Source: an optimization exercise on an open RTL-to-GDS flow (aim: small area, a short achievable clock period and few clock cycles per item). Production flows keep margins and buffers that such runs may drop. Where RTL was checked, it was by simulation tests only, not by an equivalence proof against the original. The series may have gaps, and a smaller design here may also do less where the tests do not look. Only the layout flow was run in runs 3 to 11; the RTL was not checked for function there.

--- config.mk ---
export PLATFORM = sky130hd
export DESIGN_NAME = Mult
export DESIGN_NICKNAME = Mult
export VERILOG_FILES = /design/flow/design.v
export SDC_FILE = /design/flow/constraint.sdc
export NUM_CORES = 4
export LEC_CHECK = 0
export CAP_MARGIN = 20
export CORE_MARGIN = 2
export CORE_UTILIZATION = 40
export SETUP_SLACK_MARGIN = 1.5
export SLEW_MARGIN = 20
export SYNTH_HIERARCHICAL = 1
export SYNTH_MINIMUM_KEEP_SIZE = 0
--- design.v ---
module Mult (MultStart, out_A, out_B, rst, clk, HI, LOW, EndMult);
	input wire MultStart;
	input wire [31:0] out_A;
	input wire [31:0] out_B;
	output wire [31:0] HI;
	output wire [31:0] LOW;
	input wire rst;
	input wire clk;
	output reg EndMult;
	always @(posedge clk) EndMult <= ~rst & MultStart;
	wire [32:0] bs;
	assign bs = {out_B, 1'b0};
	wire [32:0] ax = {out_A[31], out_A};
	wire [32:0] ax1 = {out_A, 1'b0};
	wire neg0, pn0;
	wire [31:0] pp0;
	wire one0 = bs[1] ^ bs[0];
	wire two0 = (bs[2] & ~bs[1] & ~bs[0]) | (~bs[2] & bs[1] & bs[0]);
	assign neg0 = bs[2];
	BoothRow row0 (.one(one0), .two(two0), .neg(neg0), .a(out_A), .p(pp0));
	assign pn0 = ~(((one0 | two0) & out_A[31]) ^ neg0);
	wire neg1, pn1;
	wire [31:0] pp1;
	wire one1 = bs[3] ^ bs[2];
	wire two1 = (bs[4] & ~bs[3] & ~bs[2]) | (~bs[4] & bs[3] & bs[2]);
	assign neg1 = bs[4];
	BoothRow row1 (.one(one1), .two(two1), .neg(neg1), .a(out_A), .p(pp1));
	assign pn1 = ~(((one1 | two1) & out_A[31]) ^ neg1);
	wire neg2, pn2;
	wire [31:0] pp2;
	wire one2 = bs[5] ^ bs[4];
	wire two2 = (bs[6] & ~bs[5] & ~bs[4]) | (~bs[6] & bs[5] & bs[4]);
	assign neg2 = bs[6];
	BoothRow row2 (.one(one2), .two(two2), .neg(neg2), .a(out_A), .p(pp2));
	assign pn2 = ~(((one2 | two2) & out_A[31]) ^ neg2);
	wire neg3, pn3;
	wire [31:0] pp3;
	wire one3 = bs[7] ^ bs[6];
	wire two3 = (bs[8] & ~bs[7] & ~bs[6]) | (~bs[8] & bs[7] & bs[6]);
	assign neg3 = bs[8];
	BoothRow row3 (.one(one3), .two(two3), .neg(neg3), .a(out_A), .p(pp3));
	assign pn3 = ~(((one3 | two3) & out_A[31]) ^ neg3);
	wire neg4, pn4;
	wire [31:0] pp4;
	wire one4 = bs[9] ^ bs[8];
	wire two4 = (bs[10] & ~bs[9] & ~bs[8]) | (~bs[10] & bs[9] & bs[8]);
	assign neg4 = bs[10];
	BoothRow row4 (.one(one4), .two(two4), .neg(neg4), .a(out_A), .p(pp4));
	assign pn4 = ~(((one4 | two4) & out_A[31]) ^ neg4);
	wire neg5, pn5;
	wire [31:0] pp5;
	wire one5 = bs[11] ^ bs[10];
	wire two5 = (bs[12] & ~bs[11] & ~bs[10]) | (~bs[12] & bs[11] & bs[10]);
	assign neg5 = bs[12];
	BoothRow row5 (.one(one5), .two(two5), .neg(neg5), .a(out_A), .p(pp5));
	assign pn5 = ~(((one5 | two5) & out_A[31]) ^ neg5);
	wire neg6, pn6;
	wire [31:0] pp6;
	wire one6 = bs[13] ^ bs[12];
	wire two6 = (bs[14] & ~bs[13] & ~bs[12]) | (~bs[14] & bs[13] & bs[12]);
	assign neg6 = bs[14];
	BoothRow row6 (.one(one6), .two(two6), .neg(neg6), .a(out_A), .p(pp6));
	assign pn6 = ~(((one6 | two6) & out_A[31]) ^ neg6);
	wire neg7, pn7;
	wire [31:0] pp7;
	wire one7 = bs[15] ^ bs[14];
	wire two7 = (bs[16] & ~bs[15] & ~bs[14]) | (~bs[16] & bs[15] & bs[14]);
	assign neg7 = bs[16];
	BoothRow row7 (.one(one7), .two(two7), .neg(neg7), .a(out_A), .p(pp7));
	assign pn7 = ~(((one7 | two7) & out_A[31]) ^ neg7);
	wire neg8, pn8;
	wire [31:0] pp8;
	wire one8 = bs[17] ^ bs[16];
	wire two8 = (bs[18] & ~bs[17] & ~bs[16]) | (~bs[18] & bs[17] & bs[16]);
	assign neg8 = bs[18];
	BoothRow row8 (.one(one8), .two(two8), .neg(neg8), .a(out_A), .p(pp8));
	assign pn8 = ~(((one8 | two8) & out_A[31]) ^ neg8);
	wire neg9, pn9;
	wire [31:0] pp9;
	wire one9 = bs[19] ^ bs[18];
	wire two9 = (bs[20] & ~bs[19] & ~bs[18]) | (~bs[20] & bs[19] & bs[18]);
	assign neg9 = bs[20];
	BoothRow row9 (.one(one9), .two(two9), .neg(neg9), .a(out_A), .p(pp9));
	assign pn9 = ~(((one9 | two9) & out_A[31]) ^ neg9);
	wire neg10, pn10;
	wire [31:0] pp10;
	wire one10 = bs[21] ^ bs[20];
	wire two10 = (bs[22] & ~bs[21] & ~bs[20]) | (~bs[22] & bs[21] & bs[20]);
	assign neg10 = bs[22];
	BoothRow row10 (.one(one10), .two(two10), .neg(neg10), .a(out_A), .p(pp10));
	assign pn10 = ~(((one10 | two10) & out_A[31]) ^ neg10);
	wire neg11, pn11;
	wire [31:0] pp11;
	wire one11 = bs[23] ^ bs[22];
	wire two11 = (bs[24] & ~bs[23] & ~bs[22]) | (~bs[24] & bs[23] & bs[22]);
	assign neg11 = bs[24];
	BoothRow row11 (.one(one11), .two(two11), .neg(neg11), .a(out_A), .p(pp11));
	assign pn11 = ~(((one11 | two11) & out_A[31]) ^ neg11);
	wire neg12, pn12;
	wire [31:0] pp12;
	wire one12 = bs[25] ^ bs[24];
	wire two12 = (bs[26] & ~bs[25] & ~bs[24]) | (~bs[26] & bs[25] & bs[24]);
	assign neg12 = bs[26];
	BoothRow row12 (.one(one12), .two(two12), .neg(neg12), .a(out_A), .p(pp12));
	assign pn12 = ~(((one12 | two12) & out_A[31]) ^ neg12);
	wire neg13, pn13;
	wire [31:0] pp13;
	wire one13 = bs[27] ^ bs[26];
	wire two13 = (bs[28] & ~bs[27] & ~bs[26]) | (~bs[28] & bs[27] & bs[26]);
	assign neg13 = bs[28];
	BoothRow row13 (.one(one13), .two(two13), .neg(neg13), .a(out_A), .p(pp13));
	assign pn13 = ~(((one13 | two13) & out_A[31]) ^ neg13);
	wire neg14, pn14;
	wire [31:0] pp14;
	wire one14 = bs[29] ^ bs[28];
	wire two14 = (bs[30] & ~bs[29] & ~bs[28]) | (~bs[30] & bs[29] & bs[28]);
	assign neg14 = bs[30];
	BoothRow row14 (.one(one14), .two(two14), .neg(neg14), .a(out_A), .p(pp14));
	assign pn14 = ~(((one14 | two14) & out_A[31]) ^ neg14);
	wire neg15, pn15;
	wire [31:0] pp15;
	wire one15 = bs[31] ^ bs[30];
	wire two15 = (bs[32] & ~bs[31] & ~bs[30]) | (~bs[32] & bs[31] & bs[30]);
	assign neg15 = bs[32];
	BoothRow row15 (.one(one15), .two(two15), .neg(neg15), .a(out_A), .p(pp15));
	assign pn15 = ~(((one15 | two15) & out_A[31]) ^ neg15);
	wire s1, c2;
	HA ha_s1 (.a(neg12), .b(pp0[24]), .s(s1), .co(c2));
	wire s3, c4;
	FA fa_s3 (.a(pp0[25]), .b(pp1[23]), .c(pp2[21]), .s(s3), .co(c4));
	wire s5, c6;
	FA fa_s5 (.a(neg13), .b(pp0[26]), .c(pp1[24]), .s(s5), .co(c6));
	wire s7, c8;
	FA fa_s7 (.a(pp2[22]), .b(pp3[20]), .c(pp4[18]), .s(s7), .co(c8));
	wire s9, c10;
	FA fa_s9 (.a(pp0[27]), .b(pp1[25]), .c(pp2[23]), .s(s9), .co(c10));
	wire s11, c12;
	FA fa_s11 (.a(pp3[21]), .b(pp4[19]), .c(pp5[17]), .s(s11), .co(c12));
	wire s13, c14;
	HA ha_s13 (.a(pp6[15]), .b(pp7[13]), .s(s13), .co(c14));
	wire s15, c16;
	FA fa_s15 (.a(neg14), .b(pp0[28]), .c(pp1[26]), .s(s15), .co(c16));
	wire s17, c18;
	FA fa_s17 (.a(pp2[24]), .b(pp3[22]), .c(pp4[20]), .s(s17), .co(c18));
	wire s19, c20;
	FA fa_s19 (.a(pp5[18]), .b(pp6[16]), .c(pp7[14]), .s(s19), .co(c20));
	wire s21, c22;
	FA fa_s21 (.a(pp8[12]), .b(pp9[10]), .c(pp10[8]), .s(s21), .co(c22));
	wire s23, c24;
	HA ha_s23 (.a(pp11[6]), .b(pp12[4]), .s(s23), .co(c24));
	wire s25, c26;
	FA fa_s25 (.a(pp0[29]), .b(pp1[27]), .c(pp2[25]), .s(s25), .co(c26));
	wire s27, c28;
	FA fa_s27 (.a(pp3[23]), .b(pp4[21]), .c(pp5[19]), .s(s27), .co(c28));
	wire s29, c30;
	FA fa_s29 (.a(pp6[17]), .b(pp7[15]), .c(pp8[13]), .s(s29), .co(c30));
	wire s31, c32;
	FA fa_s31 (.a(pp9[11]), .b(pp10[9]), .c(pp11[7]), .s(s31), .co(c32));
	wire s33, c34;
	FA fa_s33 (.a(pp12[5]), .b(pp13[3]), .c(pp14[1]), .s(s33), .co(c34));
	wire s35, c36;
	FA fa_s35 (.a(neg15), .b(pp0[30]), .c(pp1[28]), .s(s35), .co(c36));
	wire s37, c38;
	FA fa_s37 (.a(pp2[26]), .b(pp3[24]), .c(pp4[22]), .s(s37), .co(c38));
	wire s39, c40;
	FA fa_s39 (.a(pp5[20]), .b(pp6[18]), .c(pp7[16]), .s(s39), .co(c40));
	wire s41, c42;
	FA fa_s41 (.a(pp8[14]), .b(pp9[12]), .c(pp10[10]), .s(s41), .co(c42));
	wire s43, c44;
	FA fa_s43 (.a(pp11[8]), .b(pp12[6]), .c(pp13[4]), .s(s43), .co(c44));
	wire s45, c46;
	HA ha_s45 (.a(pp14[2]), .b(pp15[0]), .s(s45), .co(c46));
	wire s47, c48;
	FA fa_s47 (.a(pp0[31]), .b(pp1[29]), .c(pp2[27]), .s(s47), .co(c48));
	wire s49, c50;
	FA fa_s49 (.a(pp3[25]), .b(pp4[23]), .c(pp5[21]), .s(s49), .co(c50));
	wire s51, c52;
	FA fa_s51 (.a(pp6[19]), .b(pp7[17]), .c(pp8[15]), .s(s51), .co(c52));
	wire s53, c54;
	FA fa_s53 (.a(pp9[13]), .b(pp10[11]), .c(pp11[9]), .s(s53), .co(c54));
	wire s55, c56;
	FA fa_s55 (.a(pp12[7]), .b(pp13[5]), .c(pp14[3]), .s(s55), .co(c56));
	wire s57, c58;
	FA fa_s57 (.a(1'b1), .b(pn0), .c(pp1[30]), .s(s57), .co(c58));
	wire s59, c60;
	FA fa_s59 (.a(pp2[28]), .b(pp3[26]), .c(pp4[24]), .s(s59), .co(c60));
	wire s61, c62;
	FA fa_s61 (.a(pp5[22]), .b(pp6[20]), .c(pp7[18]), .s(s61), .co(c62));
	wire s63, c64;
	FA fa_s63 (.a(pp8[16]), .b(pp9[14]), .c(pp10[12]), .s(s63), .co(c64));
	wire s65, c66;
	FA fa_s65 (.a(pp11[10]), .b(pp12[8]), .c(pp13[6]), .s(s65), .co(c66));
	wire s67, c68;
	HA ha_s67 (.a(pp14[4]), .b(pp15[2]), .s(s67), .co(c68));
	wire s69, c70;
	FA fa_s69 (.a(1'b1), .b(pp1[31]), .c(pp2[29]), .s(s69), .co(c70));
	wire s71, c72;
	FA fa_s71 (.a(pp3[27]), .b(pp4[25]), .c(pp5[23]), .s(s71), .co(c72));
	wire s73, c74;
	FA fa_s73 (.a(pp6[21]), .b(pp7[19]), .c(pp8[17]), .s(s73), .co(c74));
	wire s75, c76;
	FA fa_s75 (.a(pp9[15]), .b(pp10[13]), .c(pp11[11]), .s(s75), .co(c76));
	wire s77, c78;
	FA fa_s77 (.a(pp12[9]), .b(pp13[7]), .c(pp14[5]), .s(s77), .co(c78));
	wire s79, c80;
	FA fa_s79 (.a(pn1), .b(pp2[30]), .c(pp3[28]), .s(s79), .co(c80));
	wire s81, c82;
	FA fa_s81 (.a(pp4[26]), .b(pp5[24]), .c(pp6[22]), .s(s81), .co(c82));
	wire s83, c84;
	FA fa_s83 (.a(pp7[20]), .b(pp8[18]), .c(pp9[16]), .s(s83), .co(c84));
	wire s85, c86;
	FA fa_s85 (.a(pp10[14]), .b(pp11[12]), .c(pp12[10]), .s(s85), .co(c86));
	wire s87, c88;
	FA fa_s87 (.a(pp13[8]), .b(pp14[6]), .c(pp15[4]), .s(s87), .co(c88));
	wire s89, c90;
	FA fa_s89 (.a(1'b1), .b(pp2[31]), .c(pp3[29]), .s(s89), .co(c90));
	wire s91, c92;
	FA fa_s91 (.a(pp4[27]), .b(pp5[25]), .c(pp6[23]), .s(s91), .co(c92));
	wire s93, c94;
	FA fa_s93 (.a(pp7[21]), .b(pp8[19]), .c(pp9[17]), .s(s93), .co(c94));
	wire s95, c96;
	FA fa_s95 (.a(pp10[15]), .b(pp11[13]), .c(pp12[11]), .s(s95), .co(c96));
	wire s97, c98;
	FA fa_s97 (.a(pp13[9]), .b(pp14[7]), .c(pp15[5]), .s(s97), .co(c98));
	wire s99, c100;
	FA fa_s99 (.a(pn2), .b(pp3[30]), .c(pp4[28]), .s(s99), .co(c100));
	wire s101, c102;
	FA fa_s101 (.a(pp5[26]), .b(pp6[24]), .c(pp7[22]), .s(s101), .co(c102));
	wire s103, c104;
	FA fa_s103 (.a(pp8[20]), .b(pp9[18]), .c(pp10[16]), .s(s103), .co(c104));
	wire s105, c106;
	FA fa_s105 (.a(pp11[14]), .b(pp12[12]), .c(pp13[10]), .s(s105), .co(c106));
	wire s107, c108;
	HA ha_s107 (.a(pp14[8]), .b(pp15[6]), .s(s107), .co(c108));
	wire s109, c110;
	FA fa_s109 (.a(1'b1), .b(pp3[31]), .c(pp4[29]), .s(s109), .co(c110));
	wire s111, c112;
	FA fa_s111 (.a(pp5[27]), .b(pp6[25]), .c(pp7[23]), .s(s111), .co(c112));
	wire s113, c114;
	FA fa_s113 (.a(pp8[21]), .b(pp9[19]), .c(pp10[17]), .s(s113), .co(c114));
	wire s115, c116;
	FA fa_s115 (.a(pp11[15]), .b(pp12[13]), .c(pp13[11]), .s(s115), .co(c116));
	wire s117, c118;
	HA ha_s117 (.a(pp14[9]), .b(pp15[7]), .s(s117), .co(c118));
	wire s119, c120;
	FA fa_s119 (.a(pn3), .b(pp4[30]), .c(pp5[28]), .s(s119), .co(c120));
	wire s121, c122;
	FA fa_s121 (.a(pp6[26]), .b(pp7[24]), .c(pp8[22]), .s(s121), .co(c122));
	wire s123, c124;
	FA fa_s123 (.a(pp9[20]), .b(pp10[18]), .c(pp11[16]), .s(s123), .co(c124));
	wire s125, c126;
	FA fa_s125 (.a(pp12[14]), .b(pp13[12]), .c(pp14[10]), .s(s125), .co(c126));
	wire s127, c128;
	FA fa_s127 (.a(1'b1), .b(pp4[31]), .c(pp5[29]), .s(s127), .co(c128));
	wire s129, c130;
	FA fa_s129 (.a(pp6[27]), .b(pp7[25]), .c(pp8[23]), .s(s129), .co(c130));
	wire s131, c132;
	FA fa_s131 (.a(pp9[21]), .b(pp10[19]), .c(pp11[17]), .s(s131), .co(c132));
	wire s133, c134;
	FA fa_s133 (.a(pp12[15]), .b(pp13[13]), .c(pp14[11]), .s(s133), .co(c134));
	wire s135, c136;
	FA fa_s135 (.a(pn4), .b(pp5[30]), .c(pp6[28]), .s(s135), .co(c136));
	wire s137, c138;
	FA fa_s137 (.a(pp7[26]), .b(pp8[24]), .c(pp9[22]), .s(s137), .co(c138));
	wire s139, c140;
	FA fa_s139 (.a(pp10[20]), .b(pp11[18]), .c(pp12[16]), .s(s139), .co(c140));
	wire s141, c142;
	HA ha_s141 (.a(pp13[14]), .b(pp14[12]), .s(s141), .co(c142));
	wire s143, c144;
	FA fa_s143 (.a(1'b1), .b(pp5[31]), .c(pp6[29]), .s(s143), .co(c144));
	wire s145, c146;
	FA fa_s145 (.a(pp7[27]), .b(pp8[25]), .c(pp9[23]), .s(s145), .co(c146));
	wire s147, c148;
	FA fa_s147 (.a(pp10[21]), .b(pp11[19]), .c(pp12[17]), .s(s147), .co(c148));
	wire s149, c150;
	HA ha_s149 (.a(pp13[15]), .b(pp14[13]), .s(s149), .co(c150));
	wire s151, c152;
	FA fa_s151 (.a(pn5), .b(pp6[30]), .c(pp7[28]), .s(s151), .co(c152));
	wire s153, c154;
	FA fa_s153 (.a(pp8[26]), .b(pp9[24]), .c(pp10[22]), .s(s153), .co(c154));
	wire s155, c156;
	FA fa_s155 (.a(pp11[20]), .b(pp12[18]), .c(pp13[16]), .s(s155), .co(c156));
	wire s157, c158;
	FA fa_s157 (.a(1'b1), .b(pp6[31]), .c(pp7[29]), .s(s157), .co(c158));
	wire s159, c160;
	FA fa_s159 (.a(pp8[27]), .b(pp9[25]), .c(pp10[23]), .s(s159), .co(c160));
	wire s161, c162;
	HA ha_s161 (.a(pn6), .b(pp7[30]), .s(s161), .co(c162));
	wire s163, c164;
	HA ha_s163 (.a(neg8), .b(pp0[16]), .s(s163), .co(c164));
	wire s165, c166;
	FA fa_s165 (.a(pp0[17]), .b(pp1[15]), .c(pp2[13]), .s(s165), .co(c166));
	wire s167, c168;
	FA fa_s167 (.a(neg9), .b(pp0[18]), .c(pp1[16]), .s(s167), .co(c168));
	wire s169, c170;
	FA fa_s169 (.a(pp2[14]), .b(pp3[12]), .c(pp4[10]), .s(s169), .co(c170));
	wire s171, c172;
	FA fa_s171 (.a(pp0[19]), .b(pp1[17]), .c(pp2[15]), .s(s171), .co(c172));
	wire s173, c174;
	FA fa_s173 (.a(pp3[13]), .b(pp4[11]), .c(pp5[9]), .s(s173), .co(c174));
	wire s175, c176;
	HA ha_s175 (.a(pp6[7]), .b(pp7[5]), .s(s175), .co(c176));
	wire s177, c178;
	FA fa_s177 (.a(neg10), .b(pp0[20]), .c(pp1[18]), .s(s177), .co(c178));
	wire s179, c180;
	FA fa_s179 (.a(pp2[16]), .b(pp3[14]), .c(pp4[12]), .s(s179), .co(c180));
	wire s181, c182;
	FA fa_s181 (.a(pp5[10]), .b(pp6[8]), .c(pp7[6]), .s(s181), .co(c182));
	wire s183, c184;
	FA fa_s183 (.a(pp8[4]), .b(pp9[2]), .c(pp10[0]), .s(s183), .co(c184));
	wire s185, c186;
	FA fa_s185 (.a(pp0[21]), .b(pp1[19]), .c(pp2[17]), .s(s185), .co(c186));
	wire s187, c188;
	FA fa_s187 (.a(pp3[15]), .b(pp4[13]), .c(pp5[11]), .s(s187), .co(c188));
	wire s189, c190;
	FA fa_s189 (.a(pp6[9]), .b(pp7[7]), .c(pp8[5]), .s(s189), .co(c190));
	wire s191, c192;
	HA ha_s191 (.a(pp9[3]), .b(pp10[1]), .s(s191), .co(c192));
	wire s193, c194;
	FA fa_s193 (.a(neg11), .b(pp0[22]), .c(pp1[20]), .s(s193), .co(c194));
	wire s195, c196;
	FA fa_s195 (.a(pp2[18]), .b(pp3[16]), .c(pp4[14]), .s(s195), .co(c196));
	wire s197, c198;
	FA fa_s197 (.a(pp5[12]), .b(pp6[10]), .c(pp7[8]), .s(s197), .co(c198));
	wire s199, c200;
	FA fa_s199 (.a(pp8[6]), .b(pp9[4]), .c(pp10[2]), .s(s199), .co(c200));
	wire s201, c202;
	FA fa_s201 (.a(pp0[23]), .b(pp1[21]), .c(pp2[19]), .s(s201), .co(c202));
	wire s203, c204;
	FA fa_s203 (.a(pp3[17]), .b(pp4[15]), .c(pp5[13]), .s(s203), .co(c204));
	wire s205, c206;
	FA fa_s205 (.a(pp6[11]), .b(pp7[9]), .c(pp8[7]), .s(s205), .co(c206));
	wire s207, c208;
	FA fa_s207 (.a(pp9[5]), .b(pp10[3]), .c(pp11[1]), .s(s207), .co(c208));
	wire s209, c210;
	FA fa_s209 (.a(pp1[22]), .b(pp2[20]), .c(pp3[18]), .s(s209), .co(c210));
	wire s211, c212;
	FA fa_s211 (.a(pp4[16]), .b(pp5[14]), .c(pp6[12]), .s(s211), .co(c212));
	wire s213, c214;
	FA fa_s213 (.a(pp7[10]), .b(pp8[8]), .c(pp9[6]), .s(s213), .co(c214));
	wire s215, c216;
	FA fa_s215 (.a(pp10[4]), .b(pp11[2]), .c(pp12[0]), .s(s215), .co(c216));
	wire s217, c218;
	FA fa_s217 (.a(pp3[19]), .b(pp4[17]), .c(pp5[15]), .s(s217), .co(c218));
	wire s219, c220;
	FA fa_s219 (.a(pp6[13]), .b(pp7[11]), .c(pp8[9]), .s(s219), .co(c220));
	wire s221, c222;
	FA fa_s221 (.a(pp9[7]), .b(pp10[5]), .c(pp11[3]), .s(s221), .co(c222));
	wire s223, c224;
	FA fa_s223 (.a(pp12[1]), .b(c2), .c(s3), .s(s223), .co(c224));
	wire s225, c226;
	FA fa_s225 (.a(pp5[16]), .b(pp6[14]), .c(pp7[12]), .s(s225), .co(c226));
	wire s227, c228;
	FA fa_s227 (.a(pp8[10]), .b(pp9[8]), .c(pp10[6]), .s(s227), .co(c228));
	wire s229, c230;
	FA fa_s229 (.a(pp11[4]), .b(pp12[2]), .c(pp13[0]), .s(s229), .co(c230));
	wire s231, c232;
	FA fa_s231 (.a(c4), .b(s5), .c(s7), .s(s231), .co(c232));
	wire s233, c234;
	FA fa_s233 (.a(pp8[11]), .b(pp9[9]), .c(pp10[7]), .s(s233), .co(c234));
	wire s235, c236;
	FA fa_s235 (.a(pp11[5]), .b(pp12[3]), .c(pp13[1]), .s(s235), .co(c236));
	wire s237, c238;
	FA fa_s237 (.a(s13), .b(c6), .c(c8), .s(s237), .co(c238));
	wire s239, c240;
	HA ha_s239 (.a(s9), .b(s11), .s(s239), .co(c240));
	wire s241, c242;
	FA fa_s241 (.a(pp13[2]), .b(pp14[0]), .c(c14), .s(s241), .co(c242));
	wire s243, c244;
	FA fa_s243 (.a(s23), .b(c10), .c(c12), .s(s243), .co(c244));
	wire s245, c246;
	FA fa_s245 (.a(s15), .b(s17), .c(s19), .s(s245), .co(c246));
	wire s247, c248;
	FA fa_s247 (.a(c24), .b(c16), .c(c18), .s(s247), .co(c248));
	wire s249, c250;
	FA fa_s249 (.a(c20), .b(c22), .c(s25), .s(s249), .co(c250));
	wire s251, c252;
	FA fa_s251 (.a(s27), .b(s29), .c(s31), .s(s251), .co(c252));
	wire s253, c254;
	FA fa_s253 (.a(s45), .b(c26), .c(c28), .s(s253), .co(c254));
	wire s255, c256;
	FA fa_s255 (.a(c30), .b(c32), .c(c34), .s(s255), .co(c256));
	wire s257, c258;
	FA fa_s257 (.a(s35), .b(s37), .c(s39), .s(s257), .co(c258));
	wire s259, c260;
	HA ha_s259 (.a(s41), .b(s43), .s(s259), .co(c260));
	wire s261, c262;
	FA fa_s261 (.a(pp15[1]), .b(c46), .c(c36), .s(s261), .co(c262));
	wire s263, c264;
	FA fa_s263 (.a(c38), .b(c40), .c(c42), .s(s263), .co(c264));
	wire s265, c266;
	FA fa_s265 (.a(c44), .b(s47), .c(s49), .s(s265), .co(c266));
	wire s267, c268;
	FA fa_s267 (.a(s51), .b(s53), .c(s55), .s(s267), .co(c268));
	wire s269, c270;
	FA fa_s269 (.a(s67), .b(c48), .c(c50), .s(s269), .co(c270));
	wire s271, c272;
	FA fa_s271 (.a(c52), .b(c54), .c(c56), .s(s271), .co(c272));
	wire s273, c274;
	FA fa_s273 (.a(s57), .b(s59), .c(s61), .s(s273), .co(c274));
	wire s275, c276;
	HA ha_s275 (.a(s63), .b(s65), .s(s275), .co(c276));
	wire s277, c278;
	FA fa_s277 (.a(pp15[3]), .b(c68), .c(c58), .s(s277), .co(c278));
	wire s279, c280;
	FA fa_s279 (.a(c60), .b(c62), .c(c64), .s(s279), .co(c280));
	wire s281, c282;
	FA fa_s281 (.a(c66), .b(s69), .c(s71), .s(s281), .co(c282));
	wire s283, c284;
	FA fa_s283 (.a(s73), .b(s75), .c(s77), .s(s283), .co(c284));
	wire s285, c286;
	FA fa_s285 (.a(c70), .b(c72), .c(c74), .s(s285), .co(c286));
	wire s287, c288;
	FA fa_s287 (.a(c76), .b(c78), .c(s79), .s(s287), .co(c288));
	wire s289, c290;
	FA fa_s289 (.a(s81), .b(s83), .c(s85), .s(s289), .co(c290));
	wire s291, c292;
	FA fa_s291 (.a(c80), .b(c82), .c(c84), .s(s291), .co(c292));
	wire s293, c294;
	FA fa_s293 (.a(c86), .b(c88), .c(s89), .s(s293), .co(c294));
	wire s295, c296;
	FA fa_s295 (.a(s91), .b(s93), .c(s95), .s(s295), .co(c296));
	wire s297, c298;
	FA fa_s297 (.a(s107), .b(c90), .c(c92), .s(s297), .co(c298));
	wire s299, c300;
	FA fa_s299 (.a(c94), .b(c96), .c(c98), .s(s299), .co(c300));
	wire s301, c302;
	FA fa_s301 (.a(s99), .b(s101), .c(s103), .s(s301), .co(c302));
	wire s303, c304;
	FA fa_s303 (.a(c108), .b(s117), .c(c100), .s(s303), .co(c304));
	wire s305, c306;
	FA fa_s305 (.a(c102), .b(c104), .c(c106), .s(s305), .co(c306));
	wire s307, c308;
	FA fa_s307 (.a(s109), .b(s111), .c(s113), .s(s307), .co(c308));
	wire s309, c310;
	FA fa_s309 (.a(pp15[8]), .b(c118), .c(c110), .s(s309), .co(c310));
	wire s311, c312;
	FA fa_s311 (.a(c112), .b(c114), .c(c116), .s(s311), .co(c312));
	wire s313, c314;
	FA fa_s313 (.a(s119), .b(s121), .c(s123), .s(s313), .co(c314));
	wire s315, c316;
	FA fa_s315 (.a(pp15[9]), .b(c120), .c(c122), .s(s315), .co(c316));
	wire s317, c318;
	FA fa_s317 (.a(c124), .b(c126), .c(s127), .s(s317), .co(c318));
	wire s319, c320;
	FA fa_s319 (.a(s129), .b(s131), .c(s133), .s(s319), .co(c320));
	wire s321, c322;
	FA fa_s321 (.a(pp15[10]), .b(s141), .c(c128), .s(s321), .co(c322));
	wire s323, c324;
	FA fa_s323 (.a(c130), .b(c132), .c(c134), .s(s323), .co(c324));
	wire s325, c326;
	FA fa_s325 (.a(s135), .b(s137), .c(s139), .s(s325), .co(c326));
	wire s327, c328;
	FA fa_s327 (.a(pp15[11]), .b(c142), .c(s149), .s(s327), .co(c328));
	wire s329, c330;
	FA fa_s329 (.a(c136), .b(c138), .c(c140), .s(s329), .co(c330));
	wire s331, c332;
	FA fa_s331 (.a(s143), .b(s145), .c(s147), .s(s331), .co(c332));
	wire s333, c334;
	FA fa_s333 (.a(pp14[14]), .b(pp15[12]), .c(c150), .s(s333), .co(c334));
	wire s335, c336;
	FA fa_s335 (.a(c144), .b(c146), .c(c148), .s(s335), .co(c336));
	wire s337, c338;
	FA fa_s337 (.a(s151), .b(s153), .c(s155), .s(s337), .co(c338));
	wire s339, c340;
	FA fa_s339 (.a(pp11[21]), .b(pp12[19]), .c(pp13[17]), .s(s339), .co(c340));
	wire s341, c342;
	FA fa_s341 (.a(pp14[15]), .b(pp15[13]), .c(c152), .s(s341), .co(c342));
	wire s343, c344;
	FA fa_s343 (.a(c154), .b(c156), .c(s157), .s(s343), .co(c344));
	wire s345, c346;
	FA fa_s345 (.a(pp8[28]), .b(pp9[26]), .c(pp10[24]), .s(s345), .co(c346));
	wire s347, c348;
	FA fa_s347 (.a(pp11[22]), .b(pp12[20]), .c(pp13[18]), .s(s347), .co(c348));
	wire s349, c350;
	FA fa_s349 (.a(pp14[16]), .b(pp15[14]), .c(s161), .s(s349), .co(c350));
	wire s351, c352;
	HA ha_s351 (.a(c158), .b(c160), .s(s351), .co(c352));
	wire s353, c354;
	FA fa_s353 (.a(1'b1), .b(pp7[31]), .c(pp8[29]), .s(s353), .co(c354));
	wire s355, c356;
	FA fa_s355 (.a(pp9[27]), .b(pp10[25]), .c(pp11[23]), .s(s355), .co(c356));
	wire s357, c358;
	FA fa_s357 (.a(pp12[21]), .b(pp13[19]), .c(pp14[17]), .s(s357), .co(c358));
	wire s359, c360;
	HA ha_s359 (.a(pp15[15]), .b(c162), .s(s359), .co(c360));
	wire s361, c362;
	FA fa_s361 (.a(pn7), .b(pp8[30]), .c(pp9[28]), .s(s361), .co(c362));
	wire s363, c364;
	FA fa_s363 (.a(pp10[26]), .b(pp11[24]), .c(pp12[22]), .s(s363), .co(c364));
	wire s365, c366;
	FA fa_s365 (.a(pp13[20]), .b(pp14[18]), .c(pp15[16]), .s(s365), .co(c366));
	wire s367, c368;
	FA fa_s367 (.a(1'b1), .b(pp8[31]), .c(pp9[29]), .s(s367), .co(c368));
	wire s369, c370;
	FA fa_s369 (.a(pp10[27]), .b(pp11[25]), .c(pp12[23]), .s(s369), .co(c370));
	wire s371, c372;
	FA fa_s371 (.a(pp13[21]), .b(pp14[19]), .c(pp15[17]), .s(s371), .co(c372));
	wire s373, c374;
	FA fa_s373 (.a(pn8), .b(pp9[30]), .c(pp10[28]), .s(s373), .co(c374));
	wire s375, c376;
	FA fa_s375 (.a(pp11[26]), .b(pp12[24]), .c(pp13[22]), .s(s375), .co(c376));
	wire s377, c378;
	HA ha_s377 (.a(pp14[20]), .b(pp15[18]), .s(s377), .co(c378));
	wire s379, c380;
	FA fa_s379 (.a(1'b1), .b(pp9[31]), .c(pp10[29]), .s(s379), .co(c380));
	wire s381, c382;
	FA fa_s381 (.a(pp11[27]), .b(pp12[25]), .c(pp13[23]), .s(s381), .co(c382));
	wire s383, c384;
	HA ha_s383 (.a(pp14[21]), .b(pp15[19]), .s(s383), .co(c384));
	wire s385, c386;
	FA fa_s385 (.a(pn9), .b(pp10[30]), .c(pp11[28]), .s(s385), .co(c386));
	wire s387, c388;
	FA fa_s387 (.a(pp12[26]), .b(pp13[24]), .c(pp14[22]), .s(s387), .co(c388));
	wire s389, c390;
	FA fa_s389 (.a(1'b1), .b(pp10[31]), .c(pp11[29]), .s(s389), .co(c390));
	wire s391, c392;
	HA ha_s391 (.a(neg5), .b(pp0[10]), .s(s391), .co(c392));
	wire s393, c394;
	FA fa_s393 (.a(pp0[11]), .b(pp1[9]), .c(pp2[7]), .s(s393), .co(c394));
	wire s395, c396;
	FA fa_s395 (.a(neg6), .b(pp0[12]), .c(pp1[10]), .s(s395), .co(c396));
	wire s397, c398;
	FA fa_s397 (.a(pp2[8]), .b(pp3[6]), .c(pp4[4]), .s(s397), .co(c398));
	wire s399, c400;
	FA fa_s399 (.a(pp0[13]), .b(pp1[11]), .c(pp2[9]), .s(s399), .co(c400));
	wire s401, c402;
	FA fa_s401 (.a(pp3[7]), .b(pp4[5]), .c(pp5[3]), .s(s401), .co(c402));
	wire s403, c404;
	FA fa_s403 (.a(neg7), .b(pp0[14]), .c(pp1[12]), .s(s403), .co(c404));
	wire s405, c406;
	FA fa_s405 (.a(pp2[10]), .b(pp3[8]), .c(pp4[6]), .s(s405), .co(c406));
	wire s407, c408;
	FA fa_s407 (.a(pp5[4]), .b(pp6[2]), .c(pp7[0]), .s(s407), .co(c408));
	wire s409, c410;
	FA fa_s409 (.a(pp0[15]), .b(pp1[13]), .c(pp2[11]), .s(s409), .co(c410));
	wire s411, c412;
	FA fa_s411 (.a(pp3[9]), .b(pp4[7]), .c(pp5[5]), .s(s411), .co(c412));
	wire s413, c414;
	HA ha_s413 (.a(pp6[3]), .b(pp7[1]), .s(s413), .co(c414));
	wire s415, c416;
	FA fa_s415 (.a(pp1[14]), .b(pp2[12]), .c(pp3[10]), .s(s415), .co(c416));
	wire s417, c418;
	FA fa_s417 (.a(pp4[8]), .b(pp5[6]), .c(pp6[4]), .s(s417), .co(c418));
	wire s419, c420;
	FA fa_s419 (.a(pp7[2]), .b(pp8[0]), .c(s163), .s(s419), .co(c420));
	wire s421, c422;
	FA fa_s421 (.a(pp3[11]), .b(pp4[9]), .c(pp5[7]), .s(s421), .co(c422));
	wire s423, c424;
	FA fa_s423 (.a(pp6[5]), .b(pp7[3]), .c(pp8[1]), .s(s423), .co(c424));
	wire s425, c426;
	HA ha_s425 (.a(c164), .b(s165), .s(s425), .co(c426));
	wire s427, c428;
	FA fa_s427 (.a(pp5[8]), .b(pp6[6]), .c(pp7[4]), .s(s427), .co(c428));
	wire s429, c430;
	FA fa_s429 (.a(pp8[2]), .b(pp9[0]), .c(c166), .s(s429), .co(c430));
	wire s431, c432;
	HA ha_s431 (.a(s167), .b(s169), .s(s431), .co(c432));
	wire s433, c434;
	FA fa_s433 (.a(pp8[3]), .b(pp9[1]), .c(s175), .s(s433), .co(c434));
	wire s435, c436;
	FA fa_s435 (.a(c168), .b(c170), .c(s171), .s(s435), .co(c436));
	wire s437, c438;
	FA fa_s437 (.a(c176), .b(c172), .c(c174), .s(s437), .co(c438));
	wire s439, c440;
	FA fa_s439 (.a(s177), .b(s179), .c(s181), .s(s439), .co(c440));
	wire s441, c442;
	FA fa_s441 (.a(s191), .b(c178), .c(c180), .s(s441), .co(c442));
	wire s443, c444;
	FA fa_s443 (.a(c182), .b(c184), .c(s185), .s(s443), .co(c444));
	wire s445, c446;
	HA ha_s445 (.a(s187), .b(s189), .s(s445), .co(c446));
	wire s447, c448;
	FA fa_s447 (.a(pp11[0]), .b(c192), .c(c186), .s(s447), .co(c448));
	wire s449, c450;
	FA fa_s449 (.a(c188), .b(c190), .c(s193), .s(s449), .co(c450));
	wire s451, c452;
	FA fa_s451 (.a(s195), .b(s197), .c(s199), .s(s451), .co(c452));
	wire s453, c454;
	FA fa_s453 (.a(c194), .b(c196), .c(c198), .s(s453), .co(c454));
	wire s455, c456;
	FA fa_s455 (.a(c200), .b(s201), .c(s203), .s(s455), .co(c456));
	wire s457, c458;
	HA ha_s457 (.a(s205), .b(s207), .s(s457), .co(c458));
	wire s459, c460;
	FA fa_s459 (.a(s1), .b(c202), .c(c204), .s(s459), .co(c460));
	wire s461, c462;
	FA fa_s461 (.a(c206), .b(c208), .c(s209), .s(s461), .co(c462));
	wire s463, c464;
	FA fa_s463 (.a(s211), .b(s213), .c(s215), .s(s463), .co(c464));
	wire s465, c466;
	FA fa_s465 (.a(c210), .b(c212), .c(c214), .s(s465), .co(c466));
	wire s467, c468;
	FA fa_s467 (.a(c216), .b(s217), .c(s219), .s(s467), .co(c468));
	wire s469, c470;
	HA ha_s469 (.a(s221), .b(s223), .s(s469), .co(c470));
	wire s471, c472;
	FA fa_s471 (.a(c218), .b(c220), .c(c222), .s(s471), .co(c472));
	wire s473, c474;
	FA fa_s473 (.a(s225), .b(s227), .c(s229), .s(s473), .co(c474));
	wire s475, c476;
	HA ha_s475 (.a(c224), .b(s231), .s(s475), .co(c476));
	wire s477, c478;
	FA fa_s477 (.a(c226), .b(c228), .c(c230), .s(s477), .co(c478));
	wire s479, c480;
	FA fa_s479 (.a(s233), .b(s235), .c(s239), .s(s479), .co(c480));
	wire s481, c482;
	HA ha_s481 (.a(c232), .b(s237), .s(s481), .co(c482));
	wire s483, c484;
	FA fa_s483 (.a(c234), .b(c236), .c(s21), .s(s483), .co(c484));
	wire s485, c486;
	FA fa_s485 (.a(c240), .b(s241), .c(c238), .s(s485), .co(c486));
	wire s487, c488;
	HA ha_s487 (.a(s243), .b(s245), .s(s487), .co(c488));
	wire s489, c490;
	FA fa_s489 (.a(s33), .b(c242), .c(c244), .s(s489), .co(c490));
	wire s491, c492;
	FA fa_s491 (.a(c246), .b(s247), .c(s249), .s(s491), .co(c492));
	wire s493, c494;
	FA fa_s493 (.a(s259), .b(c248), .c(c250), .s(s493), .co(c494));
	wire s495, c496;
	FA fa_s495 (.a(c252), .b(s253), .c(s255), .s(s495), .co(c496));
	wire s497, c498;
	FA fa_s497 (.a(c260), .b(c254), .c(c256), .s(s497), .co(c498));
	wire s499, c500;
	FA fa_s499 (.a(c258), .b(s261), .c(s263), .s(s499), .co(c500));
	wire s501, c502;
	HA ha_s501 (.a(s265), .b(s267), .s(s501), .co(c502));
	wire s503, c504;
	FA fa_s503 (.a(s275), .b(c262), .c(c264), .s(s503), .co(c504));
	wire s505, c506;
	FA fa_s505 (.a(c266), .b(c268), .c(s269), .s(s505), .co(c506));
	wire s507, c508;
	HA ha_s507 (.a(s271), .b(s273), .s(s507), .co(c508));
	wire s509, c510;
	FA fa_s509 (.a(c276), .b(c270), .c(c272), .s(s509), .co(c510));
	wire s511, c512;
	FA fa_s511 (.a(c274), .b(s277), .c(s279), .s(s511), .co(c512));
	wire s513, c514;
	HA ha_s513 (.a(s281), .b(s283), .s(s513), .co(c514));
	wire s515, c516;
	FA fa_s515 (.a(s87), .b(c278), .c(c280), .s(s515), .co(c516));
	wire s517, c518;
	FA fa_s517 (.a(c282), .b(c284), .c(s285), .s(s517), .co(c518));
	wire s519, c520;
	HA ha_s519 (.a(s287), .b(s289), .s(s519), .co(c520));
	wire s521, c522;
	FA fa_s521 (.a(s97), .b(c286), .c(c288), .s(s521), .co(c522));
	wire s523, c524;
	FA fa_s523 (.a(c290), .b(s291), .c(s293), .s(s523), .co(c524));
	wire s525, c526;
	FA fa_s525 (.a(s105), .b(c292), .c(c294), .s(s525), .co(c526));
	wire s527, c528;
	FA fa_s527 (.a(c296), .b(s297), .c(s299), .s(s527), .co(c528));
	wire s529, c530;
	FA fa_s529 (.a(s115), .b(c298), .c(c300), .s(s529), .co(c530));
	wire s531, c532;
	FA fa_s531 (.a(c302), .b(s303), .c(s305), .s(s531), .co(c532));
	wire s533, c534;
	FA fa_s533 (.a(s125), .b(c304), .c(c306), .s(s533), .co(c534));
	wire s535, c536;
	FA fa_s535 (.a(c308), .b(s309), .c(s311), .s(s535), .co(c536));
	wire s537, c538;
	FA fa_s537 (.a(c310), .b(c312), .c(c314), .s(s537), .co(c538));
	wire s539, c540;
	FA fa_s539 (.a(s315), .b(s317), .c(s319), .s(s539), .co(c540));
	wire s541, c542;
	FA fa_s541 (.a(c316), .b(c318), .c(c320), .s(s541), .co(c542));
	wire s543, c544;
	FA fa_s543 (.a(s321), .b(s323), .c(s325), .s(s543), .co(c544));
	wire s545, c546;
	FA fa_s545 (.a(s327), .b(c322), .c(c324), .s(s545), .co(c546));
	wire s547, c548;
	FA fa_s547 (.a(c326), .b(s329), .c(s331), .s(s547), .co(c548));
	wire s549, c550;
	FA fa_s549 (.a(c328), .b(s333), .c(c330), .s(s549), .co(c550));
	wire s551, c552;
	FA fa_s551 (.a(c332), .b(s335), .c(s337), .s(s551), .co(c552));
	wire s553, c554;
	FA fa_s553 (.a(s339), .b(s159), .c(c334), .s(s553), .co(c554));
	wire s555, c556;
	FA fa_s555 (.a(c336), .b(c338), .c(s341), .s(s555), .co(c556));
	wire s557, c558;
	FA fa_s557 (.a(c340), .b(s345), .c(s347), .s(s557), .co(c558));
	wire s559, c560;
	FA fa_s559 (.a(s349), .b(s351), .c(c342), .s(s559), .co(c560));
	wire s561, c562;
	FA fa_s561 (.a(c346), .b(c348), .c(s353), .s(s561), .co(c562));
	wire s563, c564;
	FA fa_s563 (.a(s355), .b(s357), .c(s359), .s(s563), .co(c564));
	wire s565, c566;
	HA ha_s565 (.a(c350), .b(c352), .s(s565), .co(c566));
	wire s567, c568;
	FA fa_s567 (.a(c354), .b(c356), .c(c358), .s(s567), .co(c568));
	wire s569, c570;
	FA fa_s569 (.a(s361), .b(s363), .c(s365), .s(s569), .co(c570));
	wire s571, c572;
	FA fa_s571 (.a(c362), .b(c364), .c(c366), .s(s571), .co(c572));
	wire s573, c574;
	FA fa_s573 (.a(s367), .b(s369), .c(s371), .s(s573), .co(c574));
	wire s575, c576;
	FA fa_s575 (.a(s377), .b(c368), .c(c370), .s(s575), .co(c576));
	wire s577, c578;
	FA fa_s577 (.a(c372), .b(s373), .c(s375), .s(s577), .co(c578));
	wire s579, c580;
	FA fa_s579 (.a(c378), .b(s383), .c(c374), .s(s579), .co(c580));
	wire s581, c582;
	FA fa_s581 (.a(c376), .b(s379), .c(s381), .s(s581), .co(c582));
	wire s583, c584;
	FA fa_s583 (.a(pp15[20]), .b(c384), .c(c380), .s(s583), .co(c584));
	wire s585, c586;
	FA fa_s585 (.a(c382), .b(s385), .c(s387), .s(s585), .co(c586));
	wire s587, c588;
	FA fa_s587 (.a(pp12[27]), .b(pp13[25]), .c(pp14[23]), .s(s587), .co(c588));
	wire s589, c590;
	FA fa_s589 (.a(pp15[21]), .b(c386), .c(c388), .s(s589), .co(c590));
	wire s591, c592;
	FA fa_s591 (.a(pn10), .b(pp11[30]), .c(pp12[28]), .s(s591), .co(c592));
	wire s593, c594;
	FA fa_s593 (.a(pp13[26]), .b(pp14[24]), .c(pp15[22]), .s(s593), .co(c594));
	wire s595, c596;
	FA fa_s595 (.a(1'b1), .b(pp11[31]), .c(pp12[29]), .s(s595), .co(c596));
	wire s597, c598;
	FA fa_s597 (.a(pp13[27]), .b(pp14[25]), .c(pp15[23]), .s(s597), .co(c598));
	wire s599, c600;
	FA fa_s599 (.a(pn11), .b(pp12[30]), .c(pp13[28]), .s(s599), .co(c600));
	wire s601, c602;
	HA ha_s601 (.a(pp14[26]), .b(pp15[24]), .s(s601), .co(c602));
	wire s603, c604;
	FA fa_s603 (.a(1'b1), .b(pp12[31]), .c(pp13[29]), .s(s603), .co(c604));
	wire s605, c606;
	HA ha_s605 (.a(pp14[27]), .b(pp15[25]), .s(s605), .co(c606));
	wire s607, c608;
	FA fa_s607 (.a(pn12), .b(pp13[30]), .c(pp14[28]), .s(s607), .co(c608));
	wire s609, c610;
	HA ha_s609 (.a(neg3), .b(pp0[6]), .s(s609), .co(c610));
	wire s611, c612;
	FA fa_s611 (.a(pp0[7]), .b(pp1[5]), .c(pp2[3]), .s(s611), .co(c612));
	wire s613, c614;
	FA fa_s613 (.a(neg4), .b(pp0[8]), .c(pp1[6]), .s(s613), .co(c614));
	wire s615, c616;
	FA fa_s615 (.a(pp2[4]), .b(pp3[2]), .c(pp4[0]), .s(s615), .co(c616));
	wire s617, c618;
	FA fa_s617 (.a(pp0[9]), .b(pp1[7]), .c(pp2[5]), .s(s617), .co(c618));
	wire s619, c620;
	HA ha_s619 (.a(pp3[3]), .b(pp4[1]), .s(s619), .co(c620));
	wire s621, c622;
	FA fa_s621 (.a(pp1[8]), .b(pp2[6]), .c(pp3[4]), .s(s621), .co(c622));
	wire s623, c624;
	FA fa_s623 (.a(pp4[2]), .b(pp5[0]), .c(s391), .s(s623), .co(c624));
	wire s625, c626;
	FA fa_s625 (.a(pp3[5]), .b(pp4[3]), .c(pp5[1]), .s(s625), .co(c626));
	wire s627, c628;
	HA ha_s627 (.a(c392), .b(s393), .s(s627), .co(c628));
	wire s629, c630;
	FA fa_s629 (.a(pp5[2]), .b(pp6[0]), .c(c394), .s(s629), .co(c630));
	wire s631, c632;
	HA ha_s631 (.a(s395), .b(s397), .s(s631), .co(c632));
	wire s633, c634;
	FA fa_s633 (.a(pp6[1]), .b(c396), .c(c398), .s(s633), .co(c634));
	wire s635, c636;
	HA ha_s635 (.a(s399), .b(s401), .s(s635), .co(c636));
	wire s637, c638;
	FA fa_s637 (.a(c400), .b(c402), .c(s403), .s(s637), .co(c638));
	wire s639, c640;
	HA ha_s639 (.a(s405), .b(s407), .s(s639), .co(c640));
	wire s641, c642;
	FA fa_s641 (.a(s413), .b(c404), .c(c406), .s(s641), .co(c642));
	wire s643, c644;
	FA fa_s643 (.a(c408), .b(s409), .c(s411), .s(s643), .co(c644));
	wire s645, c646;
	FA fa_s645 (.a(c414), .b(c410), .c(c412), .s(s645), .co(c646));
	wire s647, c648;
	FA fa_s647 (.a(s415), .b(s417), .c(s419), .s(s647), .co(c648));
	wire s649, c650;
	FA fa_s649 (.a(c416), .b(c418), .c(s421), .s(s649), .co(c650));
	wire s651, c652;
	FA fa_s651 (.a(s423), .b(c420), .c(s425), .s(s651), .co(c652));
	wire s653, c654;
	FA fa_s653 (.a(c422), .b(c424), .c(s427), .s(s653), .co(c654));
	wire s655, c656;
	FA fa_s655 (.a(c426), .b(s431), .c(s429), .s(s655), .co(c656));
	wire s657, c658;
	FA fa_s657 (.a(c428), .b(s173), .c(c432), .s(s657), .co(c658));
	wire s659, c660;
	FA fa_s659 (.a(s433), .b(c430), .c(s435), .s(s659), .co(c660));
	wire s661, c662;
	FA fa_s661 (.a(s183), .b(c434), .c(c436), .s(s661), .co(c662));
	wire s663, c664;
	HA ha_s663 (.a(s437), .b(s439), .s(s663), .co(c664));
	wire s665, c666;
	FA fa_s665 (.a(s445), .b(c438), .c(c440), .s(s665), .co(c666));
	wire s667, c668;
	HA ha_s667 (.a(s441), .b(s443), .s(s667), .co(c668));
	wire s669, c670;
	FA fa_s669 (.a(c446), .b(c442), .c(c444), .s(s669), .co(c670));
	wire s671, c672;
	FA fa_s671 (.a(s447), .b(s449), .c(s451), .s(s671), .co(c672));
	wire s673, c674;
	FA fa_s673 (.a(s457), .b(c448), .c(c450), .s(s673), .co(c674));
	wire s675, c676;
	FA fa_s675 (.a(c452), .b(s453), .c(s455), .s(s675), .co(c676));
	wire s677, c678;
	FA fa_s677 (.a(c458), .b(c454), .c(c456), .s(s677), .co(c678));
	wire s679, c680;
	FA fa_s679 (.a(s459), .b(s461), .c(s463), .s(s679), .co(c680));
	wire s681, c682;
	FA fa_s681 (.a(c460), .b(c462), .c(c464), .s(s681), .co(c682));
	wire s683, c684;
	FA fa_s683 (.a(s465), .b(s467), .c(s469), .s(s683), .co(c684));
	wire s685, c686;
	FA fa_s685 (.a(c466), .b(c468), .c(s471), .s(s685), .co(c686));
	wire s687, c688;
	FA fa_s687 (.a(s473), .b(c470), .c(s475), .s(s687), .co(c688));
	wire s689, c690;
	FA fa_s689 (.a(c472), .b(c474), .c(s477), .s(s689), .co(c690));
	wire s691, c692;
	FA fa_s691 (.a(c476), .b(s479), .c(s481), .s(s691), .co(c692));
	wire s693, c694;
	FA fa_s693 (.a(c478), .b(s483), .c(c480), .s(s693), .co(c694));
	wire s695, c696;
	FA fa_s695 (.a(c482), .b(s487), .c(s485), .s(s695), .co(c696));
	wire s697, c698;
	FA fa_s697 (.a(c484), .b(s251), .c(c488), .s(s697), .co(c698));
	wire s699, c700;
	FA fa_s699 (.a(c486), .b(s489), .c(s491), .s(s699), .co(c700));
	wire s701, c702;
	FA fa_s701 (.a(s257), .b(c490), .c(c492), .s(s701), .co(c702));
	wire s703, c704;
	HA ha_s703 (.a(s493), .b(s495), .s(s703), .co(c704));
	wire s705, c706;
	FA fa_s705 (.a(s501), .b(c494), .c(c496), .s(s705), .co(c706));
	wire s707, c708;
	HA ha_s707 (.a(s497), .b(s499), .s(s707), .co(c708));
	wire s709, c710;
	FA fa_s709 (.a(c502), .b(s507), .c(c498), .s(s709), .co(c710));
	wire s711, c712;
	FA fa_s711 (.a(c500), .b(s503), .c(s505), .s(s711), .co(c712));
	wire s713, c714;
	FA fa_s713 (.a(c508), .b(s513), .c(c504), .s(s713), .co(c714));
	wire s715, c716;
	FA fa_s715 (.a(c506), .b(s509), .c(s511), .s(s715), .co(c716));
	wire s717, c718;
	FA fa_s717 (.a(c514), .b(s519), .c(c510), .s(s717), .co(c718));
	wire s719, c720;
	FA fa_s719 (.a(c512), .b(s515), .c(s517), .s(s719), .co(c720));
	wire s721, c722;
	FA fa_s721 (.a(s295), .b(c520), .c(c516), .s(s721), .co(c722));
	wire s723, c724;
	FA fa_s723 (.a(c518), .b(s521), .c(s523), .s(s723), .co(c724));
	wire s725, c726;
	FA fa_s725 (.a(s301), .b(c522), .c(c524), .s(s725), .co(c726));
	wire s727, c728;
	HA ha_s727 (.a(s525), .b(s527), .s(s727), .co(c728));
	wire s729, c730;
	FA fa_s729 (.a(s307), .b(c526), .c(c528), .s(s729), .co(c730));
	wire s731, c732;
	HA ha_s731 (.a(s529), .b(s531), .s(s731), .co(c732));
	wire s733, c734;
	FA fa_s733 (.a(s313), .b(c530), .c(c532), .s(s733), .co(c734));
	wire s735, c736;
	HA ha_s735 (.a(s533), .b(s535), .s(s735), .co(c736));
	wire s737, c738;
	FA fa_s737 (.a(c534), .b(c536), .c(s537), .s(s737), .co(c738));
	wire s739, c740;
	FA fa_s739 (.a(c538), .b(c540), .c(s541), .s(s739), .co(c740));
	wire s741, c742;
	FA fa_s741 (.a(c542), .b(c544), .c(s545), .s(s741), .co(c742));
	wire s743, c744;
	FA fa_s743 (.a(c546), .b(c548), .c(s549), .s(s743), .co(c744));
	wire s745, c746;
	FA fa_s745 (.a(s343), .b(s553), .c(c550), .s(s745), .co(c746));
	wire s747, c748;
	HA ha_s747 (.a(c552), .b(s555), .s(s747), .co(c748));
	wire s749, c750;
	FA fa_s749 (.a(s557), .b(c344), .c(c554), .s(s749), .co(c750));
	wire s751, c752;
	HA ha_s751 (.a(c556), .b(s559), .s(s751), .co(c752));
	wire s753, c754;
	FA fa_s753 (.a(c558), .b(s561), .c(s563), .s(s753), .co(c754));
	wire s755, c756;
	HA ha_s755 (.a(s565), .b(c560), .s(s755), .co(c756));
	wire s757, c758;
	FA fa_s757 (.a(c360), .b(c562), .c(s567), .s(s757), .co(c758));
	wire s759, c760;
	FA fa_s759 (.a(s569), .b(c564), .c(c566), .s(s759), .co(c760));
	wire s761, c762;
	FA fa_s761 (.a(c568), .b(c570), .c(s571), .s(s761), .co(c762));
	wire s763, c764;
	FA fa_s763 (.a(c572), .b(c574), .c(s575), .s(s763), .co(c764));
	wire s765, c766;
	FA fa_s765 (.a(c576), .b(c578), .c(s579), .s(s765), .co(c766));
	wire s767, c768;
	FA fa_s767 (.a(c580), .b(c582), .c(s583), .s(s767), .co(c768));
	wire s769, c770;
	FA fa_s769 (.a(s587), .b(s389), .c(c584), .s(s769), .co(c770));
	wire s771, c772;
	HA ha_s771 (.a(c586), .b(s589), .s(s771), .co(c772));
	wire s773, c774;
	FA fa_s773 (.a(c588), .b(s591), .c(s593), .s(s773), .co(c774));
	wire s775, c776;
	HA ha_s775 (.a(c390), .b(c590), .s(s775), .co(c776));
	wire s777, c778;
	FA fa_s777 (.a(c592), .b(c594), .c(s595), .s(s777), .co(c778));
	wire s779, c780;
	FA fa_s779 (.a(s601), .b(c596), .c(c598), .s(s779), .co(c780));
	wire s781, c782;
	FA fa_s781 (.a(c602), .b(s605), .c(c600), .s(s781), .co(c782));
	wire s783, c784;
	FA fa_s783 (.a(pp15[26]), .b(c606), .c(c604), .s(s783), .co(c784));
	wire s785, c786;
	FA fa_s785 (.a(1'b1), .b(pp13[31]), .c(pp14[29]), .s(s785), .co(c786));
	wire s787, c788;
	HA ha_s787 (.a(pp15[27]), .b(c608), .s(s787), .co(c788));
	wire s789, c790;
	FA fa_s789 (.a(pn13), .b(pp14[30]), .c(pp15[28]), .s(s789), .co(c790));
	wire s791, c792;
	HA ha_s791 (.a(1'b1), .b(pp14[31]), .s(s791), .co(c792));
	wire s793, c794;
	HA ha_s793 (.a(neg2), .b(pp0[4]), .s(s793), .co(c794));
	wire s795, c796;
	FA fa_s795 (.a(pp0[5]), .b(pp1[3]), .c(pp2[1]), .s(s795), .co(c796));
	wire s797, c798;
	FA fa_s797 (.a(pp1[4]), .b(pp2[2]), .c(pp3[0]), .s(s797), .co(c798));
	wire s799, c800;
	FA fa_s799 (.a(pp3[1]), .b(c610), .c(s611), .s(s799), .co(c800));
	wire s801, c802;
	FA fa_s801 (.a(c612), .b(s613), .c(s615), .s(s801), .co(c802));
	wire s803, c804;
	FA fa_s803 (.a(s619), .b(c614), .c(c616), .s(s803), .co(c804));
	wire s805, c806;
	FA fa_s805 (.a(c620), .b(c618), .c(s621), .s(s805), .co(c806));
	wire s807, c808;
	FA fa_s807 (.a(c622), .b(s625), .c(c624), .s(s807), .co(c808));
	wire s809, c810;
	FA fa_s809 (.a(c626), .b(c628), .c(s631), .s(s809), .co(c810));
	wire s811, c812;
	FA fa_s811 (.a(c632), .b(s635), .c(c630), .s(s811), .co(c812));
	wire s813, c814;
	FA fa_s813 (.a(c636), .b(s639), .c(c634), .s(s813), .co(c814));
	wire s815, c816;
	FA fa_s815 (.a(c640), .b(c638), .c(s641), .s(s815), .co(c816));
	wire s817, c818;
	FA fa_s817 (.a(c642), .b(c644), .c(s645), .s(s817), .co(c818));
	wire s819, c820;
	FA fa_s819 (.a(c646), .b(s649), .c(c648), .s(s819), .co(c820));
	wire s821, c822;
	FA fa_s821 (.a(c650), .b(s653), .c(c652), .s(s821), .co(c822));
	wire s823, c824;
	FA fa_s823 (.a(c654), .b(s657), .c(c656), .s(s823), .co(c824));
	wire s825, c826;
	FA fa_s825 (.a(c658), .b(s663), .c(c660), .s(s825), .co(c826));
	wire s827, c828;
	FA fa_s827 (.a(c664), .b(s667), .c(c662), .s(s827), .co(c828));
	wire s829, c830;
	FA fa_s829 (.a(c668), .b(c666), .c(s669), .s(s829), .co(c830));
	wire s831, c832;
	FA fa_s831 (.a(c670), .b(c672), .c(s673), .s(s831), .co(c832));
	wire s833, c834;
	FA fa_s833 (.a(c674), .b(c676), .c(s677), .s(s833), .co(c834));
	wire s835, c836;
	FA fa_s835 (.a(c678), .b(c680), .c(s681), .s(s835), .co(c836));
	wire s837, c838;
	FA fa_s837 (.a(c682), .b(s685), .c(c684), .s(s837), .co(c838));
	wire s839, c840;
	FA fa_s839 (.a(c686), .b(s689), .c(c688), .s(s839), .co(c840));
	wire s841, c842;
	FA fa_s841 (.a(c690), .b(c692), .c(s693), .s(s841), .co(c842));
	wire s843, c844;
	FA fa_s843 (.a(c694), .b(s697), .c(c696), .s(s843), .co(c844));
	wire s845, c846;
	FA fa_s845 (.a(c698), .b(s703), .c(c700), .s(s845), .co(c846));
	wire s847, c848;
	FA fa_s847 (.a(c704), .b(s707), .c(c702), .s(s847), .co(c848));
	wire s849, c850;
	FA fa_s849 (.a(c708), .b(c706), .c(s709), .s(s849), .co(c850));
	wire s851, c852;
	FA fa_s851 (.a(c710), .b(c712), .c(s713), .s(s851), .co(c852));
	wire s853, c854;
	FA fa_s853 (.a(c714), .b(c716), .c(s717), .s(s853), .co(c854));
	wire s855, c856;
	FA fa_s855 (.a(c718), .b(c720), .c(s721), .s(s855), .co(c856));
	wire s857, c858;
	FA fa_s857 (.a(s727), .b(c722), .c(c724), .s(s857), .co(c858));
	wire s859, c860;
	FA fa_s859 (.a(c728), .b(s731), .c(c726), .s(s859), .co(c860));
	wire s861, c862;
	FA fa_s861 (.a(c732), .b(s735), .c(c730), .s(s861), .co(c862));
	wire s863, c864;
	FA fa_s863 (.a(s539), .b(c736), .c(c734), .s(s863), .co(c864));
	wire s865, c866;
	FA fa_s865 (.a(s543), .b(c738), .c(s739), .s(s865), .co(c866));
	wire s867, c868;
	FA fa_s867 (.a(s547), .b(c740), .c(s741), .s(s867), .co(c868));
	wire s869, c870;
	FA fa_s869 (.a(s551), .b(c742), .c(s743), .s(s869), .co(c870));
	wire s871, c872;
	FA fa_s871 (.a(s747), .b(c744), .c(s745), .s(s871), .co(c872));
	wire s873, c874;
	FA fa_s873 (.a(c748), .b(s749), .c(s751), .s(s873), .co(c874));
	wire s875, c876;
	FA fa_s875 (.a(s753), .b(c750), .c(c752), .s(s875), .co(c876));
	wire s877, c878;
	FA fa_s877 (.a(s757), .b(c754), .c(s759), .s(s877), .co(c878));
	wire s879, c880;
	FA fa_s879 (.a(s573), .b(c758), .c(s761), .s(s879), .co(c880));
	wire s881, c882;
	FA fa_s881 (.a(s577), .b(c762), .c(s763), .s(s881), .co(c882));
	wire s883, c884;
	FA fa_s883 (.a(s581), .b(c764), .c(s765), .s(s883), .co(c884));
	wire s885, c886;
	FA fa_s885 (.a(s585), .b(c766), .c(s767), .s(s885), .co(c886));
	wire s887, c888;
	FA fa_s887 (.a(s771), .b(c768), .c(s769), .s(s887), .co(c888));
	wire s889, c890;
	FA fa_s889 (.a(s773), .b(c772), .c(s775), .s(s889), .co(c890));
	wire s891, c892;
	FA fa_s891 (.a(s597), .b(c774), .c(s777), .s(s891), .co(c892));
	wire s893, c894;
	FA fa_s893 (.a(s599), .b(c778), .c(s779), .s(s893), .co(c894));
	wire s895, c896;
	FA fa_s895 (.a(s603), .b(c780), .c(s781), .s(s895), .co(c896));
	wire s897, c898;
	FA fa_s897 (.a(s607), .b(c782), .c(s783), .s(s897), .co(c898));
	wire s899, c900;
	FA fa_s899 (.a(s785), .b(s787), .c(c784), .s(s899), .co(c900));
	wire s901, c902;
	FA fa_s901 (.a(c786), .b(s789), .c(c788), .s(s901), .co(c902));
	wire s903, c904;
	FA fa_s903 (.a(pp15[29]), .b(s791), .c(c790), .s(s903), .co(c904));
	wire s905, c906;
	FA fa_s905 (.a(pn14), .b(pp15[30]), .c(c792), .s(s905), .co(c906));
	wire s907, c908;
	HA ha_s907 (.a(1'b1), .b(pp15[31]), .s(s907), .co(c908));
	wire s909, c910;
	HA ha_s909 (.a(neg1), .b(pp0[2]), .s(s909), .co(c910));
	wire s911, c912;
	HA ha_s911 (.a(pp0[3]), .b(pp1[1]), .s(s911), .co(c912));
	wire s913, c914;
	FA fa_s913 (.a(pp1[2]), .b(pp2[0]), .c(s793), .s(s913), .co(c914));
	wire s915, c916;
	HA ha_s915 (.a(c794), .b(s795), .s(s915), .co(c916));
	wire s917, c918;
	FA fa_s917 (.a(s609), .b(c796), .c(s797), .s(s917), .co(c918));
	wire s919, c920;
	HA ha_s919 (.a(c798), .b(s799), .s(s919), .co(c920));
	wire s921, c922;
	HA ha_s921 (.a(c800), .b(s801), .s(s921), .co(c922));
	wire s923, c924;
	FA fa_s923 (.a(s617), .b(c802), .c(s803), .s(s923), .co(c924));
	wire s925, c926;
	FA fa_s925 (.a(s623), .b(c804), .c(s805), .s(s925), .co(c926));
	wire s927, c928;
	FA fa_s927 (.a(s627), .b(c806), .c(s807), .s(s927), .co(c928));
	wire s929, c930;
	FA fa_s929 (.a(s629), .b(c808), .c(s809), .s(s929), .co(c930));
	wire s931, c932;
	FA fa_s931 (.a(s633), .b(c810), .c(s811), .s(s931), .co(c932));
	wire s933, c934;
	FA fa_s933 (.a(s637), .b(c812), .c(s813), .s(s933), .co(c934));
	wire s935, c936;
	FA fa_s935 (.a(s643), .b(c814), .c(s815), .s(s935), .co(c936));
	wire s937, c938;
	FA fa_s937 (.a(s647), .b(c816), .c(s817), .s(s937), .co(c938));
	wire s939, c940;
	FA fa_s939 (.a(s651), .b(c818), .c(s819), .s(s939), .co(c940));
	wire s941, c942;
	FA fa_s941 (.a(s655), .b(c820), .c(s821), .s(s941), .co(c942));
	wire s943, c944;
	FA fa_s943 (.a(s659), .b(c822), .c(s823), .s(s943), .co(c944));
	wire s945, c946;
	FA fa_s945 (.a(s661), .b(c824), .c(s825), .s(s945), .co(c946));
	wire s947, c948;
	FA fa_s947 (.a(s665), .b(c826), .c(s827), .s(s947), .co(c948));
	wire s949, c950;
	FA fa_s949 (.a(s671), .b(c828), .c(s829), .s(s949), .co(c950));
	wire s951, c952;
	FA fa_s951 (.a(s675), .b(c830), .c(s831), .s(s951), .co(c952));
	wire s953, c954;
	FA fa_s953 (.a(s679), .b(c832), .c(s833), .s(s953), .co(c954));
	wire s955, c956;
	FA fa_s955 (.a(s683), .b(c834), .c(s835), .s(s955), .co(c956));
	wire s957, c958;
	FA fa_s957 (.a(s687), .b(c836), .c(s837), .s(s957), .co(c958));
	wire s959, c960;
	FA fa_s959 (.a(s691), .b(c838), .c(s839), .s(s959), .co(c960));
	wire s961, c962;
	FA fa_s961 (.a(s695), .b(c840), .c(s841), .s(s961), .co(c962));
	wire s963, c964;
	FA fa_s963 (.a(s699), .b(c842), .c(s843), .s(s963), .co(c964));
	wire s965, c966;
	FA fa_s965 (.a(s701), .b(c844), .c(s845), .s(s965), .co(c966));
	wire s967, c968;
	FA fa_s967 (.a(s705), .b(c846), .c(s847), .s(s967), .co(c968));
	wire s969, c970;
	FA fa_s969 (.a(s711), .b(c848), .c(s849), .s(s969), .co(c970));
	wire s971, c972;
	FA fa_s971 (.a(s715), .b(c850), .c(s851), .s(s971), .co(c972));
	wire s973, c974;
	FA fa_s973 (.a(s719), .b(c852), .c(s853), .s(s973), .co(c974));
	wire s975, c976;
	FA fa_s975 (.a(s723), .b(c854), .c(s855), .s(s975), .co(c976));
	wire s977, c978;
	FA fa_s977 (.a(s725), .b(c856), .c(s857), .s(s977), .co(c978));
	wire s979, c980;
	FA fa_s979 (.a(s729), .b(c858), .c(s859), .s(s979), .co(c980));
	wire s981, c982;
	FA fa_s981 (.a(s733), .b(c860), .c(s861), .s(s981), .co(c982));
	wire s983, c984;
	FA fa_s983 (.a(s737), .b(c862), .c(s863), .s(s983), .co(c984));
	wire s985, c986;
	HA ha_s985 (.a(c864), .b(s865), .s(s985), .co(c986));
	wire s987, c988;
	HA ha_s987 (.a(c866), .b(s867), .s(s987), .co(c988));
	wire s989, c990;
	HA ha_s989 (.a(c868), .b(s869), .s(s989), .co(c990));
	wire s991, c992;
	HA ha_s991 (.a(c870), .b(s871), .s(s991), .co(c992));
	wire s993, c994;
	FA fa_s993 (.a(c746), .b(s873), .c(c872), .s(s993), .co(c994));
	wire s995, c996;
	FA fa_s995 (.a(s755), .b(c874), .c(s875), .s(s995), .co(c996));
	wire s997, c998;
	FA fa_s997 (.a(c756), .b(s877), .c(c876), .s(s997), .co(c998));
	wire s999, c1000;
	FA fa_s999 (.a(c760), .b(s879), .c(c878), .s(s999), .co(c1000));
	wire s1001, c1002;
	HA ha_s1001 (.a(c880), .b(s881), .s(s1001), .co(c1002));
	wire s1003, c1004;
	HA ha_s1003 (.a(c882), .b(s883), .s(s1003), .co(c1004));
	wire s1005, c1006;
	HA ha_s1005 (.a(c884), .b(s885), .s(s1005), .co(c1006));
	wire s1007, c1008;
	HA ha_s1007 (.a(c886), .b(s887), .s(s1007), .co(c1008));
	wire s1009, c1010;
	FA fa_s1009 (.a(c770), .b(s889), .c(c888), .s(s1009), .co(c1010));
	wire s1011, c1012;
	FA fa_s1011 (.a(c776), .b(s891), .c(c890), .s(s1011), .co(c1012));
	wire s1013, c1014;
	HA ha_s1013 (.a(c892), .b(s893), .s(s1013), .co(c1014));
	wire s1015, c1016;
	HA ha_s1015 (.a(c894), .b(s895), .s(s1015), .co(c1016));
	wire s1017, c1018;
	HA ha_s1017 (.a(c896), .b(s897), .s(s1017), .co(c1018));
	wire s1019, c1020;
	HA ha_s1019 (.a(c898), .b(s899), .s(s1019), .co(c1020));
	wire s1021, c1022;
	HA ha_s1021 (.a(s901), .b(c900), .s(s1021), .co(c1022));
	wire s1023, c1024;
	HA ha_s1023 (.a(s903), .b(c902), .s(s1023), .co(c1024));
	wire s1025, c1026;
	HA ha_s1025 (.a(s905), .b(c904), .s(s1025), .co(c1026));
	wire s1027, c1028;
	HA ha_s1027 (.a(s907), .b(c906), .s(s1027), .co(c1028));
	wire s1029, c1030;
	HA ha_s1029 (.a(pn15), .b(c908), .s(s1029), .co(c1030));
	wire [7:0] lb;
	wire rc1031;
	HA ha_rc1031 (.a(neg0), .b(pp0[0]), .s(lb[0]), .co(rc1031));
	wire rc1032;
	HA ha_rc1032 (.a(pp0[1]), .b(rc1031), .s(lb[1]), .co(rc1032));
	wire rc1033;
	FA fa_rc1033 (.a(s909), .b(pp1[0]), .c(rc1032), .s(lb[2]), .co(rc1033));
	wire rc1034;
	FA fa_rc1034 (.a(c910), .b(s911), .c(rc1033), .s(lb[3]), .co(rc1034));
	wire rc1035;
	FA fa_rc1035 (.a(c912), .b(s913), .c(rc1034), .s(lb[4]), .co(rc1035));
	wire rc1036;
	FA fa_rc1036 (.a(c914), .b(s915), .c(rc1035), .s(lb[5]), .co(rc1036));
	wire rc1037;
	FA fa_rc1037 (.a(c916), .b(s917), .c(rc1036), .s(lb[6]), .co(rc1037));
	wire rc1038;
	FA fa_rc1038 (.a(c918), .b(s919), .c(rc1037), .s(lb[7]), .co(rc1038));
	reg [55:0] S;
	reg [55:0] C;
	reg [7:0] LB;
	reg CI;
	always @(posedge clk) begin
		LB <= lb;
		CI <= rc1038;
		S[0] <= c920;
		C[0] <= s921;
		S[1] <= c922;
		C[1] <= s923;
		S[2] <= c924;
		C[2] <= s925;
		S[3] <= c926;
		C[3] <= s927;
		S[4] <= c928;
		C[4] <= s929;
		S[5] <= c930;
		C[5] <= s931;
		S[6] <= c932;
		C[6] <= s933;
		S[7] <= c934;
		C[7] <= s935;
		S[8] <= c936;
		C[8] <= s937;
		S[9] <= c938;
		C[9] <= s939;
		S[10] <= c940;
		C[10] <= s941;
		S[11] <= c942;
		C[11] <= s943;
		S[12] <= c944;
		C[12] <= s945;
		S[13] <= c946;
		C[13] <= s947;
		S[14] <= c948;
		C[14] <= s949;
		S[15] <= c950;
		C[15] <= s951;
		S[16] <= c952;
		C[16] <= s953;
		S[17] <= c954;
		C[17] <= s955;
		S[18] <= c956;
		C[18] <= s957;
		S[19] <= c958;
		C[19] <= s959;
		S[20] <= c960;
		C[20] <= s961;
		S[21] <= c962;
		C[21] <= s963;
		S[22] <= c964;
		C[22] <= s965;
		S[23] <= c966;
		C[23] <= s967;
		S[24] <= c968;
		C[24] <= s969;
		S[25] <= c970;
		C[25] <= s971;
		S[26] <= c972;
		C[26] <= s973;
		S[27] <= c974;
		C[27] <= s975;
		S[28] <= c976;
		C[28] <= s977;
		S[29] <= c978;
		C[29] <= s979;
		S[30] <= c980;
		C[30] <= s981;
		S[31] <= c982;
		C[31] <= s983;
		S[32] <= c984;
		C[32] <= s985;
		S[33] <= c986;
		C[33] <= s987;
		S[34] <= c988;
		C[34] <= s989;
		S[35] <= c990;
		C[35] <= s991;
		S[36] <= c992;
		C[36] <= s993;
		S[37] <= c994;
		C[37] <= s995;
		S[38] <= c996;
		C[38] <= s997;
		S[39] <= c998;
		C[39] <= s999;
		S[40] <= c1000;
		C[40] <= s1001;
		S[41] <= c1002;
		C[41] <= s1003;
		S[42] <= c1004;
		C[42] <= s1005;
		S[43] <= c1006;
		C[43] <= s1007;
		S[44] <= c1008;
		C[44] <= s1009;
		S[45] <= c1010;
		C[45] <= s1011;
		S[46] <= c1012;
		C[46] <= s1013;
		S[47] <= c1014;
		C[47] <= s1015;
		S[48] <= c1016;
		C[48] <= s1017;
		S[49] <= c1018;
		C[49] <= s1019;
		S[50] <= c1020;
		C[50] <= s1021;
		S[51] <= c1022;
		C[51] <= s1023;
		S[52] <= c1024;
		C[52] <= s1025;
		S[53] <= c1026;
		C[53] <= s1027;
		S[54] <= c1028;
		C[54] <= s1029;
		S[55] <= c1030;
		C[55] <= 1'b1;
	end
	wire [56:0] hs = {S, 1'b1} + {C, CI};
	assign {HI, LOW} = {hs[56:1], LB};
endmodule
module BoothRow (one, two, neg, a, p);
	input wire one, two, neg;
	input wire [31:0] a;
	output wire [31:0] p;
	assign p = (({32{one}} & a) | ({32{two}} & {a[30:0], 1'b0})) ^ {32{neg}};
endmodule
module FA (a, b, c, s, co);
	input wire a, b, c;
	output wire s, co;
	assign s = a ^ b ^ c;
	assign co = (a & b) | (a & c) | (b & c);
endmodule
module HA (a, b, s, co);
	input wire a, b;
	output wire s, co;
	assign s = a ^ b;
	assign co = a & b;
endmodule
--- standard.sh ---
#!/bin/bash
# synth_recipe.tcl (not shown) runs the flow's synth.tcl, then flattens the netlist and writes it again
# the make line also repeats each setting of config.mk as NAME=value (left out here)
make -C /OpenROAD-flow-scripts/flow DESIGN_CONFIG=/design/flow/config.mk WORK_HOME=/design/flow/orfs CLKGATE_MAP_FILE= SYNTH_SCRIPT=/design/flow/synth_recipe.tcl "${@:-finish}"
--- flow/run.sh ---
#!/bin/bash
# The standard layout (standard.sh: ORFS synthesis to finish), except that
# the port buffers are sky130_fd_sc_hd__buf_4 rather than the delay-cell buffer
# that buffer_ports picks by default. The make output goes to standard.log; ORFS
# keeps each step's own log under orfs/logs/.
set -uo pipefail
bash standard.sh "BUFFER_PORTS_ARGS=-buffer_cell sky130_fd_sc_hd__buf_4" finish > standard.log 2>&1
--- constraint.sdc ---
create_clock -name core_clock -period 6.5 [get_ports {clk}]
set_input_delay 1.3000 -clock core_clock [delete_from_list [all_inputs] [get_ports {clk}]]
set_output_delay 1.3000 -clock core_clock [all_outputs]
set_load 0.01 [all_outputs]
==> results.yml, run 1 <==
yosys:
  yosysSeqAreaShare: 0.09390
  syn_area_um2: 25800
  syn_avg_cell_area_um2: 10.58
  ys_async_sr_fraction: 0
  synthCells: 2438
  synth_ff_type: "dfxtp_1"
  synth.distinct_cells: 62
  ys_warn_count: 7
  yosys_register_bits: 121
  synth_edf_count: 0
place:
  numPortBuffers: 131
  place_congestion: 0.9029
  dp.cells: 3326
  dpl.hpwl_mm: 65.56
worst_hold_path:
  hp-class: "in -> reg"
cts:
  cts_max_path_buffers: 2
  clock_sinks: 121
  postCtsHoldBufs: 0
  cts_tree: "built"
  clkSlewWorstSetupHoldPaths_ns: 0.07
finish:
  fin_cells: 3422
  drive_gt1_frac: 0.1680
  nets: 3199
  regArea_um2: 2422
  syn_to_final_growth_pct: 13.88
  multi_input_area_um2: 22680
  fill_cells: 5939
floorplan:
  io_pins: 132
  core_um2: 64120
  fp-row-count: 93
  start_util: 0.4024
  die_w_um: 258.0
  die_h_um: 258.0
  die_area_um2: 66540
sta:
  slew_headroom: 0.4348
  period_minus_slack_ns: 4.946
  rsz0062_at_grt: "yes"
  finalHoldViolations: 0
  worstMarginPinSlew_ns: 0.8478
  drv_slew: 0
  whs_ns: 0.9762
  period_share: 0.7609
  setup_tns_ns: 0
  setup_viol: 0
  timing.fmax_mhz: 202.2
critical_path:
  worstSetupPathType: "in -> reg"
  critPathMaxFanout: 18
  start_kind: "input pin"
  crit_arrival_ns: 5.30
  endpoint_kind: "flop"
  required_ns: 6.85
status:
  status: "complete, no violations"
detailed_routing:
  wire_per_inst_um: 27.64
  vias: 21366
  first_pass_iters: 9
  drc_errors: 0
  drtIter0Drc: 2579
  ant_nets: 0
  finalWirelength_mm: 94.59
  via_per_inst: 6.244
global_routing:
  grt_pass1_vias: 22534
  overflow: 0
  track_usage: 0.2815
  antenna_found_initial: 2
  grt_max_degree: 42
  grt_pass1_wl_mm: 141.5
flow_run:
  cap_viol_max_count: 0
Testbench counts for the RTL of run 1, summed over its fixed seeds: cycles 960, items 960.
[run 1: layer usage]
metal	vias up	track usage	share of wire
met5	-	0	0.00029
li1	8860	-	-
met2	1368	0.4362	0.45
met3	266	0.08088	0.11
met1	10868	0.3653	0.39
met4	4	0.1259	0.042
[run 1: worst paths after layout]
kind / cells after the start / to / slack, ns / start
worst max-delay path: 12 / C[26] / 1.55 / out_B[21]
worst min-delay path: 2 / EndMult / 0.98 / rst
[run 1: cell type report]
class / instances / area share
sequential: 121 / 0.08245
inverter: 32 / 0.004089
clock buffer: 18 / 0.01495
tap: 855 / 0.03641
antenna: 1 / 0.00008518
timing repair buffer: 267 / 0.08373
clock inverter: 14 / 0.006303
multi-input combinational: 2114 / 0.7720
[run 1: what timing repair did]
item / 4_1_cts / 5_1_grt
gates cloned: 3 / 3
resized for setup: 71 / 79
endpoints found under the setup margin: 73 / 60
setup buffers: 18 / 39
pin swaps: 19 / 53
[run 1: worst max-delay path, cell delays in order]
cell and delay (ns):
buf_6 0.16, or3_4 0.39, o21ai_4 0.13, buf_4 0.18, a22oi_1 0.07, xnor2_1 0.19
fa_1 0.59, fa_2 0.63, ha_4 0.21, fa_2 0.57, fa_1 0.43, fa_1 0.43
[run 1: kinds of logic (layout without fill, tap and decap cells)]
family	Yosys count	count (layout)	synth area share
AOI/OAI and AO/OA	719	722	0.1985
adders and majority gates	586	586	0.4119
xor gates and xnor gates	582	582	0.1976
buffers and inverters	221	331	0.05786
and+or+nand+nor	200	200	0.03696
DFF	121	121	0.09390
muxes	8	8	0.003153
other	1	17	0.0001454
[run 1: registers in the layout (all words and copies together) (netlist names)]
signal and flops:
S 56, LB 8, CI 1, EndMult 1
C 55
[run 1: cell usage after synthesis (16+ instances only)]
library cell    n  share of area
a22oi_1       496           0.14
xnor2_1       548           0.19
nor2_1         34         0.0049
xor2_1         34          0.012
fa_1          441           0.34
buf_4          17         0.0049
nand3_1        19         0.0037
inv_1          32         0.0047
nand4_1        21         0.0051
a21o_1         30         0.0087
nand2_1        75          0.011
dfxtp_1       121          0.094
clkbuf_1       18         0.0026
o21ai_0        56          0.011
a21oi_1        75          0.015
clkbuf_4       16         0.0047
buf_6          49          0.021
buf_2          81          0.016
ha_1          138          0.067
[run 1: per-module statistics from Yosys (local to each module, per instance)]
module	copies in the design	area [um^2]
Mult	1	6501
BoothRow	16	590.6
FA	440	20.02
HA	83	12.51
[run 1: through the flow]
step	cell area, um^2	utilization	setup slack, ns
after global placement	27420	0.4277	0.5520
after detailed placement	27420	0.4277	0.5660
after CTS	28680	0.4473	1.493
final	29380	0.4582	1.554
after floorplan	26110	-	1.436
after global routing	29380	0.4582	1.459
[run 1: cells in the final DEF (no fill, tap or decap), types with 19 or more instances in the layout]
cell type  synthesis  layout
dfxtp_1          121     121
fa_2               0      40
xnor2_1          548     541
fa_1             441     401
nand4_1           21      21
xor2_1            34      19
nor2_1            34      33
nand2_1           75      73
inv_1             32      28
a21o_1            30      29
o21ai_0           56      41
ha_1             138     133
a21oi_1           75      71
a22oi_1          496     493
buf_4             17     219
buf_12             0      20
==> run_1/closeup.png <==
Window x 116 to 141, y 116 to 141 um. Cells in gray, sequential cells in the stronger gray; small squares are vias.
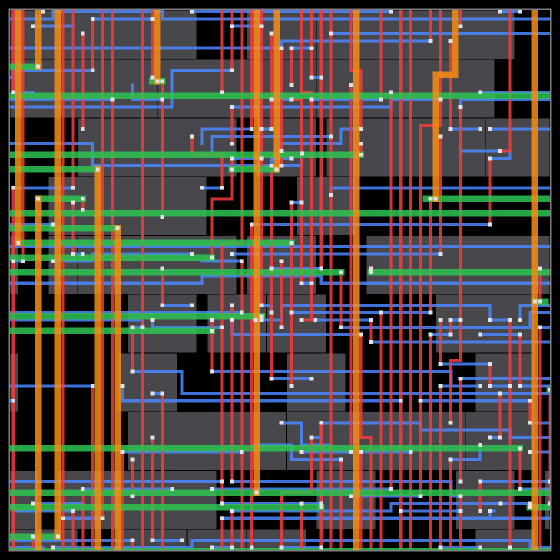
Key: blue = M1; green = M3; orange = M4; red = M2
Most frequent: fa_1 (9), buf_4 (5). Sequential cells in the window: 0. 28 logic cells have their middle in the window.

==> run_1/cts.png <==
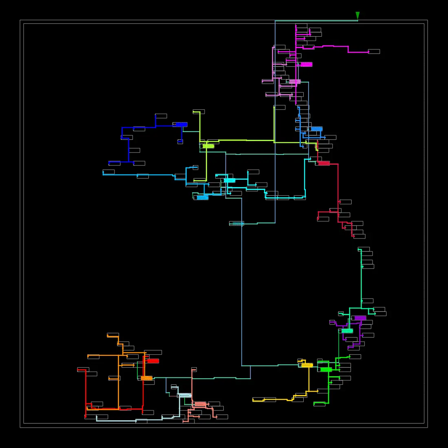
root buffer cell: clkbuf_16
CTS H-Tree Depth: 4
Num CTS Buffers: 17

==> run_1/m2.png <==
Scale: 1.5 px per um. Cells faint in the background.
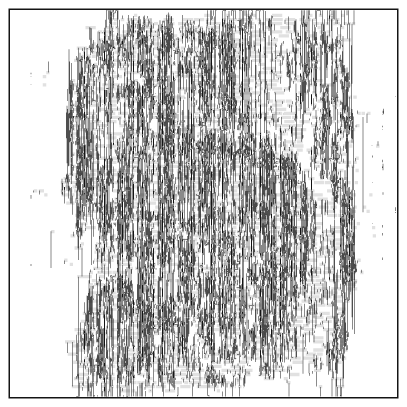
2743 nets have wire on it. The layer carries 42.9 mm of wire.

==> inputs of run 2 (changes only) <==
--- a/config.mk
+++ b/config.mk
@@ -8,7 +8,7 @@
 export CAP_MARGIN = 20
 export CORE_MARGIN = 2
 export CORE_UTILIZATION = 40
-export SETUP_SLACK_MARGIN = 1.5
+export SETUP_SLACK_MARGIN = 2.0
 export SLEW_MARGIN = 20
 export SYNTH_HIERARCHICAL = 1
 export SYNTH_MINIMUM_KEEP_SIZE = 0
==> run_2/closeup.png <==
Window x 116 to 141, y 116 to 141 um. Cells in gray, sequential cells in the stronger gray; small squares are vias.
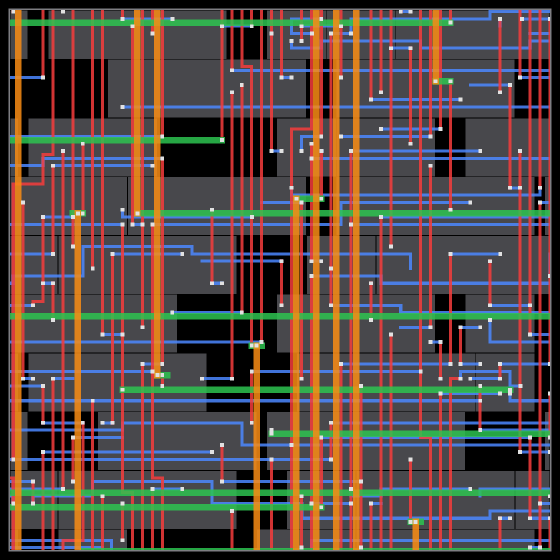
Key: orange = M4; blue = M1; red = M2; green = M3
Most frequent: fa_2 (11), xnor2_1 (5). 28 logic cells have their middle in the window. Sequential cells in the window: 0.

==> run_2/m2.png <==
Scale: 1.5 px per um. Cells faint in the background.
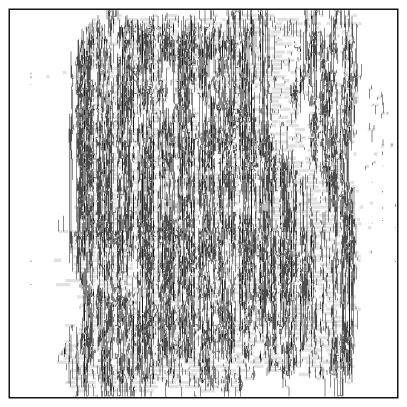
Total Wirelength: 102.0 mm
met2 global-route usage: 0.4600
Vias: 22410

==> run_2/gates.png <==
Scale: 2 px per um.
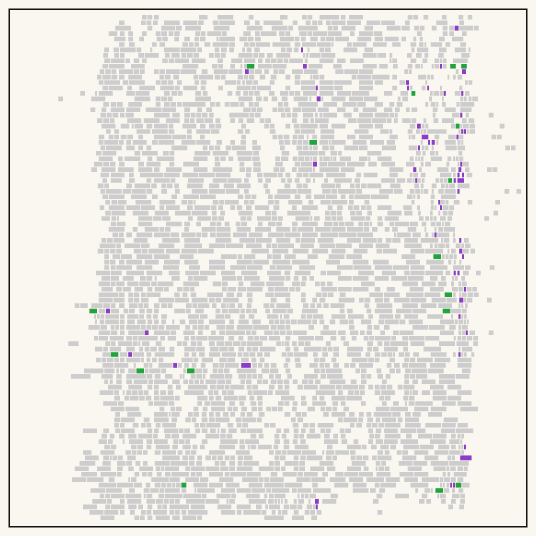
Key: green = and/or cells [cells 17, where all over the die]; purple = nor cells [cells 56]
multi-input gate share of total cell area: 0.7463
final std cells w/o fill: 3538
most common cell after layout, fill and taps aside: xnor2_1

==> run 2 against run 1 <==
Cell area is 11% higher. Fmax up 0.67%. Via count up 4.9%. Worst setup slack better by 0.033 ns. Global-route usage is 1.9 points higher. Cell count is 3.4% higher. Flip-flop and latch count stayed put. Non-clock buffer count rose by 117.
==> results.yml, run 2 <==
critical_path:
  path_buf_inv: 5
  slowest_stage: "fa_2"
  crit_end: "C[36]"
  start_kind: "input pin"
  max_stage_delay_ns: 0.62
place:
  dpl.hpwl_mm: 68.14
  dp.cells: 3324
  numPortBuffers: 131
yosys:
  yosys-top-cells-count: "xnor2_1 (548), a22oi_1 (496), fa_1 (441)"
  ys_async_sr_fraction: 0
  muxShareOfSynthArea: 0.003153
  synthCells: 2438
  synth_top_family_by_area: "adder cells"
  yosys.area_share.simple: 0.03696
  syn_avg_cell_area_um2: 10.58
  syn_area_um2: 25800
status:
  status: "complete, no violations"
worst_hold_path:
  hp-class: "in -> reg"
flow_run:
  cap_viol_max_count: 0
finish:
  syn_to_final_growth_pct: 26.37
  design_area_um2: 32600
  largest_reg_flops: 56
  nets: 3314
cts:
  clock_sinks: 121
  cts_max_path_buffers: 2
  cts_root_buf: "clkbuf_16"
sta:
  drv_slew: 0
  rsz0062_at_grt: "yes"
  slew_headroom: 0.4183
floorplan:
  die_w_um: 258.0
  die_area_um2: 66540
detailed_routing:
  drc_errors: 0
global_routing:
  antenna_found_initial: 0
  overflow: 0
  grt_pass1_wl_mm: 149.8
  grt_pass1_vias: 23251
  track_usage: 0.3000
[run 2: logic make-up after synthesis]
| kind of cell | after synthesis |
|---|---|
| multiplexers | 8 |
| adder cells (fa/ha/maj) | 586 |
| other | 1 |
| AND/OR/NAND/NOR | 200 |
| AO/OA/AOI/OAI | 719 |
| XOR/XNOR | 582 |
| flip-flops | 121 |
| buffers and inverters | 221 |
[run 2: cell type report]
type / instances / area, um^2
fillers: 5520 / 31520
multi-input cells: 2112 / 24330
repair buffers: 384 / 4046
flip-flops and latches: 121 / 2432
well taps: 855 / 1070
clock buffers: 17 / 425.4
clock inverters: 15 / 150.1
inverters: 32 / 142.6
diodes: 2 / 5.005
[run 2: modules after synthesis, one instance, submodules excluded]
| module | flip-flops and latches | times used | cells |
|---|---|---|---|
| Mult | 121 | 1 | 731 |
| BoothRow | 0 | 16 | 74 |
| FA | 0 | 440 | 1 |
| HA | 0 | 83 | 1 |
[run 2: per-stage QoR]
| step | setup slack [ns] | utilization |
|---|---|---|
| after global placement | 0.2640 | 0.4326 |
| final | 1.587 | 0.5084 |
| after CTS | 1.580 | 0.4937 |
| after floorplan | 1.455 | - |
| after global routing | 1.533 | 0.5084 |
| after detailed placement | 0.2137 | 0.4328 |
[run 2: per-layer routing]
metal | share of wire | vias up | GRT usage
met1 | 0.38 | 11371 | 0.3891
met2 | 0.44 | 1599 | 0.4600
li1 | - | 9093 | -
met3 | 0.11 | 347 | 0.07538
met4 | 0.062 | 0 | 0.1633
met5 | 0 | - | 0
[run 2: how the worst min path moves through the flow]
stage                          to  slack [ns]  startpoint  cells after the start
after floorplan           EndMult        1.37         rst                      1
after global placement    EndMult        1.45         rst                      2
after detailed placement  EndMult        1.46         rst                      2
after CTS                 EndMult        0.96         rst                      2
after global routing      EndMult        0.98         rst                      2
final                     EndMult        0.97         rst                      2
[run 2: repair_timing]
item                       in CTS  in global routing
buffers inserted              129                 39
setup endpoints to repair     124                 94
resized for setup             398                129
pin swaps                     221                103
gates cloned                   10                  2
==> inputs of run 3 (changes only) <==
--- a/design.v
+++ b/design.v
@@ -1154,145 +1154,139 @@
 	HA ha_s1027 (.a(s907), .b(c906), .s(s1027), .co(c1028));
 	wire s1029, c1030;
 	HA ha_s1029 (.a(pn15), .b(c908), .s(s1029), .co(c1030));
-	wire [7:0] lb;
-	wire rc1031;
-	HA ha_rc1031 (.a(neg0), .b(pp0[0]), .s(lb[0]), .co(rc1031));
-	wire rc1032;
-	HA ha_rc1032 (.a(pp0[1]), .b(rc1031), .s(lb[1]), .co(rc1032));
-	wire rc1033;
-	FA fa_rc1033 (.a(s909), .b(pp1[0]), .c(rc1032), .s(lb[2]), .co(rc1033));
-	wire rc1034;
-	FA fa_rc1034 (.a(c910), .b(s911), .c(rc1033), .s(lb[3]), .co(rc1034));
-	wire rc1035;
-	FA fa_rc1035 (.a(c912), .b(s913), .c(rc1034), .s(lb[4]), .co(rc1035));
-	wire rc1036;
-	FA fa_rc1036 (.a(c914), .b(s915), .c(rc1035), .s(lb[5]), .co(rc1036));
-	wire rc1037;
-	FA fa_rc1037 (.a(c916), .b(s917), .c(rc1036), .s(lb[6]), .co(rc1037));
-	wire rc1038;
-	FA fa_rc1038 (.a(c918), .b(s919), .c(rc1037), .s(lb[7]), .co(rc1038));
-	reg [55:0] S;
-	reg [55:0] C;
-	reg [7:0] LB;
-	reg CI;
+	reg [63:0] S;
+	reg [63:0] C;
 	always @(posedge clk) begin
-		LB <= lb;
-		CI <= rc1038;
-		S[0] <= c920;
-		C[0] <= s921;
-		S[1] <= c922;
-		C[1] <= s923;
-		S[2] <= c924;
-		C[2] <= s925;
-		S[3] <= c926;
-		C[3] <= s927;
-		S[4] <= c928;
-		C[4] <= s929;
-		S[5] <= c930;
-		C[5] <= s931;
-		S[6] <= c932;
-		C[6] <= s933;
-		S[7] <= c934;
-		C[7] <= s935;
-		S[8] <= c936;
-		C[8] <= s937;
-		S[9] <= c938;
-		C[9] <= s939;
-		S[10] <= c940;
-		C[10] <= s941;
-		S[11] <= c942;
-		C[11] <= s943;
-		S[12] <= c944;
-		C[12] <= s945;
-		S[13] <= c946;
-		C[13] <= s947;
-		S[14] <= c948;
-		C[14] <= s949;
-		S[15] <= c950;
-		C[15] <= s951;
-		S[16] <= c952;
-		C[16] <= s953;
-		S[17] <= c954;
-		C[17] <= s955;
-		S[18] <= c956;
-		C[18] <= s957;
-		S[19] <= c958;
-		C[19] <= s959;
-		S[20] <= c960;
-		C[20] <= s961;
-		S[21] <= c962;
-		C[21] <= s963;
-		S[22] <= c964;
-		C[22] <= s965;
-		S[23] <= c966;
-		C[23] <= s967;
-		S[24] <= c968;
-		C[24] <= s969;
-		S[25] <= c970;
-		C[25] <= s971;
-		S[26] <= c972;
-		C[26] <= s973;
-		S[27] <= c974;
-		C[27] <= s975;
-		S[28] <= c976;
-		C[28] <= s977;
-		S[29] <= c978;
-		C[29] <= s979;
-		S[30] <= c980;
-		C[30] <= s981;
-		S[31] <= c982;
-		C[31] <= s983;
-		S[32] <= c984;
-		C[32] <= s985;
-		S[33] <= c986;
-		C[33] <= s987;
-		S[34] <= c988;
-		C[34] <= s989;
-		S[35] <= c990;
-		C[35] <= s991;
-		S[36] <= c992;
-		C[36] <= s993;
-		S[37] <= c994;
-		C[37] <= s995;
-		S[38] <= c996;
-		C[38] <= s997;
-		S[39] <= c998;
-		C[39] <= s999;
-		S[40] <= c1000;
-		C[40] <= s1001;
-		S[41] <= c1002;
-		C[41] <= s1003;
-		S[42] <= c1004;
-		C[42] <= s1005;
-		S[43] <= c1006;
-		C[43] <= s1007;
-		S[44] <= c1008;
-		C[44] <= s1009;
-		S[45] <= c1010;
-		C[45] <= s1011;
-		S[46] <= c1012;
-		C[46] <= s1013;
-		S[47] <= c1014;
-		C[47] <= s1015;
-		S[48] <= c1016;
-		C[48] <= s1017;
-		S[49] <= c1018;
-		C[49] <= s1019;
-		S[50] <= c1020;
-		C[50] <= s1021;
-		S[51] <= c1022;
-		C[51] <= s1023;
-		S[52] <= c1024;
-		C[52] <= s1025;
-		S[53] <= c1026;
-		C[53] <= s1027;
-		S[54] <= c1028;
-		C[54] <= s1029;
-		S[55] <= c1030;
-		C[55] <= 1'b1;
+		S[0] <= neg0;
+		C[0] <= pp0[0];
+		S[1] <= pp0[1];
+		C[1] <= 1'b0;
+		S[2] <= s909;
+		C[2] <= pp1[0];
+		S[3] <= c910;
+		C[3] <= s911;
+		S[4] <= c912;
+		C[4] <= s913;
+		S[5] <= c914;
+		C[5] <= s915;
+		S[6] <= c916;
+		C[6] <= s917;
+		S[7] <= c918;
+		C[7] <= s919;
+		S[8] <= c920;
+		C[8] <= s921;
+		S[9] <= c922;
+		C[9] <= s923;
+		S[10] <= c924;
+		C[10] <= s925;
+		S[11] <= c926;
+		C[11] <= s927;
+		S[12] <= c928;
+		C[12] <= s929;
+		S[13] <= c930;
+		C[13] <= s931;
+		S[14] <= c932;
+		C[14] <= s933;
+		S[15] <= c934;
+		C[15] <= s935;
+		S[16] <= c936;
+		C[16] <= s937;
+		S[17] <= c938;
+		C[17] <= s939;
+		S[18] <= c940;
+		C[18] <= s941;
+		S[19] <= c942;
+		C[19] <= s943;
+		S[20] <= c944;
+		C[20] <= s945;
+		S[21] <= c946;
+		C[21] <= s947;
+		S[22] <= c948;
+		C[22] <= s949;
+		S[23] <= c950;
+		C[23] <= s951;
+		S[24] <= c952;
+		C[24] <= s953;
+		S[25] <= c954;
+		C[25] <= s955;
+		S[26] <= c956;
+		C[26] <= s957;
+		S[27] <= c958;
+		C[27] <= s959;
+		S[28] <= c960;
+		C[28] <= s961;
+		S[29] <= c962;
+		C[29] <= s963;
+		S[30] <= c964;
+		C[30] <= s965;
+		S[31] <= c966;
+		C[31] <= s967;
+		S[32] <= c968;
+		C[32] <= s969;
+		S[33] <= c970;
+		C[33] <= s971;
+		S[34] <= c972;
+		C[34] <= s973;
+		S[35] <= c974;
+		C[35] <= s975;
+		S[36] <= c976;
+		C[36] <= s977;
+		S[37] <= c978;
+		C[37] <= s979;
+		S[38] <= c980;
+		C[38] <= s981;
+		S[39] <= c982;
+		C[39] <= s983;
+		S[40] <= c984;
+		C[40] <= s985;
+		S[41] <= c986;
+		C[41] <= s987;
+		S[42] <= c988;
+		C[42] <= s989;
+		S[43] <= c990;
+		C[43] <= s991;
+		S[44] <= c992;
+		C[44] <= s993;
+		S[45] <= c994;
+		C[45] <= s995;
+		S[46] <= c996;
+		C[46] <= s997;
+		S[47] <= c998;
+		C[47] <= s999;
+		S[48] <= c1000;
+		C[48] <= s1001;
+		S[49] <= c1002;
+		C[49] <= s1003;
+		S[50] <= c1004;
+		C[50] <= s1005;
+		S[51] <= c1006;
+		C[51] <= s1007;
+		S[52] <= c1008;
+		C[52] <= s1009;
+		S[53] <= c1010;
+		C[53] <= s1011;
+		S[54] <= c1012;
+		C[54] <= s1013;
+		S[55] <= c1014;
+		C[55] <= s1015;
+		S[56] <= c1016;
+		C[56] <= s1017;
+		S[57] <= c1018;
+		C[57] <= s1019;
+		S[58] <= c1020;
+		C[58] <= s1021;
+		S[59] <= c1022;
+		C[59] <= s1023;
+		S[60] <= c1024;
+		C[60] <= s1025;
+		S[61] <= c1026;
+		C[61] <= s1027;
+		S[62] <= c1028;
+		C[62] <= s1029;
+		S[63] <= c1030;
+		C[63] <= 1'b1;
 	end
-	wire [56:0] hs = {S, 1'b1} + {C, CI};
-	assign {HI, LOW} = {hs[56:1], LB};
+	assign {HI, LOW} = S + C;
 endmodule
 module BoothRow (one, two, neg, a, p);
 	input wire one, two, neg;
--- a/config.mk
+++ b/config.mk
@@ -8,7 +8,7 @@
 export CAP_MARGIN = 20
 export CORE_MARGIN = 2
 export CORE_UTILIZATION = 40
-export SETUP_SLACK_MARGIN = 2.0
+export SETUP_SLACK_MARGIN = 1.0
 export SLEW_MARGIN = 20
 export SYNTH_HIERARCHICAL = 1
 export SYNTH_MINIMUM_KEEP_SIZE = 0
==> run_3/closeup.png <==
Window x 118 to 143, y 118 to 143 um. Cells in gray, sequential cells in the stronger gray; small squares are vias.
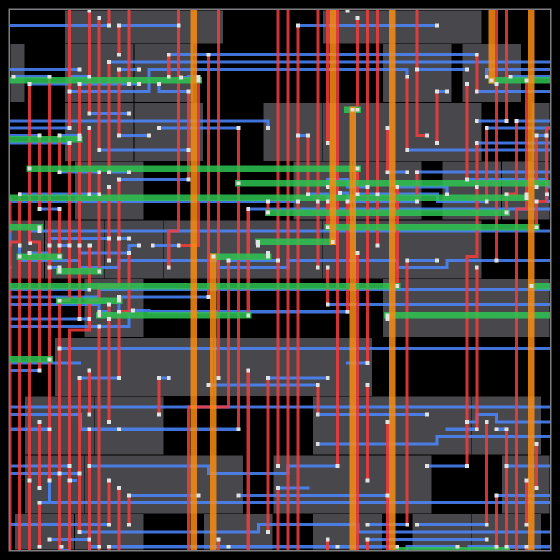

==> run_3/cts.png <==
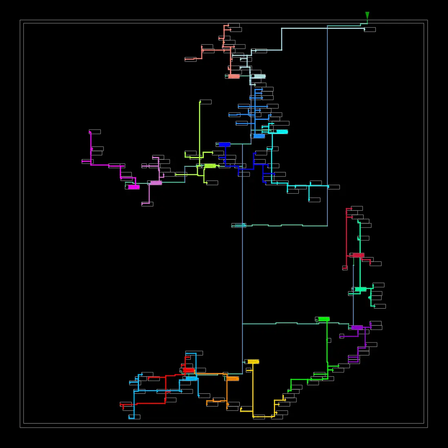
sequential cell count: 127
clk sinks: 127

==> run_3/m2.png <==
Scale: 1.5 px per um. Cells faint in the background.
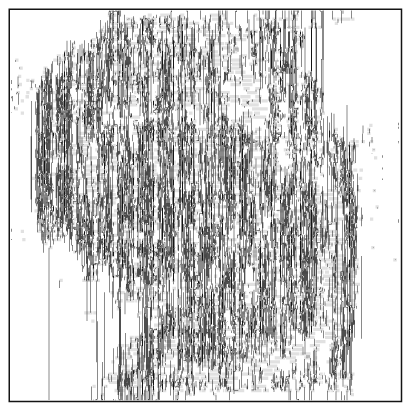
met2 global-route usage: 0.4345
Total Wirelength: 92.80 mm
Vias: 21596

==> run 3 against run 2 <==
Still clean on timing, DRC and antenna. Cell count is 2.7% lower. Flip-flop and latch count grew 6. Sequential share of layout area grew 1.5 points. Die area is 2.0% higher. Core utilization is 7.2 points lower. Largest cell class unchanged.
==> results.yml, run 3 <==
cts:
  cts_root_buf: "clkbuf_16"
  htreeDepth: 4
  cts_resized: 0
  cts_max_path_buffers: 2
  numCtsBuffers: 17
  clkSlewWorstSetupHoldPaths_ns: 0.07
  postCtsHoldBufs: 0
  cts_setup_buffers: 0
  cts_tree: "built"
yosys:
  yosysTopAreaCellShare: 0.3302
  syn_area_um2: 26310
  synth.distinct_cells: 68
  yosys_register_bits: 127
  yosys.cell_count.top_type: "xnor2_1"
  yosysTopAreaCell: "fa_1"
  ys_warn_count: 7
  synth_area_leaders: "fa_1 (33%), xnor2_1 (18%), a22oi_1 (14%)"
  yosys-top-cells-count: "xnor2_1 (546), a22oi_1 (497), fa_1 (434)"
  yosysSeqAreaShare: 0.09663
  synthCells: 2519
  synth_ff_type: "dfxtp_1"
floorplan:
  fp-row-count: 94
  die_h_um: 260.5
  die_area_um2: 67840
  start_util: 0.4023
  core_um2: 65390
finish:
  largest-register: "S"
  drive_gt1_frac: 0.1138
  design_area_um2: 28530
  syn_to_final_growth_pct: 8.422
  mostFrequentLayoutCell: "xnor2_1"
  nets: 3207
  final_cell_mix: "xnor2_1 (546), a22oi_1 (497), fa_1 (434)"
  largest_reg_flops: 64
  fill_cells: 6288
  reg.largest.list: "S: 64 flops, C: 62 flops, EndMult: 1 flops"
global_routing:
  grt_pass1_wl_mm: 140.9
  grt_pass1_vias: 22621
  grt_max_degree: 42
  track_usage: 0.2758
critical_path:
  worstSetupPathType: "in -> reg"
  slowest_stage: "o21ai_2"
  start_kind: "input pin"
  max_stage_delay_ns: 0.78
  path_common_cell: "fa_1"
  crit_arrival_ns: 5.70
  critPathMaxFanout: 17
  path_cells: "buf_4 -> nand2b_1 -> o21ai_2 -> a22oi_1 -> xnor2_1 -> fa_1 -> fa_1 -> fa_1 -> fa_1 -> fa_1 -> fa_1"
  required_ns: 6.81
place:
  place_congestion: 0.9126
  dpl.hpwl_mm: 67.97
  numPortBuffers: 131
sta:
  timing.fmax_mhz: 185.7
  setup_tns_ns: 0
  finalHoldViolations: 0
  period_share: 0.8283
  setup_viol: 0
  drv_slew: 0
detailed_routing:
  via_per_inst: 6.276
  drc_errors: 0
  wire_per_inst_um: 26.97
worst_hold_path:
  hp-start: "rst"
  min_path_cells: 2
  worstHoldEndpoint: "EndMult"
flow_run:
  cap_viol_max_count: 0
status:
  status: "complete, no violations"
run 3: cell types whose count changed after synthesis, moves of 6 or more:
| cell | before | now |
|---|---|---|
| and3_1 | 1 | 7 |
| fa_1 | 441 | 434 |
| dfxtp_1 | 121 | 127 |
| a21o_1 | 30 | 39 |
| ha_1 | 138 | 144 |
| o21a_1 | 2 | 8 |
| xor2_1 | 34 | 40 |
| clkbuf_1 | 18 | 37 |
run 3: logic make-up after synthesis:
family	Yosys count	synth area share
adders and majority gates	585	0.4014
AOI/OAI and AO/OA	756	0.2069
buffers and inverters	231	0.05502
and+or+nand+nor	225	0.04180
xor gates and xnor gates	586	0.1951
other	1	0.0001425
muxes	8	0.003091
DFF	127	0.09663
run 3: metrics by stage:
stage	std cells	setup WS, ns	util	hold WS, ns
after floorplan	2534	1.236	-	1.328
after global placement	3407	0.6829	0.4266	1.455
after detailed placement	3407	0.6603	0.4266	1.458
after CTS	3439	1.150	0.4360	0.9571
after global routing	3441	1.032	0.4362	0.9798
final	3441	1.116	0.4362	0.9801
run 3: worst max path at each step:
| stage | to | depth (start not counted) | start |
|---|---|---|---|
| final | C[37] | 11 | out_B[29] |
| after global routing | C[29] | 13 | out_B[7] |
| after CTS | C[28] | 13 | out_B[11] |
| after detailed placement | C[28] | 13 | out_B[11] |
| after global placement | C[28] | 13 | out_B[11] |
| after floorplan | C[34] | 12 | out_B[13] |
run 3: per-module statistics from Yosys (local to each module, per instance):
| module | cells inside | cell area [um^2] |
|---|---|---|
| HA | 1 | 12.51 |
| Mult | 820 | 7159 |
| BoothRow | 74 | 590.6 |
| FA | 1 | 20.02 |
run 3: worst max-delay path, delay by kind of cell:
| family | cells | cell delay [ns] |
|---|---|---|
| fa+ha+maj | 6 | 2.83 |
| buf+inv | 1 | 0.27 |
| xor+xnor | 1 | 0.20 |
| compound gates | 2 | 0.97 |
| simple gates | 1 | 0.12 |
run 3: layout make-up:
cell class	instances	area (um^2)	area share
Sequential cell	127	2542	0.08913
Timing Repair Buffer	206	1588	0.05566
Antenna cell	2	5.005	0.0001754
Clock inverter	14	182.7	0.006404
Clock buffer	18	429.2	0.01504
Tap cell	864	1081	0.03790
Inverter	34	127.6	0.004474
Multi-Input combinational cell	2176	22570	0.7912
run 3: layer usage:
layer / vias up / global-route usage / wire [um]
li1: 9038 / - / -
met1: 10912 / 0.3660 / 36780
met2: 1371 / 0.4345 / 42260
met3: 273 / 0.05216 / 9181
met4: 2 / 0.1308 / 4568
met5: - / 0 / 13
==> run_3/ff_map.png <==
Scale: 1.5 px per um. Other sequential cells in the stronger gray, the rest of the logic in the fainter gray.
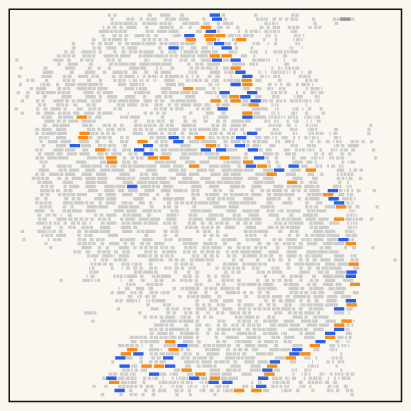

==> inputs of run 4 (changes only) <==
==> run.sh (new file) <==
#!/bin/bash
# synth_recipe.tcl (not shown) runs the flow's synth.tcl, then flattens the netlist and writes it again
# the make line also repeats each setting of config.mk as NAME=value (left out here)
make -C /OpenROAD-flow-scripts/flow DESIGN_CONFIG=/design/flow/config.mk WORK_HOME=/design/flow/orfs CLKGATE_MAP_FILE= SYNTH_SCRIPT=/design/flow/synth_recipe.tcl finish
removed: flow/run.sh
removed: standard.sh
==> run_4/ff_map.png <==
Scale: 1.5 px per um. Other sequential cells in the stronger gray, the rest of the logic in the fainter gray.
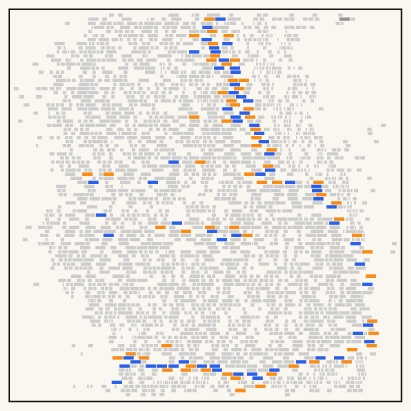
Key: blue = S [placed flops 64]; orange = C [placed flops 62]
Another 1 sequential cells are not colored.

==> run_4/gates.png <==
Scale: 2 px per um.
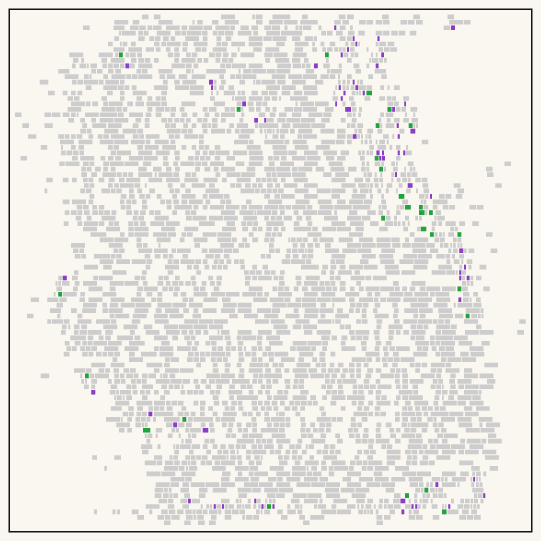
multi-input gate share of total cell area: 0.7595
final std cells w/o fill: 3549

==> run_4/m2.png <==
Scale: 1.5 px per um. Cells faint in the background.
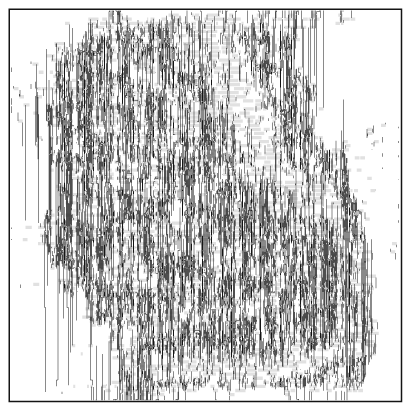
2843 nets have wire on it. The wires run mostly vertical. The layer carries 42.7 mm of wire.

==> run 4 against run 3 <==
Still clean on timing, DRC and antenna. Critical path depth fell by 1. Core utilization grew 2.3 points. Wire length rose by 2.3%. Cell count increased by 3.1%. Critical endpoint is now C[44].
==> results.yml, run 4 <==
status:
  status: "complete, no violations"
detailed_routing:
  drtIter0Drc: 2441
  via_per_inst: 6.150
  finalWirelength_mm: 94.92
  wire_per_inst_um: 26.74
  ant_nets: 0
  vias: 21828
  first_pass_iters: 8
  drc_errors: 0
finish:
  mostFrequentLayoutCell: "xnor2_1"
  multi_input_area_um2: 22780
  nets: 3316
  final_cell_mix: "xnor2_1 (543), a22oi_1 (496), fa_1 (423)"
  postLayoutCoreUtil: 0.4587
  drive_gt1_frac: 0.1148
  reg.largest.list: "S: 64 flops, C: 62 flops, EndMult: 1 flops"
  syn_to_final_growth_pct: 14.02
  fill_cells: 6205
  largest_reg_flops: 64
  regArea_um2: 2542
  largest-register: "S"
global_routing:
  overflow: 0
  grt_pass1_wl_mm: 143.0
  antenna_found_initial: 3
  grt_max_degree: 35
  grt_pass1_vias: 22391
  track_usage: 0.2795
cts:
  cts_tree: "built"
  clock_sinks: 127
  htreeDepth: 4
  cts_root_buf: "clkbuf_16"
  numCtsBuffers: 17
  cts_max_path_buffers: 2
  clkSlewWorstSetupHoldPaths_ns: 0.06
  postCtsHoldBufs: 0
yosys:
  ys_async_sr_fraction: 0
  yosysTopAreaCellShare: 0.3302
  syn_area_um2: 26310
  muxShareOfSynthArea: 0.003091
  synthAdderAreaFrac: 0.4014
  yosysSeqAreaShare: 0.09663
  synth_area_leaders: "fa_1 (33%), xnor2_1 (18%), a22oi_1 (14%)"
  synthCells: 2519
  synth_compound_area_frac: 0.2069
  yosys.area_share.simple: 0.04180
  synth_ff_type: "dfxtp_1"
  synth_top_family_by_area: "adder cells"
  yosys.cell_count.top_type: "xnor2_1"
  synth_edf_count: 0
  ys_warn_count: 7
  synth_xor_area_frac: 0.1951
  yosys_register_bits: 127
  synth.distinct_cells: 68
  yosysTopAreaCell: "fa_1"
  yosys-top-cells-count: "xnor2_1 (546), a22oi_1 (497), fa_1 (434)"
  syn_avg_cell_area_um2: 10.44
critical_path:
  startpoint: "out_A[27]"
  cp_top_family: "adder cells"
  path_buf_inv: 3
  path_common_cell: "fa_1"
  crit_end: "C[44]"
  endpoint_kind: "flop"
  required_ns: 6.82
  max_stage_delay_ns: 0.95
  path_cells: "clkdlybuf4s50_1 -> buf_4 -> buf_4 -> a22oi_1 -> xnor2_1 -> fa_1 -> fa_1 -> fa_1 -> fa_1 -> fa_1"
  slowest_stage: "clkdlybuf4s50_1"
  crit_arrival_ns: 5.78
  start_kind: "input pin"
  path_depth: 10
  worstSetupPathType: "in -> reg"
  critPathMaxFanout: 16
floorplan:
  io_pins: 132
  core_um2: 65390
  fp-row-count: 94
  die_h_um: 260.5
  die_w_um: 260.5
  die_area_um2: 67840
  start_util: 0.4023
sta:
  rsz0062_at_grt: "yes"
  period_share: 0.8406
  drv_slew: 0
  timing.fmax_mhz: 183.0
  period_minus_slack_ns: 5.464
  worstMarginPinSlew_ns: 1.073
  slew_headroom: 0.2832
  finalHoldViolations: 0
  setup_tns_ns: 0
  setup_viol: 0
worst_hold_path:
  min_path_cells: 2
  hp-class: "in -> reg"
place:
  numPortBuffers: 131
  dpl.hpwl_mm: 73.68
  place_congestion: 0.9544
flow_run:
  cap_viol_max_count: 0
run 4: cell counts after synthesis:
Identical to the previous run, type by type.
run 4: layout make-up:
| class | count | share of cell area |
|---|---|---|
| diodes | 1 | 0.00008342 |
| clock buffers | 20 | 0.01522 |
| well taps | 864 | 0.03604 |
| inverters | 34 | 0.004254 |
| clock inverters | 12 | 0.004546 |
| repair buffers | 314 | 0.09564 |
| multi-input cells | 2177 | 0.7595 |
| flip-flops and latches | 127 | 0.08475 |
run 4: how the worst min path moves through the flow:
stage,slack (ns),end,from
floorplan,1.33,S[0],out_B[1]
global placement,1.82,S[0],out_B[1]
detailed placement,1.82,S[0],out_B[1]
CTS,1.34,S[0],out_B[1]
global route,1.38,S[0],out_B[1]
finish,1.37,EndMult,rst
run 4: stage by stage:
step                      setup slack [ns]  cells  hold WS (ns)  instance area [um^2]
after CTS                           0.9350   3529         1.344                 29480
after floorplan                      1.236   2534         1.328                 26370
after global routing                0.9734   3549         1.384                 30000
final                                1.036   3549         1.370                 30000
after global placement              0.4311   3496         1.819                 28820
after detailed placement            0.4425   3496         1.825                 28820
run 4: what timing repair did:
item / in CTS / in global routing
cloned: 0 / 4
endpoints found under the hold margin: 0 / 0
resized for setup: 11 / 60
buffers inserted: 1 / 15
pin swaps: 1 / 20
endpoints found under the setup margin: 19 / 50
run 4: cell families after synthesis:
kind of cell / after synthesis
muxes: 8
other: 1
buffers and inverters: 231
adders and majority gates: 585
DFF: 127
and+or+nand+nor: 225
AOI/OAI and AO/OA: 756
xor gates and xnor gates: 586
run 4: layer usage:
metal	wire length, um	track usage	vias to the layer above
li1	-	-	9252
met1	38290	0.3827	11070
met2	42650	0.4342	1302
met3	9494	0.05099	200
met4	4455	0.1179	4
met5	28	0	-
run 4: modules after synthesis, one instance, submodules excluded:
module | flops+latches | cell area [um^2] | copies in the design
BoothRow | 0 | 590.6 | 16
Mult | 127 | 7159 | 1
FA | 0 | 20.02 | 434
HA | 0 | 12.51 | 81
==> inputs of run 5 (changes only) <==
--- a/config.mk
+++ b/config.mk
@@ -8,7 +8,7 @@
 export CAP_MARGIN = 20
 export CORE_MARGIN = 2
 export CORE_UTILIZATION = 40
-export SETUP_SLACK_MARGIN = 1.0
+export SETUP_SLACK_MARGIN = 1.6
 export SLEW_MARGIN = 20
 export SYNTH_HIERARCHICAL = 1
 export SYNTH_MINIMUM_KEEP_SIZE = 0
==> run_5/cts.png <==
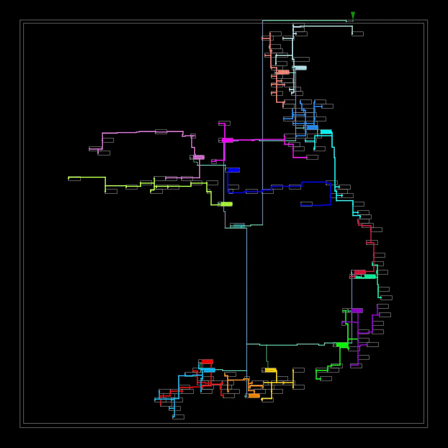

==> run_5/gates.png <==
Scale: 2 px per um.
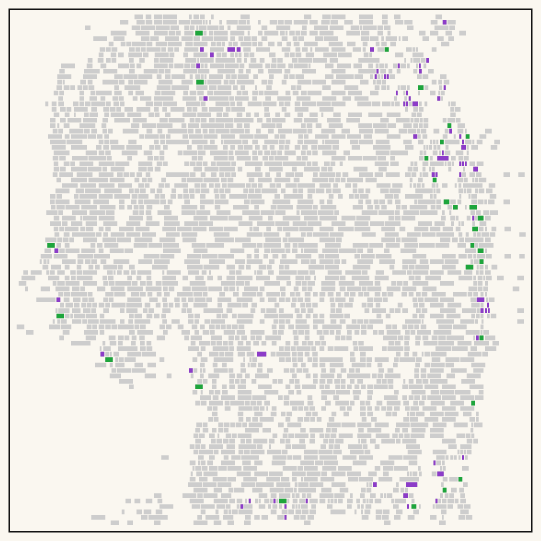
Key: purple = nor cells [cells 64]; green = and/or cells [cells 28]

==> run_5/ff_map.png <==
Scale: 1.5 px per um. Other sequential cells in the stronger gray, the rest of the logic in the fainter gray.
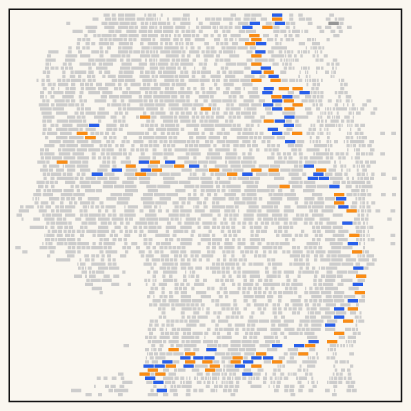
Key: blue = S [placed flops 64]; orange = C [placed flops 62]
Register Area: 2549 um^2
Seq area share: 0.07650
final core occ: 0.5095

==> run 5 against run 4 <==
Wire length rose by 13%. Non-clock buffer count rose by 87. Synthesized area did not move. Core utilization rose by 5.1 points. Critical endpoint is now C[45]. Cell count rose by 2.5%. Still clean on timing, DRC and antenna. Global-route usage rose by 2.7 points. Sequential share of layout area fell by 0.83 points. Fmax rose by 8.9%. Count of clock-buffer cells in the layout fell by 2. Flip-flop and latch count did not move. Hold slack got worse by 0.29 ns.
==> results.yml, run 5 <==
status:
  status: "complete, no violations"
sta:
  whs_ns: 1.085
  period_share: 0.7716
  worstMarginPinSlew_ns: 0.8462
  setup_tns_ns: 0
  slew_headroom: 0.4332
  setup_viol: 0
  drv_slew: 0
  rsz0062_at_grt: "yes"
  period_minus_slack_ns: 5.015
  finalHoldViolations: 0
  timing.fmax_mhz: 199.4
  fin_ws_ns: 1.485
flow_run:
  cap_viol_max_count: 0
yosys:
  yosys.cell_count.top_type: "xnor2_1"
  yosysTopAreaCell: "fa_1"
  synthCells: 2519
  synth_edf_count: 0
  synth_area_leaders: "fa_1 (33%), xnor2_1 (18%), a22oi_1 (14%)"
  ys_async_sr_fraction: 0
  syn_avg_cell_area_um2: 10.44
  yosysTopAreaCellShare: 0.3302
  synth_ff_type: "dfxtp_1"
  synth.distinct_cells: 68
  yosys-top-cells-count: "xnor2_1 (546), a22oi_1 (497), fa_1 (434)"
  ys_warn_count: 7
  yosysSeqAreaShare: 0.09663
  syn_area_um2: 26310
  yosys_register_bits: 127
floorplan:
  die_h_um: 260.5
  core_um2: 65390
  io_pins: 132
  die_area_um2: 67840
  start_util: 0.4023
  fp-row-count: 94
  die_w_um: 260.5
critical_path:
  crit_end: "C[45]"
  path_cells: "buf_12 -> inv_6 -> or3_4 -> o21ai_4 -> buf_12 -> buf_12 -> buf_16 -> buf_6 -> a22oi_2 -> xnor2_2 -> fa_2 -> fa_1 -> fa_2 -> fa_1 -> fa_2"
  slowest_stage: "fa_2"
  crit_arrival_ns: 5.39
  startpoint: "out_B[19]"
  worstSetupPathType: "in -> reg"
  start_kind: "input pin"
  critPathMaxFanout: 5
  endpoint_kind: "flop"
  max_stage_delay_ns: 0.64
  required_ns: 6.88
global_routing:
  track_usage: 0.3063
  grt_pass1_wl_mm: 154.6
  grt_max_degree: 36
  grt_pass1_vias: 23828
  antenna_found_initial: 1
  overflow: 0
cts:
  cts_root_buf: "clkbuf_16"
  numCtsBuffers: 17
  htreeDepth: 4
  clkSlewWorstSetupHoldPaths_ns: 0.06
  clock_sinks: 127
  cts_max_path_buffers: 2
  postCtsHoldBufs: 0
  cts_tree: "built"
finish:
  mostFrequentLayoutCell: "xnor2_1"
  syn_to_final_growth_pct: 26.64
  final_cell_mix: "xnor2_1 (520), a22oi_1 (462), fa_1 (301)"
  largest-register: "S"
  nets: 3404
  largest_reg_flops: 64
  fill_cells: 5785
  multi_input_area_um2: 24170
  reg.largest.list: "S: 64 flops, C: 62 flops, EndMult: 1 flops"
  drive_gt1_frac: 0.2519
place:
  place_congestion: 0.9585
  dp_slack_ns: 0.3772
  dpl.hpwl_mm: 71.17
  numPortBuffers: 131
detailed_routing:
  finalWirelength_mm: 107.3
  drc_errors: 0
  first_pass_iters: 8
  wire_per_inst_um: 29.51
  vias: 23105
  drtIter0Drc: 3233
  via_per_inst: 6.353
  ant_nets: 0
worst_hold_path:
  hp-class: "in -> reg"
  hp-start: "out_B[3]"
==> run 5: cell counts after synthesis <==
Identical to the previous run, type by type.
==> run 5: modules after synthesis (local to each module, per instance) <==
module    copies in the design  flops+latches
Mult                         1            127
BoothRow                    16              0
FA                         434              0
HA                          81              0
==> run 5: layout make-up <==
class	instances	area share
Multi-Input combinational cell	2178	0.7255
Inverter	34	0.004431
Clock buffer	18	0.01318
Timing Repair Buffer	401	0.1439
Tap cell	864	0.03245
Sequential cell	127	0.07650
Antenna cell	2	0.0001502
Clock inverter	13	0.003868
==> run 5: how the worst min path moves through the flow <==
stage                     endpoint  slack [ns]  cells past startpoint
after floorplan               S[0]        1.33                      0
after global placement        C[2]        1.67                      2
after detailed placement      C[2]        1.67                      2
after CTS                     C[2]        1.10                      2
after global routing          S[2]        1.08                      2
final                         S[2]        1.08                      2
==> run 5: through the flow <==
step,area (um^2),cells
3_3_place_gp,28840,3457
2_1_floorplan,26790,2534
4_1_cts,32000,3584
6_report,33320,3637
5_1_grt,33310,3635
3_5_place_dp,28840,3457
==> run 5: critical path, delay by kind of cell <==
| family | cells | cell delay [ns] |
|---|---|---|
| adder cells (fa/ha/maj) | 5 | 2.77 |
| AO/OA/AOI/OAI | 2 | 0.15 |
| XOR/XNOR | 1 | 0.17 |
| AND/OR/NAND/NOR | 1 | 0.38 |
| buffers and inverters | 6 | 0.61 |
==> run 5: repair_timing <==
action | 4_1_cts | 5_1_grt
gates resized for setup | 361 | 207
buffers inserted | 77 | 42
pin swaps | 145 | 191
cloned | 19 | 9
endpoints found under the setup margin | 110 | 70
==> run 5: layer usage <==
layer	track usage	up-vias	share of wire	wire (um)
met4	0.1529	2	0.057	6114
met3	0.09441	382	0.12	12950
li1	-	9456	-	-
met2	0.4656	1568	0.44	47360
met1	0.3944	11697	0.38	40900
met5	0	-	0.00012	13
==> run 5: logic make-up after synthesis <==
group           share of synthesized area
flops                             0.09663
other cells                     0.0001425
simple gates                      0.04180
fa+ha+maj                          0.4014
mux                              0.003091
xor+xnor                           0.1951
buf+inv                           0.05502
compound gates                     0.2069
==> inputs of run 6 (changes only) <==
--- a/design.v
+++ b/design.v
@@ -12,118 +12,118 @@
 	assign bs = {out_B, 1'b0};
 	wire [32:0] ax = {out_A[31], out_A};
 	wire [32:0] ax1 = {out_A, 1'b0};
-	wire neg0, pn0;
-	wire [31:0] pp0;
+	wire neg0 = bs[2];
 	wire one0 = bs[1] ^ bs[0];
 	wire two0 = (bs[2] & ~bs[1] & ~bs[0]) | (~bs[2] & bs[1] & bs[0]);
-	assign neg0 = bs[2];
-	BoothRow row0 (.one(one0), .two(two0), .neg(neg0), .a(out_A), .p(pp0));
-	assign pn0 = ~(((one0 | two0) & out_A[31]) ^ neg0);
-	wire neg1, pn1;
-	wire [31:0] pp1;
+	wire [31:0] pp0;
+	wire pn0;
+	BoothSel bsel0 [31:0] (.one(one0), .two(two0), .neg(neg0), .a(out_A), .a1(ax1[31:0]), .p(pp0));
+	BoothSelN bseln0 (.one(one0), .two(two0), .neg(neg0), .a(out_A[31]), .a1(out_A[31]), .pn(pn0));
+	wire neg1 = bs[4];
 	wire one1 = bs[3] ^ bs[2];
 	wire two1 = (bs[4] & ~bs[3] & ~bs[2]) | (~bs[4] & bs[3] & bs[2]);
-	assign neg1 = bs[4];
-	BoothRow row1 (.one(one1), .two(two1), .neg(neg1), .a(out_A), .p(pp1));
-	assign pn1 = ~(((one1 | two1) & out_A[31]) ^ neg1);
-	wire neg2, pn2;
-	wire [31:0] pp2;
+	wire [31:0] pp1;
+	wire pn1;
+	BoothSel bsel1 [31:0] (.one(one1), .two(two1), .neg(neg1), .a(out_A), .a1(ax1[31:0]), .p(pp1));
+	BoothSelN bseln1 (.one(one1), .two(two1), .neg(neg1), .a(out_A[31]), .a1(out_A[31]), .pn(pn1));
+	wire neg2 = bs[6];
 	wire one2 = bs[5] ^ bs[4];
 	wire two2 = (bs[6] & ~bs[5] & ~bs[4]) | (~bs[6] & bs[5] & bs[4]);
-	assign neg2 = bs[6];
-	BoothRow row2 (.one(one2), .two(two2), .neg(neg2), .a(out_A), .p(pp2));
-	assign pn2 = ~(((one2 | two2) & out_A[31]) ^ neg2);
-	wire neg3, pn3;
-	wire [31:0] pp3;
+	wire [31:0] pp2;
+	wire pn2;
+	BoothSel bsel2 [31:0] (.one(one2), .two(two2), .neg(neg2), .a(out_A), .a1(ax1[31:0]), .p(pp2));
+	BoothSelN bseln2 (.one(one2), .two(two2), .neg(neg2), .a(out_A[31]), .a1(out_A[31]), .pn(pn2));
+	wire neg3 = bs[8];
 	wire one3 = bs[7] ^ bs[6];
 	wire two3 = (bs[8] & ~bs[7] & ~bs[6]) | (~bs[8] & bs[7] & bs[6]);
-	assign neg3 = bs[8];
-	BoothRow row3 (.one(one3), .two(two3), .neg(neg3), .a(out_A), .p(pp3));
-	assign pn3 = ~(((one3 | two3) & out_A[31]) ^ neg3);
-	wire neg4, pn4;
-	wire [31:0] pp4;
+	wire [31:0] pp3;
+	wire pn3;
+	BoothSel bsel3 [31:0] (.one(one3), .two(two3), .neg(neg3), .a(out_A), .a1(ax1[31:0]), .p(pp3));
+	BoothSelN bseln3 (.one(one3), .two(two3), .neg(neg3), .a(out_A[31]), .a1(out_A[31]), .pn(pn3));
+	wire neg4 = bs[10];
 	wire one4 = bs[9] ^ bs[8];
 	wire two4 = (bs[10] & ~bs[9] & ~bs[8]) | (~bs[10] & bs[9] & bs[8]);
-	assign neg4 = bs[10];
-	BoothRow row4 (.one(one4), .two(two4), .neg(neg4), .a(out_A), .p(pp4));
-	assign pn4 = ~(((one4 | two4) & out_A[31]) ^ neg4);
-	wire neg5, pn5;
-	wire [31:0] pp5;
+	wire [31:0] pp4;
+	wire pn4;
+	BoothSel bsel4 [31:0] (.one(one4), .two(two4), .neg(neg4), .a(out_A), .a1(ax1[31:0]), .p(pp4));
+	BoothSelN bseln4 (.one(one4), .two(two4), .neg(neg4), .a(out_A[31]), .a1(out_A[31]), .pn(pn4));
+	wire neg5 = bs[12];
 	wire one5 = bs[11] ^ bs[10];
 	wire two5 = (bs[12] & ~bs[11] & ~bs[10]) | (~bs[12] & bs[11] & bs[10]);
-	assign neg5 = bs[12];
-	BoothRow row5 (.one(one5), .two(two5), .neg(neg5), .a(out_A), .p(pp5));
-	assign pn5 = ~(((one5 | two5) & out_A[31]) ^ neg5);
-	wire neg6, pn6;
-	wire [31:0] pp6;
+	wire [31:0] pp5;
+	wire pn5;
+	BoothSel bsel5 [31:0] (.one(one5), .two(two5), .neg(neg5), .a(out_A), .a1(ax1[31:0]), .p(pp5));
+	BoothSelN bseln5 (.one(one5), .two(two5), .neg(neg5), .a(out_A[31]), .a1(out_A[31]), .pn(pn5));
+	wire neg6 = bs[14];
 	wire one6 = bs[13] ^ bs[12];
 	wire two6 = (bs[14] & ~bs[13] & ~bs[12]) | (~bs[14] & bs[13] & bs[12]);
-	assign neg6 = bs[14];
-	BoothRow row6 (.one(one6), .two(two6), .neg(neg6), .a(out_A), .p(pp6));
-	assign pn6 = ~(((one6 | two6) & out_A[31]) ^ neg6);
-	wire neg7, pn7;
-	wire [31:0] pp7;
+	wire [31:0] pp6;
+	wire pn6;
+	BoothSel bsel6 [31:0] (.one(one6), .two(two6), .neg(neg6), .a(out_A), .a1(ax1[31:0]), .p(pp6));
+	BoothSelN bseln6 (.one(one6), .two(two6), .neg(neg6), .a(out_A[31]), .a1(out_A[31]), .pn(pn6));
+	wire neg7 = bs[16];
 	wire one7 = bs[15] ^ bs[14];
 	wire two7 = (bs[16] & ~bs[15] & ~bs[14]) | (~bs[16] & bs[15] & bs[14]);
-	assign neg7 = bs[16];
-	BoothRow row7 (.one(one7), .two(two7), .neg(neg7), .a(out_A), .p(pp7));
-	assign pn7 = ~(((one7 | two7) & out_A[31]) ^ neg7);
-	wire neg8, pn8;
-	wire [31:0] pp8;
+	wire [31:0] pp7;
+	wire pn7;
+	BoothSel bsel7 [31:0] (.one(one7), .two(two7), .neg(neg7), .a(out_A), .a1(ax1[31:0]), .p(pp7));
+	BoothSelN bseln7 (.one(one7), .two(two7), .neg(neg7), .a(out_A[31]), .a1(out_A[31]), .pn(pn7));
+	wire neg8 = bs[18];
 	wire one8 = bs[17] ^ bs[16];
 	wire two8 = (bs[18] & ~bs[17] & ~bs[16]) | (~bs[18] & bs[17] & bs[16]);
-	assign neg8 = bs[18];
-	BoothRow row8 (.one(one8), .two(two8), .neg(neg8), .a(out_A), .p(pp8));
-	assign pn8 = ~(((one8 | two8) & out_A[31]) ^ neg8);
-	wire neg9, pn9;
-	wire [31:0] pp9;
+	wire [31:0] pp8;
+	wire pn8;
+	BoothSel bsel8 [31:0] (.one(one8), .two(two8), .neg(neg8), .a(out_A), .a1(ax1[31:0]), .p(pp8));
+	BoothSelN bseln8 (.one(one8), .two(two8), .neg(neg8), .a(out_A[31]), .a1(out_A[31]), .pn(pn8));
+	wire neg9 = bs[20];
 	wire one9 = bs[19] ^ bs[18];
 	wire two9 = (bs[20] & ~bs[19] & ~bs[18]) | (~bs[20] & bs[19] & bs[18]);
-	assign neg9 = bs[20];
-	BoothRow row9 (.one(one9), .two(two9), .neg(neg9), .a(out_A), .p(pp9));
-	assign pn9 = ~(((one9 | two9) & out_A[31]) ^ neg9);
-	wire neg10, pn10;
-	wire [31:0] pp10;
+	wire [31:0] pp9;
+	wire pn9;
+	BoothSel bsel9 [31:0] (.one(one9), .two(two9), .neg(neg9), .a(out_A), .a1(ax1[31:0]), .p(pp9));
+	BoothSelN bseln9 (.one(one9), .two(two9), .neg(neg9), .a(out_A[31]), .a1(out_A[31]), .pn(pn9));
+	wire neg10 = bs[22];
 	wire one10 = bs[21] ^ bs[20];
 	wire two10 = (bs[22] & ~bs[21] & ~bs[20]) | (~bs[22] & bs[21] & bs[20]);
-	assign neg10 = bs[22];
-	BoothRow row10 (.one(one10), .two(two10), .neg(neg10), .a(out_A), .p(pp10));
-	assign pn10 = ~(((one10 | two10) & out_A[31]) ^ neg10);
-	wire neg11, pn11;
-	wire [31:0] pp11;
+	wire [31:0] pp10;
+	wire pn10;
+	BoothSel bsel10 [31:0] (.one(one10), .two(two10), .neg(neg10), .a(out_A), .a1(ax1[31:0]), .p(pp10));
+	BoothSelN bseln10 (.one(one10), .two(two10), .neg(neg10), .a(out_A[31]), .a1(out_A[31]), .pn(pn10));
+	wire neg11 = bs[24];
 	wire one11 = bs[23] ^ bs[22];
 	wire two11 = (bs[24] & ~bs[23] & ~bs[22]) | (~bs[24] & bs[23] & bs[22]);
-	assign neg11 = bs[24];
-	BoothRow row11 (.one(one11), .two(two11), .neg(neg11), .a(out_A), .p(pp11));
-	assign pn11 = ~(((one11 | two11) & out_A[31]) ^ neg11);
-	wire neg12, pn12;
-	wire [31:0] pp12;
+	wire [31:0] pp11;
+	wire pn11;
+	BoothSel bsel11 [31:0] (.one(one11), .two(two11), .neg(neg11), .a(out_A), .a1(ax1[31:0]), .p(pp11));
+	BoothSelN bseln11 (.one(one11), .two(two11), .neg(neg11), .a(out_A[31]), .a1(out_A[31]), .pn(pn11));
+	wire neg12 = bs[26];
 	wire one12 = bs[25] ^ bs[24];
 	wire two12 = (bs[26] & ~bs[25] & ~bs[24]) | (~bs[26] & bs[25] & bs[24]);
-	assign neg12 = bs[26];
-	BoothRow row12 (.one(one12), .two(two12), .neg(neg12), .a(out_A), .p(pp12));
-	assign pn12 = ~(((one12 | two12) & out_A[31]) ^ neg12);
-	wire neg13, pn13;
-	wire [31:0] pp13;
+	wire [31:0] pp12;
+	wire pn12;
+	BoothSel bsel12 [31:0] (.one(one12), .two(two12), .neg(neg12), .a(out_A), .a1(ax1[31:0]), .p(pp12));
+	BoothSelN bseln12 (.one(one12), .two(two12), .neg(neg12), .a(out_A[31]), .a1(out_A[31]), .pn(pn12));
+	wire neg13 = bs[28];
 	wire one13 = bs[27] ^ bs[26];
 	wire two13 = (bs[28] & ~bs[27] & ~bs[26]) | (~bs[28] & bs[27] & bs[26]);
-	assign neg13 = bs[28];
-	BoothRow row13 (.one(one13), .two(two13), .neg(neg13), .a(out_A), .p(pp13));
-	assign pn13 = ~(((one13 | two13) & out_A[31]) ^ neg13);
-	wire neg14, pn14;
-	wire [31:0] pp14;
+	wire [31:0] pp13;
+	wire pn13;
+	BoothSel bsel13 [31:0] (.one(one13), .two(two13), .neg(neg13), .a(out_A), .a1(ax1[31:0]), .p(pp13));
+	BoothSelN bseln13 (.one(one13), .two(two13), .neg(neg13), .a(out_A[31]), .a1(out_A[31]), .pn(pn13));
+	wire neg14 = bs[30];
 	wire one14 = bs[29] ^ bs[28];
 	wire two14 = (bs[30] & ~bs[29] & ~bs[28]) | (~bs[30] & bs[29] & bs[28]);
-	assign neg14 = bs[30];
-	BoothRow row14 (.one(one14), .two(two14), .neg(neg14), .a(out_A), .p(pp14));
-	assign pn14 = ~(((one14 | two14) & out_A[31]) ^ neg14);
-	wire neg15, pn15;
-	wire [31:0] pp15;
+	wire [31:0] pp14;
+	wire pn14;
+	BoothSel bsel14 [31:0] (.one(one14), .two(two14), .neg(neg14), .a(out_A), .a1(ax1[31:0]), .p(pp14));
+	BoothSelN bseln14 (.one(one14), .two(two14), .neg(neg14), .a(out_A[31]), .a1(out_A[31]), .pn(pn14));
+	wire neg15 = bs[32];
 	wire one15 = bs[31] ^ bs[30];
 	wire two15 = (bs[32] & ~bs[31] & ~bs[30]) | (~bs[32] & bs[31] & bs[30]);
-	assign neg15 = bs[32];
-	BoothRow row15 (.one(one15), .two(two15), .neg(neg15), .a(out_A), .p(pp15));
-	assign pn15 = ~(((one15 | two15) & out_A[31]) ^ neg15);
+	wire [31:0] pp15;
+	wire pn15;
+	BoothSel bsel15 [31:0] (.one(one15), .two(two15), .neg(neg15), .a(out_A), .a1(ax1[31:0]), .p(pp15));
+	BoothSelN bseln15 (.one(one15), .two(two15), .neg(neg15), .a(out_A[31]), .a1(out_A[31]), .pn(pn15));
 	wire s1, c2;
 	HA ha_s1 (.a(neg12), .b(pp0[24]), .s(s1), .co(c2));
 	wire s3, c4;
@@ -1288,11 +1288,15 @@
 	end
 	assign {HI, LOW} = S + C;
 endmodule
-module BoothRow (one, two, neg, a, p);
-	input wire one, two, neg;
-	input wire [31:0] a;
-	output wire [31:0] p;
-	assign p = (({32{one}} & a) | ({32{two}} & {a[30:0], 1'b0})) ^ {32{neg}};
+module BoothSel (one, two, neg, a, a1, p);
+	input wire one, two, neg, a, a1;
+	output wire p;
+	assign p = ((one & a) | (two & a1)) ^ neg;
+endmodule
+module BoothSelN (one, two, neg, a, a1, pn);
+	input wire one, two, neg, a, a1;
+	output wire pn;
+	assign pn = ~(((one & a) | (two & a1)) ^ neg);
 endmodule
 module FA (a, b, c, s, co);
 	input wire a, b, c;
--- a/config.mk
+++ b/config.mk
@@ -8,7 +8,7 @@
 export CAP_MARGIN = 20
 export CORE_MARGIN = 2
 export CORE_UTILIZATION = 40
-export SETUP_SLACK_MARGIN = 1.6
+export SETUP_SLACK_MARGIN = 1.0
 export SLEW_MARGIN = 20
 export SYNTH_HIERARCHICAL = 1
 export SYNTH_MINIMUM_KEEP_SIZE = 0
==> run_6/cts.png <==
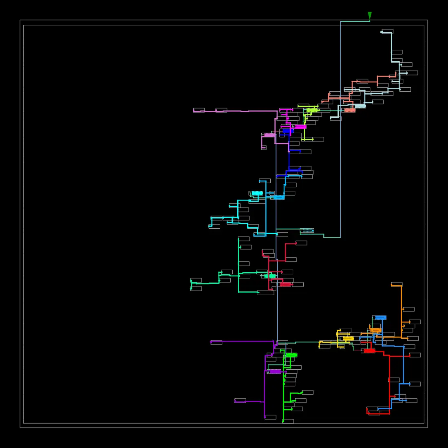

==> run_6/closeup.png <==
Window x 121 to 146, y 121 to 146 um. Cells in gray, sequential cells in the stronger gray; small squares are vias.
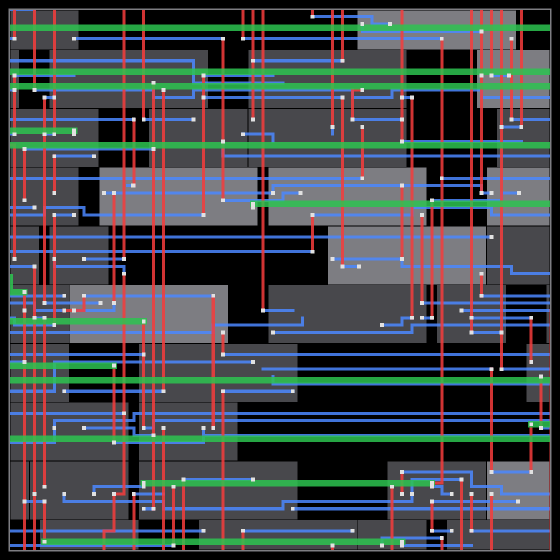
Key: red = M2; green = M3; blue = M1
Netlist names of flops here include S (3), C (2). 24 logic cells have their middle in the window. Sequential cells in the window: 5. Most frequent: fa_1 (8), dfxtp_1 (5).

==> run_6/ff_map.png <==
Scale: 1.5 px per um. Other sequential cells in the stronger gray, the rest of the logic in the fainter gray.
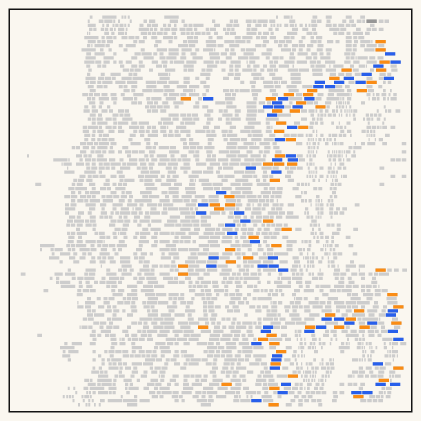
Key: blue = S [placed flops 64]; orange = C [placed flops 62]

==> run 6 against run 5 <==
Die area up 5.3%. Synthesized area increased by 5.4%. Critical path type unchanged. Sequential share of layout area up 0.050 points. Highest routed layer unchanged. Worst setup slack worse by 0.43 ns.
==> results.yml, run 6 <==
status:
  status: "complete, no violations"
detailed_routing:
  vias: 22036
  wire_per_inst_um: 28.32
  drc_errors: 0
  drtIter0Drc: 1945
  first_pass_iters: 5
sta:
  rsz0062_at_grt: "yes"
  slew_headroom: 0.3289
  drv_slew: 0
  worstMarginPinSlew_ns: 1.007
  timing.fmax_mhz: 183.5
yosys:
  yosysTopAreaCell: "fa_1"
  yosys_register_bits: 127
  syn_area_um2: 27720
  synth_ff_type: "dfxtp_1"
finish:
  antennaDiodeCount: 0
  largest_reg_flops: 64
  largest-register: "S"
  nets: 3309
floorplan:
  die_h_um: 267.3
  die_area_um2: 71420
  io_pins: 132
  fp-row-count: 96
  core_um2: 68590
cts:
  clkSlewWorstSetupHoldPaths_ns: 0.07
  cts_root_buf: "clkbuf_16"
  htreeDepth: 4
worst_hold_path:
  worstHoldEndpoint: "EndMult"
  min_path_cells: 2
global_routing:
  antenna_found_initial: 2
  overflow: 0
  track_usage: 0.2854
  grt_max_degree: 35
critical_path:
  required_ns: 6.78
  endpoint_kind: "flop"
  critPathMaxFanout: 16
  path_cells: "clkdlybuf4s50_1 -> xor2_4 -> buf_4 -> a22oi_2 -> xnor2_1 -> fa_1 -> fa_1 -> fa_1 -> fa_1 -> fa_1"
  worstSetupPathType: "in -> reg"
  path_common_cell: "fa_1"
  slowest_stage: "clkdlybuf4s50_1"
  path_buf_inv: 2
place:
  dp_slack_ns: 0.3659
  place_congestion: 0.9128
[run 6: changes by cell type after synthesis, moves of 17 or more]
cell | before | now
buf_6 | 48 | 0
inv_1 | 34 | 15
buf_2 | 80 | 1
a22oi_1 | 497 | 1
a22oi_2 | 0 | 528
xor2_1 | 40 | 57
[run 6: worst max-delay path by stage]
stage               depth (start not counted)      start  slack [ns]  endpoint
floorplan                                  10   out_B[6]        1.09     C[33]
finish                                     10  out_B[28]        1.05     C[45]
global placement                           12   out_B[6]        0.39     C[38]
CTS                                        12       C[2]        0.91    HI[31]
global route                               12       C[2]        0.91    HI[31]
detailed placement                         12   out_B[6]        0.37     C[29]
[run 6: per-layer routing]
| layer | part of all wire | vias up | track usage |
|---|---|---|---|
| li1 | - | 9255 | - |
| met2 | 0.45 | 1063 | 0.4376 |
| met4 | 0.024 | 2 | 0.06939 |
| met5 | 0.00012 | - | 0 |
| met3 | 0.087 | 151 | 0.05756 |
| met1 | 0.44 | 11565 | 0.4112 |
[run 6: cell families after synthesis]
logic type	share of synthesized area
compound gates	0.2968
xor+xnor	0.1902
fa+ha+maj	0.3784
simple gates	0.03670
flops	0.09172
buf+inv	0.005868
other cells	0.0002709
[run 6: through the flow]
stage / hold slack [ns] / cells
after floorplan: 1.328 / 2354
after global placement: 1.822 / 3520
after detailed placement: 1.836 / 3520
after CTS: 1.371 / 3584
after global routing: 1.375 / 3608
final: 1.393 / 3608
[run 6: what timing repair did]
action,CTS,global route
pin swaps,10,11
setup buffers,31,19
cloned,1,5
resized for setup,9,24
setup endpoints to repair,44,38
hold buffers,0,0
[run 6: cell type report]
cell class / count / area, um^2
Fill cell: 6138 / 35570
Multi-Input combinational cell: 2184 / 25700
Timing Repair Buffer: 319 / 2912
Sequential cell: 127 / 2542
Tap cell: 931 / 1165
Clock buffer: 18 / 439.2
Clock inverter: 14 / 203.9
Inverter: 15 / 56.30
[run 6: modules after synthesis (local to each module, per instance)]
module / area, um^2 / cells inside
Mult: 6788 / 753
BoothSel: 21.27 / 2
BoothSelN: 21.27 / 2
FA: 20.02 / 1
HA: 12.51 / 1
==> inputs of run 7 (changes only) <==
--- a/design.v
+++ b/design.v
@@ -12,118 +12,102 @@
 	assign bs = {out_B, 1'b0};
 	wire [32:0] ax = {out_A[31], out_A};
 	wire [32:0] ax1 = {out_A, 1'b0};
-	wire neg0 = bs[2];
 	wire one0 = bs[1] ^ bs[0];
 	wire two0 = (bs[2] & ~bs[1] & ~bs[0]) | (~bs[2] & bs[1] & bs[0]);
+	wire neg0 = bs[2] | (~bs[1] & ~bs[0]);
 	wire [31:0] pp0;
 	wire pn0;
-	BoothSel bsel0 [31:0] (.one(one0), .two(two0), .neg(neg0), .a(out_A), .a1(ax1[31:0]), .p(pp0));
-	BoothSelN bseln0 (.one(one0), .two(two0), .neg(neg0), .a(out_A[31]), .a1(out_A[31]), .pn(pn0));
-	wire neg1 = bs[4];
+	BoothRowX row0 (.one(one0), .two(two0), .nx(bs[2]), .a(out_A), .p(pp0), .pn(pn0));
 	wire one1 = bs[3] ^ bs[2];
 	wire two1 = (bs[4] & ~bs[3] & ~bs[2]) | (~bs[4] & bs[3] & bs[2]);
+	wire neg1 = bs[4] | (~bs[3] & ~bs[2]);
 	wire [31:0] pp1;
 	wire pn1;
-	BoothSel bsel1 [31:0] (.one(one1), .two(two1), .neg(neg1), .a(out_A), .a1(ax1[31:0]), .p(pp1));
-	BoothSelN bseln1 (.one(one1), .two(two1), .neg(neg1), .a(out_A[31]), .a1(out_A[31]), .pn(pn1));
-	wire neg2 = bs[6];
+	BoothRowX row1 (.one(one1), .two(two1), .nx(bs[4]), .a(out_A), .p(pp1), .pn(pn1));
 	wire one2 = bs[5] ^ bs[4];
 	wire two2 = (bs[6] & ~bs[5] & ~bs[4]) | (~bs[6] & bs[5] & bs[4]);
+	wire neg2 = bs[6] | (~bs[5] & ~bs[4]);
 	wire [31:0] pp2;
 	wire pn2;
-	BoothSel bsel2 [31:0] (.one(one2), .two(two2), .neg(neg2), .a(out_A), .a1(ax1[31:0]), .p(pp2));
-	BoothSelN bseln2 (.one(one2), .two(two2), .neg(neg2), .a(out_A[31]), .a1(out_A[31]), .pn(pn2));
-	wire neg3 = bs[8];
+	BoothRowX row2 (.one(one2), .two(two2), .nx(bs[6]), .a(out_A), .p(pp2), .pn(pn2));
 	wire one3 = bs[7] ^ bs[6];
 	wire two3 = (bs[8] & ~bs[7] & ~bs[6]) | (~bs[8] & bs[7] & bs[6]);
+	wire neg3 = bs[8] | (~bs[7] & ~bs[6]);
 	wire [31:0] pp3;
 	wire pn3;
-	BoothSel bsel3 [31:0] (.one(one3), .two(two3), .neg(neg3), .a(out_A), .a1(ax1[31:0]), .p(pp3));
-	BoothSelN bseln3 (.one(one3), .two(two3), .neg(neg3), .a(out_A[31]), .a1(out_A[31]), .pn(pn3));
-	wire neg4 = bs[10];
+	BoothRowX row3 (.one(one3), .two(two3), .nx(bs[8]), .a(out_A), .p(pp3), .pn(pn3));
 	wire one4 = bs[9] ^ bs[8];
 	wire two4 = (bs[10] & ~bs[9] & ~bs[8]) | (~bs[10] & bs[9] & bs[8]);
+	wire neg4 = bs[10] | (~bs[9] & ~bs[8]);
 	wire [31:0] pp4;
 	wire pn4;
-	BoothSel bsel4 [31:0] (.one(one4), .two(two4), .neg(neg4), .a(out_A), .a1(ax1[31:0]), .p(pp4));
-	BoothSelN bseln4 (.one(one4), .two(two4), .neg(neg4), .a(out_A[31]), .a1(out_A[31]), .pn(pn4));
-	wire neg5 = bs[12];
+	BoothRowX row4 (.one(one4), .two(two4), .nx(bs[10]), .a(out_A), .p(pp4), .pn(pn4));
 	wire one5 = bs[11] ^ bs[10];
 	wire two5 = (bs[12] & ~bs[11] & ~bs[10]) | (~bs[12] & bs[11] & bs[10]);
+	wire neg5 = bs[12] | (~bs[11] & ~bs[10]);
 	wire [31:0] pp5;
 	wire pn5;
-	BoothSel bsel5 [31:0] (.one(one5), .two(two5), .neg(neg5), .a(out_A), .a1(ax1[31:0]), .p(pp5));
-	BoothSelN bseln5 (.one(one5), .two(two5), .neg(neg5), .a(out_A[31]), .a1(out_A[31]), .pn(pn5));
-	wire neg6 = bs[14];
+	BoothRowX row5 (.one(one5), .two(two5), .nx(bs[12]), .a(out_A), .p(pp5), .pn(pn5));
 	wire one6 = bs[13] ^ bs[12];
 	wire two6 = (bs[14] & ~bs[13] & ~bs[12]) | (~bs[14] & bs[13] & bs[12]);
+	wire neg6 = bs[14] | (~bs[13] & ~bs[12]);
 	wire [31:0] pp6;
 	wire pn6;
-	BoothSel bsel6 [31:0] (.one(one6), .two(two6), .neg(neg6), .a(out_A), .a1(ax1[31:0]), .p(pp6));
-	BoothSelN bseln6 (.one(one6), .two(two6), .neg(neg6), .a(out_A[31]), .a1(out_A[31]), .pn(pn6));
-	wire neg7 = bs[16];
+	BoothRowX row6 (.one(one6), .two(two6), .nx(bs[14]), .a(out_A), .p(pp6), .pn(pn6));
 	wire one7 = bs[15] ^ bs[14];
 	wire two7 = (bs[16] & ~bs[15] & ~bs[14]) | (~bs[16] & bs[15] & bs[14]);
+	wire neg7 = bs[16] | (~bs[15] & ~bs[14]);
 	wire [31:0] pp7;
 	wire pn7;
-	BoothSel bsel7 [31:0] (.one(one7), .two(two7), .neg(neg7), .a(out_A), .a1(ax1[31:0]), .p(pp7));
-	BoothSelN bseln7 (.one(one7), .two(two7), .neg(neg7), .a(out_A[31]), .a1(out_A[31]), .pn(pn7));
-	wire neg8 = bs[18];
+	BoothRowX row7 (.one(one7), .two(two7), .nx(bs[16]), .a(out_A), .p(pp7), .pn(pn7));
 	wire one8 = bs[17] ^ bs[16];
 	wire two8 = (bs[18] & ~bs[17] & ~bs[16]) | (~bs[18] & bs[17] & bs[16]);
+	wire neg8 = bs[18] | (~bs[17] & ~bs[16]);
 	wire [31:0] pp8;
 	wire pn8;
-	BoothSel bsel8 [31:0] (.one(one8), .two(two8), .neg(neg8), .a(out_A), .a1(ax1[31:0]), .p(pp8));
-	BoothSelN bseln8 (.one(one8), .two(two8), .neg(neg8), .a(out_A[31]), .a1(out_A[31]), .pn(pn8));
-	wire neg9 = bs[20];
+	BoothRowX row8 (.one(one8), .two(two8), .nx(bs[18]), .a(out_A), .p(pp8), .pn(pn8));
 	wire one9 = bs[19] ^ bs[18];
 	wire two9 = (bs[20] & ~bs[19] & ~bs[18]) | (~bs[20] & bs[19] & bs[18]);
+	wire neg9 = bs[20] | (~bs[19] & ~bs[18]);
 	wire [31:0] pp9;
 	wire pn9;
-	BoothSel bsel9 [31:0] (.one(one9), .two(two9), .neg(neg9), .a(out_A), .a1(ax1[31:0]), .p(pp9));
-	BoothSelN bseln9 (.one(one9), .two(two9), .neg(neg9), .a(out_A[31]), .a1(out_A[31]), .pn(pn9));
-	wire neg10 = bs[22];
+	BoothRowX row9 (.one(one9), .two(two9), .nx(bs[20]), .a(out_A), .p(pp9), .pn(pn9));
 	wire one10 = bs[21] ^ bs[20];
 	wire two10 = (bs[22] & ~bs[21] & ~bs[20]) | (~bs[22] & bs[21] & bs[20]);
+	wire neg10 = bs[22] | (~bs[21] & ~bs[20]);
 	wire [31:0] pp10;
 	wire pn10;
-	BoothSel bsel10 [31:0] (.one(one10), .two(two10), .neg(neg10), .a(out_A), .a1(ax1[31:0]), .p(pp10));
-	BoothSelN bseln10 (.one(one10), .two(two10), .neg(neg10), .a(out_A[31]), .a1(out_A[31]), .pn(pn10));
-	wire neg11 = bs[24];
+	BoothRowX row10 (.one(one10), .two(two10), .nx(bs[22]), .a(out_A), .p(pp10), .pn(pn10));
 	wire one11 = bs[23] ^ bs[22];
 	wire two11 = (bs[24] & ~bs[23] & ~bs[22]) | (~bs[24] & bs[23] & bs[22]);
+	wire neg11 = bs[24] | (~bs[23] & ~bs[22]);
 	wire [31:0] pp11;
 	wire pn11;
-	BoothSel bsel11 [31:0] (.one(one11), .two(two11), .neg(neg11), .a(out_A), .a1(ax1[31:0]), .p(pp11));
-	BoothSelN bseln11 (.one(one11), .two(two11), .neg(neg11), .a(out_A[31]), .a1(out_A[31]), .pn(pn11));
-	wire neg12 = bs[26];
+	BoothRowX row11 (.one(one11), .two(two11), .nx(bs[24]), .a(out_A), .p(pp11), .pn(pn11));
 	wire one12 = bs[25] ^ bs[24];
 	wire two12 = (bs[26] & ~bs[25] & ~bs[24]) | (~bs[26] & bs[25] & bs[24]);
+	wire neg12 = bs[26] | (~bs[25] & ~bs[24]);
 	wire [31:0] pp12;
 	wire pn12;
-	BoothSel bsel12 [31:0] (.one(one12), .two(two12), .neg(neg12), .a(out_A), .a1(ax1[31:0]), .p(pp12));
-	BoothSelN bseln12 (.one(one12), .two(two12), .neg(neg12), .a(out_A[31]), .a1(out_A[31]), .pn(pn12));
-	wire neg13 = bs[28];
+	BoothRowX row12 (.one(one12), .two(two12), .nx(bs[26]), .a(out_A), .p(pp12), .pn(pn12));
 	wire one13 = bs[27] ^ bs[26];
 	wire two13 = (bs[28] & ~bs[27] & ~bs[26]) | (~bs[28] & bs[27] & bs[26]);
+	wire neg13 = bs[28] | (~bs[27] & ~bs[26]);
 	wire [31:0] pp13;
 	wire pn13;
-	BoothSel bsel13 [31:0] (.one(one13), .two(two13), .neg(neg13), .a(out_A), .a1(ax1[31:0]), .p(pp13));
-	BoothSelN bseln13 (.one(one13), .two(two13), .neg(neg13), .a(out_A[31]), .a1(out_A[31]), .pn(pn13));
-	wire neg14 = bs[30];
+	BoothRowX row13 (.one(one13), .two(two13), .nx(bs[28]), .a(out_A), .p(pp13), .pn(pn13));
 	wire one14 = bs[29] ^ bs[28];
 	wire two14 = (bs[30] & ~bs[29] & ~bs[28]) | (~bs[30] & bs[29] & bs[28]);
+	wire neg14 = bs[30] | (~bs[29] & ~bs[28]);
 	wire [31:0] pp14;
 	wire pn14;
-	BoothSel bsel14 [31:0] (.one(one14), .two(two14), .neg(neg14), .a(out_A), .a1(ax1[31:0]), .p(pp14));
-	BoothSelN bseln14 (.one(one14), .two(two14), .neg(neg14), .a(out_A[31]), .a1(out_A[31]), .pn(pn14));
-	wire neg15 = bs[32];
+	BoothRowX row14 (.one(one14), .two(two14), .nx(bs[30]), .a(out_A), .p(pp14), .pn(pn14));
 	wire one15 = bs[31] ^ bs[30];
 	wire two15 = (bs[32] & ~bs[31] & ~bs[30]) | (~bs[32] & bs[31] & bs[30]);
+	wire neg15 = bs[32] | (~bs[31] & ~bs[30]);
 	wire [31:0] pp15;
 	wire pn15;
-	BoothSel bsel15 [31:0] (.one(one15), .two(two15), .neg(neg15), .a(out_A), .a1(ax1[31:0]), .p(pp15));
-	BoothSelN bseln15 (.one(one15), .two(two15), .neg(neg15), .a(out_A[31]), .a1(out_A[31]), .pn(pn15));
+	BoothRowX row15 (.one(one15), .two(two15), .nx(bs[32]), .a(out_A), .p(pp15), .pn(pn15));
 	wire s1, c2;
 	HA ha_s1 (.a(neg12), .b(pp0[24]), .s(s1), .co(c2));
 	wire s3, c4;
@@ -1154,149 +1138,155 @@
 	HA ha_s1027 (.a(s907), .b(c906), .s(s1027), .co(c1028));
 	wire s1029, c1030;
 	HA ha_s1029 (.a(pn15), .b(c908), .s(s1029), .co(c1030));
-	reg [63:0] S;
-	reg [63:0] C;
+	wire [7:0] lb;
+	wire rc1031;
+	HA ha_rc1031 (.a(neg0), .b(pp0[0]), .s(lb[0]), .co(rc1031));
+	wire rc1032;
+	HA ha_rc1032 (.a(pp0[1]), .b(rc1031), .s(lb[1]), .co(rc1032));
+	wire rc1033;
+	FA fa_rc1033 (.a(s909), .b(pp1[0]), .c(rc1032), .s(lb[2]), .co(rc1033));
+	wire rc1034;
+	FA fa_rc1034 (.a(c910), .b(s911), .c(rc1033), .s(lb[3]), .co(rc1034));
+	wire rc1035;
+	FA fa_rc1035 (.a(c912), .b(s913), .c(rc1034), .s(lb[4]), .co(rc1035));
+	wire rc1036;
+	FA fa_rc1036 (.a(c914), .b(s915), .c(rc1035), .s(lb[5]), .co(rc1036));
+	wire rc1037;
+	FA fa_rc1037 (.a(c916), .b(s917), .c(rc1036), .s(lb[6]), .co(rc1037));
+	wire rc1038;
+	FA fa_rc1038 (.a(c918), .b(s919), .c(rc1037), .s(lb[7]), .co(rc1038));
+	reg [55:0] S;
+	reg [55:0] C;
+	reg [7:0] LB;
+	reg CI;
 	always @(posedge clk) begin
-		S[0] <= neg0;
-		C[0] <= pp0[0];
-		S[1] <= pp0[1];
-		C[1] <= 1'b0;
-		S[2] <= s909;
-		C[2] <= pp1[0];
-		S[3] <= c910;
-		C[3] <= s911;
-		S[4] <= c912;
-		C[4] <= s913;
-		S[5] <= c914;
-		C[5] <= s915;
-		S[6] <= c916;
-		C[6] <= s917;
-		S[7] <= c918;
-		C[7] <= s919;
-		S[8] <= c920;
-		C[8] <= s921;
-		S[9] <= c922;
-		C[9] <= s923;
-		S[10] <= c924;
-		C[10] <= s925;
-		S[11] <= c926;
-		C[11] <= s927;
-		S[12] <= c928;
-		C[12] <= s929;
-		S[13] <= c930;
-		C[13] <= s931;
-		S[14] <= c932;
-		C[14] <= s933;
-		S[15] <= c934;
-		C[15] <= s935;
-		S[16] <= c936;
-		C[16] <= s937;
-		S[17] <= c938;
-		C[17] <= s939;
-		S[18] <= c940;
-		C[18] <= s941;
-		S[19] <= c942;
-		C[19] <= s943;
-		S[20] <= c944;
-		C[20] <= s945;
-		S[21] <= c946;
-		C[21] <= s947;
-		S[22] <= c948;
-		C[22] <= s949;
-		S[23] <= c950;
-		C[23] <= s951;
-		S[24] <= c952;
-		C[24] <= s953;
-		S[25] <= c954;
-		C[25] <= s955;
-		S[26] <= c956;
-		C[26] <= s957;
-		S[27] <= c958;
-		C[27] <= s959;
-		S[28] <= c960;
-		C[28] <= s961;
-		S[29] <= c962;
-		C[29] <= s963;
-		S[30] <= c964;
-		C[30] <= s965;
-		S[31] <= c966;
-		C[31] <= s967;
-		S[32] <= c968;
-		C[32] <= s969;
-		S[33] <= c970;
-		C[33] <= s971;
-		S[34] <= c972;
-		C[34] <= s973;
-		S[35] <= c974;
-		C[35] <= s975;
-		S[36] <= c976;
-		C[36] <= s977;
-		S[37] <= c978;
-		C[37] <= s979;
-		S[38] <= c980;
-		C[38] <= s981;
-		S[39] <= c982;
-		C[39] <= s983;
-		S[40] <= c984;
-		C[40] <= s985;
-		S[41] <= c986;
-		C[41] <= s987;
-		S[42] <= c988;
-		C[42] <= s989;
-		S[43] <= c990;
-		C[43] <= s991;
-		S[44] <= c992;
-		C[44] <= s993;
-		S[45] <= c994;
-		C[45] <= s995;
-		S[46] <= c996;
-		C[46] <= s997;
-		S[47] <= c998;
-		C[47] <= s999;
-		S[48] <= c1000;
-		C[48] <= s1001;
-		S[49] <= c1002;
-		C[49] <= s1003;
-		S[50] <= c1004;
-		C[50] <= s1005;
-		S[51] <= c1006;
-		C[51] <= s1007;
-		S[52] <= c1008;
-		C[52] <= s1009;
-		S[53] <= c1010;
-		C[53] <= s1011;
-		S[54] <= c1012;
-		C[54] <= s1013;
-		S[55] <= c1014;
-		C[55] <= s1015;
-		S[56] <= c1016;
-		C[56] <= s1017;
-		S[57] <= c1018;
-		C[57] <= s1019;
-		S[58] <= c1020;
-		C[58] <= s1021;
-		S[59] <= c1022;
-		C[59] <= s1023;
-		S[60] <= c1024;
-		C[60] <= s1025;
-		S[61] <= c1026;
-		C[61] <= s1027;
-		S[62] <= c1028;
-		C[62] <= s1029;
-		S[63] <= c1030;
-		C[63] <= 1'b1;
+		LB <= lb;
+		CI <= rc1038;
+		S[0] <= c920;
+		C[0] <= s921;
+		S[1] <= c922;
+		C[1] <= s923;
+		S[2] <= c924;
+		C[2] <= s925;
+		S[3] <= c926;
+		C[3] <= s927;
+		S[4] <= c928;
+		C[4] <= s929;
+		S[5] <= c930;
+		C[5] <= s931;
+		S[6] <= c932;
+		C[6] <= s933;
+		S[7] <= c934;
+		C[7] <= s935;
+		S[8] <= c936;
+		C[8] <= s937;
+		S[9] <= c938;
+		C[9] <= s939;
+		S[10] <= c940;
+		C[10] <= s941;
+		S[11] <= c942;
+		C[11] <= s943;
+		S[12] <= c944;
+		C[12] <= s945;
+		S[13] <= c946;
+		C[13] <= s947;
+		S[14] <= c948;
+		C[14] <= s949;
+		S[15] <= c950;
+		C[15] <= s951;
+		S[16] <= c952;
+		C[16] <= s953;
+		S[17] <= c954;
+		C[17] <= s955;
+		S[18] <= c956;
+		C[18] <= s957;
+		S[19] <= c958;
+		C[19] <= s959;
+		S[20] <= c960;
+		C[20] <= s961;
+		S[21] <= c962;
+		C[21] <= s963;
+		S[22] <= c964;
+		C[22] <= s965;
+		S[23] <= c966;
+		C[23] <= s967;
+		S[24] <= c968;
+		C[24] <= s969;
+		S[25] <= c970;
+		C[25] <= s971;
+		S[26] <= c972;
+		C[26] <= s973;
+		S[27] <= c974;
+		C[27] <= s975;
+		S[28] <= c976;
+		C[28] <= s977;
+		S[29] <= c978;
+		C[29] <= s979;
+		S[30] <= c980;
+		C[30] <= s981;
+		S[31] <= c982;
+		C[31] <= s983;
+		S[32] <= c984;
+		C[32] <= s985;
+		S[33] <= c986;
+		C[33] <= s987;
+		S[34] <= c988;
+		C[34] <= s989;
+		S[35] <= c990;
+		C[35] <= s991;
+		S[36] <= c992;
+		C[36] <= s993;
+		S[37] <= c994;
+		C[37] <= s995;
+		S[38] <= c996;
+		C[38] <= s997;
+		S[39] <= c998;
+		C[39] <= s999;
+		S[40] <= c1000;
+		C[40] <= s1001;
+		S[41] <= c1002;
+		C[41] <= s1003;
+		S[42] <= c1004;
+		C[42] <= s1005;
+		S[43] <= c1006;
+		C[43] <= s1007;
+		S[44] <= c1008;
+		C[44] <= s1009;
+		S[45] <= c1010;
+		C[45] <= s1011;
+		S[46] <= c1012;
+		C[46] <= s1013;
+		S[47] <= c1014;
+		C[47] <= s1015;
+		S[48] <= c1016;
+		C[48] <= s1017;
+		S[49] <= c1018;
+		C[49] <= s1019;
+		S[50] <= c1020;
+		C[50] <= s1021;
+		S[51] <= c1022;
+		C[51] <= s1023;
+		S[52] <= c1024;
+		C[52] <= s1025;
+		S[53] <= c1026;
+		C[53] <= s1027;
+		S[54] <= c1028;
+		C[54] <= s1029;
+		S[55] <= c1030;
+		C[55] <= 1'b1;
 	end
-	assign {HI, LOW} = S + C;
+	wire [56:0] hs = {S, 1'b1} + {C, CI};
+	assign {HI, LOW} = {hs[56:1], LB};
 endmodule
-module BoothSel (one, two, neg, a, a1, p);
-	input wire one, two, neg, a, a1;
-	output wire p;
-	assign p = ((one & a) | (two & a1)) ^ neg;
-endmodule
-module BoothSelN (one, two, neg, a, a1, pn);
-	input wire one, two, neg, a, a1;
+module BoothRowX (one, two, nx, a, p, pn);
+	input wire one, two, nx;
+	input wire [31:0] a;
+	output wire [31:0] p;
 	output wire pn;
-	assign pn = ~(((one & a) | (two & a1)) ^ neg);
+	wire [31:0] q = ~(a ^ {32{nx}});
+	wire [31:0] q1 = {q[30:0], ~nx};
+	assign p = ~(({32{one}} & q) | ({32{two}} & q1));
+	assign pn = (one | two) & q[31];
 endmodule
 module FA (a, b, c, s, co);
 	input wire a, b, c;
==> flow/run.sh (new file) <==
#!/bin/bash
# The standard layout (standard.sh: ORFS synthesis to finish), except that
# the port buffers are sky130_fd_sc_hd__buf_4 rather than the delay-cell buffer
# that buffer_ports picks by default. The make output goes to standard.log; ORFS
# keeps each step's own log under orfs/logs/.
set -uo pipefail
bash standard.sh "BUFFER_PORTS_ARGS=-buffer_cell sky130_fd_sc_hd__buf_4" finish > standard.log 2>&1
==> standard.sh (new file) <==
#!/bin/bash
# synth_recipe.tcl (not shown) runs the flow's synth.tcl, then flattens the netlist and writes it again
# the make line also repeats each setting of config.mk as NAME=value (left out here)
make -C /OpenROAD-flow-scripts/flow DESIGN_CONFIG=/design/flow/config.mk WORK_HOME=/design/flow/orfs CLKGATE_MAP_FILE= SYNTH_SCRIPT=/design/flow/synth_recipe.tcl "${@:-finish}"
--- a/config.mk
+++ b/config.mk
@@ -8,7 +8,7 @@
 export CAP_MARGIN = 20
 export CORE_MARGIN = 2
 export CORE_UTILIZATION = 40
-export SETUP_SLACK_MARGIN = 1.0
+export SETUP_SLACK_MARGIN = 1.5
 export SLEW_MARGIN = 20
 export SYNTH_HIERARCHICAL = 1
 export SYNTH_MINIMUM_KEEP_SIZE = 0
removed: run.sh
==> run_7/gates.png <==
Scale: 2 px per um.
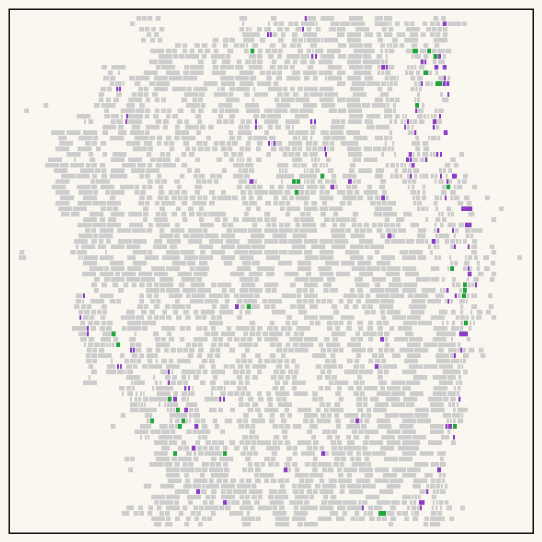
Key: purple = nor cells [cells 107, where all over the die]; green = and/or cells [cells 29]

==> run_7/m2.png <==
Scale: 1.5 px per um. Cells faint in the background.
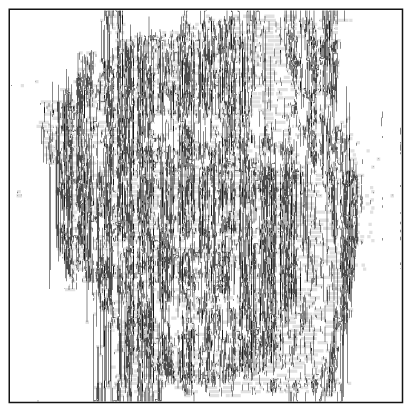
The layer carries 41.6 mm of wire. The wires run mostly vertical.

==> run_7/ff_map.png <==
Scale: 1.5 px per um. Other sequential cells in the stronger gray, the rest of the logic in the fainter gray.
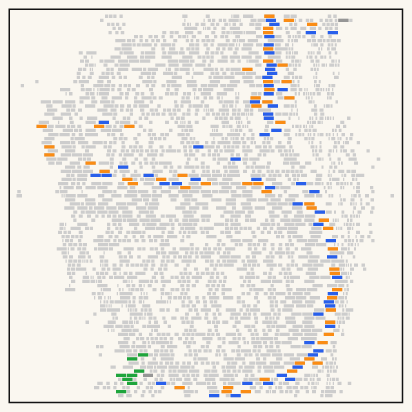
Seq area share: 0.08484
Register Area: 2422 um^2
final core occ: 0.4351

==> run 7 against run 6 <==
Core utilization decreased by 4.6 points. Worst setup slack gained 0.51 ns. Wire length fell by 11%. Via count shrank 4.9%. Sequential share of layout area increased by 0.78 points. Largest cell class unchanged. Non-clock buffer count is 114 lower.
==> results.yml, run 7 <==
cts:
  clkSlewWorstSetupHoldPaths_ns: 0.07
  clock_sinks: 121
  htreeDepth: 4
  cts_max_path_buffers: 2
  cts_root_buf: "clkbuf_16"
  numCtsBuffers: 17
finish:
  final_cell_mix: "xnor2_1 (533), a22oi_1 (475), fa_1 (441)"
  largest-register: "S"
  fill_cells: 6272
  mostFrequentLayoutCell: "xnor2_1"
  nets: 3223
  drive_gt1_frac: 0.1196
  syn_to_final_growth_pct: 7.906
  fin_cells: 3440
  reg.largest.list: "S: 56 flops, C: 55 flops, LB: 8 flops"
  largest_reg_flops: 56
critical_path:
  required_ns: 6.84
  critPathMaxFanout: 9
  slowest_stage: "fa_1"
  worstSetupPathType: "in -> reg"
  path_common_cell: "fa_1"
  max_stage_delay_ns: 0.54
  path_cells: "buf_6 -> clkinvlp_4 -> ha_4 -> clkbuf_4 -> a22oi_1 -> fa_1 -> fa_1 -> fa_1 -> fa_1 -> fa_1 -> fa_1"
  crit_arrival_ns: 5.28
  endpoint_kind: "flop"
  start_kind: "input pin"
yosys:
  synth_area_leaders: "fa_1 (33%), xnor2_1 (18%), a22oi_1 (14%)"
  synth.distinct_cells: 67
  yosysTopAreaCellShare: 0.3336
  yosys.cell_count.top_type: "xnor2_1"
  yosys_register_bits: 121
  synthCells: 2516
  synth_ff_type: "dfxtp_1"
  synth_edf_count: 0
  ys_warn_count: 7
  yosysSeqAreaShare: 0.09155
  yosys-top-cells-count: "xnor2_1 (533), a22oi_1 (481), fa_1 (441)"
  syn_avg_cell_area_um2: 10.52
  syn_area_um2: 26460
  yosysTopAreaCell: "fa_1"
  ys_async_sr_fraction: 0
flow_run:
  cap_viol_max_count: 0
detailed_routing:
  drc_errors: 0
  via_per_inst: 6.093
  drtIter0Drc: 2174
  wire_per_inst_um: 26.46
  finalWirelength_mm: 91.01
  ant_nets: 0
  vias: 20961
global_routing:
  grt_max_degree: 39
  grt_use_met2: 0.4278
  track_usage: 0.2693
  antenna_found_initial: 2
  gr-usage-met1: 0.3506
  overflow: 0
  grt_pass1_vias: 21617
  grt.busiest_layer: "met2"
  grt_use_met3: 0.05875
sta:
  worstMarginPinSlew_ns: 0.8766
  setup_viol: 0
  rsz0062_at_grt: "yes"
  timing.fmax_mhz: 202.6
  setup_tns_ns: 0
  whs_ns: 0.9632
  finalHoldViolations: 0
  drv_slew: 0
  period_share: 0.7592
  slew_headroom: 0.4145
floorplan:
  fp-row-count: 94
  io_pins: 132
  core_um2: 65630
  die_h_um: 261.2
  die_area_um2: 68230
  die_w_um: 261.2
  start_util: 0.4032
place:
  numPortBuffers: 131
  dpl.hpwl_mm: 71.93
  place_congestion: 0.9452
  dp.cells: 3389
status:
  status: "complete, no violations"
worst_hold_path:
  hp-start: "rst"
  min_path_cells: 2
  hp-class: "in -> reg"
  worstHoldEndpoint: "EndMult"
-- run 7: cell count changes in the layout (fill, tap and decap cells not counted), moves of 18 or more --
cell	change
buf_2	-49
inv_1	+49
a22oi_1	+475
buf_6	+18
buf_4	+20
clkdlybuf4s50_1	-78
nor2_1	+36
nor2b_1	+18
a21oi_1	+20
a21o_1	-25
buf_12	-19
a22oi_2	-523
-- run 7: cell type report --
cell class	count	area (um^2)	share of cell area
Antenna cell	1	2.502	0.00008764
Clock buffer	17	425.4	0.01490
Inverter	65	247.7	0.008677
Tap cell	864	1081	0.03786
Multi-Input combinational cell	2152	22480	0.7875
Clock inverter	15	178.9	0.006266
Sequential cell	121	2422	0.08484
Timing Repair Buffer	205	1710	0.05990
-- run 7: Yosys stat by module (local to each module, per instance) --
module,flip-flops and latches,cell area (um^2),times used,cells
Mult,121,6404,1,729
BoothRowX,0,638.1,16,79
FA,0,20.02,440,1
HA,0,12.51,83,1
-- run 7: metrics by stage --
stage               setup slack [ns]    util  instance area, um^2
detailed placement            0.6518  0.4173                27380
CTS                            1.480  0.4289                28150
floorplan                      1.495       -                26530
finish                         1.565  0.4351                28550
global placement              0.6978  0.4173                27380
global route                   1.496  0.4350                28550
-- run 7: worst max-delay path by stage --
| stage | slack (ns) | cells past startpoint | endpoint | from |
|---|---|---|---|---|
| 6_report | 1.56 | 11 | C[27] | out_B[19] |
| 3_3_place_gp | 0.70 | 11 | C[22] | out_B[19] |
| 4_1_cts | 1.48 | 11 | C[27] | out_B[1] |
| 5_1_grt | 1.50 | 10 | C[27] | out_B[27] |
| 3_5_place_dp | 0.65 | 11 | C[27] | out_B[11] |
| 2_1_floorplan | 1.49 | 11 | C[26] | out_B[13] |
-- run 7: routing by layer --
| layer | vias to the layer above | wire length (um) |
|---|---|---|
| li1 | 9009 | - |
| met4 | 0 | 4662 |
| met1 | 10621 | 37020 |
| met3 | 224 | 7772 |
| met2 | 1107 | 41560 |
| met5 | - | 0 |
-- run 7: logic make-up after synthesis --
| kind of cell | Yosys count | synth area share |
|---|---|---|
| other | 1 | 0.0001417 |
| xor gates and xnor gates | 564 | 0.1867 |
| and+or+nand+nor | 247 | 0.04587 |
| adders and majority gates | 594 | 0.4060 |
| muxes | 1 | 0.0003783 |
| buffers and inverters | 258 | 0.07258 |
| DFF | 121 | 0.09155 |
| AOI/OAI and AO/OA | 730 | 0.1968 |
-- run 7: critical path: cells and delay by family --
family / cells / cell delay, ns
compound gates: 1 / 0.14
buf+inv: 3 / 0.66
fa+ha+maj: 7 / 3.15
-- run 7: timing repair --
item / in CTS / in global routing
gates resized for setup: 32 / 47
setup buffers: 0 / 18
pin swaps: 0 / 7
endpoints found under the setup margin: 43 / 50
hold buffers: 0 / 0
==> inputs of run 8 (changes only) <==
--- a/design.v
+++ b/design.v
@@ -12,99 +12,83 @@
 	assign bs = {out_B, 1'b0};
 	wire [32:0] ax = {out_A[31], out_A};
 	wire [32:0] ax1 = {out_A, 1'b0};
-	wire one0 = bs[1] ^ bs[0];
-	wire two0 = (bs[2] & ~bs[1] & ~bs[0]) | (~bs[2] & bs[1] & bs[0]);
-	wire neg0 = bs[2] | (~bs[1] & ~bs[0]);
+	wire one0, two0, neg0;
+	BoothEnc enc0 (.b(bs[2:0]), .one(one0), .two(two0), .c(neg0));
 	wire [31:0] pp0;
 	wire pn0;
 	BoothRowX row0 (.one(one0), .two(two0), .nx(bs[2]), .a(out_A), .p(pp0), .pn(pn0));
-	wire one1 = bs[3] ^ bs[2];
-	wire two1 = (bs[4] & ~bs[3] & ~bs[2]) | (~bs[4] & bs[3] & bs[2]);
-	wire neg1 = bs[4] | (~bs[3] & ~bs[2]);
+	wire one1, two1, neg1;
+	BoothEnc enc1 (.b(bs[4:2]), .one(one1), .two(two1), .c(neg1));
 	wire [31:0] pp1;
 	wire pn1;
 	BoothRowX row1 (.one(one1), .two(two1), .nx(bs[4]), .a(out_A), .p(pp1), .pn(pn1));
-	wire one2 = bs[5] ^ bs[4];
-	wire two2 = (bs[6] & ~bs[5] & ~bs[4]) | (~bs[6] & bs[5] & bs[4]);
-	wire neg2 = bs[6] | (~bs[5] & ~bs[4]);
+	wire one2, two2, neg2;
+	BoothEnc enc2 (.b(bs[6:4]), .one(one2), .two(two2), .c(neg2));
 	wire [31:0] pp2;
 	wire pn2;
 	BoothRowX row2 (.one(one2), .two(two2), .nx(bs[6]), .a(out_A), .p(pp2), .pn(pn2));
-	wire one3 = bs[7] ^ bs[6];
-	wire two3 = (bs[8] & ~bs[7] & ~bs[6]) | (~bs[8] & bs[7] & bs[6]);
-	wire neg3 = bs[8] | (~bs[7] & ~bs[6]);
+	wire one3, two3, neg3;
+	BoothEnc enc3 (.b(bs[8:6]), .one(one3), .two(two3), .c(neg3));
 	wire [31:0] pp3;
 	wire pn3;
 	BoothRowX row3 (.one(one3), .two(two3), .nx(bs[8]), .a(out_A), .p(pp3), .pn(pn3));
-	wire one4 = bs[9] ^ bs[8];
-	wire two4 = (bs[10] & ~bs[9] & ~bs[8]) | (~bs[10] & bs[9] & bs[8]);
-	wire neg4 = bs[10] | (~bs[9] & ~bs[8]);
+	wire one4, two4, neg4;
+	BoothEnc enc4 (.b(bs[10:8]), .one(one4), .two(two4), .c(neg4));
 	wire [31:0] pp4;
 	wire pn4;
 	BoothRowX row4 (.one(one4), .two(two4), .nx(bs[10]), .a(out_A), .p(pp4), .pn(pn4));
-	wire one5 = bs[11] ^ bs[10];
-	wire two5 = (bs[12] & ~bs[11] & ~bs[10]) | (~bs[12] & bs[11] & bs[10]);
-	wire neg5 = bs[12] | (~bs[11] & ~bs[10]);
+	wire one5, two5, neg5;
+	BoothEnc enc5 (.b(bs[12:10]), .one(one5), .two(two5), .c(neg5));
 	wire [31:0] pp5;
 	wire pn5;
 	BoothRowX row5 (.one(one5), .two(two5), .nx(bs[12]), .a(out_A), .p(pp5), .pn(pn5));
-	wire one6 = bs[13] ^ bs[12];
-	wire two6 = (bs[14] & ~bs[13] & ~bs[12]) | (~bs[14] & bs[13] & bs[12]);
-	wire neg6 = bs[14] | (~bs[13] & ~bs[12]);
+	wire one6, two6, neg6;
+	BoothEnc enc6 (.b(bs[14:12]), .one(one6), .two(two6), .c(neg6));
 	wire [31:0] pp6;
 	wire pn6;
 	BoothRowX row6 (.one(one6), .two(two6), .nx(bs[14]), .a(out_A), .p(pp6), .pn(pn6));
-	wire one7 = bs[15] ^ bs[14];
-	wire two7 = (bs[16] & ~bs[15] & ~bs[14]) | (~bs[16] & bs[15] & bs[14]);
-	wire neg7 = bs[16] | (~bs[15] & ~bs[14]);
+	wire one7, two7, neg7;
+	BoothEnc enc7 (.b(bs[16:14]), .one(one7), .two(two7), .c(neg7));
 	wire [31:0] pp7;
 	wire pn7;
 	BoothRowX row7 (.one(one7), .two(two7), .nx(bs[16]), .a(out_A), .p(pp7), .pn(pn7));
-	wire one8 = bs[17] ^ bs[16];
-	wire two8 = (bs[18] & ~bs[17] & ~bs[16]) | (~bs[18] & bs[17] & bs[16]);
-	wire neg8 = bs[18] | (~bs[17] & ~bs[16]);
+	wire one8, two8, neg8;
+	BoothEnc enc8 (.b(bs[18:16]), .one(one8), .two(two8), .c(neg8));
 	wire [31:0] pp8;
 	wire pn8;
 	BoothRowX row8 (.one(one8), .two(two8), .nx(bs[18]), .a(out_A), .p(pp8), .pn(pn8));
-	wire one9 = bs[19] ^ bs[18];
-	wire two9 = (bs[20] & ~bs[19] & ~bs[18]) | (~bs[20] & bs[19] & bs[18]);
-	wire neg9 = bs[20] | (~bs[19] & ~bs[18]);
+	wire one9, two9, neg9;
+	BoothEnc enc9 (.b(bs[20:18]), .one(one9), .two(two9), .c(neg9));
 	wire [31:0] pp9;
 	wire pn9;
 	BoothRowX row9 (.one(one9), .two(two9), .nx(bs[20]), .a(out_A), .p(pp9), .pn(pn9));
-	wire one10 = bs[21] ^ bs[20];
-	wire two10 = (bs[22] & ~bs[21] & ~bs[20]) | (~bs[22] & bs[21] & bs[20]);
-	wire neg10 = bs[22] | (~bs[21] & ~bs[20]);
+	wire one10, two10, neg10;
+	BoothEnc enc10 (.b(bs[22:20]), .one(one10), .two(two10), .c(neg10));
 	wire [31:0] pp10;
 	wire pn10;
 	BoothRowX row10 (.one(one10), .two(two10), .nx(bs[22]), .a(out_A), .p(pp10), .pn(pn10));
-	wire one11 = bs[23] ^ bs[22];
-	wire two11 = (bs[24] & ~bs[23] & ~bs[22]) | (~bs[24] & bs[23] & bs[22]);
-	wire neg11 = bs[24] | (~bs[23] & ~bs[22]);
+	wire one11, two11, neg11;
+	BoothEnc enc11 (.b(bs[24:22]), .one(one11), .two(two11), .c(neg11));
 	wire [31:0] pp11;
 	wire pn11;
 	BoothRowX row11 (.one(one11), .two(two11), .nx(bs[24]), .a(out_A), .p(pp11), .pn(pn11));
-	wire one12 = bs[25] ^ bs[24];
-	wire two12 = (bs[26] & ~bs[25] & ~bs[24]) | (~bs[26] & bs[25] & bs[24]);
-	wire neg12 = bs[26] | (~bs[25] & ~bs[24]);
+	wire one12, two12, neg12;
+	BoothEnc enc12 (.b(bs[26:24]), .one(one12), .two(two12), .c(neg12));
 	wire [31:0] pp12;
 	wire pn12;
 	BoothRowX row12 (.one(one12), .two(two12), .nx(bs[26]), .a(out_A), .p(pp12), .pn(pn12));
-	wire one13 = bs[27] ^ bs[26];
-	wire two13 = (bs[28] & ~bs[27] & ~bs[26]) | (~bs[28] & bs[27] & bs[26]);
-	wire neg13 = bs[28] | (~bs[27] & ~bs[26]);
+	wire one13, two13, neg13;
+	BoothEnc enc13 (.b(bs[28:26]), .one(one13), .two(two13), .c(neg13));
 	wire [31:0] pp13;
 	wire pn13;
 	BoothRowX row13 (.one(one13), .two(two13), .nx(bs[28]), .a(out_A), .p(pp13), .pn(pn13));
-	wire one14 = bs[29] ^ bs[28];
-	wire two14 = (bs[30] & ~bs[29] & ~bs[28]) | (~bs[30] & bs[29] & bs[28]);
-	wire neg14 = bs[30] | (~bs[29] & ~bs[28]);
+	wire one14, two14, neg14;
+	BoothEnc enc14 (.b(bs[30:28]), .one(one14), .two(two14), .c(neg14));
 	wire [31:0] pp14;
 	wire pn14;
 	BoothRowX row14 (.one(one14), .two(two14), .nx(bs[30]), .a(out_A), .p(pp14), .pn(pn14));
-	wire one15 = bs[31] ^ bs[30];
-	wire two15 = (bs[32] & ~bs[31] & ~bs[30]) | (~bs[32] & bs[31] & bs[30]);
-	wire neg15 = bs[32] | (~bs[31] & ~bs[30]);
+	wire one15, two15, neg15;
+	BoothEnc enc15 (.b(bs[32:30]), .one(one15), .two(two15), .c(neg15));
 	wire [31:0] pp15;
 	wire pn15;
 	BoothRowX row15 (.one(one15), .two(two15), .nx(bs[32]), .a(out_A), .p(pp15), .pn(pn15));
@@ -1155,10 +1139,10 @@
 	FA fa_rc1037 (.a(c916), .b(s917), .c(rc1036), .s(lb[6]), .co(rc1037));
 	wire rc1038;
 	FA fa_rc1038 (.a(c918), .b(s919), .c(rc1037), .s(lb[7]), .co(rc1038));
-	reg [55:0] S;
-	reg [55:0] C;
 	reg [7:0] LB;
 	reg CI;
+	reg [55:0] S;
+	reg [55:0] C;
 	always @(posedge clk) begin
 		LB <= lb;
 		CI <= rc1038;
@@ -1275,8 +1259,18 @@
 		S[55] <= c1030;
 		C[55] <= 1'b1;
 	end
-	wire [56:0] hs = {S, 1'b1} + {C, CI};
-	assign {HI, LOW} = {hs[56:1], LB};
+	wire [55:0] G = S & C;
+	wire [55:0] P = S ^ C;
+	wire [55:0] hs;
+	PrefixAdd padd (.g(G), .p(P), .ci(CI), .s(hs));
+	assign {HI, LOW} = {hs, LB};
+endmodule
+module BoothEnc (b, one, two, c);
+	input wire [2:0] b;
+	output wire one, two, c;
+	assign one = b[1] ^ b[0];
+	assign two = (b[2] ^ b[1]) & ~(b[1] ^ b[0]);
+	assign c = b[2] | ~(b[1] | b[0]);
 endmodule
 module BoothRowX (one, two, nx, a, p, pn);
 	input wire one, two, nx;
@@ -1288,6 +1282,220 @@
 	assign p = ~(({32{one}} & q) | ({32{two}} & q1));
 	assign pn = (one | two) & q[31];
 endmodule
+module PrefixAdd (g, p, ci, s);
+	input wire [55:0] g;
+	input wire [55:0] p;
+	input wire ci;
+	output wire [55:0] s;
+	wire G1 = g[0] | (p[0] & ci);
+	wire G2 = g[2] | (p[2] & g[1]);
+	wire P2 = p[2] & p[1];
+	wire G3 = g[4] | (p[4] & g[3]);
+	wire P3 = p[4] & p[3];
+	wire G4 = g[6] | (p[6] & g[5]);
+	wire P4 = p[6] & p[5];
+	wire G5 = g[8] | (p[8] & g[7]);
+	wire P5 = p[8] & p[7];
+	wire G6 = g[10] | (p[10] & g[9]);
+	wire P6 = p[10] & p[9];
+	wire G7 = g[12] | (p[12] & g[11]);
+	wire P7 = p[12] & p[11];
+	wire G8 = g[14] | (p[14] & g[13]);
+	wire P8 = p[14] & p[13];
+	wire G9 = g[16] | (p[16] & g[15]);
+	wire P9 = p[16] & p[15];
+	wire G10 = g[18] | (p[18] & g[17]);
+	wire P10 = p[18] & p[17];
+	wire G11 = g[20] | (p[20] & g[19]);
+	wire P11 = p[20] & p[19];
+	wire G12 = g[22] | (p[22] & g[21]);
+	wire P12 = p[22] & p[21];
+	wire G13 = g[24] | (p[24] & g[23]);
+	wire P13 = p[24] & p[23];
+	wire G14 = g[26] | (p[26] & g[25]);
+	wire P14 = p[26] & p[25];
+	wire G15 = g[28] | (p[28] & g[27]);
+	wire P15 = p[28] & p[27];
+	wire G16 = g[30] | (p[30] & g[29]);
+	wire P16 = p[30] & p[29];
+	wire G17 = g[32] | (p[32] & g[31]);
+	wire P17 = p[32] & p[31];
+	wire G18 = g[34] | (p[34] & g[33]);
+	wire P18 = p[34] & p[33];
+	wire G19 = g[36] | (p[36] & g[35]);
+	wire P19 = p[36] & p[35];
+	wire G20 = g[38] | (p[38] & g[37]);
+	wire P20 = p[38] & p[37];
+	wire G21 = g[40] | (p[40] & g[39]);
+	wire P21 = p[40] & p[39];
+	wire G22 = g[42] | (p[42] & g[41]);
+	wire P22 = p[42] & p[41];
+	wire G23 = g[44] | (p[44] & g[43]);
+	wire P23 = p[44] & p[43];
+	wire G24 = g[46] | (p[46] & g[45]);
+	wire P24 = p[46] & p[45];
+	wire G25 = g[48] | (p[48] & g[47]);
+	wire P25 = p[48] & p[47];
+	wire G26 = g[50] | (p[50] & g[49]);
+	wire P26 = p[50] & p[49];
+	wire G27 = g[52] | (p[52] & g[51]);
+	wire P27 = p[52] & p[51];
+	wire G28 = g[54] | (p[54] & g[53]);
+	wire P28 = p[54] & p[53];
+	wire G29 = G2 | (P2 & G1);
+	wire G30 = G4 | (P4 & G3);
+	wire P30 = P4 & P3;
+	wire G31 = G6 | (P6 & G5);
+	wire P31 = P6 & P5;
+	wire G32 = G8 | (P8 & G7);
+	wire P32 = P8 & P7;
+	wire G33 = G10 | (P10 & G9);
+	wire P33 = P10 & P9;
+	wire G34 = G12 | (P12 & G11);
+	wire P34 = P12 & P11;
+	wire G35 = G14 | (P14 & G13);
+	wire P35 = P14 & P13;
+	wire G36 = G16 | (P16 & G15);
+	wire P36 = P16 & P15;
+	wire G37 = G18 | (P18 & G17);
+	wire P37 = P18 & P17;
+	wire G38 = G20 | (P20 & G19);
+	wire P38 = P20 & P19;
+	wire G39 = G22 | (P22 & G21);
+	wire P39 = P22 & P21;
+	wire G40 = G24 | (P24 & G23);
+	wire P40 = P24 & P23;
+	wire G41 = G26 | (P26 & G25);
+	wire P41 = P26 & P25;
+	wire G42 = G28 | (P28 & G27);
+	wire P42 = P28 & P27;
+	wire G43 = G30 | (P30 & G29);
+	wire G44 = G32 | (P32 & G31);
+	wire P44 = P32 & P31;
+	wire G45 = G34 | (P34 & G33);
+	wire P45 = P34 & P33;
+	wire G46 = G36 | (P36 & G35);
+	wire P46 = P36 & P35;
+	wire G47 = G38 | (P38 & G37);
+	wire P47 = P38 & P37;
+	wire G48 = G40 | (P40 & G39);
+	wire P48 = P40 & P39;
+	wire G49 = G42 | (P42 & G41);
+	wire P49 = P42 & P41;
+	wire G50 = G44 | (P44 & G43);
+	wire G51 = G46 | (P46 & G45);
+	wire P51 = P46 & P45;
+	wire G52 = G48 | (P48 & G47);
+	wire P52 = P48 & P47;
+	wire G53 = G51 | (P51 & G50);
+	wire G54 = G52 | (P52 & G53);
+	wire G55 = G45 | (P45 & G50);
+	wire G56 = G47 | (P47 & G53);
+	wire G57 = G49 | (P49 & G54);
+	wire G58 = G31 | (P31 & G43);
+	wire G59 = G33 | (P33 & G50);
+	wire G60 = G35 | (P35 & G55);
+	wire G61 = G37 | (P37 & G53);
+	wire G62 = G39 | (P39 & G56);
+	wire G63 = G41 | (P41 & G54);
+	wire G64 = G3 | (P3 & G29);
+	wire G65 = G5 | (P5 & G43);
+	wire G66 = G7 | (P7 & G58);
+	wire G67 = G9 | (P9 & G50);
+	wire G68 = G11 | (P11 & G59);
+	wire G69 = G13 | (P13 & G55);
+	wire G70 = G15 | (P15 & G60);
+	wire G71 = G17 | (P17 & G53);
+	wire G72 = G19 | (P19 & G61);
+	wire G73 = G21 | (P21 & G56);
+	wire G74 = G23 | (P23 & G62);
+	wire G75 = G25 | (P25 & G54);
+	wire G76 = G27 | (P27 & G63);
+	wire G77 = g[1] | (p[1] & G1);
+	wire G78 = g[3] | (p[3] & G29);
+	wire G79 = g[5] | (p[5] & G64);
+	wire G80 = g[7] | (p[7] & G43);
+	wire G81 = g[9] | (p[9] & G65);
+	wire G82 = g[11] | (p[11] & G58);
+	wire G83 = g[13] | (p[13] & G66);
+	wire G84 = g[15] | (p[15] & G50);
+	wire G85 = g[17] | (p[17] & G67);
+	wire G86 = g[19] | (p[19] & G59);
+	wire G87 = g[21] | (p[21] & G68);
+	wire G88 = g[23] | (p[23] & G55);
+	wire G89 = g[25] | (p[25] & G69);
+	wire G90 = g[27] | (p[27] & G60);
+	wire G91 = g[29] | (p[29] & G70);
+	wire G92 = g[31] | (p[31] & G53);
+	wire G93 = g[33] | (p[33] & G71);
+	wire G94 = g[35] | (p[35] & G61);
+	wire G95 = g[37] | (p[37] & G72);
+	wire G96 = g[39] | (p[39] & G56);
+	wire G97 = g[41] | (p[41] & G73);
+	wire G98 = g[43] | (p[43] & G62);
+	wire G99 = g[45] | (p[45] & G74);
+	wire G100 = g[47] | (p[47] & G54);
+	wire G101 = g[49] | (p[49] & G75);
+	wire G102 = g[51] | (p[51] & G63);
+	wire G103 = g[53] | (p[53] & G76);
+	wire G104 = g[55] | (p[55] & G57);
+	assign s[0] = p[0] ^ ci;
+	assign s[1] = p[1] ^ G1;
+	assign s[2] = p[2] ^ G77;
+	assign s[3] = p[3] ^ G29;
+	assign s[4] = p[4] ^ G78;
+	assign s[5] = p[5] ^ G64;
+	assign s[6] = p[6] ^ G79;
+	assign s[7] = p[7] ^ G43;
+	assign s[8] = p[8] ^ G80;
+	assign s[9] = p[9] ^ G65;
+	assign s[10] = p[10] ^ G81;
+	assign s[11] = p[11] ^ G58;
+	assign s[12] = p[12] ^ G82;
+	assign s[13] = p[13] ^ G66;
+	assign s[14] = p[14] ^ G83;
+	assign s[15] = p[15] ^ G50;
+	assign s[16] = p[16] ^ G84;
+	assign s[17] = p[17] ^ G67;
+	assign s[18] = p[18] ^ G85;
+	assign s[19] = p[19] ^ G59;
+	assign s[20] = p[20] ^ G86;
+	assign s[21] = p[21] ^ G68;
+	assign s[22] = p[22] ^ G87;
+	assign s[23] = p[23] ^ G55;
+	assign s[24] = p[24] ^ G88;
+	assign s[25] = p[25] ^ G69;
+	assign s[26] = p[26] ^ G89;
+	assign s[27] = p[27] ^ G60;
+	assign s[28] = p[28] ^ G90;
+	assign s[29] = p[29] ^ G70;
+	assign s[30] = p[30] ^ G91;
+	assign s[31] = p[31] ^ G53;
+	assign s[32] = p[32] ^ G92;
+	assign s[33] = p[33] ^ G71;
+	assign s[34] = p[34] ^ G93;
+	assign s[35] = p[35] ^ G61;
+	assign s[36] = p[36] ^ G94;
+	assign s[37] = p[37] ^ G72;
+	assign s[38] = p[38] ^ G95;
+	assign s[39] = p[39] ^ G56;
+	assign s[40] = p[40] ^ G96;
+	assign s[41] = p[41] ^ G73;
+	assign s[42] = p[42] ^ G97;
+	assign s[43] = p[43] ^ G62;
+	assign s[44] = p[44] ^ G98;
+	assign s[45] = p[45] ^ G74;
+	assign s[46] = p[46] ^ G99;
+	assign s[47] = p[47] ^ G54;
+	assign s[48] = p[48] ^ G100;
+	assign s[49] = p[49] ^ G75;
+	assign s[50] = p[50] ^ G101;
+	assign s[51] = p[51] ^ G63;
+	assign s[52] = p[52] ^ G102;
+	assign s[53] = p[53] ^ G76;
+	assign s[54] = p[54] ^ G103;
+	assign s[55] = p[55] ^ G57;
+endmodule
 module FA (a, b, c, s, co);
 	input wire a, b, c;
 	output wire s, co;
==> run 8 against run 7 <==
Count of clock-buffer cells in the layout up 1. Flip-flop and latch count is the same. Via count is 8.4% lower. Synthesized area fell by 4.5%. Worst setup slack got worse by 0.15 ns.
==> results.yml, run 8 <==
status:
  status: "complete, no violations"
worst_hold_path:
  hp-start: "rst"
  hp-class: "in -> reg"
  worstHoldEndpoint: "EndMult"
  min_path_cells: 2
cts:
  cts_max_path_buffers: 2
  htreeDepth: 4
  cts_tree: "built"
  numCtsBuffers: 17
  clkSlewWorstSetupHoldPaths_ns: 0.06
  cts_root_buf: "clkbuf_16"
detailed_routing:
  vias: 19191
  ant_nets: 0
  drc_errors: 0
  finalWirelength_mm: 80.23
  via_per_inst: 5.940
  first_pass_iters: 5
  wire_per_inst_um: 24.83
  drtIter0Drc: 1746
place:
  numPortBuffers: 131
floorplan:
  core_um2: 62740
  die_h_um: 255.4
  die_area_um2: 65210
  fp-row-count: 92
  die_w_um: 255.4
  io_pins: 132
yosys:
  yosys.cell_count.top_type: "xnor2_1"
  ys_async_sr_fraction: 0
  synthCells: 2273
  synth_edf_count: 0
  syn_avg_cell_area_um2: 11.12
  yosysTopAreaCell: "fa_1"
  yosys-top-cells-count: "xnor2_1 (539), a22oi_1 (480), fa_1 (440)"
  synth_ff_type: "dfxtp_1"
  yosysSeqAreaShare: 0.09585
  yosys_register_bits: 121
  yosysTopAreaCellShare: 0.3485
  synth_area_leaders: "fa_1 (35%), xnor2_1 (19%), a22oi_1 (14%)"
critical_path:
  endpoint_kind: "output port"
  max_stage_delay_ns: 0.33
  slowest_stage: "dfxtp_2"
  critPathMaxFanout: 3
  path_cells: "ha_4 -> a21oi_4 -> o21ai_2 -> a221oi_2 -> buf_4 -> o221ai_2 -> buf_6 -> a21oi_4 -> buf_6 -> buf_6 -> buf_6 -> buf_12 -> o21ai_4 -> a21oi_2 -> o21ba_4 -> o21ai_2 -> ha_4 -> nor2_2 -> xnor2_1 -> buf_4"
  start_kind: "flop"
  path_common_cell: "buf_6"
  required_ns: 5.20
global_routing:
  overflow: 0
  antenna_found_initial: 1
  grt_max_degree: 35
  grt_pass1_wl_mm: 123.5
  grt_pass1_vias: 20579
finish:
  drive_gt1_frac: 0.1606
  nets: 3061
  final_cell_mix: "xnor2_1 (535), a22oi_1 (471), fa_1 (435)"
  largest-register: "S"
  reg.largest.list: "S: 56 flops, C: 55 flops, LB: 8 flops"
  largest_reg_flops: 56
  syn_to_final_growth_pct: 11.09
  mostFrequentLayoutCell: "xnor2_1"
sta:
  setup_tns_ns: 0
  rsz0062_at_grt: "yes"
  setup_viol: 0
  whs_ns: 0.9638
  timing.fmax_mhz: 196.7
  slew_headroom: 0.5976
  period_minus_slack_ns: 5.085
  worstMarginPinSlew_ns: 0.6036
  drv_slew: 0
## run 8: cell types whose count changed after synthesis, moves of 14 or more
cell / change
o21ai_0: -52
nand3_1: -19
nand2_1: -50
or2_1: +18
ha_1: +29
xor2_1: -14
or2_2: -16
a21oi_1: -56
## run 8: metal layers
metal | up-vias | track usage | wire length, um
li1 | 8174 | - | -
met1 | 9885 | 0.3117 | 31460
met2 | 907 | 0.4063 | 38370
met3 | 223 | 0.04792 | 5797
met4 | 2 | 0.1333 | 4586
met5 | - | 0 | 13
## run 8: cell families (layout without fill, tap and decap cells)
family                     after synthesis  in the layout  synth area share
adders and majority gates              622            622            0.4387
AOI/OAI and AO/OA                      583            583            0.1720
xor gates and xnor gates               556            556            0.1927
buffers and inverters                  238            335           0.07258
and+or+nand+nor                        151            151           0.02787
DFF                                    121            121           0.09585
other                                    2             17         0.0002972
## run 8: layout make-up
cell class / instances / area [um^2]
Sequential cell: 121 / 2437
Clock inverter: 14 / 150.1
Timing Repair Buffer: 241 / 2083
Tap cell: 846 / 1059
Multi-Input combinational cell: 1929 / 21680
Fill cell: 5902 / 34660
Clock buffer: 18 / 429.2
Inverter: 62 / 232.7
## run 8: repair_timing
item,CTS,global route
cloned,0,2
hold buffers,0,0
setup buffers,25,16
setup endpoints to repair,60,65
resized for setup,77,90
hold endpoints to repair,0,0
pin swaps,44,41
## run 8: per-module statistics from Yosys, one instance, submodules excluded
module / cell area (um^2) / flops+latches / times used
PrefixAdd: 1459 / 0 / 1
BoothRowX: 638.1 / 0 / 16
HA: 12.51 / 0 / 83
BoothEnc: 38.79 / 0 / 16
Mult: 3136 / 121 / 1
FA: 20.02 / 0 / 440
## run 8: worst max-delay path by stage
stage               startpoint     end  slack, ns  cells past startpoint
floorplan             out_B[0]   C[25]       1.48                     11
global placement     out_B[23]   C[26]       0.68                     11
detailed placement   out_B[23]   C[24]       0.61                     12
CTS                       S[8]  HI[30]       1.29                     14
global route             C[24]  HI[30]       1.25                     15
finish                   S[16]  HI[14]       1.41                     20
## run 8: metrics by stage
step	instance area, um^2	setup WS [ns]	utilization	instances
3_3_place_gp	26310	0.6807	0.4194	3156
5_1_grt	28070	1.246	0.4475	3231
4_1_cts	27510	1.290	0.4385	3213
2_1_floorplan	25380	1.483	-	2288
3_5_place_dp	26310	0.6081	0.4194	3156
6_report	28070	1.415	0.4475	3231
==> run_8/closeup.png <==
Window x 115 to 140, y 115 to 140 um. Cells in gray, sequential cells in the stronger gray; small squares are vias.
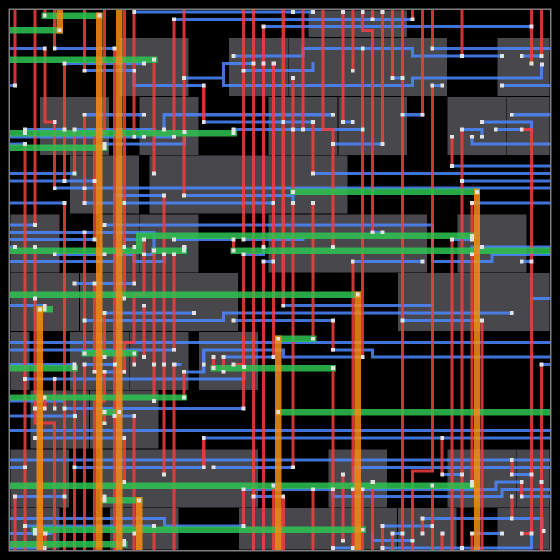
Key: orange = M4; green = M3; blue = M1; red = M2
Sequential cells in the window: 0. Most frequent: a22oi_1 (13), xnor2_1 (10), fa_1 (6). 32 logic cells have their middle in the window.

==> run_8/ff_map.png <==
Scale: 1.5 px per um. Other sequential cells in the stronger gray, the rest of the logic in the fainter gray.
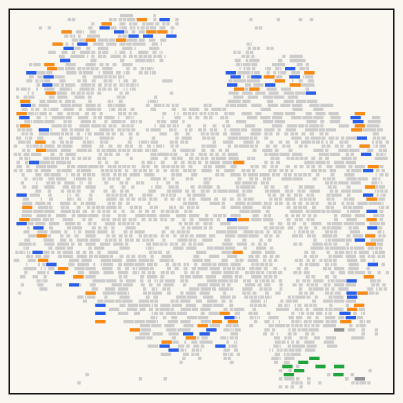
Key: blue = S [placed flops 56, where all over the die]; orange = C [placed flops 55, where all over the die]; green = LB [placed flops 8, where south-east]
Another 2 sequential cells are not colored.
Seq area share: 0.08682
final core occ: 0.4475
Register Area: 2437 um^2

==> run_8/cts.png <==
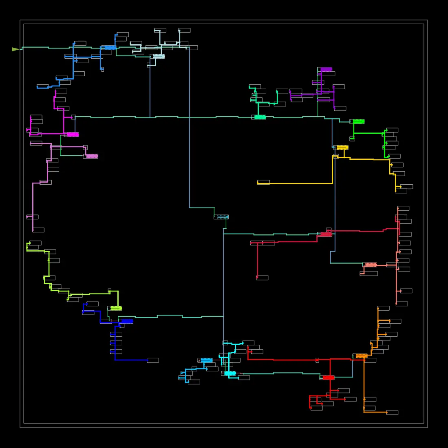
clk sinks: 121
sequential cell count: 121

==> inputs of run 9 (changes only) <==
--- a/design.v
+++ b/design.v
@@ -1342,159 +1342,269 @@
 	wire P27 = p[52] & p[51];
 	wire G28 = g[54] | (p[54] & g[53]);
 	wire P28 = p[54] & p[53];
-	wire G29 = G2 | (P2 & G1);
-	wire G30 = G4 | (P4 & G3);
-	wire P30 = P4 & P3;
-	wire G31 = G6 | (P6 & G5);
-	wire P31 = P6 & P5;
-	wire G32 = G8 | (P8 & G7);
-	wire P32 = P8 & P7;
-	wire G33 = G10 | (P10 & G9);
-	wire P33 = P10 & P9;
-	wire G34 = G12 | (P12 & G11);
-	wire P34 = P12 & P11;
-	wire G35 = G14 | (P14 & G13);
-	wire P35 = P14 & P13;
-	wire G36 = G16 | (P16 & G15);
-	wire P36 = P16 & P15;
-	wire G37 = G18 | (P18 & G17);
-	wire P37 = P18 & P17;
-	wire G38 = G20 | (P20 & G19);
-	wire P38 = P20 & P19;
-	wire G39 = G22 | (P22 & G21);
-	wire P39 = P22 & P21;
-	wire G40 = G24 | (P24 & G23);
-	wire P40 = P24 & P23;
-	wire G41 = G26 | (P26 & G25);
-	wire P41 = P26 & P25;
-	wire G42 = G28 | (P28 & G27);
-	wire P42 = P28 & P27;
-	wire G43 = G30 | (P30 & G29);
-	wire G44 = G32 | (P32 & G31);
-	wire P44 = P32 & P31;
-	wire G45 = G34 | (P34 & G33);
-	wire P45 = P34 & P33;
-	wire G46 = G36 | (P36 & G35);
-	wire P46 = P36 & P35;
-	wire G47 = G38 | (P38 & G37);
-	wire P47 = P38 & P37;
-	wire G48 = G40 | (P40 & G39);
-	wire P48 = P40 & P39;
-	wire G49 = G42 | (P42 & G41);
-	wire P49 = P42 & P41;
-	wire G50 = G44 | (P44 & G43);
-	wire G51 = G46 | (P46 & G45);
-	wire P51 = P46 & P45;
-	wire G52 = G48 | (P48 & G47);
-	wire P52 = P48 & P47;
-	wire G53 = G51 | (P51 & G50);
-	wire G54 = G52 | (P52 & G53);
-	wire G55 = G45 | (P45 & G50);
-	wire G56 = G47 | (P47 & G53);
-	wire G57 = G49 | (P49 & G54);
-	wire G58 = G31 | (P31 & G43);
-	wire G59 = G33 | (P33 & G50);
-	wire G60 = G35 | (P35 & G55);
-	wire G61 = G37 | (P37 & G53);
-	wire G62 = G39 | (P39 & G56);
-	wire G63 = G41 | (P41 & G54);
-	wire G64 = G3 | (P3 & G29);
-	wire G65 = G5 | (P5 & G43);
-	wire G66 = G7 | (P7 & G58);
-	wire G67 = G9 | (P9 & G50);
-	wire G68 = G11 | (P11 & G59);
-	wire G69 = G13 | (P13 & G55);
-	wire G70 = G15 | (P15 & G60);
-	wire G71 = G17 | (P17 & G53);
-	wire G72 = G19 | (P19 & G61);
-	wire G73 = G21 | (P21 & G56);
-	wire G74 = G23 | (P23 & G62);
-	wire G75 = G25 | (P25 & G54);
-	wire G76 = G27 | (P27 & G63);
-	wire G77 = g[1] | (p[1] & G1);
-	wire G78 = g[3] | (p[3] & G29);
-	wire G79 = g[5] | (p[5] & G64);
-	wire G80 = g[7] | (p[7] & G43);
-	wire G81 = g[9] | (p[9] & G65);
-	wire G82 = g[11] | (p[11] & G58);
-	wire G83 = g[13] | (p[13] & G66);
-	wire G84 = g[15] | (p[15] & G50);
-	wire G85 = g[17] | (p[17] & G67);
-	wire G86 = g[19] | (p[19] & G59);
-	wire G87 = g[21] | (p[21] & G68);
-	wire G88 = g[23] | (p[23] & G55);
-	wire G89 = g[25] | (p[25] & G69);
-	wire G90 = g[27] | (p[27] & G60);
-	wire G91 = g[29] | (p[29] & G70);
-	wire G92 = g[31] | (p[31] & G53);
-	wire G93 = g[33] | (p[33] & G71);
-	wire G94 = g[35] | (p[35] & G61);
-	wire G95 = g[37] | (p[37] & G72);
-	wire G96 = g[39] | (p[39] & G56);
-	wire G97 = g[41] | (p[41] & G73);
-	wire G98 = g[43] | (p[43] & G62);
-	wire G99 = g[45] | (p[45] & G74);
-	wire G100 = g[47] | (p[47] & G54);
-	wire G101 = g[49] | (p[49] & G75);
-	wire G102 = g[51] | (p[51] & G63);
-	wire G103 = g[53] | (p[53] & G76);
-	wire G104 = g[55] | (p[55] & G57);
+	wire G29 = g[1] | (p[1] & G1);
+	wire G30 = G2 | (P2 & G1);
+	wire G31 = g[5] | (p[5] & G3);
+	wire P31 = p[5] & P3;
+	wire G32 = G4 | (P4 & G3);
+	wire P32 = P4 & P3;
+	wire G33 = g[9] | (p[9] & G5);
+	wire P33 = p[9] & P5;
+	wire G34 = G6 | (P6 & G5);
+	wire P34 = P6 & P5;
+	wire G35 = g[13] | (p[13] & G7);
+	wire P35 = p[13] & P7;
+	wire G36 = G8 | (P8 & G7);
+	wire P36 = P8 & P7;
+	wire G37 = g[17] | (p[17] & G9);
+	wire P37 = p[17] & P9;
+	wire G38 = G10 | (P10 & G9);
+	wire P38 = P10 & P9;
+	wire G39 = g[21] | (p[21] & G11);
+	wire P39 = p[21] & P11;
+	wire G40 = G12 | (P12 & G11);
+	wire P40 = P12 & P11;
+	wire G41 = g[25] | (p[25] & G13);
+	wire P41 = p[25] & P13;
+	wire G42 = G14 | (P14 & G13);
+	wire P42 = P14 & P13;
+	wire G43 = g[29] | (p[29] & G15);
+	wire P43 = p[29] & P15;
+	wire G44 = G16 | (P16 & G15);
+	wire P44 = P16 & P15;
+	wire G45 = g[33] | (p[33] & G17);
+	wire P45 = p[33] & P17;
+	wire G46 = G18 | (P18 & G17);
+	wire P46 = P18 & P17;
+	wire G47 = g[37] | (p[37] & G19);
+	wire P47 = p[37] & P19;
+	wire G48 = G20 | (P20 & G19);
+	wire P48 = P20 & P19;
+	wire G49 = g[41] | (p[41] & G21);
+	wire P49 = p[41] & P21;
+	wire G50 = G22 | (P22 & G21);
+	wire P50 = P22 & P21;
+	wire G51 = g[45] | (p[45] & G23);
+	wire P51 = p[45] & P23;
+	wire G52 = G24 | (P24 & G23);
+	wire P52 = P24 & P23;
+	wire G53 = g[49] | (p[49] & G25);
+	wire P53 = p[49] & P25;
+	wire G54 = G26 | (P26 & G25);
+	wire P54 = P26 & P25;
+	wire G55 = g[53] | (p[53] & G27);
+	wire P55 = p[53] & P27;
+	wire G56 = G28 | (P28 & G27);
+	wire P56 = P28 & P27;
+	wire G57 = g[3] | (p[3] & G30);
+	wire G58 = G3 | (P3 & G30);
+	wire G59 = G31 | (P31 & G30);
+	wire G60 = G32 | (P32 & G30);
+	wire G61 = g[11] | (p[11] & G34);
+	wire P61 = p[11] & P34;
+	wire G62 = G7 | (P7 & G34);
+	wire P62 = P7 & P34;
+	wire G63 = G35 | (P35 & G34);
+	wire P63 = P35 & P34;
+	wire G64 = G36 | (P36 & G34);
+	wire P64 = P36 & P34;
+	wire G65 = g[19] | (p[19] & G38);
+	wire P65 = p[19] & P38;
+	wire G66 = G11 | (P11 & G38);
+	wire P66 = P11 & P38;
+	wire G67 = G39 | (P39 & G38);
+	wire P67 = P39 & P38;
+	wire G68 = G40 | (P40 & G38);
+	wire P68 = P40 & P38;
+	wire G69 = g[27] | (p[27] & G42);
+	wire P69 = p[27] & P42;
+	wire G70 = G15 | (P15 & G42);
+	wire P70 = P15 & P42;
+	wire G71 = G43 | (P43 & G42);
+	wire P71 = P43 & P42;
+	wire G72 = G44 | (P44 & G42);
+	wire P72 = P44 & P42;
+	wire G73 = g[35] | (p[35] & G46);
+	wire P73 = p[35] & P46;
+	wire G74 = G19 | (P19 & G46);
+	wire P74 = P19 & P46;
+	wire G75 = G47 | (P47 & G46);
+	wire P75 = P47 & P46;
+	wire G76 = G48 | (P48 & G46);
+	wire P76 = P48 & P46;
+	wire G77 = g[43] | (p[43] & G50);
+	wire P77 = p[43] & P50;
+	wire G78 = G23 | (P23 & G50);
+	wire P78 = P23 & P50;
+	wire G79 = G51 | (P51 & G50);
+	wire P79 = P51 & P50;
+	wire G80 = G52 | (P52 & G50);
+	wire P80 = P52 & P50;
+	wire G81 = g[51] | (p[51] & G54);
+	wire P81 = p[51] & P54;
+	wire G82 = G27 | (P27 & G54);
+	wire P82 = P27 & P54;
+	wire G83 = G55 | (P55 & G54);
+	wire P83 = P55 & P54;
+	wire G84 = G56 | (P56 & G54);
+	wire P84 = P56 & P54;
+	wire G85 = g[7] | (p[7] & G60);
+	wire G86 = G5 | (P5 & G60);
+	wire G87 = G33 | (P33 & G60);
+	wire G88 = G34 | (P34 & G60);
+	wire G89 = G61 | (P61 & G60);
+	wire G90 = G62 | (P62 & G60);
+	wire G91 = G63 | (P63 & G60);
+	wire G92 = G64 | (P64 & G60);
+	wire G93 = g[23] | (p[23] & G68);
+	wire P93 = p[23] & P68;
+	wire G94 = G13 | (P13 & G68);
+	wire P94 = P13 & P68;
+	wire G95 = G41 | (P41 & G68);
+	wire P95 = P41 & P68;
+	wire G96 = G42 | (P42 & G68);
+	wire P96 = P42 & P68;
+	wire G97 = G69 | (P69 & G68);
+	wire P97 = P69 & P68;
+	wire G98 = G70 | (P70 & G68);
+	wire P98 = P70 & P68;
+	wire G99 = G71 | (P71 & G68);
+	wire P99 = P71 & P68;
+	wire G100 = G72 | (P72 & G68);
+	wire P100 = P72 & P68;
+	wire G101 = g[39] | (p[39] & G76);
+	wire P101 = p[39] & P76;
+	wire G102 = G21 | (P21 & G76);
+	wire P102 = P21 & P76;
+	wire G103 = G49 | (P49 & G76);
+	wire P103 = P49 & P76;
+	wire G104 = G50 | (P50 & G76);
+	wire P104 = P50 & P76;
+	wire G105 = G77 | (P77 & G76);
+	wire P105 = P77 & P76;
+	wire G106 = G78 | (P78 & G76);
+	wire P106 = P78 & P76;
+	wire G107 = G79 | (P79 & G76);
+	wire P107 = P79 & P76;
+	wire G108 = G80 | (P80 & G76);
+	wire P108 = P80 & P76;
+	wire G109 = g[55] | (p[55] & G84);
+	wire P109 = p[55] & P84;
+	wire G110 = g[15] | (p[15] & G92);
+	wire G111 = G9 | (P9 & G92);
+	wire G112 = G37 | (P37 & G92);
+	wire G113 = G38 | (P38 & G92);
+	wire G114 = G65 | (P65 & G92);
+	wire G115 = G66 | (P66 & G92);
+	wire G116 = G67 | (P67 & G92);
+	wire G117 = G68 | (P68 & G92);
+	wire G118 = G93 | (P93 & G92);
+	wire G119 = G94 | (P94 & G92);
+	wire G120 = G95 | (P95 & G92);
+	wire G121 = G96 | (P96 & G92);
+	wire G122 = G97 | (P97 & G92);
+	wire G123 = G98 | (P98 & G92);
+	wire G124 = G99 | (P99 & G92);
+	wire G125 = G100 | (P100 & G92);
+	wire G126 = g[47] | (p[47] & G108);
+	wire P126 = p[47] & P108;
+	wire G127 = G25 | (P25 & G108);
+	wire P127 = P25 & P108;
+	wire G128 = G53 | (P53 & G108);
+	wire P128 = P53 & P108;
+	wire G129 = G54 | (P54 & G108);
+	wire P129 = P54 & P108;
+	wire G130 = G81 | (P81 & G108);
+	wire P130 = P81 & P108;
+	wire G131 = G82 | (P82 & G108);
+	wire P131 = P82 & P108;
+	wire G132 = G83 | (P83 & G108);
+	wire P132 = P83 & P108;
+	wire G133 = G84 | (P84 & G108);
+	wire P133 = P84 & P108;
+	wire G134 = G109 | (P109 & G108);
+	wire P134 = P109 & P108;
+	wire G135 = g[31] | (p[31] & G125);
+	wire G136 = G17 | (P17 & G125);
+	wire G137 = G45 | (P45 & G125);
+	wire G138 = G46 | (P46 & G125);
+	wire G139 = G73 | (P73 & G125);
+	wire G140 = G74 | (P74 & G125);
+	wire G141 = G75 | (P75 & G125);
+	wire G142 = G76 | (P76 & G125);
+	wire G143 = G101 | (P101 & G125);
+	wire G144 = G102 | (P102 & G125);
+	wire G145 = G103 | (P103 & G125);
+	wire G146 = G104 | (P104 & G125);
+	wire G147 = G105 | (P105 & G125);
+	wire G148 = G106 | (P106 & G125);
+	wire G149 = G107 | (P107 & G125);
+	wire G150 = G108 | (P108 & G125);
+	wire G151 = G126 | (P126 & G125);
+	wire G152 = G127 | (P127 & G125);
+	wire G153 = G128 | (P128 & G125);
+	wire G154 = G129 | (P129 & G125);
+	wire G155 = G130 | (P130 & G125);
+	wire G156 = G131 | (P131 & G125);
+	wire G157 = G132 | (P132 & G125);
+	wire G158 = G133 | (P133 & G125);
+	wire G159 = G134 | (P134 & G125);
 	assign s[0] = p[0] ^ ci;
 	assign s[1] = p[1] ^ G1;
-	assign s[2] = p[2] ^ G77;
-	assign s[3] = p[3] ^ G29;
-	assign s[4] = p[4] ^ G78;
-	assign s[5] = p[5] ^ G64;
-	assign s[6] = p[6] ^ G79;
-	assign s[7] = p[7] ^ G43;
-	assign s[8] = p[8] ^ G80;
-	assign s[9] = p[9] ^ G65;
-	assign s[10] = p[10] ^ G81;
-	assign s[11] = p[11] ^ G58;
-	assign s[12] = p[12] ^ G82;
-	assign s[13] = p[13] ^ G66;
-	assign s[14] = p[14] ^ G83;
-	assign s[15] = p[15] ^ G50;
-	assign s[16] = p[16] ^ G84;
-	assign s[17] = p[17] ^ G67;
-	assign s[18] = p[18] ^ G85;
-	assign s[19] = p[19] ^ G59;
-	assign s[20] = p[20] ^ G86;
-	assign s[21] = p[21] ^ G68;
-	assign s[22] = p[22] ^ G87;
-	assign s[23] = p[23] ^ G55;
-	assign s[24] = p[24] ^ G88;
-	assign s[25] = p[25] ^ G69;
-	assign s[26] = p[26] ^ G89;
-	assign s[27] = p[27] ^ G60;
-	assign s[28] = p[28] ^ G90;
-	assign s[29] = p[29] ^ G70;
-	assign s[30] = p[30] ^ G91;
-	assign s[31] = p[31] ^ G53;
-	assign s[32] = p[32] ^ G92;
-	assign s[33] = p[33] ^ G71;
-	assign s[34] = p[34] ^ G93;
-	assign s[35] = p[35] ^ G61;
-	assign s[36] = p[36] ^ G94;
-	assign s[37] = p[37] ^ G72;
-	assign s[38] = p[38] ^ G95;
-	assign s[39] = p[39] ^ G56;
-	assign s[40] = p[40] ^ G96;
-	assign s[41] = p[41] ^ G73;
-	assign s[42] = p[42] ^ G97;
-	assign s[43] = p[43] ^ G62;
-	assign s[44] = p[44] ^ G98;
-	assign s[45] = p[45] ^ G74;
-	assign s[46] = p[46] ^ G99;
-	assign s[47] = p[47] ^ G54;
-	assign s[48] = p[48] ^ G100;
-	assign s[49] = p[49] ^ G75;
-	assign s[50] = p[50] ^ G101;
-	assign s[51] = p[51] ^ G63;
-	assign s[52] = p[52] ^ G102;
-	assign s[53] = p[53] ^ G76;
-	assign s[54] = p[54] ^ G103;
-	assign s[55] = p[55] ^ G57;
+	assign s[2] = p[2] ^ G29;
+	assign s[3] = p[3] ^ G30;
+	assign s[4] = p[4] ^ G57;
+	assign s[5] = p[5] ^ G58;
+	assign s[6] = p[6] ^ G59;
+	assign s[7] = p[7] ^ G60;
+	assign s[8] = p[8] ^ G85;
+	assign s[9] = p[9] ^ G86;
+	assign s[10] = p[10] ^ G87;
+	assign s[11] = p[11] ^ G88;
+	assign s[12] = p[12] ^ G89;
+	assign s[13] = p[13] ^ G90;
+	assign s[14] = p[14] ^ G91;
+	assign s[15] = p[15] ^ G92;
+	assign s[16] = p[16] ^ G110;
+	assign s[17] = p[17] ^ G111;
+	assign s[18] = p[18] ^ G112;
+	assign s[19] = p[19] ^ G113;
+	assign s[20] = p[20] ^ G114;
+	assign s[21] = p[21] ^ G115;
+	assign s[22] = p[22] ^ G116;
+	assign s[23] = p[23] ^ G117;
+	assign s[24] = p[24] ^ G118;
+	assign s[25] = p[25] ^ G119;
+	assign s[26] = p[26] ^ G120;
+	assign s[27] = p[27] ^ G121;
+	assign s[28] = p[28] ^ G122;
+	assign s[29] = p[29] ^ G123;
+	assign s[30] = p[30] ^ G124;
+	assign s[31] = p[31] ^ G125;
+	assign s[32] = p[32] ^ G135;
+	assign s[33] = p[33] ^ G136;
+	assign s[34] = p[34] ^ G137;
+	assign s[35] = p[35] ^ G138;
+	assign s[36] = p[36] ^ G139;
+	assign s[37] = p[37] ^ G140;
+	assign s[38] = p[38] ^ G141;
+	assign s[39] = p[39] ^ G142;
+	assign s[40] = p[40] ^ G143;
+	assign s[41] = p[41] ^ G144;
+	assign s[42] = p[42] ^ G145;
+	assign s[43] = p[43] ^ G146;
+	assign s[44] = p[44] ^ G147;
+	assign s[45] = p[45] ^ G148;
+	assign s[46] = p[46] ^ G149;
+	assign s[47] = p[47] ^ G150;
+	assign s[48] = p[48] ^ G151;
+	assign s[49] = p[49] ^ G152;
+	assign s[50] = p[50] ^ G153;
+	assign s[51] = p[51] ^ G154;
+	assign s[52] = p[52] ^ G155;
+	assign s[53] = p[53] ^ G156;
+	assign s[54] = p[54] ^ G157;
+	assign s[55] = p[55] ^ G158;
 endmodule
 module FA (a, b, c, s, co);
 	input wire a, b, c;
==> run_9/cts.png <==
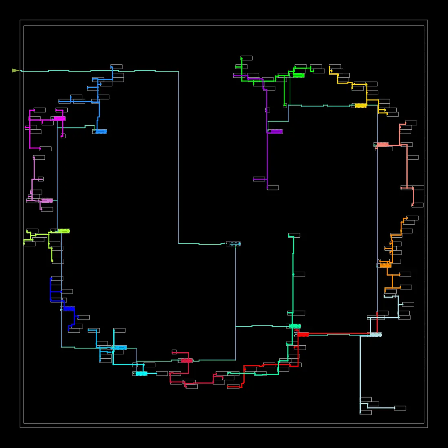

==> run_9/ff_map.png <==
Scale: 1.5 px per um. Other sequential cells in the stronger gray, the rest of the logic in the fainter gray.
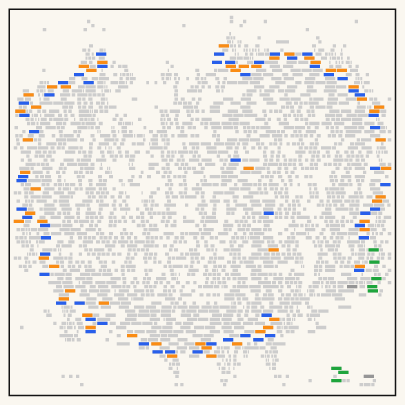
final core occ: 0.4424
Seq area share: 0.08680

==> run_9/gates.png <==
Scale: 2 px per um.
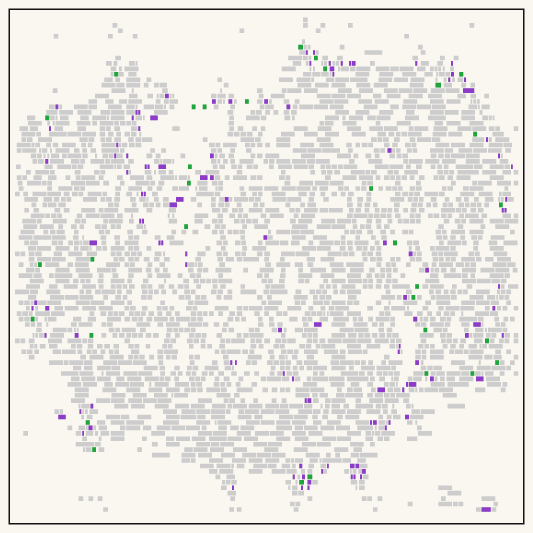
Key: green = and/or cells [cells 32, where all over the die]; purple = nor cells [cells 116, where all over the die]
final std cells w/o fill: 3253
multi-input gate share of total cell area: 0.7749

==> run 9 against run 8 <==
Via count up 0.49%. Synthesized area up 0.95%. Count of clock-buffer cells in the layout up 1. Cell count up 0.68%. Worst setup slack better by 0.11 ns. Critical path depth down 7. Cell area down 0.60%. Fmax up 2.3%. Critical endpoint is now C[21]. Sequential share of layout area about the same.
==> results.yml, run 9 <==
cts:
  cts_tree: "built"
  clkSlewWorstSetupHoldPaths_ns: 0.06
  clock_sinks: 121
  cts_root_buf: "clkbuf_16"
  htreeDepth: 4
  numCtsBuffers: 17
  cts_max_path_buffers: 2
  postCtsHoldBufs: 0
finish:
  reg.largest.list: "S: 56 flops, C: 55 flops, LB: 8 flops"
  fill_cells: 6014
  nets: 3061
  regArea_um2: 2422
  syn_to_final_growth_pct: 9.382
  largest-register: "S"
  multi_input_area_um2: 21620
  largest_reg_flops: 56
  drive_gt1_frac: 0.1325
  mostFrequentLayoutCell: "xnor2_1"
  antennaDiodeCount: 0
critical_path:
  endpoint_kind: "flop"
  start_kind: "input pin"
  required_ns: 6.85
  worstSetupPathType: "in -> reg"
global_routing:
  antenna_found_initial: 1
  grt_pass1_vias: 20926
  grt_pass1_wl_mm: 124.7
sta:
  rsz0062_at_grt: "yes"
  slew_headroom: 0.5726
  finalHoldViolations: 0
  whs_ns: 0.9708
  setup_tns_ns: 0
  setup_viol: 0
  period_share: 0.7647
  worstMarginPinSlew_ns: 0.6412
  period_minus_slack_ns: 4.971
floorplan:
  fp-row-count: 92
  core_um2: 63080
  io_pins: 132
  die_area_um2: 65820
  die_h_um: 256.5
  start_util: 0.4044
yosys:
  syn_area_um2: 25510
  ys_warn_count: 7
  yosysSeqAreaShare: 0.09495
  yosys.cell_count.top_type: "xnor2_1"
  yosys_register_bits: 121
  synth_ff_type: "dfxtp_1"
  yosysTopAreaCellShare: 0.3453
  synthCells: 2323
  synth.distinct_cells: 66
  yosysTopAreaCell: "fa_1"
  synth_area_leaders: "fa_1 (35%), xnor2_1 (19%), a22oi_1 (14%)"
  synth_edf_count: 0
  ys_async_sr_fraction: 0
  yosys-top-cells-count: "xnor2_1 (540), a22oi_1 (480), fa_1 (440)"
worst_hold_path:
  hp-start: "rst"
  hp-class: "in -> reg"
detailed_routing:
  ant_nets: 0
  first_pass_iters: 6
  finalWirelength_mm: 81.08
  vias: 19285
  drc_errors: 0
  via_per_inst: 5.928
  drtIter0Drc: 1616
place:
  numPortBuffers: 131
  place_congestion: 0.9593
status:
  status: "complete, no violations"
## run 9: cell types whose count changed after synthesis, sizes merged, moves of 5 or more
cell   change
ha        -22
a21oi     +12
nor3       +8
xor2       +8
and3       +5
nand2      +5
## run 9: cell type report
cell class              instances  area share
multi-input cells            1981      0.7749
flip-flops and latches        121     0.08680
repair buffers                213     0.07044
well taps                     846     0.03793
clock buffers                  19     0.01587
inverters                      60    0.008071
clock inverters                13    0.006008
## run 9: cells by family (layout without fill, tap and decap cells)
group                    after synthesis  after routing  synth area share
AO/OA/AOI/OAI                        611            611            0.1791
multiplexers                           1              1         0.0003924
adder cells (fa/ha/maj)              600            600            0.4237
flip-flops                           121            121           0.09495
other                                  2             17         0.0002944
XOR/XNOR                             565            565            0.1940
buffers and inverters                236            305           0.07160
AND/OR/NAND/NOR                      187            187           0.03600
## run 9: how the worst max path moves through the flow
stage / from / endpoint / depth (start not counted)
2_1_floorplan: out_B[0] / C[25] / 11
6_report: out_B[7] / C[21] / 13
4_1_cts: out_B[9] / C[36] / 12
3_5_place_dp: out_B[27] / C[32] / 12
3_3_place_gp: out_B[27] / C[32] / 12
5_1_grt: out_B[7] / C[21] / 13
## run 9: per-module statistics from Yosys, one instance, submodules excluded
| module | cells | area, um^2 | times used |
|---|---|---|---|
| FA | 1 | 20.02 | 440 |
| Mult | 180 | 3136 | 1 |
| BoothEnc | 6 | 38.79 | 16 |
| PrefixAdd | 260 | 1699 | 1 |
| BoothRowX | 79 | 638.1 | 16 |
| HA | 1 | 12.51 | 83 |
## run 9: stage by stage
stage | instance area, um^2 | worst slack [ns]
after floorplan | 25620 | 1.483
after global placement | 26530 | 0.7395
after detailed placement | 26530 | 0.6931
after CTS | 27390 | 1.500
after global routing | 27910 | 1.413
final | 27910 | 1.529
## run 9: critical path, cell delays in order
cell,delay (ns)
buf_12,0.16
inv_1,0.10
ha_4,0.26
buf_12,0.16
nor2_4,0.23
buf_12,0.17
a22oi_1,0.09
fa_1,0.61
fa_2,0.48
ha_1,0.32
fa_1,0.41
fa_2,0.54
fa_1,0.46
## run 9: repair_timing
action                                  CTS  global route
setup buffers                             5            10
hold endpoints to repair                  0             0
endpoints found under the setup margin   63            41
pin swaps                                 7            16
cloned                                    0             4
resized for setup                        48            77
## run 9: metal layers
metal,vias up,routed length (um),track usage
li1,8320,-,-
met1,9853,31560,0.3099
met2,888,39580,0.4167
met3,224,6069,0.04953
met4,0,3869,0.1187
met5,-,0,0
==> inputs of run 10 (changes only) <==
--- a/config.mk
+++ b/config.mk
@@ -8,7 +8,7 @@
 export CAP_MARGIN = 20
 export CORE_MARGIN = 2
 export CORE_UTILIZATION = 40
-export SETUP_SLACK_MARGIN = 1.5
+export SETUP_SLACK_MARGIN = 1.8
 export SLEW_MARGIN = 20
 export SYNTH_HIERARCHICAL = 1
 export SYNTH_MINIMUM_KEEP_SIZE = 0
==> run_10/closeup.png <==
Window x 116 to 141, y 116 to 141 um. Cells in gray, sequential cells in the stronger gray; small squares are vias.
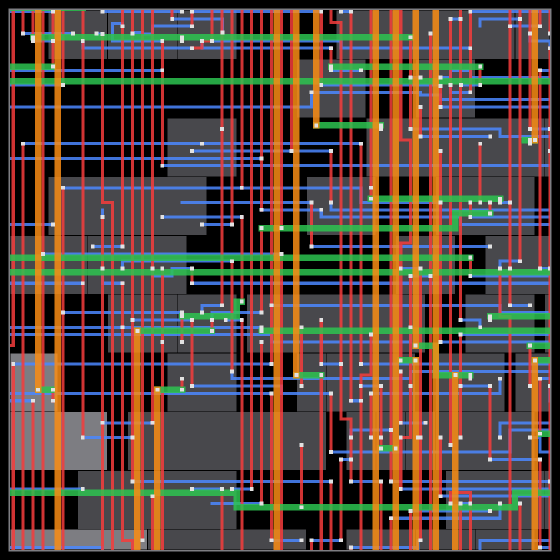
Key: red = M2; orange = M4; green = M3; blue = M1
Netlist names of flops here include S (1). Most frequent: xnor2_1 (7), a22oi_2 (5), a22oi_1 (4). Sequential cells in the window: 1. 30 logic cells have their middle in the window.

==> run_10/ff_map.png <==
Scale: 1.5 px per um. Other sequential cells in the stronger gray, the rest of the logic in the fainter gray.
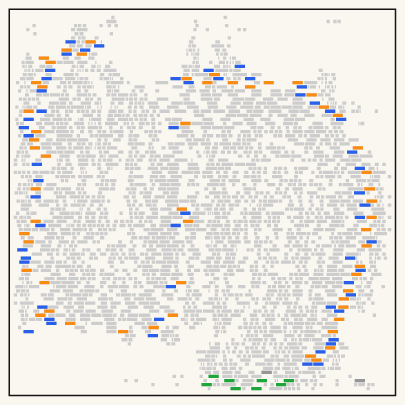
Register Area: 2430 um^2

==> run 10 against run 9 <==
Still clean. Wire length up 5.8%. Cell area up 7.7%. Count of clock-buffer cells in the layout down 1. Die area unchanged. First-iteration DRC count up 3.0%. Core utilization up 3.4 points. Sequential share of layout area down 0.59 points. Fmax up 5.6%. Hold slack worse by 0.0045 ns.
==> results.yml, run 10 <==
status:
  status: "complete, no violations"
detailed_routing:
  first_pass_iters: 7
  wire_per_inst_um: 25.82
  vias: 19826
  via_per_inst: 5.966
  finalWirelength_mm: 85.81
  ant_nets: 0
  drc_errors: 0
sta:
  finalHoldViolations: 0
  worstMarginPinSlew_ns: 0.7065
  period_share: 0.7243
  setup_viol: 0
  timing.fmax_mhz: 212.4
  rsz0062_at_grt: "yes"
  period_minus_slack_ns: 4.708
  setup_tns_ns: 0
  fin_ws_ns: 1.792
  drv_slew: 0
yosys:
  synth_xor_area_frac: 0.1940
  synthAdderAreaFrac: 0.4237
  muxShareOfSynthArea: 0.0003923
  synth.distinct_cells: 66
  yosys.area_share.simple: 0.03600
  synth_compound_area_frac: 0.1791
  ys_async_sr_fraction: 0
  yosysTopAreaCellShare: 0.3453
  synth_edf_count: 0
  synth_area_leaders: "fa_1 (35%), xnor2_1 (19%), a22oi_1 (14%)"
  synth_top_family_by_area: "adder cells"
  yosysSeqAreaShare: 0.09495
  yosys_register_bits: 121
  yosysTopAreaCell: "fa_1"
  synth_ff_type: "dfxtp_1"
  synthCells: 2323
  yosys-top-cells-count: "xnor2_1 (540), a22oi_1 (480), fa_1 (440)"
finish:
  drive_gt1_frac: 0.2560
  syn_to_final_growth_pct: 17.75
  reg.largest.list: "S: 56 flops, C: 55 flops, LB: 8 flops"
  antennaDiodeCount: 0
  fill_cells: 5877
  mostFrequentLayoutCell: "xnor2_1"
  largest-register: "S"
floorplan:
  start_util: 0.4044
  die_h_um: 256.5
  die_w_um: 256.5
  die_area_um2: 65820
  fp-row-count: 92
  io_pins: 132
global_routing:
  grt_pass1_wl_mm: 129.8
  overflow: 0
  grt_pass1_vias: 21784
cts:
  postCtsHoldBufs: 0
  clock_sinks: 121
  numCtsBuffers: 17
  cts_tree: "built"
  clkSlewWorstSetupHoldPaths_ns: 0.06
  cts_root_buf: "clkbuf_16"
  cts_max_path_buffers: 2
  htreeDepth: 4
worst_hold_path:
  hp-class: "in -> reg"
critical_path:
  path_common_cell: "fa_1"
  required_ns: 6.86
  start_kind: "input pin"
  path_cells: "buf_4 -> inv_2 -> ha_4 -> nor2_4 -> buf_4 -> a22oi_2 -> fa_1 -> fa_1 -> fa_1 -> ha_1 -> fa_1 -> fa_1"
  endpoint_kind: "flop"
  slowest_stage: "fa_1"
  worstSetupPathType: "in -> reg"
place:
  dp.cells: 3198
  numPortBuffers: 131
  place_congestion: 0.9131
  dp_slack_ns: 0.5858
  dpl.hpwl_mm: 64.50
flow_run:
  cap_viol_max_count: 0
==> run_10/gates.png <==
Scale: 2 px per um.
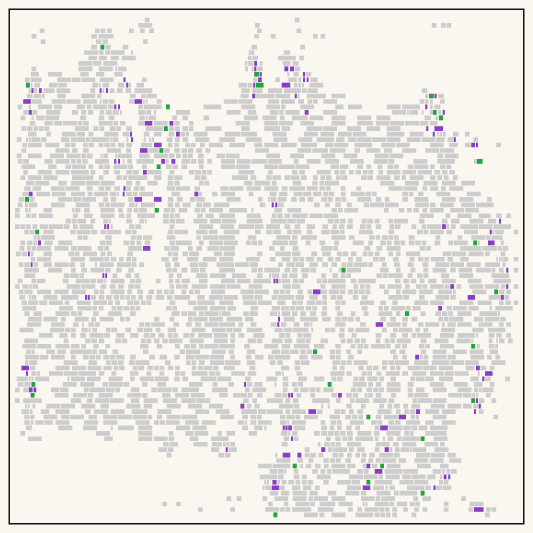
final std cells w/o fill: 3323
multi-input gate share of total cell area: 0.7644

==> run 10: worst paths after layout <==
path,startpoint,endpoint,cells past startpoint
worst min-delay path,rst,EndMult,2
worst max-delay path,out_B[9],C[29],12
==> run 10: kinds of logic after synthesis <==
family / count (synthesis)
XOR/XNOR: 565
flip-flops: 121
other: 2
buffers and inverters: 236
multiplexers: 1
AO/OA/AOI/OAI: 611
adder cells (fa/ha/maj): 600
AND/OR/NAND/NOR: 187
==> run 10: final cells by class <==
| type | count | area, um^2 | share of cell area |
|---|---|---|---|
| inverter | 60 | 242.7 | 0.008080 |
| clock buffer | 18 | 439.2 | 0.01462 |
| multi-input combinational | 1983 | 22960 | 0.7644 |
| sequential | 121 | 2430 | 0.08088 |
| clock inverter | 14 | 207.7 | 0.006914 |
| timing repair buffer | 281 | 2699 | 0.08984 |
| tap | 846 | 1059 | 0.03524 |
==> run 10: Yosys stat by module, one instance, submodules excluded <==
module | flops+latches | area (um^2)
Mult | 121 | 3136
HA | 0 | 12.51
BoothRowX | 0 | 638.1
BoothEnc | 0 | 38.79
PrefixAdd | 0 | 1699
FA | 0 | 20.02
==> run 10: metrics by stage <==
step / hold slack [ns] / utilization / instance area [um^2]
after floorplan: 1.364 / - / 27060
after global placement: 1.470 / 0.4345 / 27410
after detailed placement: 1.472 / 0.4345 / 27410
after CTS: 0.9323 / 0.4605 / 29050
after global routing: 0.9537 / 0.4762 / 30040
final: 0.9664 / 0.4762 / 30040
==> run 10: repair_timing <==
item	4_1_cts	5_1_grt
resized for setup	82	141
setup endpoints to repair	99	63
buffers inserted	59	30
cloned	2	2
pin swaps	35	69
==> run 10: layer usage <==
metal  track usage  routed length [um]  vias to the layer above
met5             0                   0                        -
met4        0.1518                5198                        0
met3       0.05546                5936                      284
met2        0.4366               41050                      914
met1        0.3136               33620                    10155
li1              -                   -                     8473
==> inputs of run 11 (changes only) <==
--- a/config.mk
+++ b/config.mk
@@ -8,7 +8,7 @@
 export CAP_MARGIN = 20
 export CORE_MARGIN = 2
 export CORE_UTILIZATION = 40
-export SETUP_SLACK_MARGIN = 1.8
+export SETUP_SLACK_MARGIN = 1.2
 export SLEW_MARGIN = 20
 export SYNTH_HIERARCHICAL = 1
 export SYNTH_MINIMUM_KEEP_SIZE = 0
==> run 11 against run 10 <==
Synthesized cell count unchanged. Non-clock buffer count down 87. Global-route usage down 1.2 points. Still clean on timing, DRC and antenna. Critical endpoint is now C[26]. Cell count down 2.7%. Cell area down 9.6%. Sequential share of layout area up 0.83 points. Core utilization down 4.6 points. Flip-flop and latch count unchanged. Critical path depth down 1.
==> results.yml, run 11 <==
sta:
  finalHoldViolations: 0
  setup_viol: 0
  setup_tns_ns: 0
  timing.fmax_mhz: 191.3
  period_minus_slack_ns: 5.226
  rsz0062_at_grt: "yes"
  drv_slew: 0
  whs_ns: 0.9678
  slew_headroom: 0.5141
  worstMarginPinSlew_ns: 0.7281
  fin_ws_ns: 1.274
  period_share: 0.8040
critical_path:
  endpoint_kind: "flop"
  crit_arrival_ns: 5.60
  start_kind: "input pin"
  required_ns: 6.87
  critPathMaxFanout: 33
  worstSetupPathType: "in -> reg"
yosys:
  syn_area_um2: 25510
  syn_avg_cell_area_um2: 10.98
  synth_xor_area_frac: 0.1940
  synth_top_family_by_area: "adder cells"
  synthAdderAreaFrac: 0.4237
  synth_compound_area_frac: 0.1791
  yosys.cell_count.top_type: "xnor2_1"
  muxShareOfSynthArea: 0.0003923
  synth_area_leaders: "fa_1 (35%), xnor2_1 (19%), a22oi_1 (14%)"
  yosysTopAreaCellShare: 0.3453
  yosys_register_bits: 121
  synth_ff_type: "dfxtp_1"
  yosysSeqAreaShare: 0.09495
  ys_async_sr_fraction: 0
  yosys.area_share.simple: 0.03600
  yosys-top-cells-count: "xnor2_1 (540), a22oi_1 (480), fa_1 (440)"
  synth_edf_count: 0
  synthCells: 2323
  yosysTopAreaCell: "fa_1"
  ys_warn_count: 7
  synth.distinct_cells: 66
cts:
  cts_root_buf: "clkbuf_16"
  numCtsBuffers: 17
  postCtsHoldBufs: 0
  cts_max_path_buffers: 2
  htreeDepth: 4
  cts_tree: "built"
  clkSlewWorstSetupHoldPaths_ns: 0.07
  clock_sinks: 121
floorplan:
  die_w_um: 256.5
  die_area_um2: 65820
  core_um2: 63080
  fp-row-count: 92
  die_h_um: 256.5
  start_util: 0.4044
  io_pins: 132
global_routing:
  overflow: 0
  grt_pass1_wl_mm: 124.8
  track_usage: 0.2505
  antenna_found_initial: 0
  grt_max_degree: 37
  grt_pass1_vias: 20955
place:
  place_congestion: 0.9172
  dp_slack_ns: 0.5708
  dp.cells: 3201
  numPortBuffers: 131
  dpl.hpwl_mm: 64.52
finish:
  drive_gt1_frac: 0.1080
  final_cell_mix: "xnor2_1 (540), a22oi_1 (480), fa_1 (440)"
  largest_reg_flops: 56
  reg.largest.list: "S: 56 flops, C: 55 flops, LB: 8 flops"
  antennaDiodeCount: 0
  fin_cells: 3234
  syn_to_final_growth_pct: 6.498
  fill_cells: 6118
  nets: 3042
  largest-register: "S"
  mostFrequentLayoutCell: "xnor2_1"
detailed_routing:
  first_pass_iters: 6
  drtIter0Drc: 1431
  via_per_inst: 5.897
  vias: 19071
  drc_errors: 0
  wire_per_inst_um: 24.97
  ant_nets: 0
status:
  status: "complete, no violations"
worst_hold_path:
  min_path_cells: 2
  hp-class: "in -> reg"
flow_run:
  cap_viol_max_count: 0
## run 11: worst max-delay path, cell delays in order
cell     delay (ns)
buf_4          0.30
inv_1          0.08
ha_1           0.35
buf_4          0.44
a22oi_1        0.21
fa_1           0.54
fa_1           0.49
fa_1           0.45
fa_1           0.46
fa_1           0.53
fa_1           0.43
## run 11: logic make-up after synthesis
kind of cell | Yosys count
AO/OA/AOI/OAI | 611
buffers and inverters | 236
XOR/XNOR | 565
other | 2
AND/OR/NAND/NOR | 187
flip-flops | 121
adder cells (fa/ha/maj) | 600
multiplexers | 1
## run 11: stage by stage
| stage | util | cell area (um^2) |
|---|---|---|
| 6_report | 0.4307 | 27170 |
| 5_1_grt | 0.4307 | 27170 |
| 4_1_cts | 0.4302 | 27140 |
| 3_5_place_dp | 0.4207 | 26540 |
| 3_3_place_gp | 0.4207 | 26540 |
| 2_1_floorplan | - | 25570 |
## run 11: per-layer routing
| layer | vias to the layer above | track usage | routed length, um | share of wire |
|---|---|---|---|---|
| li1 | 8270 | - | - | - |
| met1 | 9805 | 0.3031 | 31570 | 0.39 |
| met2 | 789 | 0.4264 | 39680 | 0.49 |
| met3 | 207 | 0.05694 | 6132 | 0.076 |
| met4 | 0 | 0.1092 | 3374 | 0.042 |
| met5 | - | 0 | 0 | 0 |
## run 11: path summary, 6_finish.rpt
path	slack, ns	endpoint	from
worst min-delay path	0.97	EndMult	rst
worst max-delay path	1.27	C[26]	out_B[11]
## run 11: timing repair
action,4_1_cts,5_1_grt
endpoints found under the hold margin,0,0
buffers inserted,1,0
pin swaps,1,0
resized for setup,2,7
endpoints found under the setup margin,18,20
## run 11: layout make-up
class                           instances  area, um^2  share of cell area
Clock inverter                         10       118.9            0.004375
Sequential cell                       121        2422             0.08915
Tap cell                              846        1059             0.03896
Inverter                               60       225.2            0.008289
Timing Repair Buffer                  194        1485             0.05466
Multi-Input combinational cell       1981       21400              0.7875
Clock buffer                           22       464.2             0.01708
## run 11: Yosys stat by module (local to each module, per instance)
module | flops+latches | times used | cell area, um^2 | cells inside
BoothEnc | 0 | 16 | 38.79 | 6
BoothRowX | 0 | 16 | 638.1 | 79
FA | 0 | 440 | 20.02 | 1
HA | 0 | 83 | 12.51 | 1
Mult | 121 | 1 | 3136 | 180
PrefixAdd | 0 | 1 | 1699 | 260
==> run_11/m2.png <==
Scale: 1.5 px per um. Cells faint in the background.
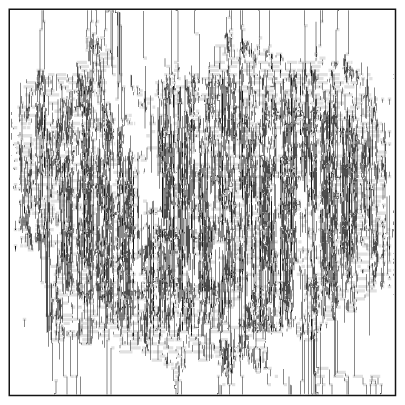
met2 global-route usage: 0.4264
Total Wirelength: 80.76 mm

==> run_11/gates.png <==
Scale: 2 px per um.
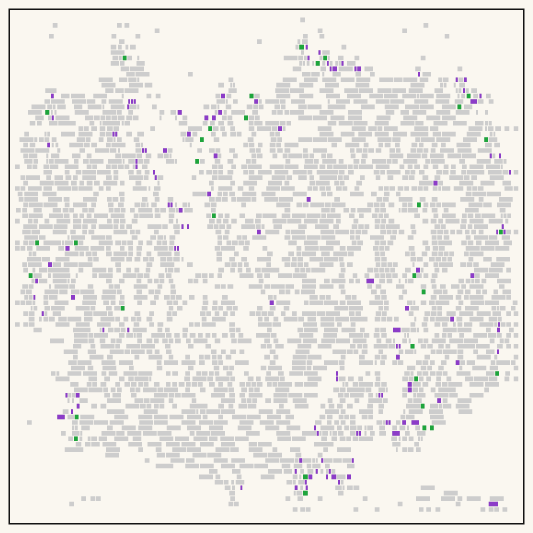
Key: green = and/or cells [cells 32, where all over the die]; purple = nor cells [cells 116, where all over the die]

==> run_11/closeup.png <==
Window x 116 to 141, y 116 to 141 um. Cells in gray, sequential cells in the stronger gray; small squares are vias.
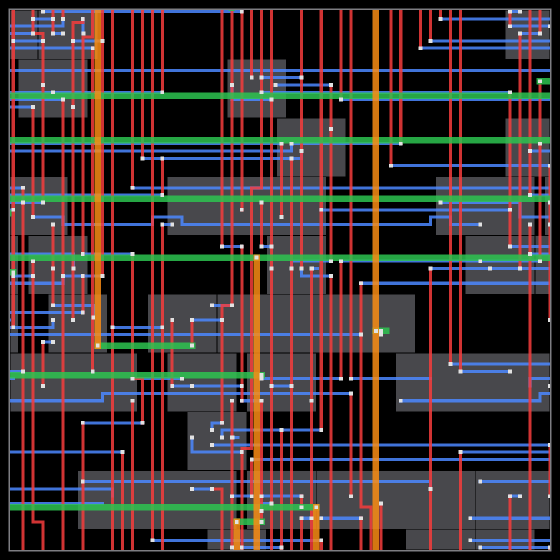

==> run_11/ff_map.png <==
Scale: 1.5 px per um. Other sequential cells in the stronger gray, the rest of the logic in the fainter gray.
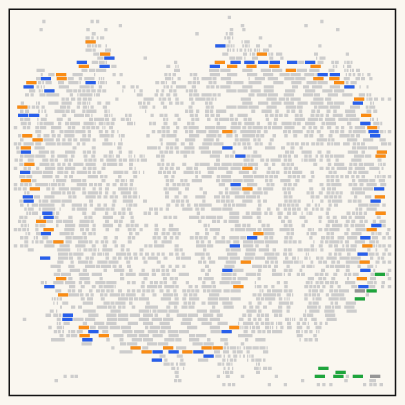

==> inputs of run 12 (changes only) <==
--- a/design.v
+++ b/design.v
@@ -12,83 +12,99 @@
 	assign bs = {out_B, 1'b0};
 	wire [32:0] ax = {out_A[31], out_A};
 	wire [32:0] ax1 = {out_A, 1'b0};
-	wire one0, two0, neg0;
-	BoothEnc enc0 (.b(bs[2:0]), .one(one0), .two(two0), .c(neg0));
+	wire one0, two0;
+	BoothEnc enc0 (.b(bs[2:0]), .one(one0), .two(two0));
+	wire neg0 = bs[2] | ~(bs[1] | bs[0]);
 	wire [31:0] pp0;
 	wire pn0;
 	BoothRowX row0 (.one(one0), .two(two0), .nx(bs[2]), .a(out_A), .p(pp0), .pn(pn0));
-	wire one1, two1, neg1;
-	BoothEnc enc1 (.b(bs[4:2]), .one(one1), .two(two1), .c(neg1));
+	wire one1, two1;
+	BoothEnc enc1 (.b(bs[4:2]), .one(one1), .two(two1));
+	wire neg1 = bs[4] | ~(bs[3] | bs[2]);
 	wire [31:0] pp1;
 	wire pn1;
 	BoothRowX row1 (.one(one1), .two(two1), .nx(bs[4]), .a(out_A), .p(pp1), .pn(pn1));
-	wire one2, two2, neg2;
-	BoothEnc enc2 (.b(bs[6:4]), .one(one2), .two(two2), .c(neg2));
+	wire one2, two2;
+	BoothEnc enc2 (.b(bs[6:4]), .one(one2), .two(two2));
+	wire neg2 = bs[6] | ~(bs[5] | bs[4]);
 	wire [31:0] pp2;
 	wire pn2;
 	BoothRowX row2 (.one(one2), .two(two2), .nx(bs[6]), .a(out_A), .p(pp2), .pn(pn2));
-	wire one3, two3, neg3;
-	BoothEnc enc3 (.b(bs[8:6]), .one(one3), .two(two3), .c(neg3));
+	wire one3, two3;
+	BoothEnc enc3 (.b(bs[8:6]), .one(one3), .two(two3));
+	wire neg3 = bs[8] | ~(bs[7] | bs[6]);
 	wire [31:0] pp3;
 	wire pn3;
 	BoothRowX row3 (.one(one3), .two(two3), .nx(bs[8]), .a(out_A), .p(pp3), .pn(pn3));
-	wire one4, two4, neg4;
-	BoothEnc enc4 (.b(bs[10:8]), .one(one4), .two(two4), .c(neg4));
+	wire one4, two4;
+	BoothEnc enc4 (.b(bs[10:8]), .one(one4), .two(two4));
+	wire neg4 = bs[10] | ~(bs[9] | bs[8]);
 	wire [31:0] pp4;
 	wire pn4;
 	BoothRowX row4 (.one(one4), .two(two4), .nx(bs[10]), .a(out_A), .p(pp4), .pn(pn4));
-	wire one5, two5, neg5;
-	BoothEnc enc5 (.b(bs[12:10]), .one(one5), .two(two5), .c(neg5));
+	wire one5, two5;
+	BoothEnc enc5 (.b(bs[12:10]), .one(one5), .two(two5));
+	wire neg5 = bs[12] | ~(bs[11] | bs[10]);
 	wire [31:0] pp5;
 	wire pn5;
 	BoothRowX row5 (.one(one5), .two(two5), .nx(bs[12]), .a(out_A), .p(pp5), .pn(pn5));
-	wire one6, two6, neg6;
-	BoothEnc enc6 (.b(bs[14:12]), .one(one6), .two(two6), .c(neg6));
+	wire one6, two6;
+	BoothEnc enc6 (.b(bs[14:12]), .one(one6), .two(two6));
+	wire neg6 = bs[14] | ~(bs[13] | bs[12]);
 	wire [31:0] pp6;
 	wire pn6;
 	BoothRowX row6 (.one(one6), .two(two6), .nx(bs[14]), .a(out_A), .p(pp6), .pn(pn6));
-	wire one7, two7, neg7;
-	BoothEnc enc7 (.b(bs[16:14]), .one(one7), .two(two7), .c(neg7));
+	wire one7, two7;
+	BoothEnc enc7 (.b(bs[16:14]), .one(one7), .two(two7));
+	wire neg7 = bs[16] | ~(bs[15] | bs[14]);
 	wire [31:0] pp7;
 	wire pn7;
 	BoothRowX row7 (.one(one7), .two(two7), .nx(bs[16]), .a(out_A), .p(pp7), .pn(pn7));
-	wire one8, two8, neg8;
-	BoothEnc enc8 (.b(bs[18:16]), .one(one8), .two(two8), .c(neg8));
+	wire one8, two8;
+	BoothEnc enc8 (.b(bs[18:16]), .one(one8), .two(two8));
+	wire neg8 = bs[18] | ~(bs[17] | bs[16]);
 	wire [31:0] pp8;
 	wire pn8;
 	BoothRowX row8 (.one(one8), .two(two8), .nx(bs[18]), .a(out_A), .p(pp8), .pn(pn8));
-	wire one9, two9, neg9;
-	BoothEnc enc9 (.b(bs[20:18]), .one(one9), .two(two9), .c(neg9));
+	wire one9, two9;
+	BoothEnc enc9 (.b(bs[20:18]), .one(one9), .two(two9));
+	wire neg9 = bs[20] | ~(bs[19] | bs[18]);
 	wire [31:0] pp9;
 	wire pn9;
 	BoothRowX row9 (.one(one9), .two(two9), .nx(bs[20]), .a(out_A), .p(pp9), .pn(pn9));
-	wire one10, two10, neg10;
-	BoothEnc enc10 (.b(bs[22:20]), .one(one10), .two(two10), .c(neg10));
+	wire one10, two10;
+	BoothEnc enc10 (.b(bs[22:20]), .one(one10), .two(two10));
+	wire neg10 = bs[22] | ~(bs[21] | bs[20]);
 	wire [31:0] pp10;
 	wire pn10;
 	BoothRowX row10 (.one(one10), .two(two10), .nx(bs[22]), .a(out_A), .p(pp10), .pn(pn10));
-	wire one11, two11, neg11;
-	BoothEnc enc11 (.b(bs[24:22]), .one(one11), .two(two11), .c(neg11));
+	wire one11, two11;
+	BoothEnc enc11 (.b(bs[24:22]), .one(one11), .two(two11));
+	wire neg11 = bs[24] | ~(bs[23] | bs[22]);
 	wire [31:0] pp11;
 	wire pn11;
 	BoothRowX row11 (.one(one11), .two(two11), .nx(bs[24]), .a(out_A), .p(pp11), .pn(pn11));
-	wire one12, two12, neg12;
-	BoothEnc enc12 (.b(bs[26:24]), .one(one12), .two(two12), .c(neg12));
+	wire one12, two12;
+	BoothEnc enc12 (.b(bs[26:24]), .one(one12), .two(two12));
+	wire neg12 = bs[26] | ~(bs[25] | bs[24]);
 	wire [31:0] pp12;
 	wire pn12;
 	BoothRowX row12 (.one(one12), .two(two12), .nx(bs[26]), .a(out_A), .p(pp12), .pn(pn12));
-	wire one13, two13, neg13;
-	BoothEnc enc13 (.b(bs[28:26]), .one(one13), .two(two13), .c(neg13));
+	wire one13, two13;
+	BoothEnc enc13 (.b(bs[28:26]), .one(one13), .two(two13));
+	wire neg13 = bs[28] | ~(bs[27] | bs[26]);
 	wire [31:0] pp13;
 	wire pn13;
 	BoothRowX row13 (.one(one13), .two(two13), .nx(bs[28]), .a(out_A), .p(pp13), .pn(pn13));
-	wire one14, two14, neg14;
-	BoothEnc enc14 (.b(bs[30:28]), .one(one14), .two(two14), .c(neg14));
+	wire one14, two14;
+	BoothEnc enc14 (.b(bs[30:28]), .one(one14), .two(two14));
+	wire neg14 = bs[30] | ~(bs[29] | bs[28]);
 	wire [31:0] pp14;
 	wire pn14;
 	BoothRowX row14 (.one(one14), .two(two14), .nx(bs[30]), .a(out_A), .p(pp14), .pn(pn14));
-	wire one15, two15, neg15;
-	BoothEnc enc15 (.b(bs[32:30]), .one(one15), .two(two15), .c(neg15));
+	wire one15, two15;
+	BoothEnc enc15 (.b(bs[32:30]), .one(one15), .two(two15));
+	wire neg15 = bs[32] | ~(bs[31] | bs[30]);
 	wire [31:0] pp15;
 	wire pn15;
 	BoothRowX row15 (.one(one15), .two(two15), .nx(bs[32]), .a(out_A), .p(pp15), .pn(pn15));
@@ -1265,12 +1281,11 @@
 	PrefixAdd padd (.g(G), .p(P), .ci(CI), .s(hs));
 	assign {HI, LOW} = {hs, LB};
 endmodule
-module BoothEnc (b, one, two, c);
+module BoothEnc (b, one, two);
 	input wire [2:0] b;
-	output wire one, two, c;
+	output wire one, two;
 	assign one = b[1] ^ b[0];
 	assign two = (b[2] ^ b[1]) & ~(b[1] ^ b[0]);
-	assign c = b[2] | ~(b[1] | b[0]);
 endmodule
 module BoothRowX (one, two, nx, a, p, pn);
 	input wire one, two, nx;
--- a/config.mk
+++ b/config.mk
@@ -8,7 +8,7 @@
 export CAP_MARGIN = 20
 export CORE_MARGIN = 2
 export CORE_UTILIZATION = 40
-export SETUP_SLACK_MARGIN = 1.2
+export SETUP_SLACK_MARGIN = 1.7
 export SLEW_MARGIN = 20
 export SYNTH_HIERARCHICAL = 1
 export SYNTH_MINIMUM_KEEP_SIZE = 0
==> run_12/ff_map.png <==
Scale: 1.5 px per um. Other sequential cells in the stronger gray, the rest of the logic in the fainter gray.
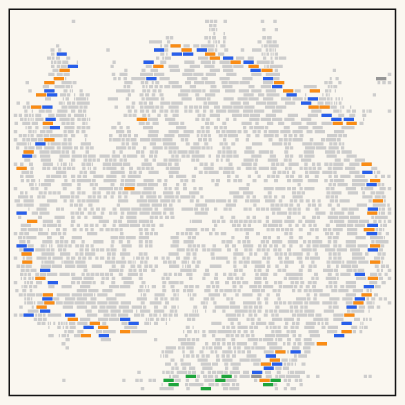
Key: green = LB [placed flops 8, where south]; blue = S [placed flops 56, where all over the die]; orange = C [placed flops 55, where all over the die]
Another 2 sequential cells are not colored.
Register Area: 2427 um^2

==> run_12/cts.png <==
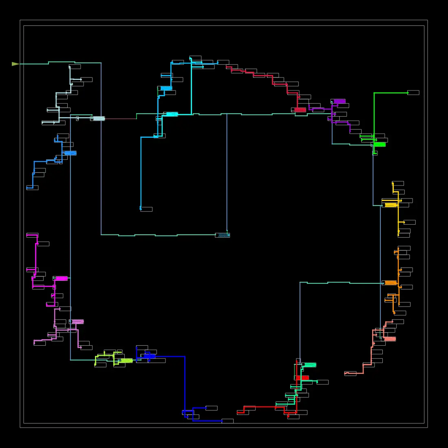

==> run_12/m2.png <==
Scale: 1.5 px per um. Cells faint in the background.
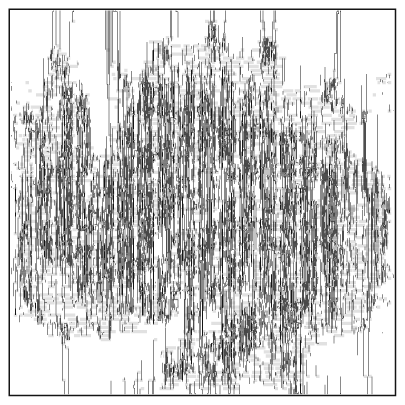
The longest straight run is 93.0 um. The wires run mostly vertical.
Total Wirelength: 85.09 mm
met2 global-route usage: 0.4357

==> run 12 against run 11 <==
Critical path type is now reg -> out. First-iteration DRC count up 39%. Cell count up 1.7%. Global-route usage up 0.86 points.
==> results.yml, run 12 <==
floorplan:
  io_pins: 132
  die_area_um2: 65790
  start_util: 0.4043
  die_h_um: 256.5
  fp-row-count: 92
  die_w_um: 256.5
sta:
  setup_tns_ns: 0
  period_minus_slack_ns: 4.799
  worstMarginPinSlew_ns: 0.6212
  fin_ws_ns: 1.701
  drv_slew: 0
  timing.fmax_mhz: 208.4
  finalHoldViolations: 0
  slew_headroom: 0.5850
  rsz0062_at_grt: "yes"
  period_share: 0.7384
  setup_viol: 0
yosys:
  synth_edf_count: 0
  yosys-top-cells-count: "xnor2_1 (524), a22oi_1 (480), fa_1 (440)"
  syn_area_um2: 25500
  yosysTopAreaCellShare: 0.3454
  synth_ff_type: "dfxtp_1"
  ys_warn_count: 7
  synth_area_leaders: "fa_1 (35%), xnor2_1 (18%), a22oi_1 (14%)"
  yosys_register_bits: 121
  ys_async_sr_fraction: 0
  yosys.cell_count.top_type: "xnor2_1"
detailed_routing:
  via_per_inst: 5.980
  wire_per_inst_um: 25.87
  first_pass_iters: 8
  drc_errors: 0
  vias: 19668
  ant_nets: 0
  drtIter0Drc: 1983
global_routing:
  grt_pass1_wl_mm: 128.5
  overflow: 0
  antenna_found_initial: 0
  track_usage: 0.2591
cts:
  cts_max_path_buffers: 2
  clkSlewWorstSetupHoldPaths_ns: 0.06
  cts_root_buf: "clkbuf_16"
  clock_sinks: 121
  cts_tree: "built"
  numCtsBuffers: 17
critical_path:
  crit_arrival_ns: 3.50
  path_cells: "ha_4 -> a211oi_4 -> nor3b_4 -> or4_4 -> a221oi_4 -> a21oi_4 -> o211ai_2 -> a21oi_2 -> or2_1 -> o311ai_2 -> buf_4"
  max_stage_delay_ns: 0.44
  worstSetupPathType: "reg -> out"
  slowest_stage: "or4_4"
  critPathMaxFanout: 4
flow_run:
  cap_viol_max_count: 0
finish:
  nets: 3081
  largest_reg_flops: 56
  mostFrequentLayoutCell: "xnor2_1"
  syn_to_final_growth_pct: 13.56
  final_cell_mix: "xnor2_1 (524), a22oi_1 (464), fa_1 (429)"
  largest-register: "S"
  design_area_um2: 28960
worst_hold_path:
  hp-class: "in -> reg"
  min_path_cells: 2
status:
  status: "complete, no violations"
place:
  dpl.hpwl_mm: 66.70
  place_congestion: 0.9708
  dp.cells: 3199
  placed_area_um2: 26730
Testbench counts for the RTL of run 12, summed over its fixed seeds: cycles 960, items 960.
run 12: cell count changes after synthesis, sizes merged:
cell    change
xnor2      -16
nand2b     +17
o21ai      +16
xor2       +16
ha         -16
o21bai     +15
or2        -16
nand3b     +16
nor2       -16
inv        -32
run 12: repair_timing:
item                                    CTS  global route
endpoints found under the hold margin     0             0
resized for setup                        91           115
pin swaps                                24            43
endpoints found under the setup margin   83            56
gates cloned                              2             7
setup buffers                            25            24
hold buffers                              0             0
run 12: worst max path at each step:
stage | from | to | slack [ns] | cells after the start
after global routing | C[0] | LOW[24] | 1.59 | 15
after detailed placement | out_B[13] | C[27] | 0.59 | 10
after CTS | out_B[7] | C[28] | 1.69 | 11
after global placement | out_B[13] | C[26] | 0.69 | 10
final | C[24] | HI[27] | 1.70 | 11
after floorplan | out_B[1] | C[22] | 1.70 | 10
run 12: stage by stage:
stage	utilization	hold WS [ns]
finish	0.4591	0.9565
global route	0.4591	0.9453
floorplan	-	1.372
detailed placement	0.4237	1.458
global placement	0.4237	1.459
CTS	0.4446	0.9097
run 12: area by class of cell:
type	instances	area [um^2]
multi-input cells	2000	22210
fillers	5888	34120
repair buffers	262	2570
well taps	846	1059
clock buffers	21	470.5
flip-flops and latches	121	2427
clock inverters	11	121.4
inverters	28	105.1
run 12: cell families after synthesis:
group	after synthesis	share of synthesized area
flip-flops	121	0.09498
adder cells (fa/ha/maj)	584	0.4160
other	2	0.0002945
AO/OA/AOI/OAI	642	0.1890
buffers and inverters	204	0.06692
multiplexers	1	0.0003925
AND/OR/NAND/NOR	188	0.03832
XOR/XNOR	565	0.1940
run 12: worst max-delay path, delay by kind of cell, from the launching register on:
family | cells | cell delay [ns]
flops | 1 | 0.33
buf+inv | 1 | 0.17
compound gates | 6 | 1.46
fa+ha+maj | 1 | 0.25
simple gates | 3 | 0.78
run 12: Yosys stat by module (local to each module, per instance):
module | cells inside | copies in the design
Mult | 196 | 1
PrefixAdd | 260 | 1
BoothRowX | 79 | 16
BoothEnc | 4 | 16
FA | 1 | 440
HA | 1 | 83
run 12: metal layers:
metal  up-vias  routed length, um  global-route usage  share of wire
li1       8431                  -                   -              -
met1     10001              32790              0.3193           0.39
met2      1008              41290              0.4357           0.49
met3       228               6006             0.03924          0.071
met4         0               5005              0.1426          0.059
met5         -                  0                   0              0

==> notes/layouts.md <==
Pictures saved along the way, in no particular order.

Metal 2.
Scale: 1.5 px per um. Cells faint in the background.
Plate I
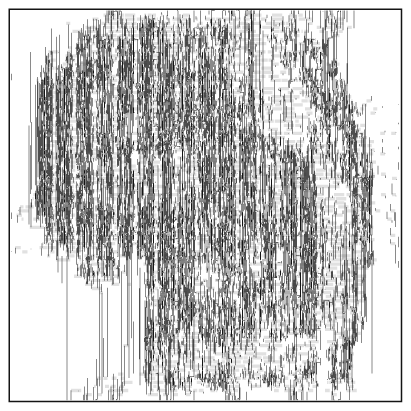
Plate II
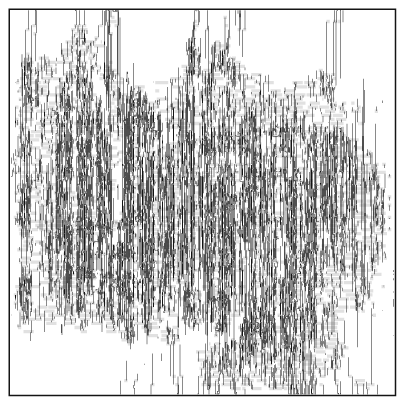
Plate III
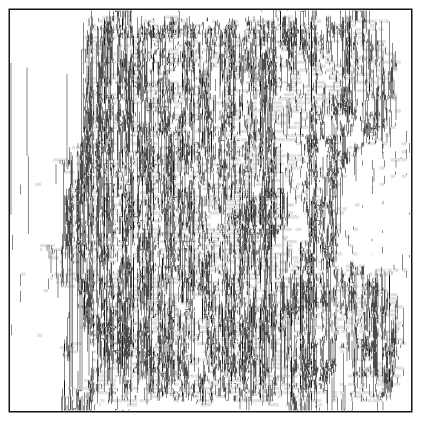
- Plate III = run 6
- Plate I = run 5
- Plate II = run 10

## what the ideal ports hide
Ports are ideal in the flow. The routed layouts listed here were re-timed in OpenROAD.
Step 1 assumes that a clkbuf_16 drives the clock port and a buf_2 every other input.
Step 2 moves the port delays by t, midway between the first and last clock arrival at a register: inputs arrive t later, outputs are due t later. That takes back most of the time a late clock gives input paths.
a / b / c = ideal / step 1 / step 2; a / b = the first two.
| run | t (ns) | slack for setup (ns) | latest minus earliest clock arrival (ns) | worst slew at a driven data input, ns | cell pins on the clock port's net |
|---|---|---|---|---|---|
| run 1 | 0.526 | 1.554 / 1.476 / 0.951 | 0.017 / 0.017 | 0.15 | 1 |
| run 2 | 0.527 | 1.587 / 1.472 / 0.945 | 0.026 / 0.026 | 0.24 | 1 |
| run 3 | 0.517 | 1.116 / 1.105 / 0.588 | 0.013 / 0.012 | 0.09 | 1 |
| run 4 | 0.508 | 1.036 / 1.063 / 0.554 | 0.020 / 0.021 | 0.20 | 1 |
| run 5 | 0.513 | 1.485 / 1.472 / 0.959 | 0.015 / 0.016 | 0.09 | 1 |
| run 6 | 0.486 | 1.051 / 1.041 / 0.554 | 0.017 / 0.017 | 0.18 | 1 |
| run 7 | 0.532 | 1.565 / 1.525 / 1.007 | 0.013 / 0.013 | 0.09 | 1 |
| run 8 | 0.554 | 1.415 / 1.355 / 0.971 | 0.016 / 0.017 | 0.09 | 1 |
| run 9 | 0.544 | 1.529 / 1.502 / 0.958 | 0.017 / 0.016 | 0.09 | 1 |
| run 10 | 0.553 | 1.792 / 1.793 / 1.242 | 0.022 / 0.023 | 0.08 | 1 |
| run 11 | 0.547 | 1.274 / 1.297 / 0.750 | 0.015 / 0.016 | 0.06 | 1 |
| run 12 | 0.554 | 1.701 / 1.640 / 1.109 | 0.014 / 0.014 | 0.18 | 1 |
After both steps setup and hold are still met in every run listed. For run 2, which loses most, drivers alone change the setup slack by -0.115 ns; drivers and shift together by -0.642 ns.
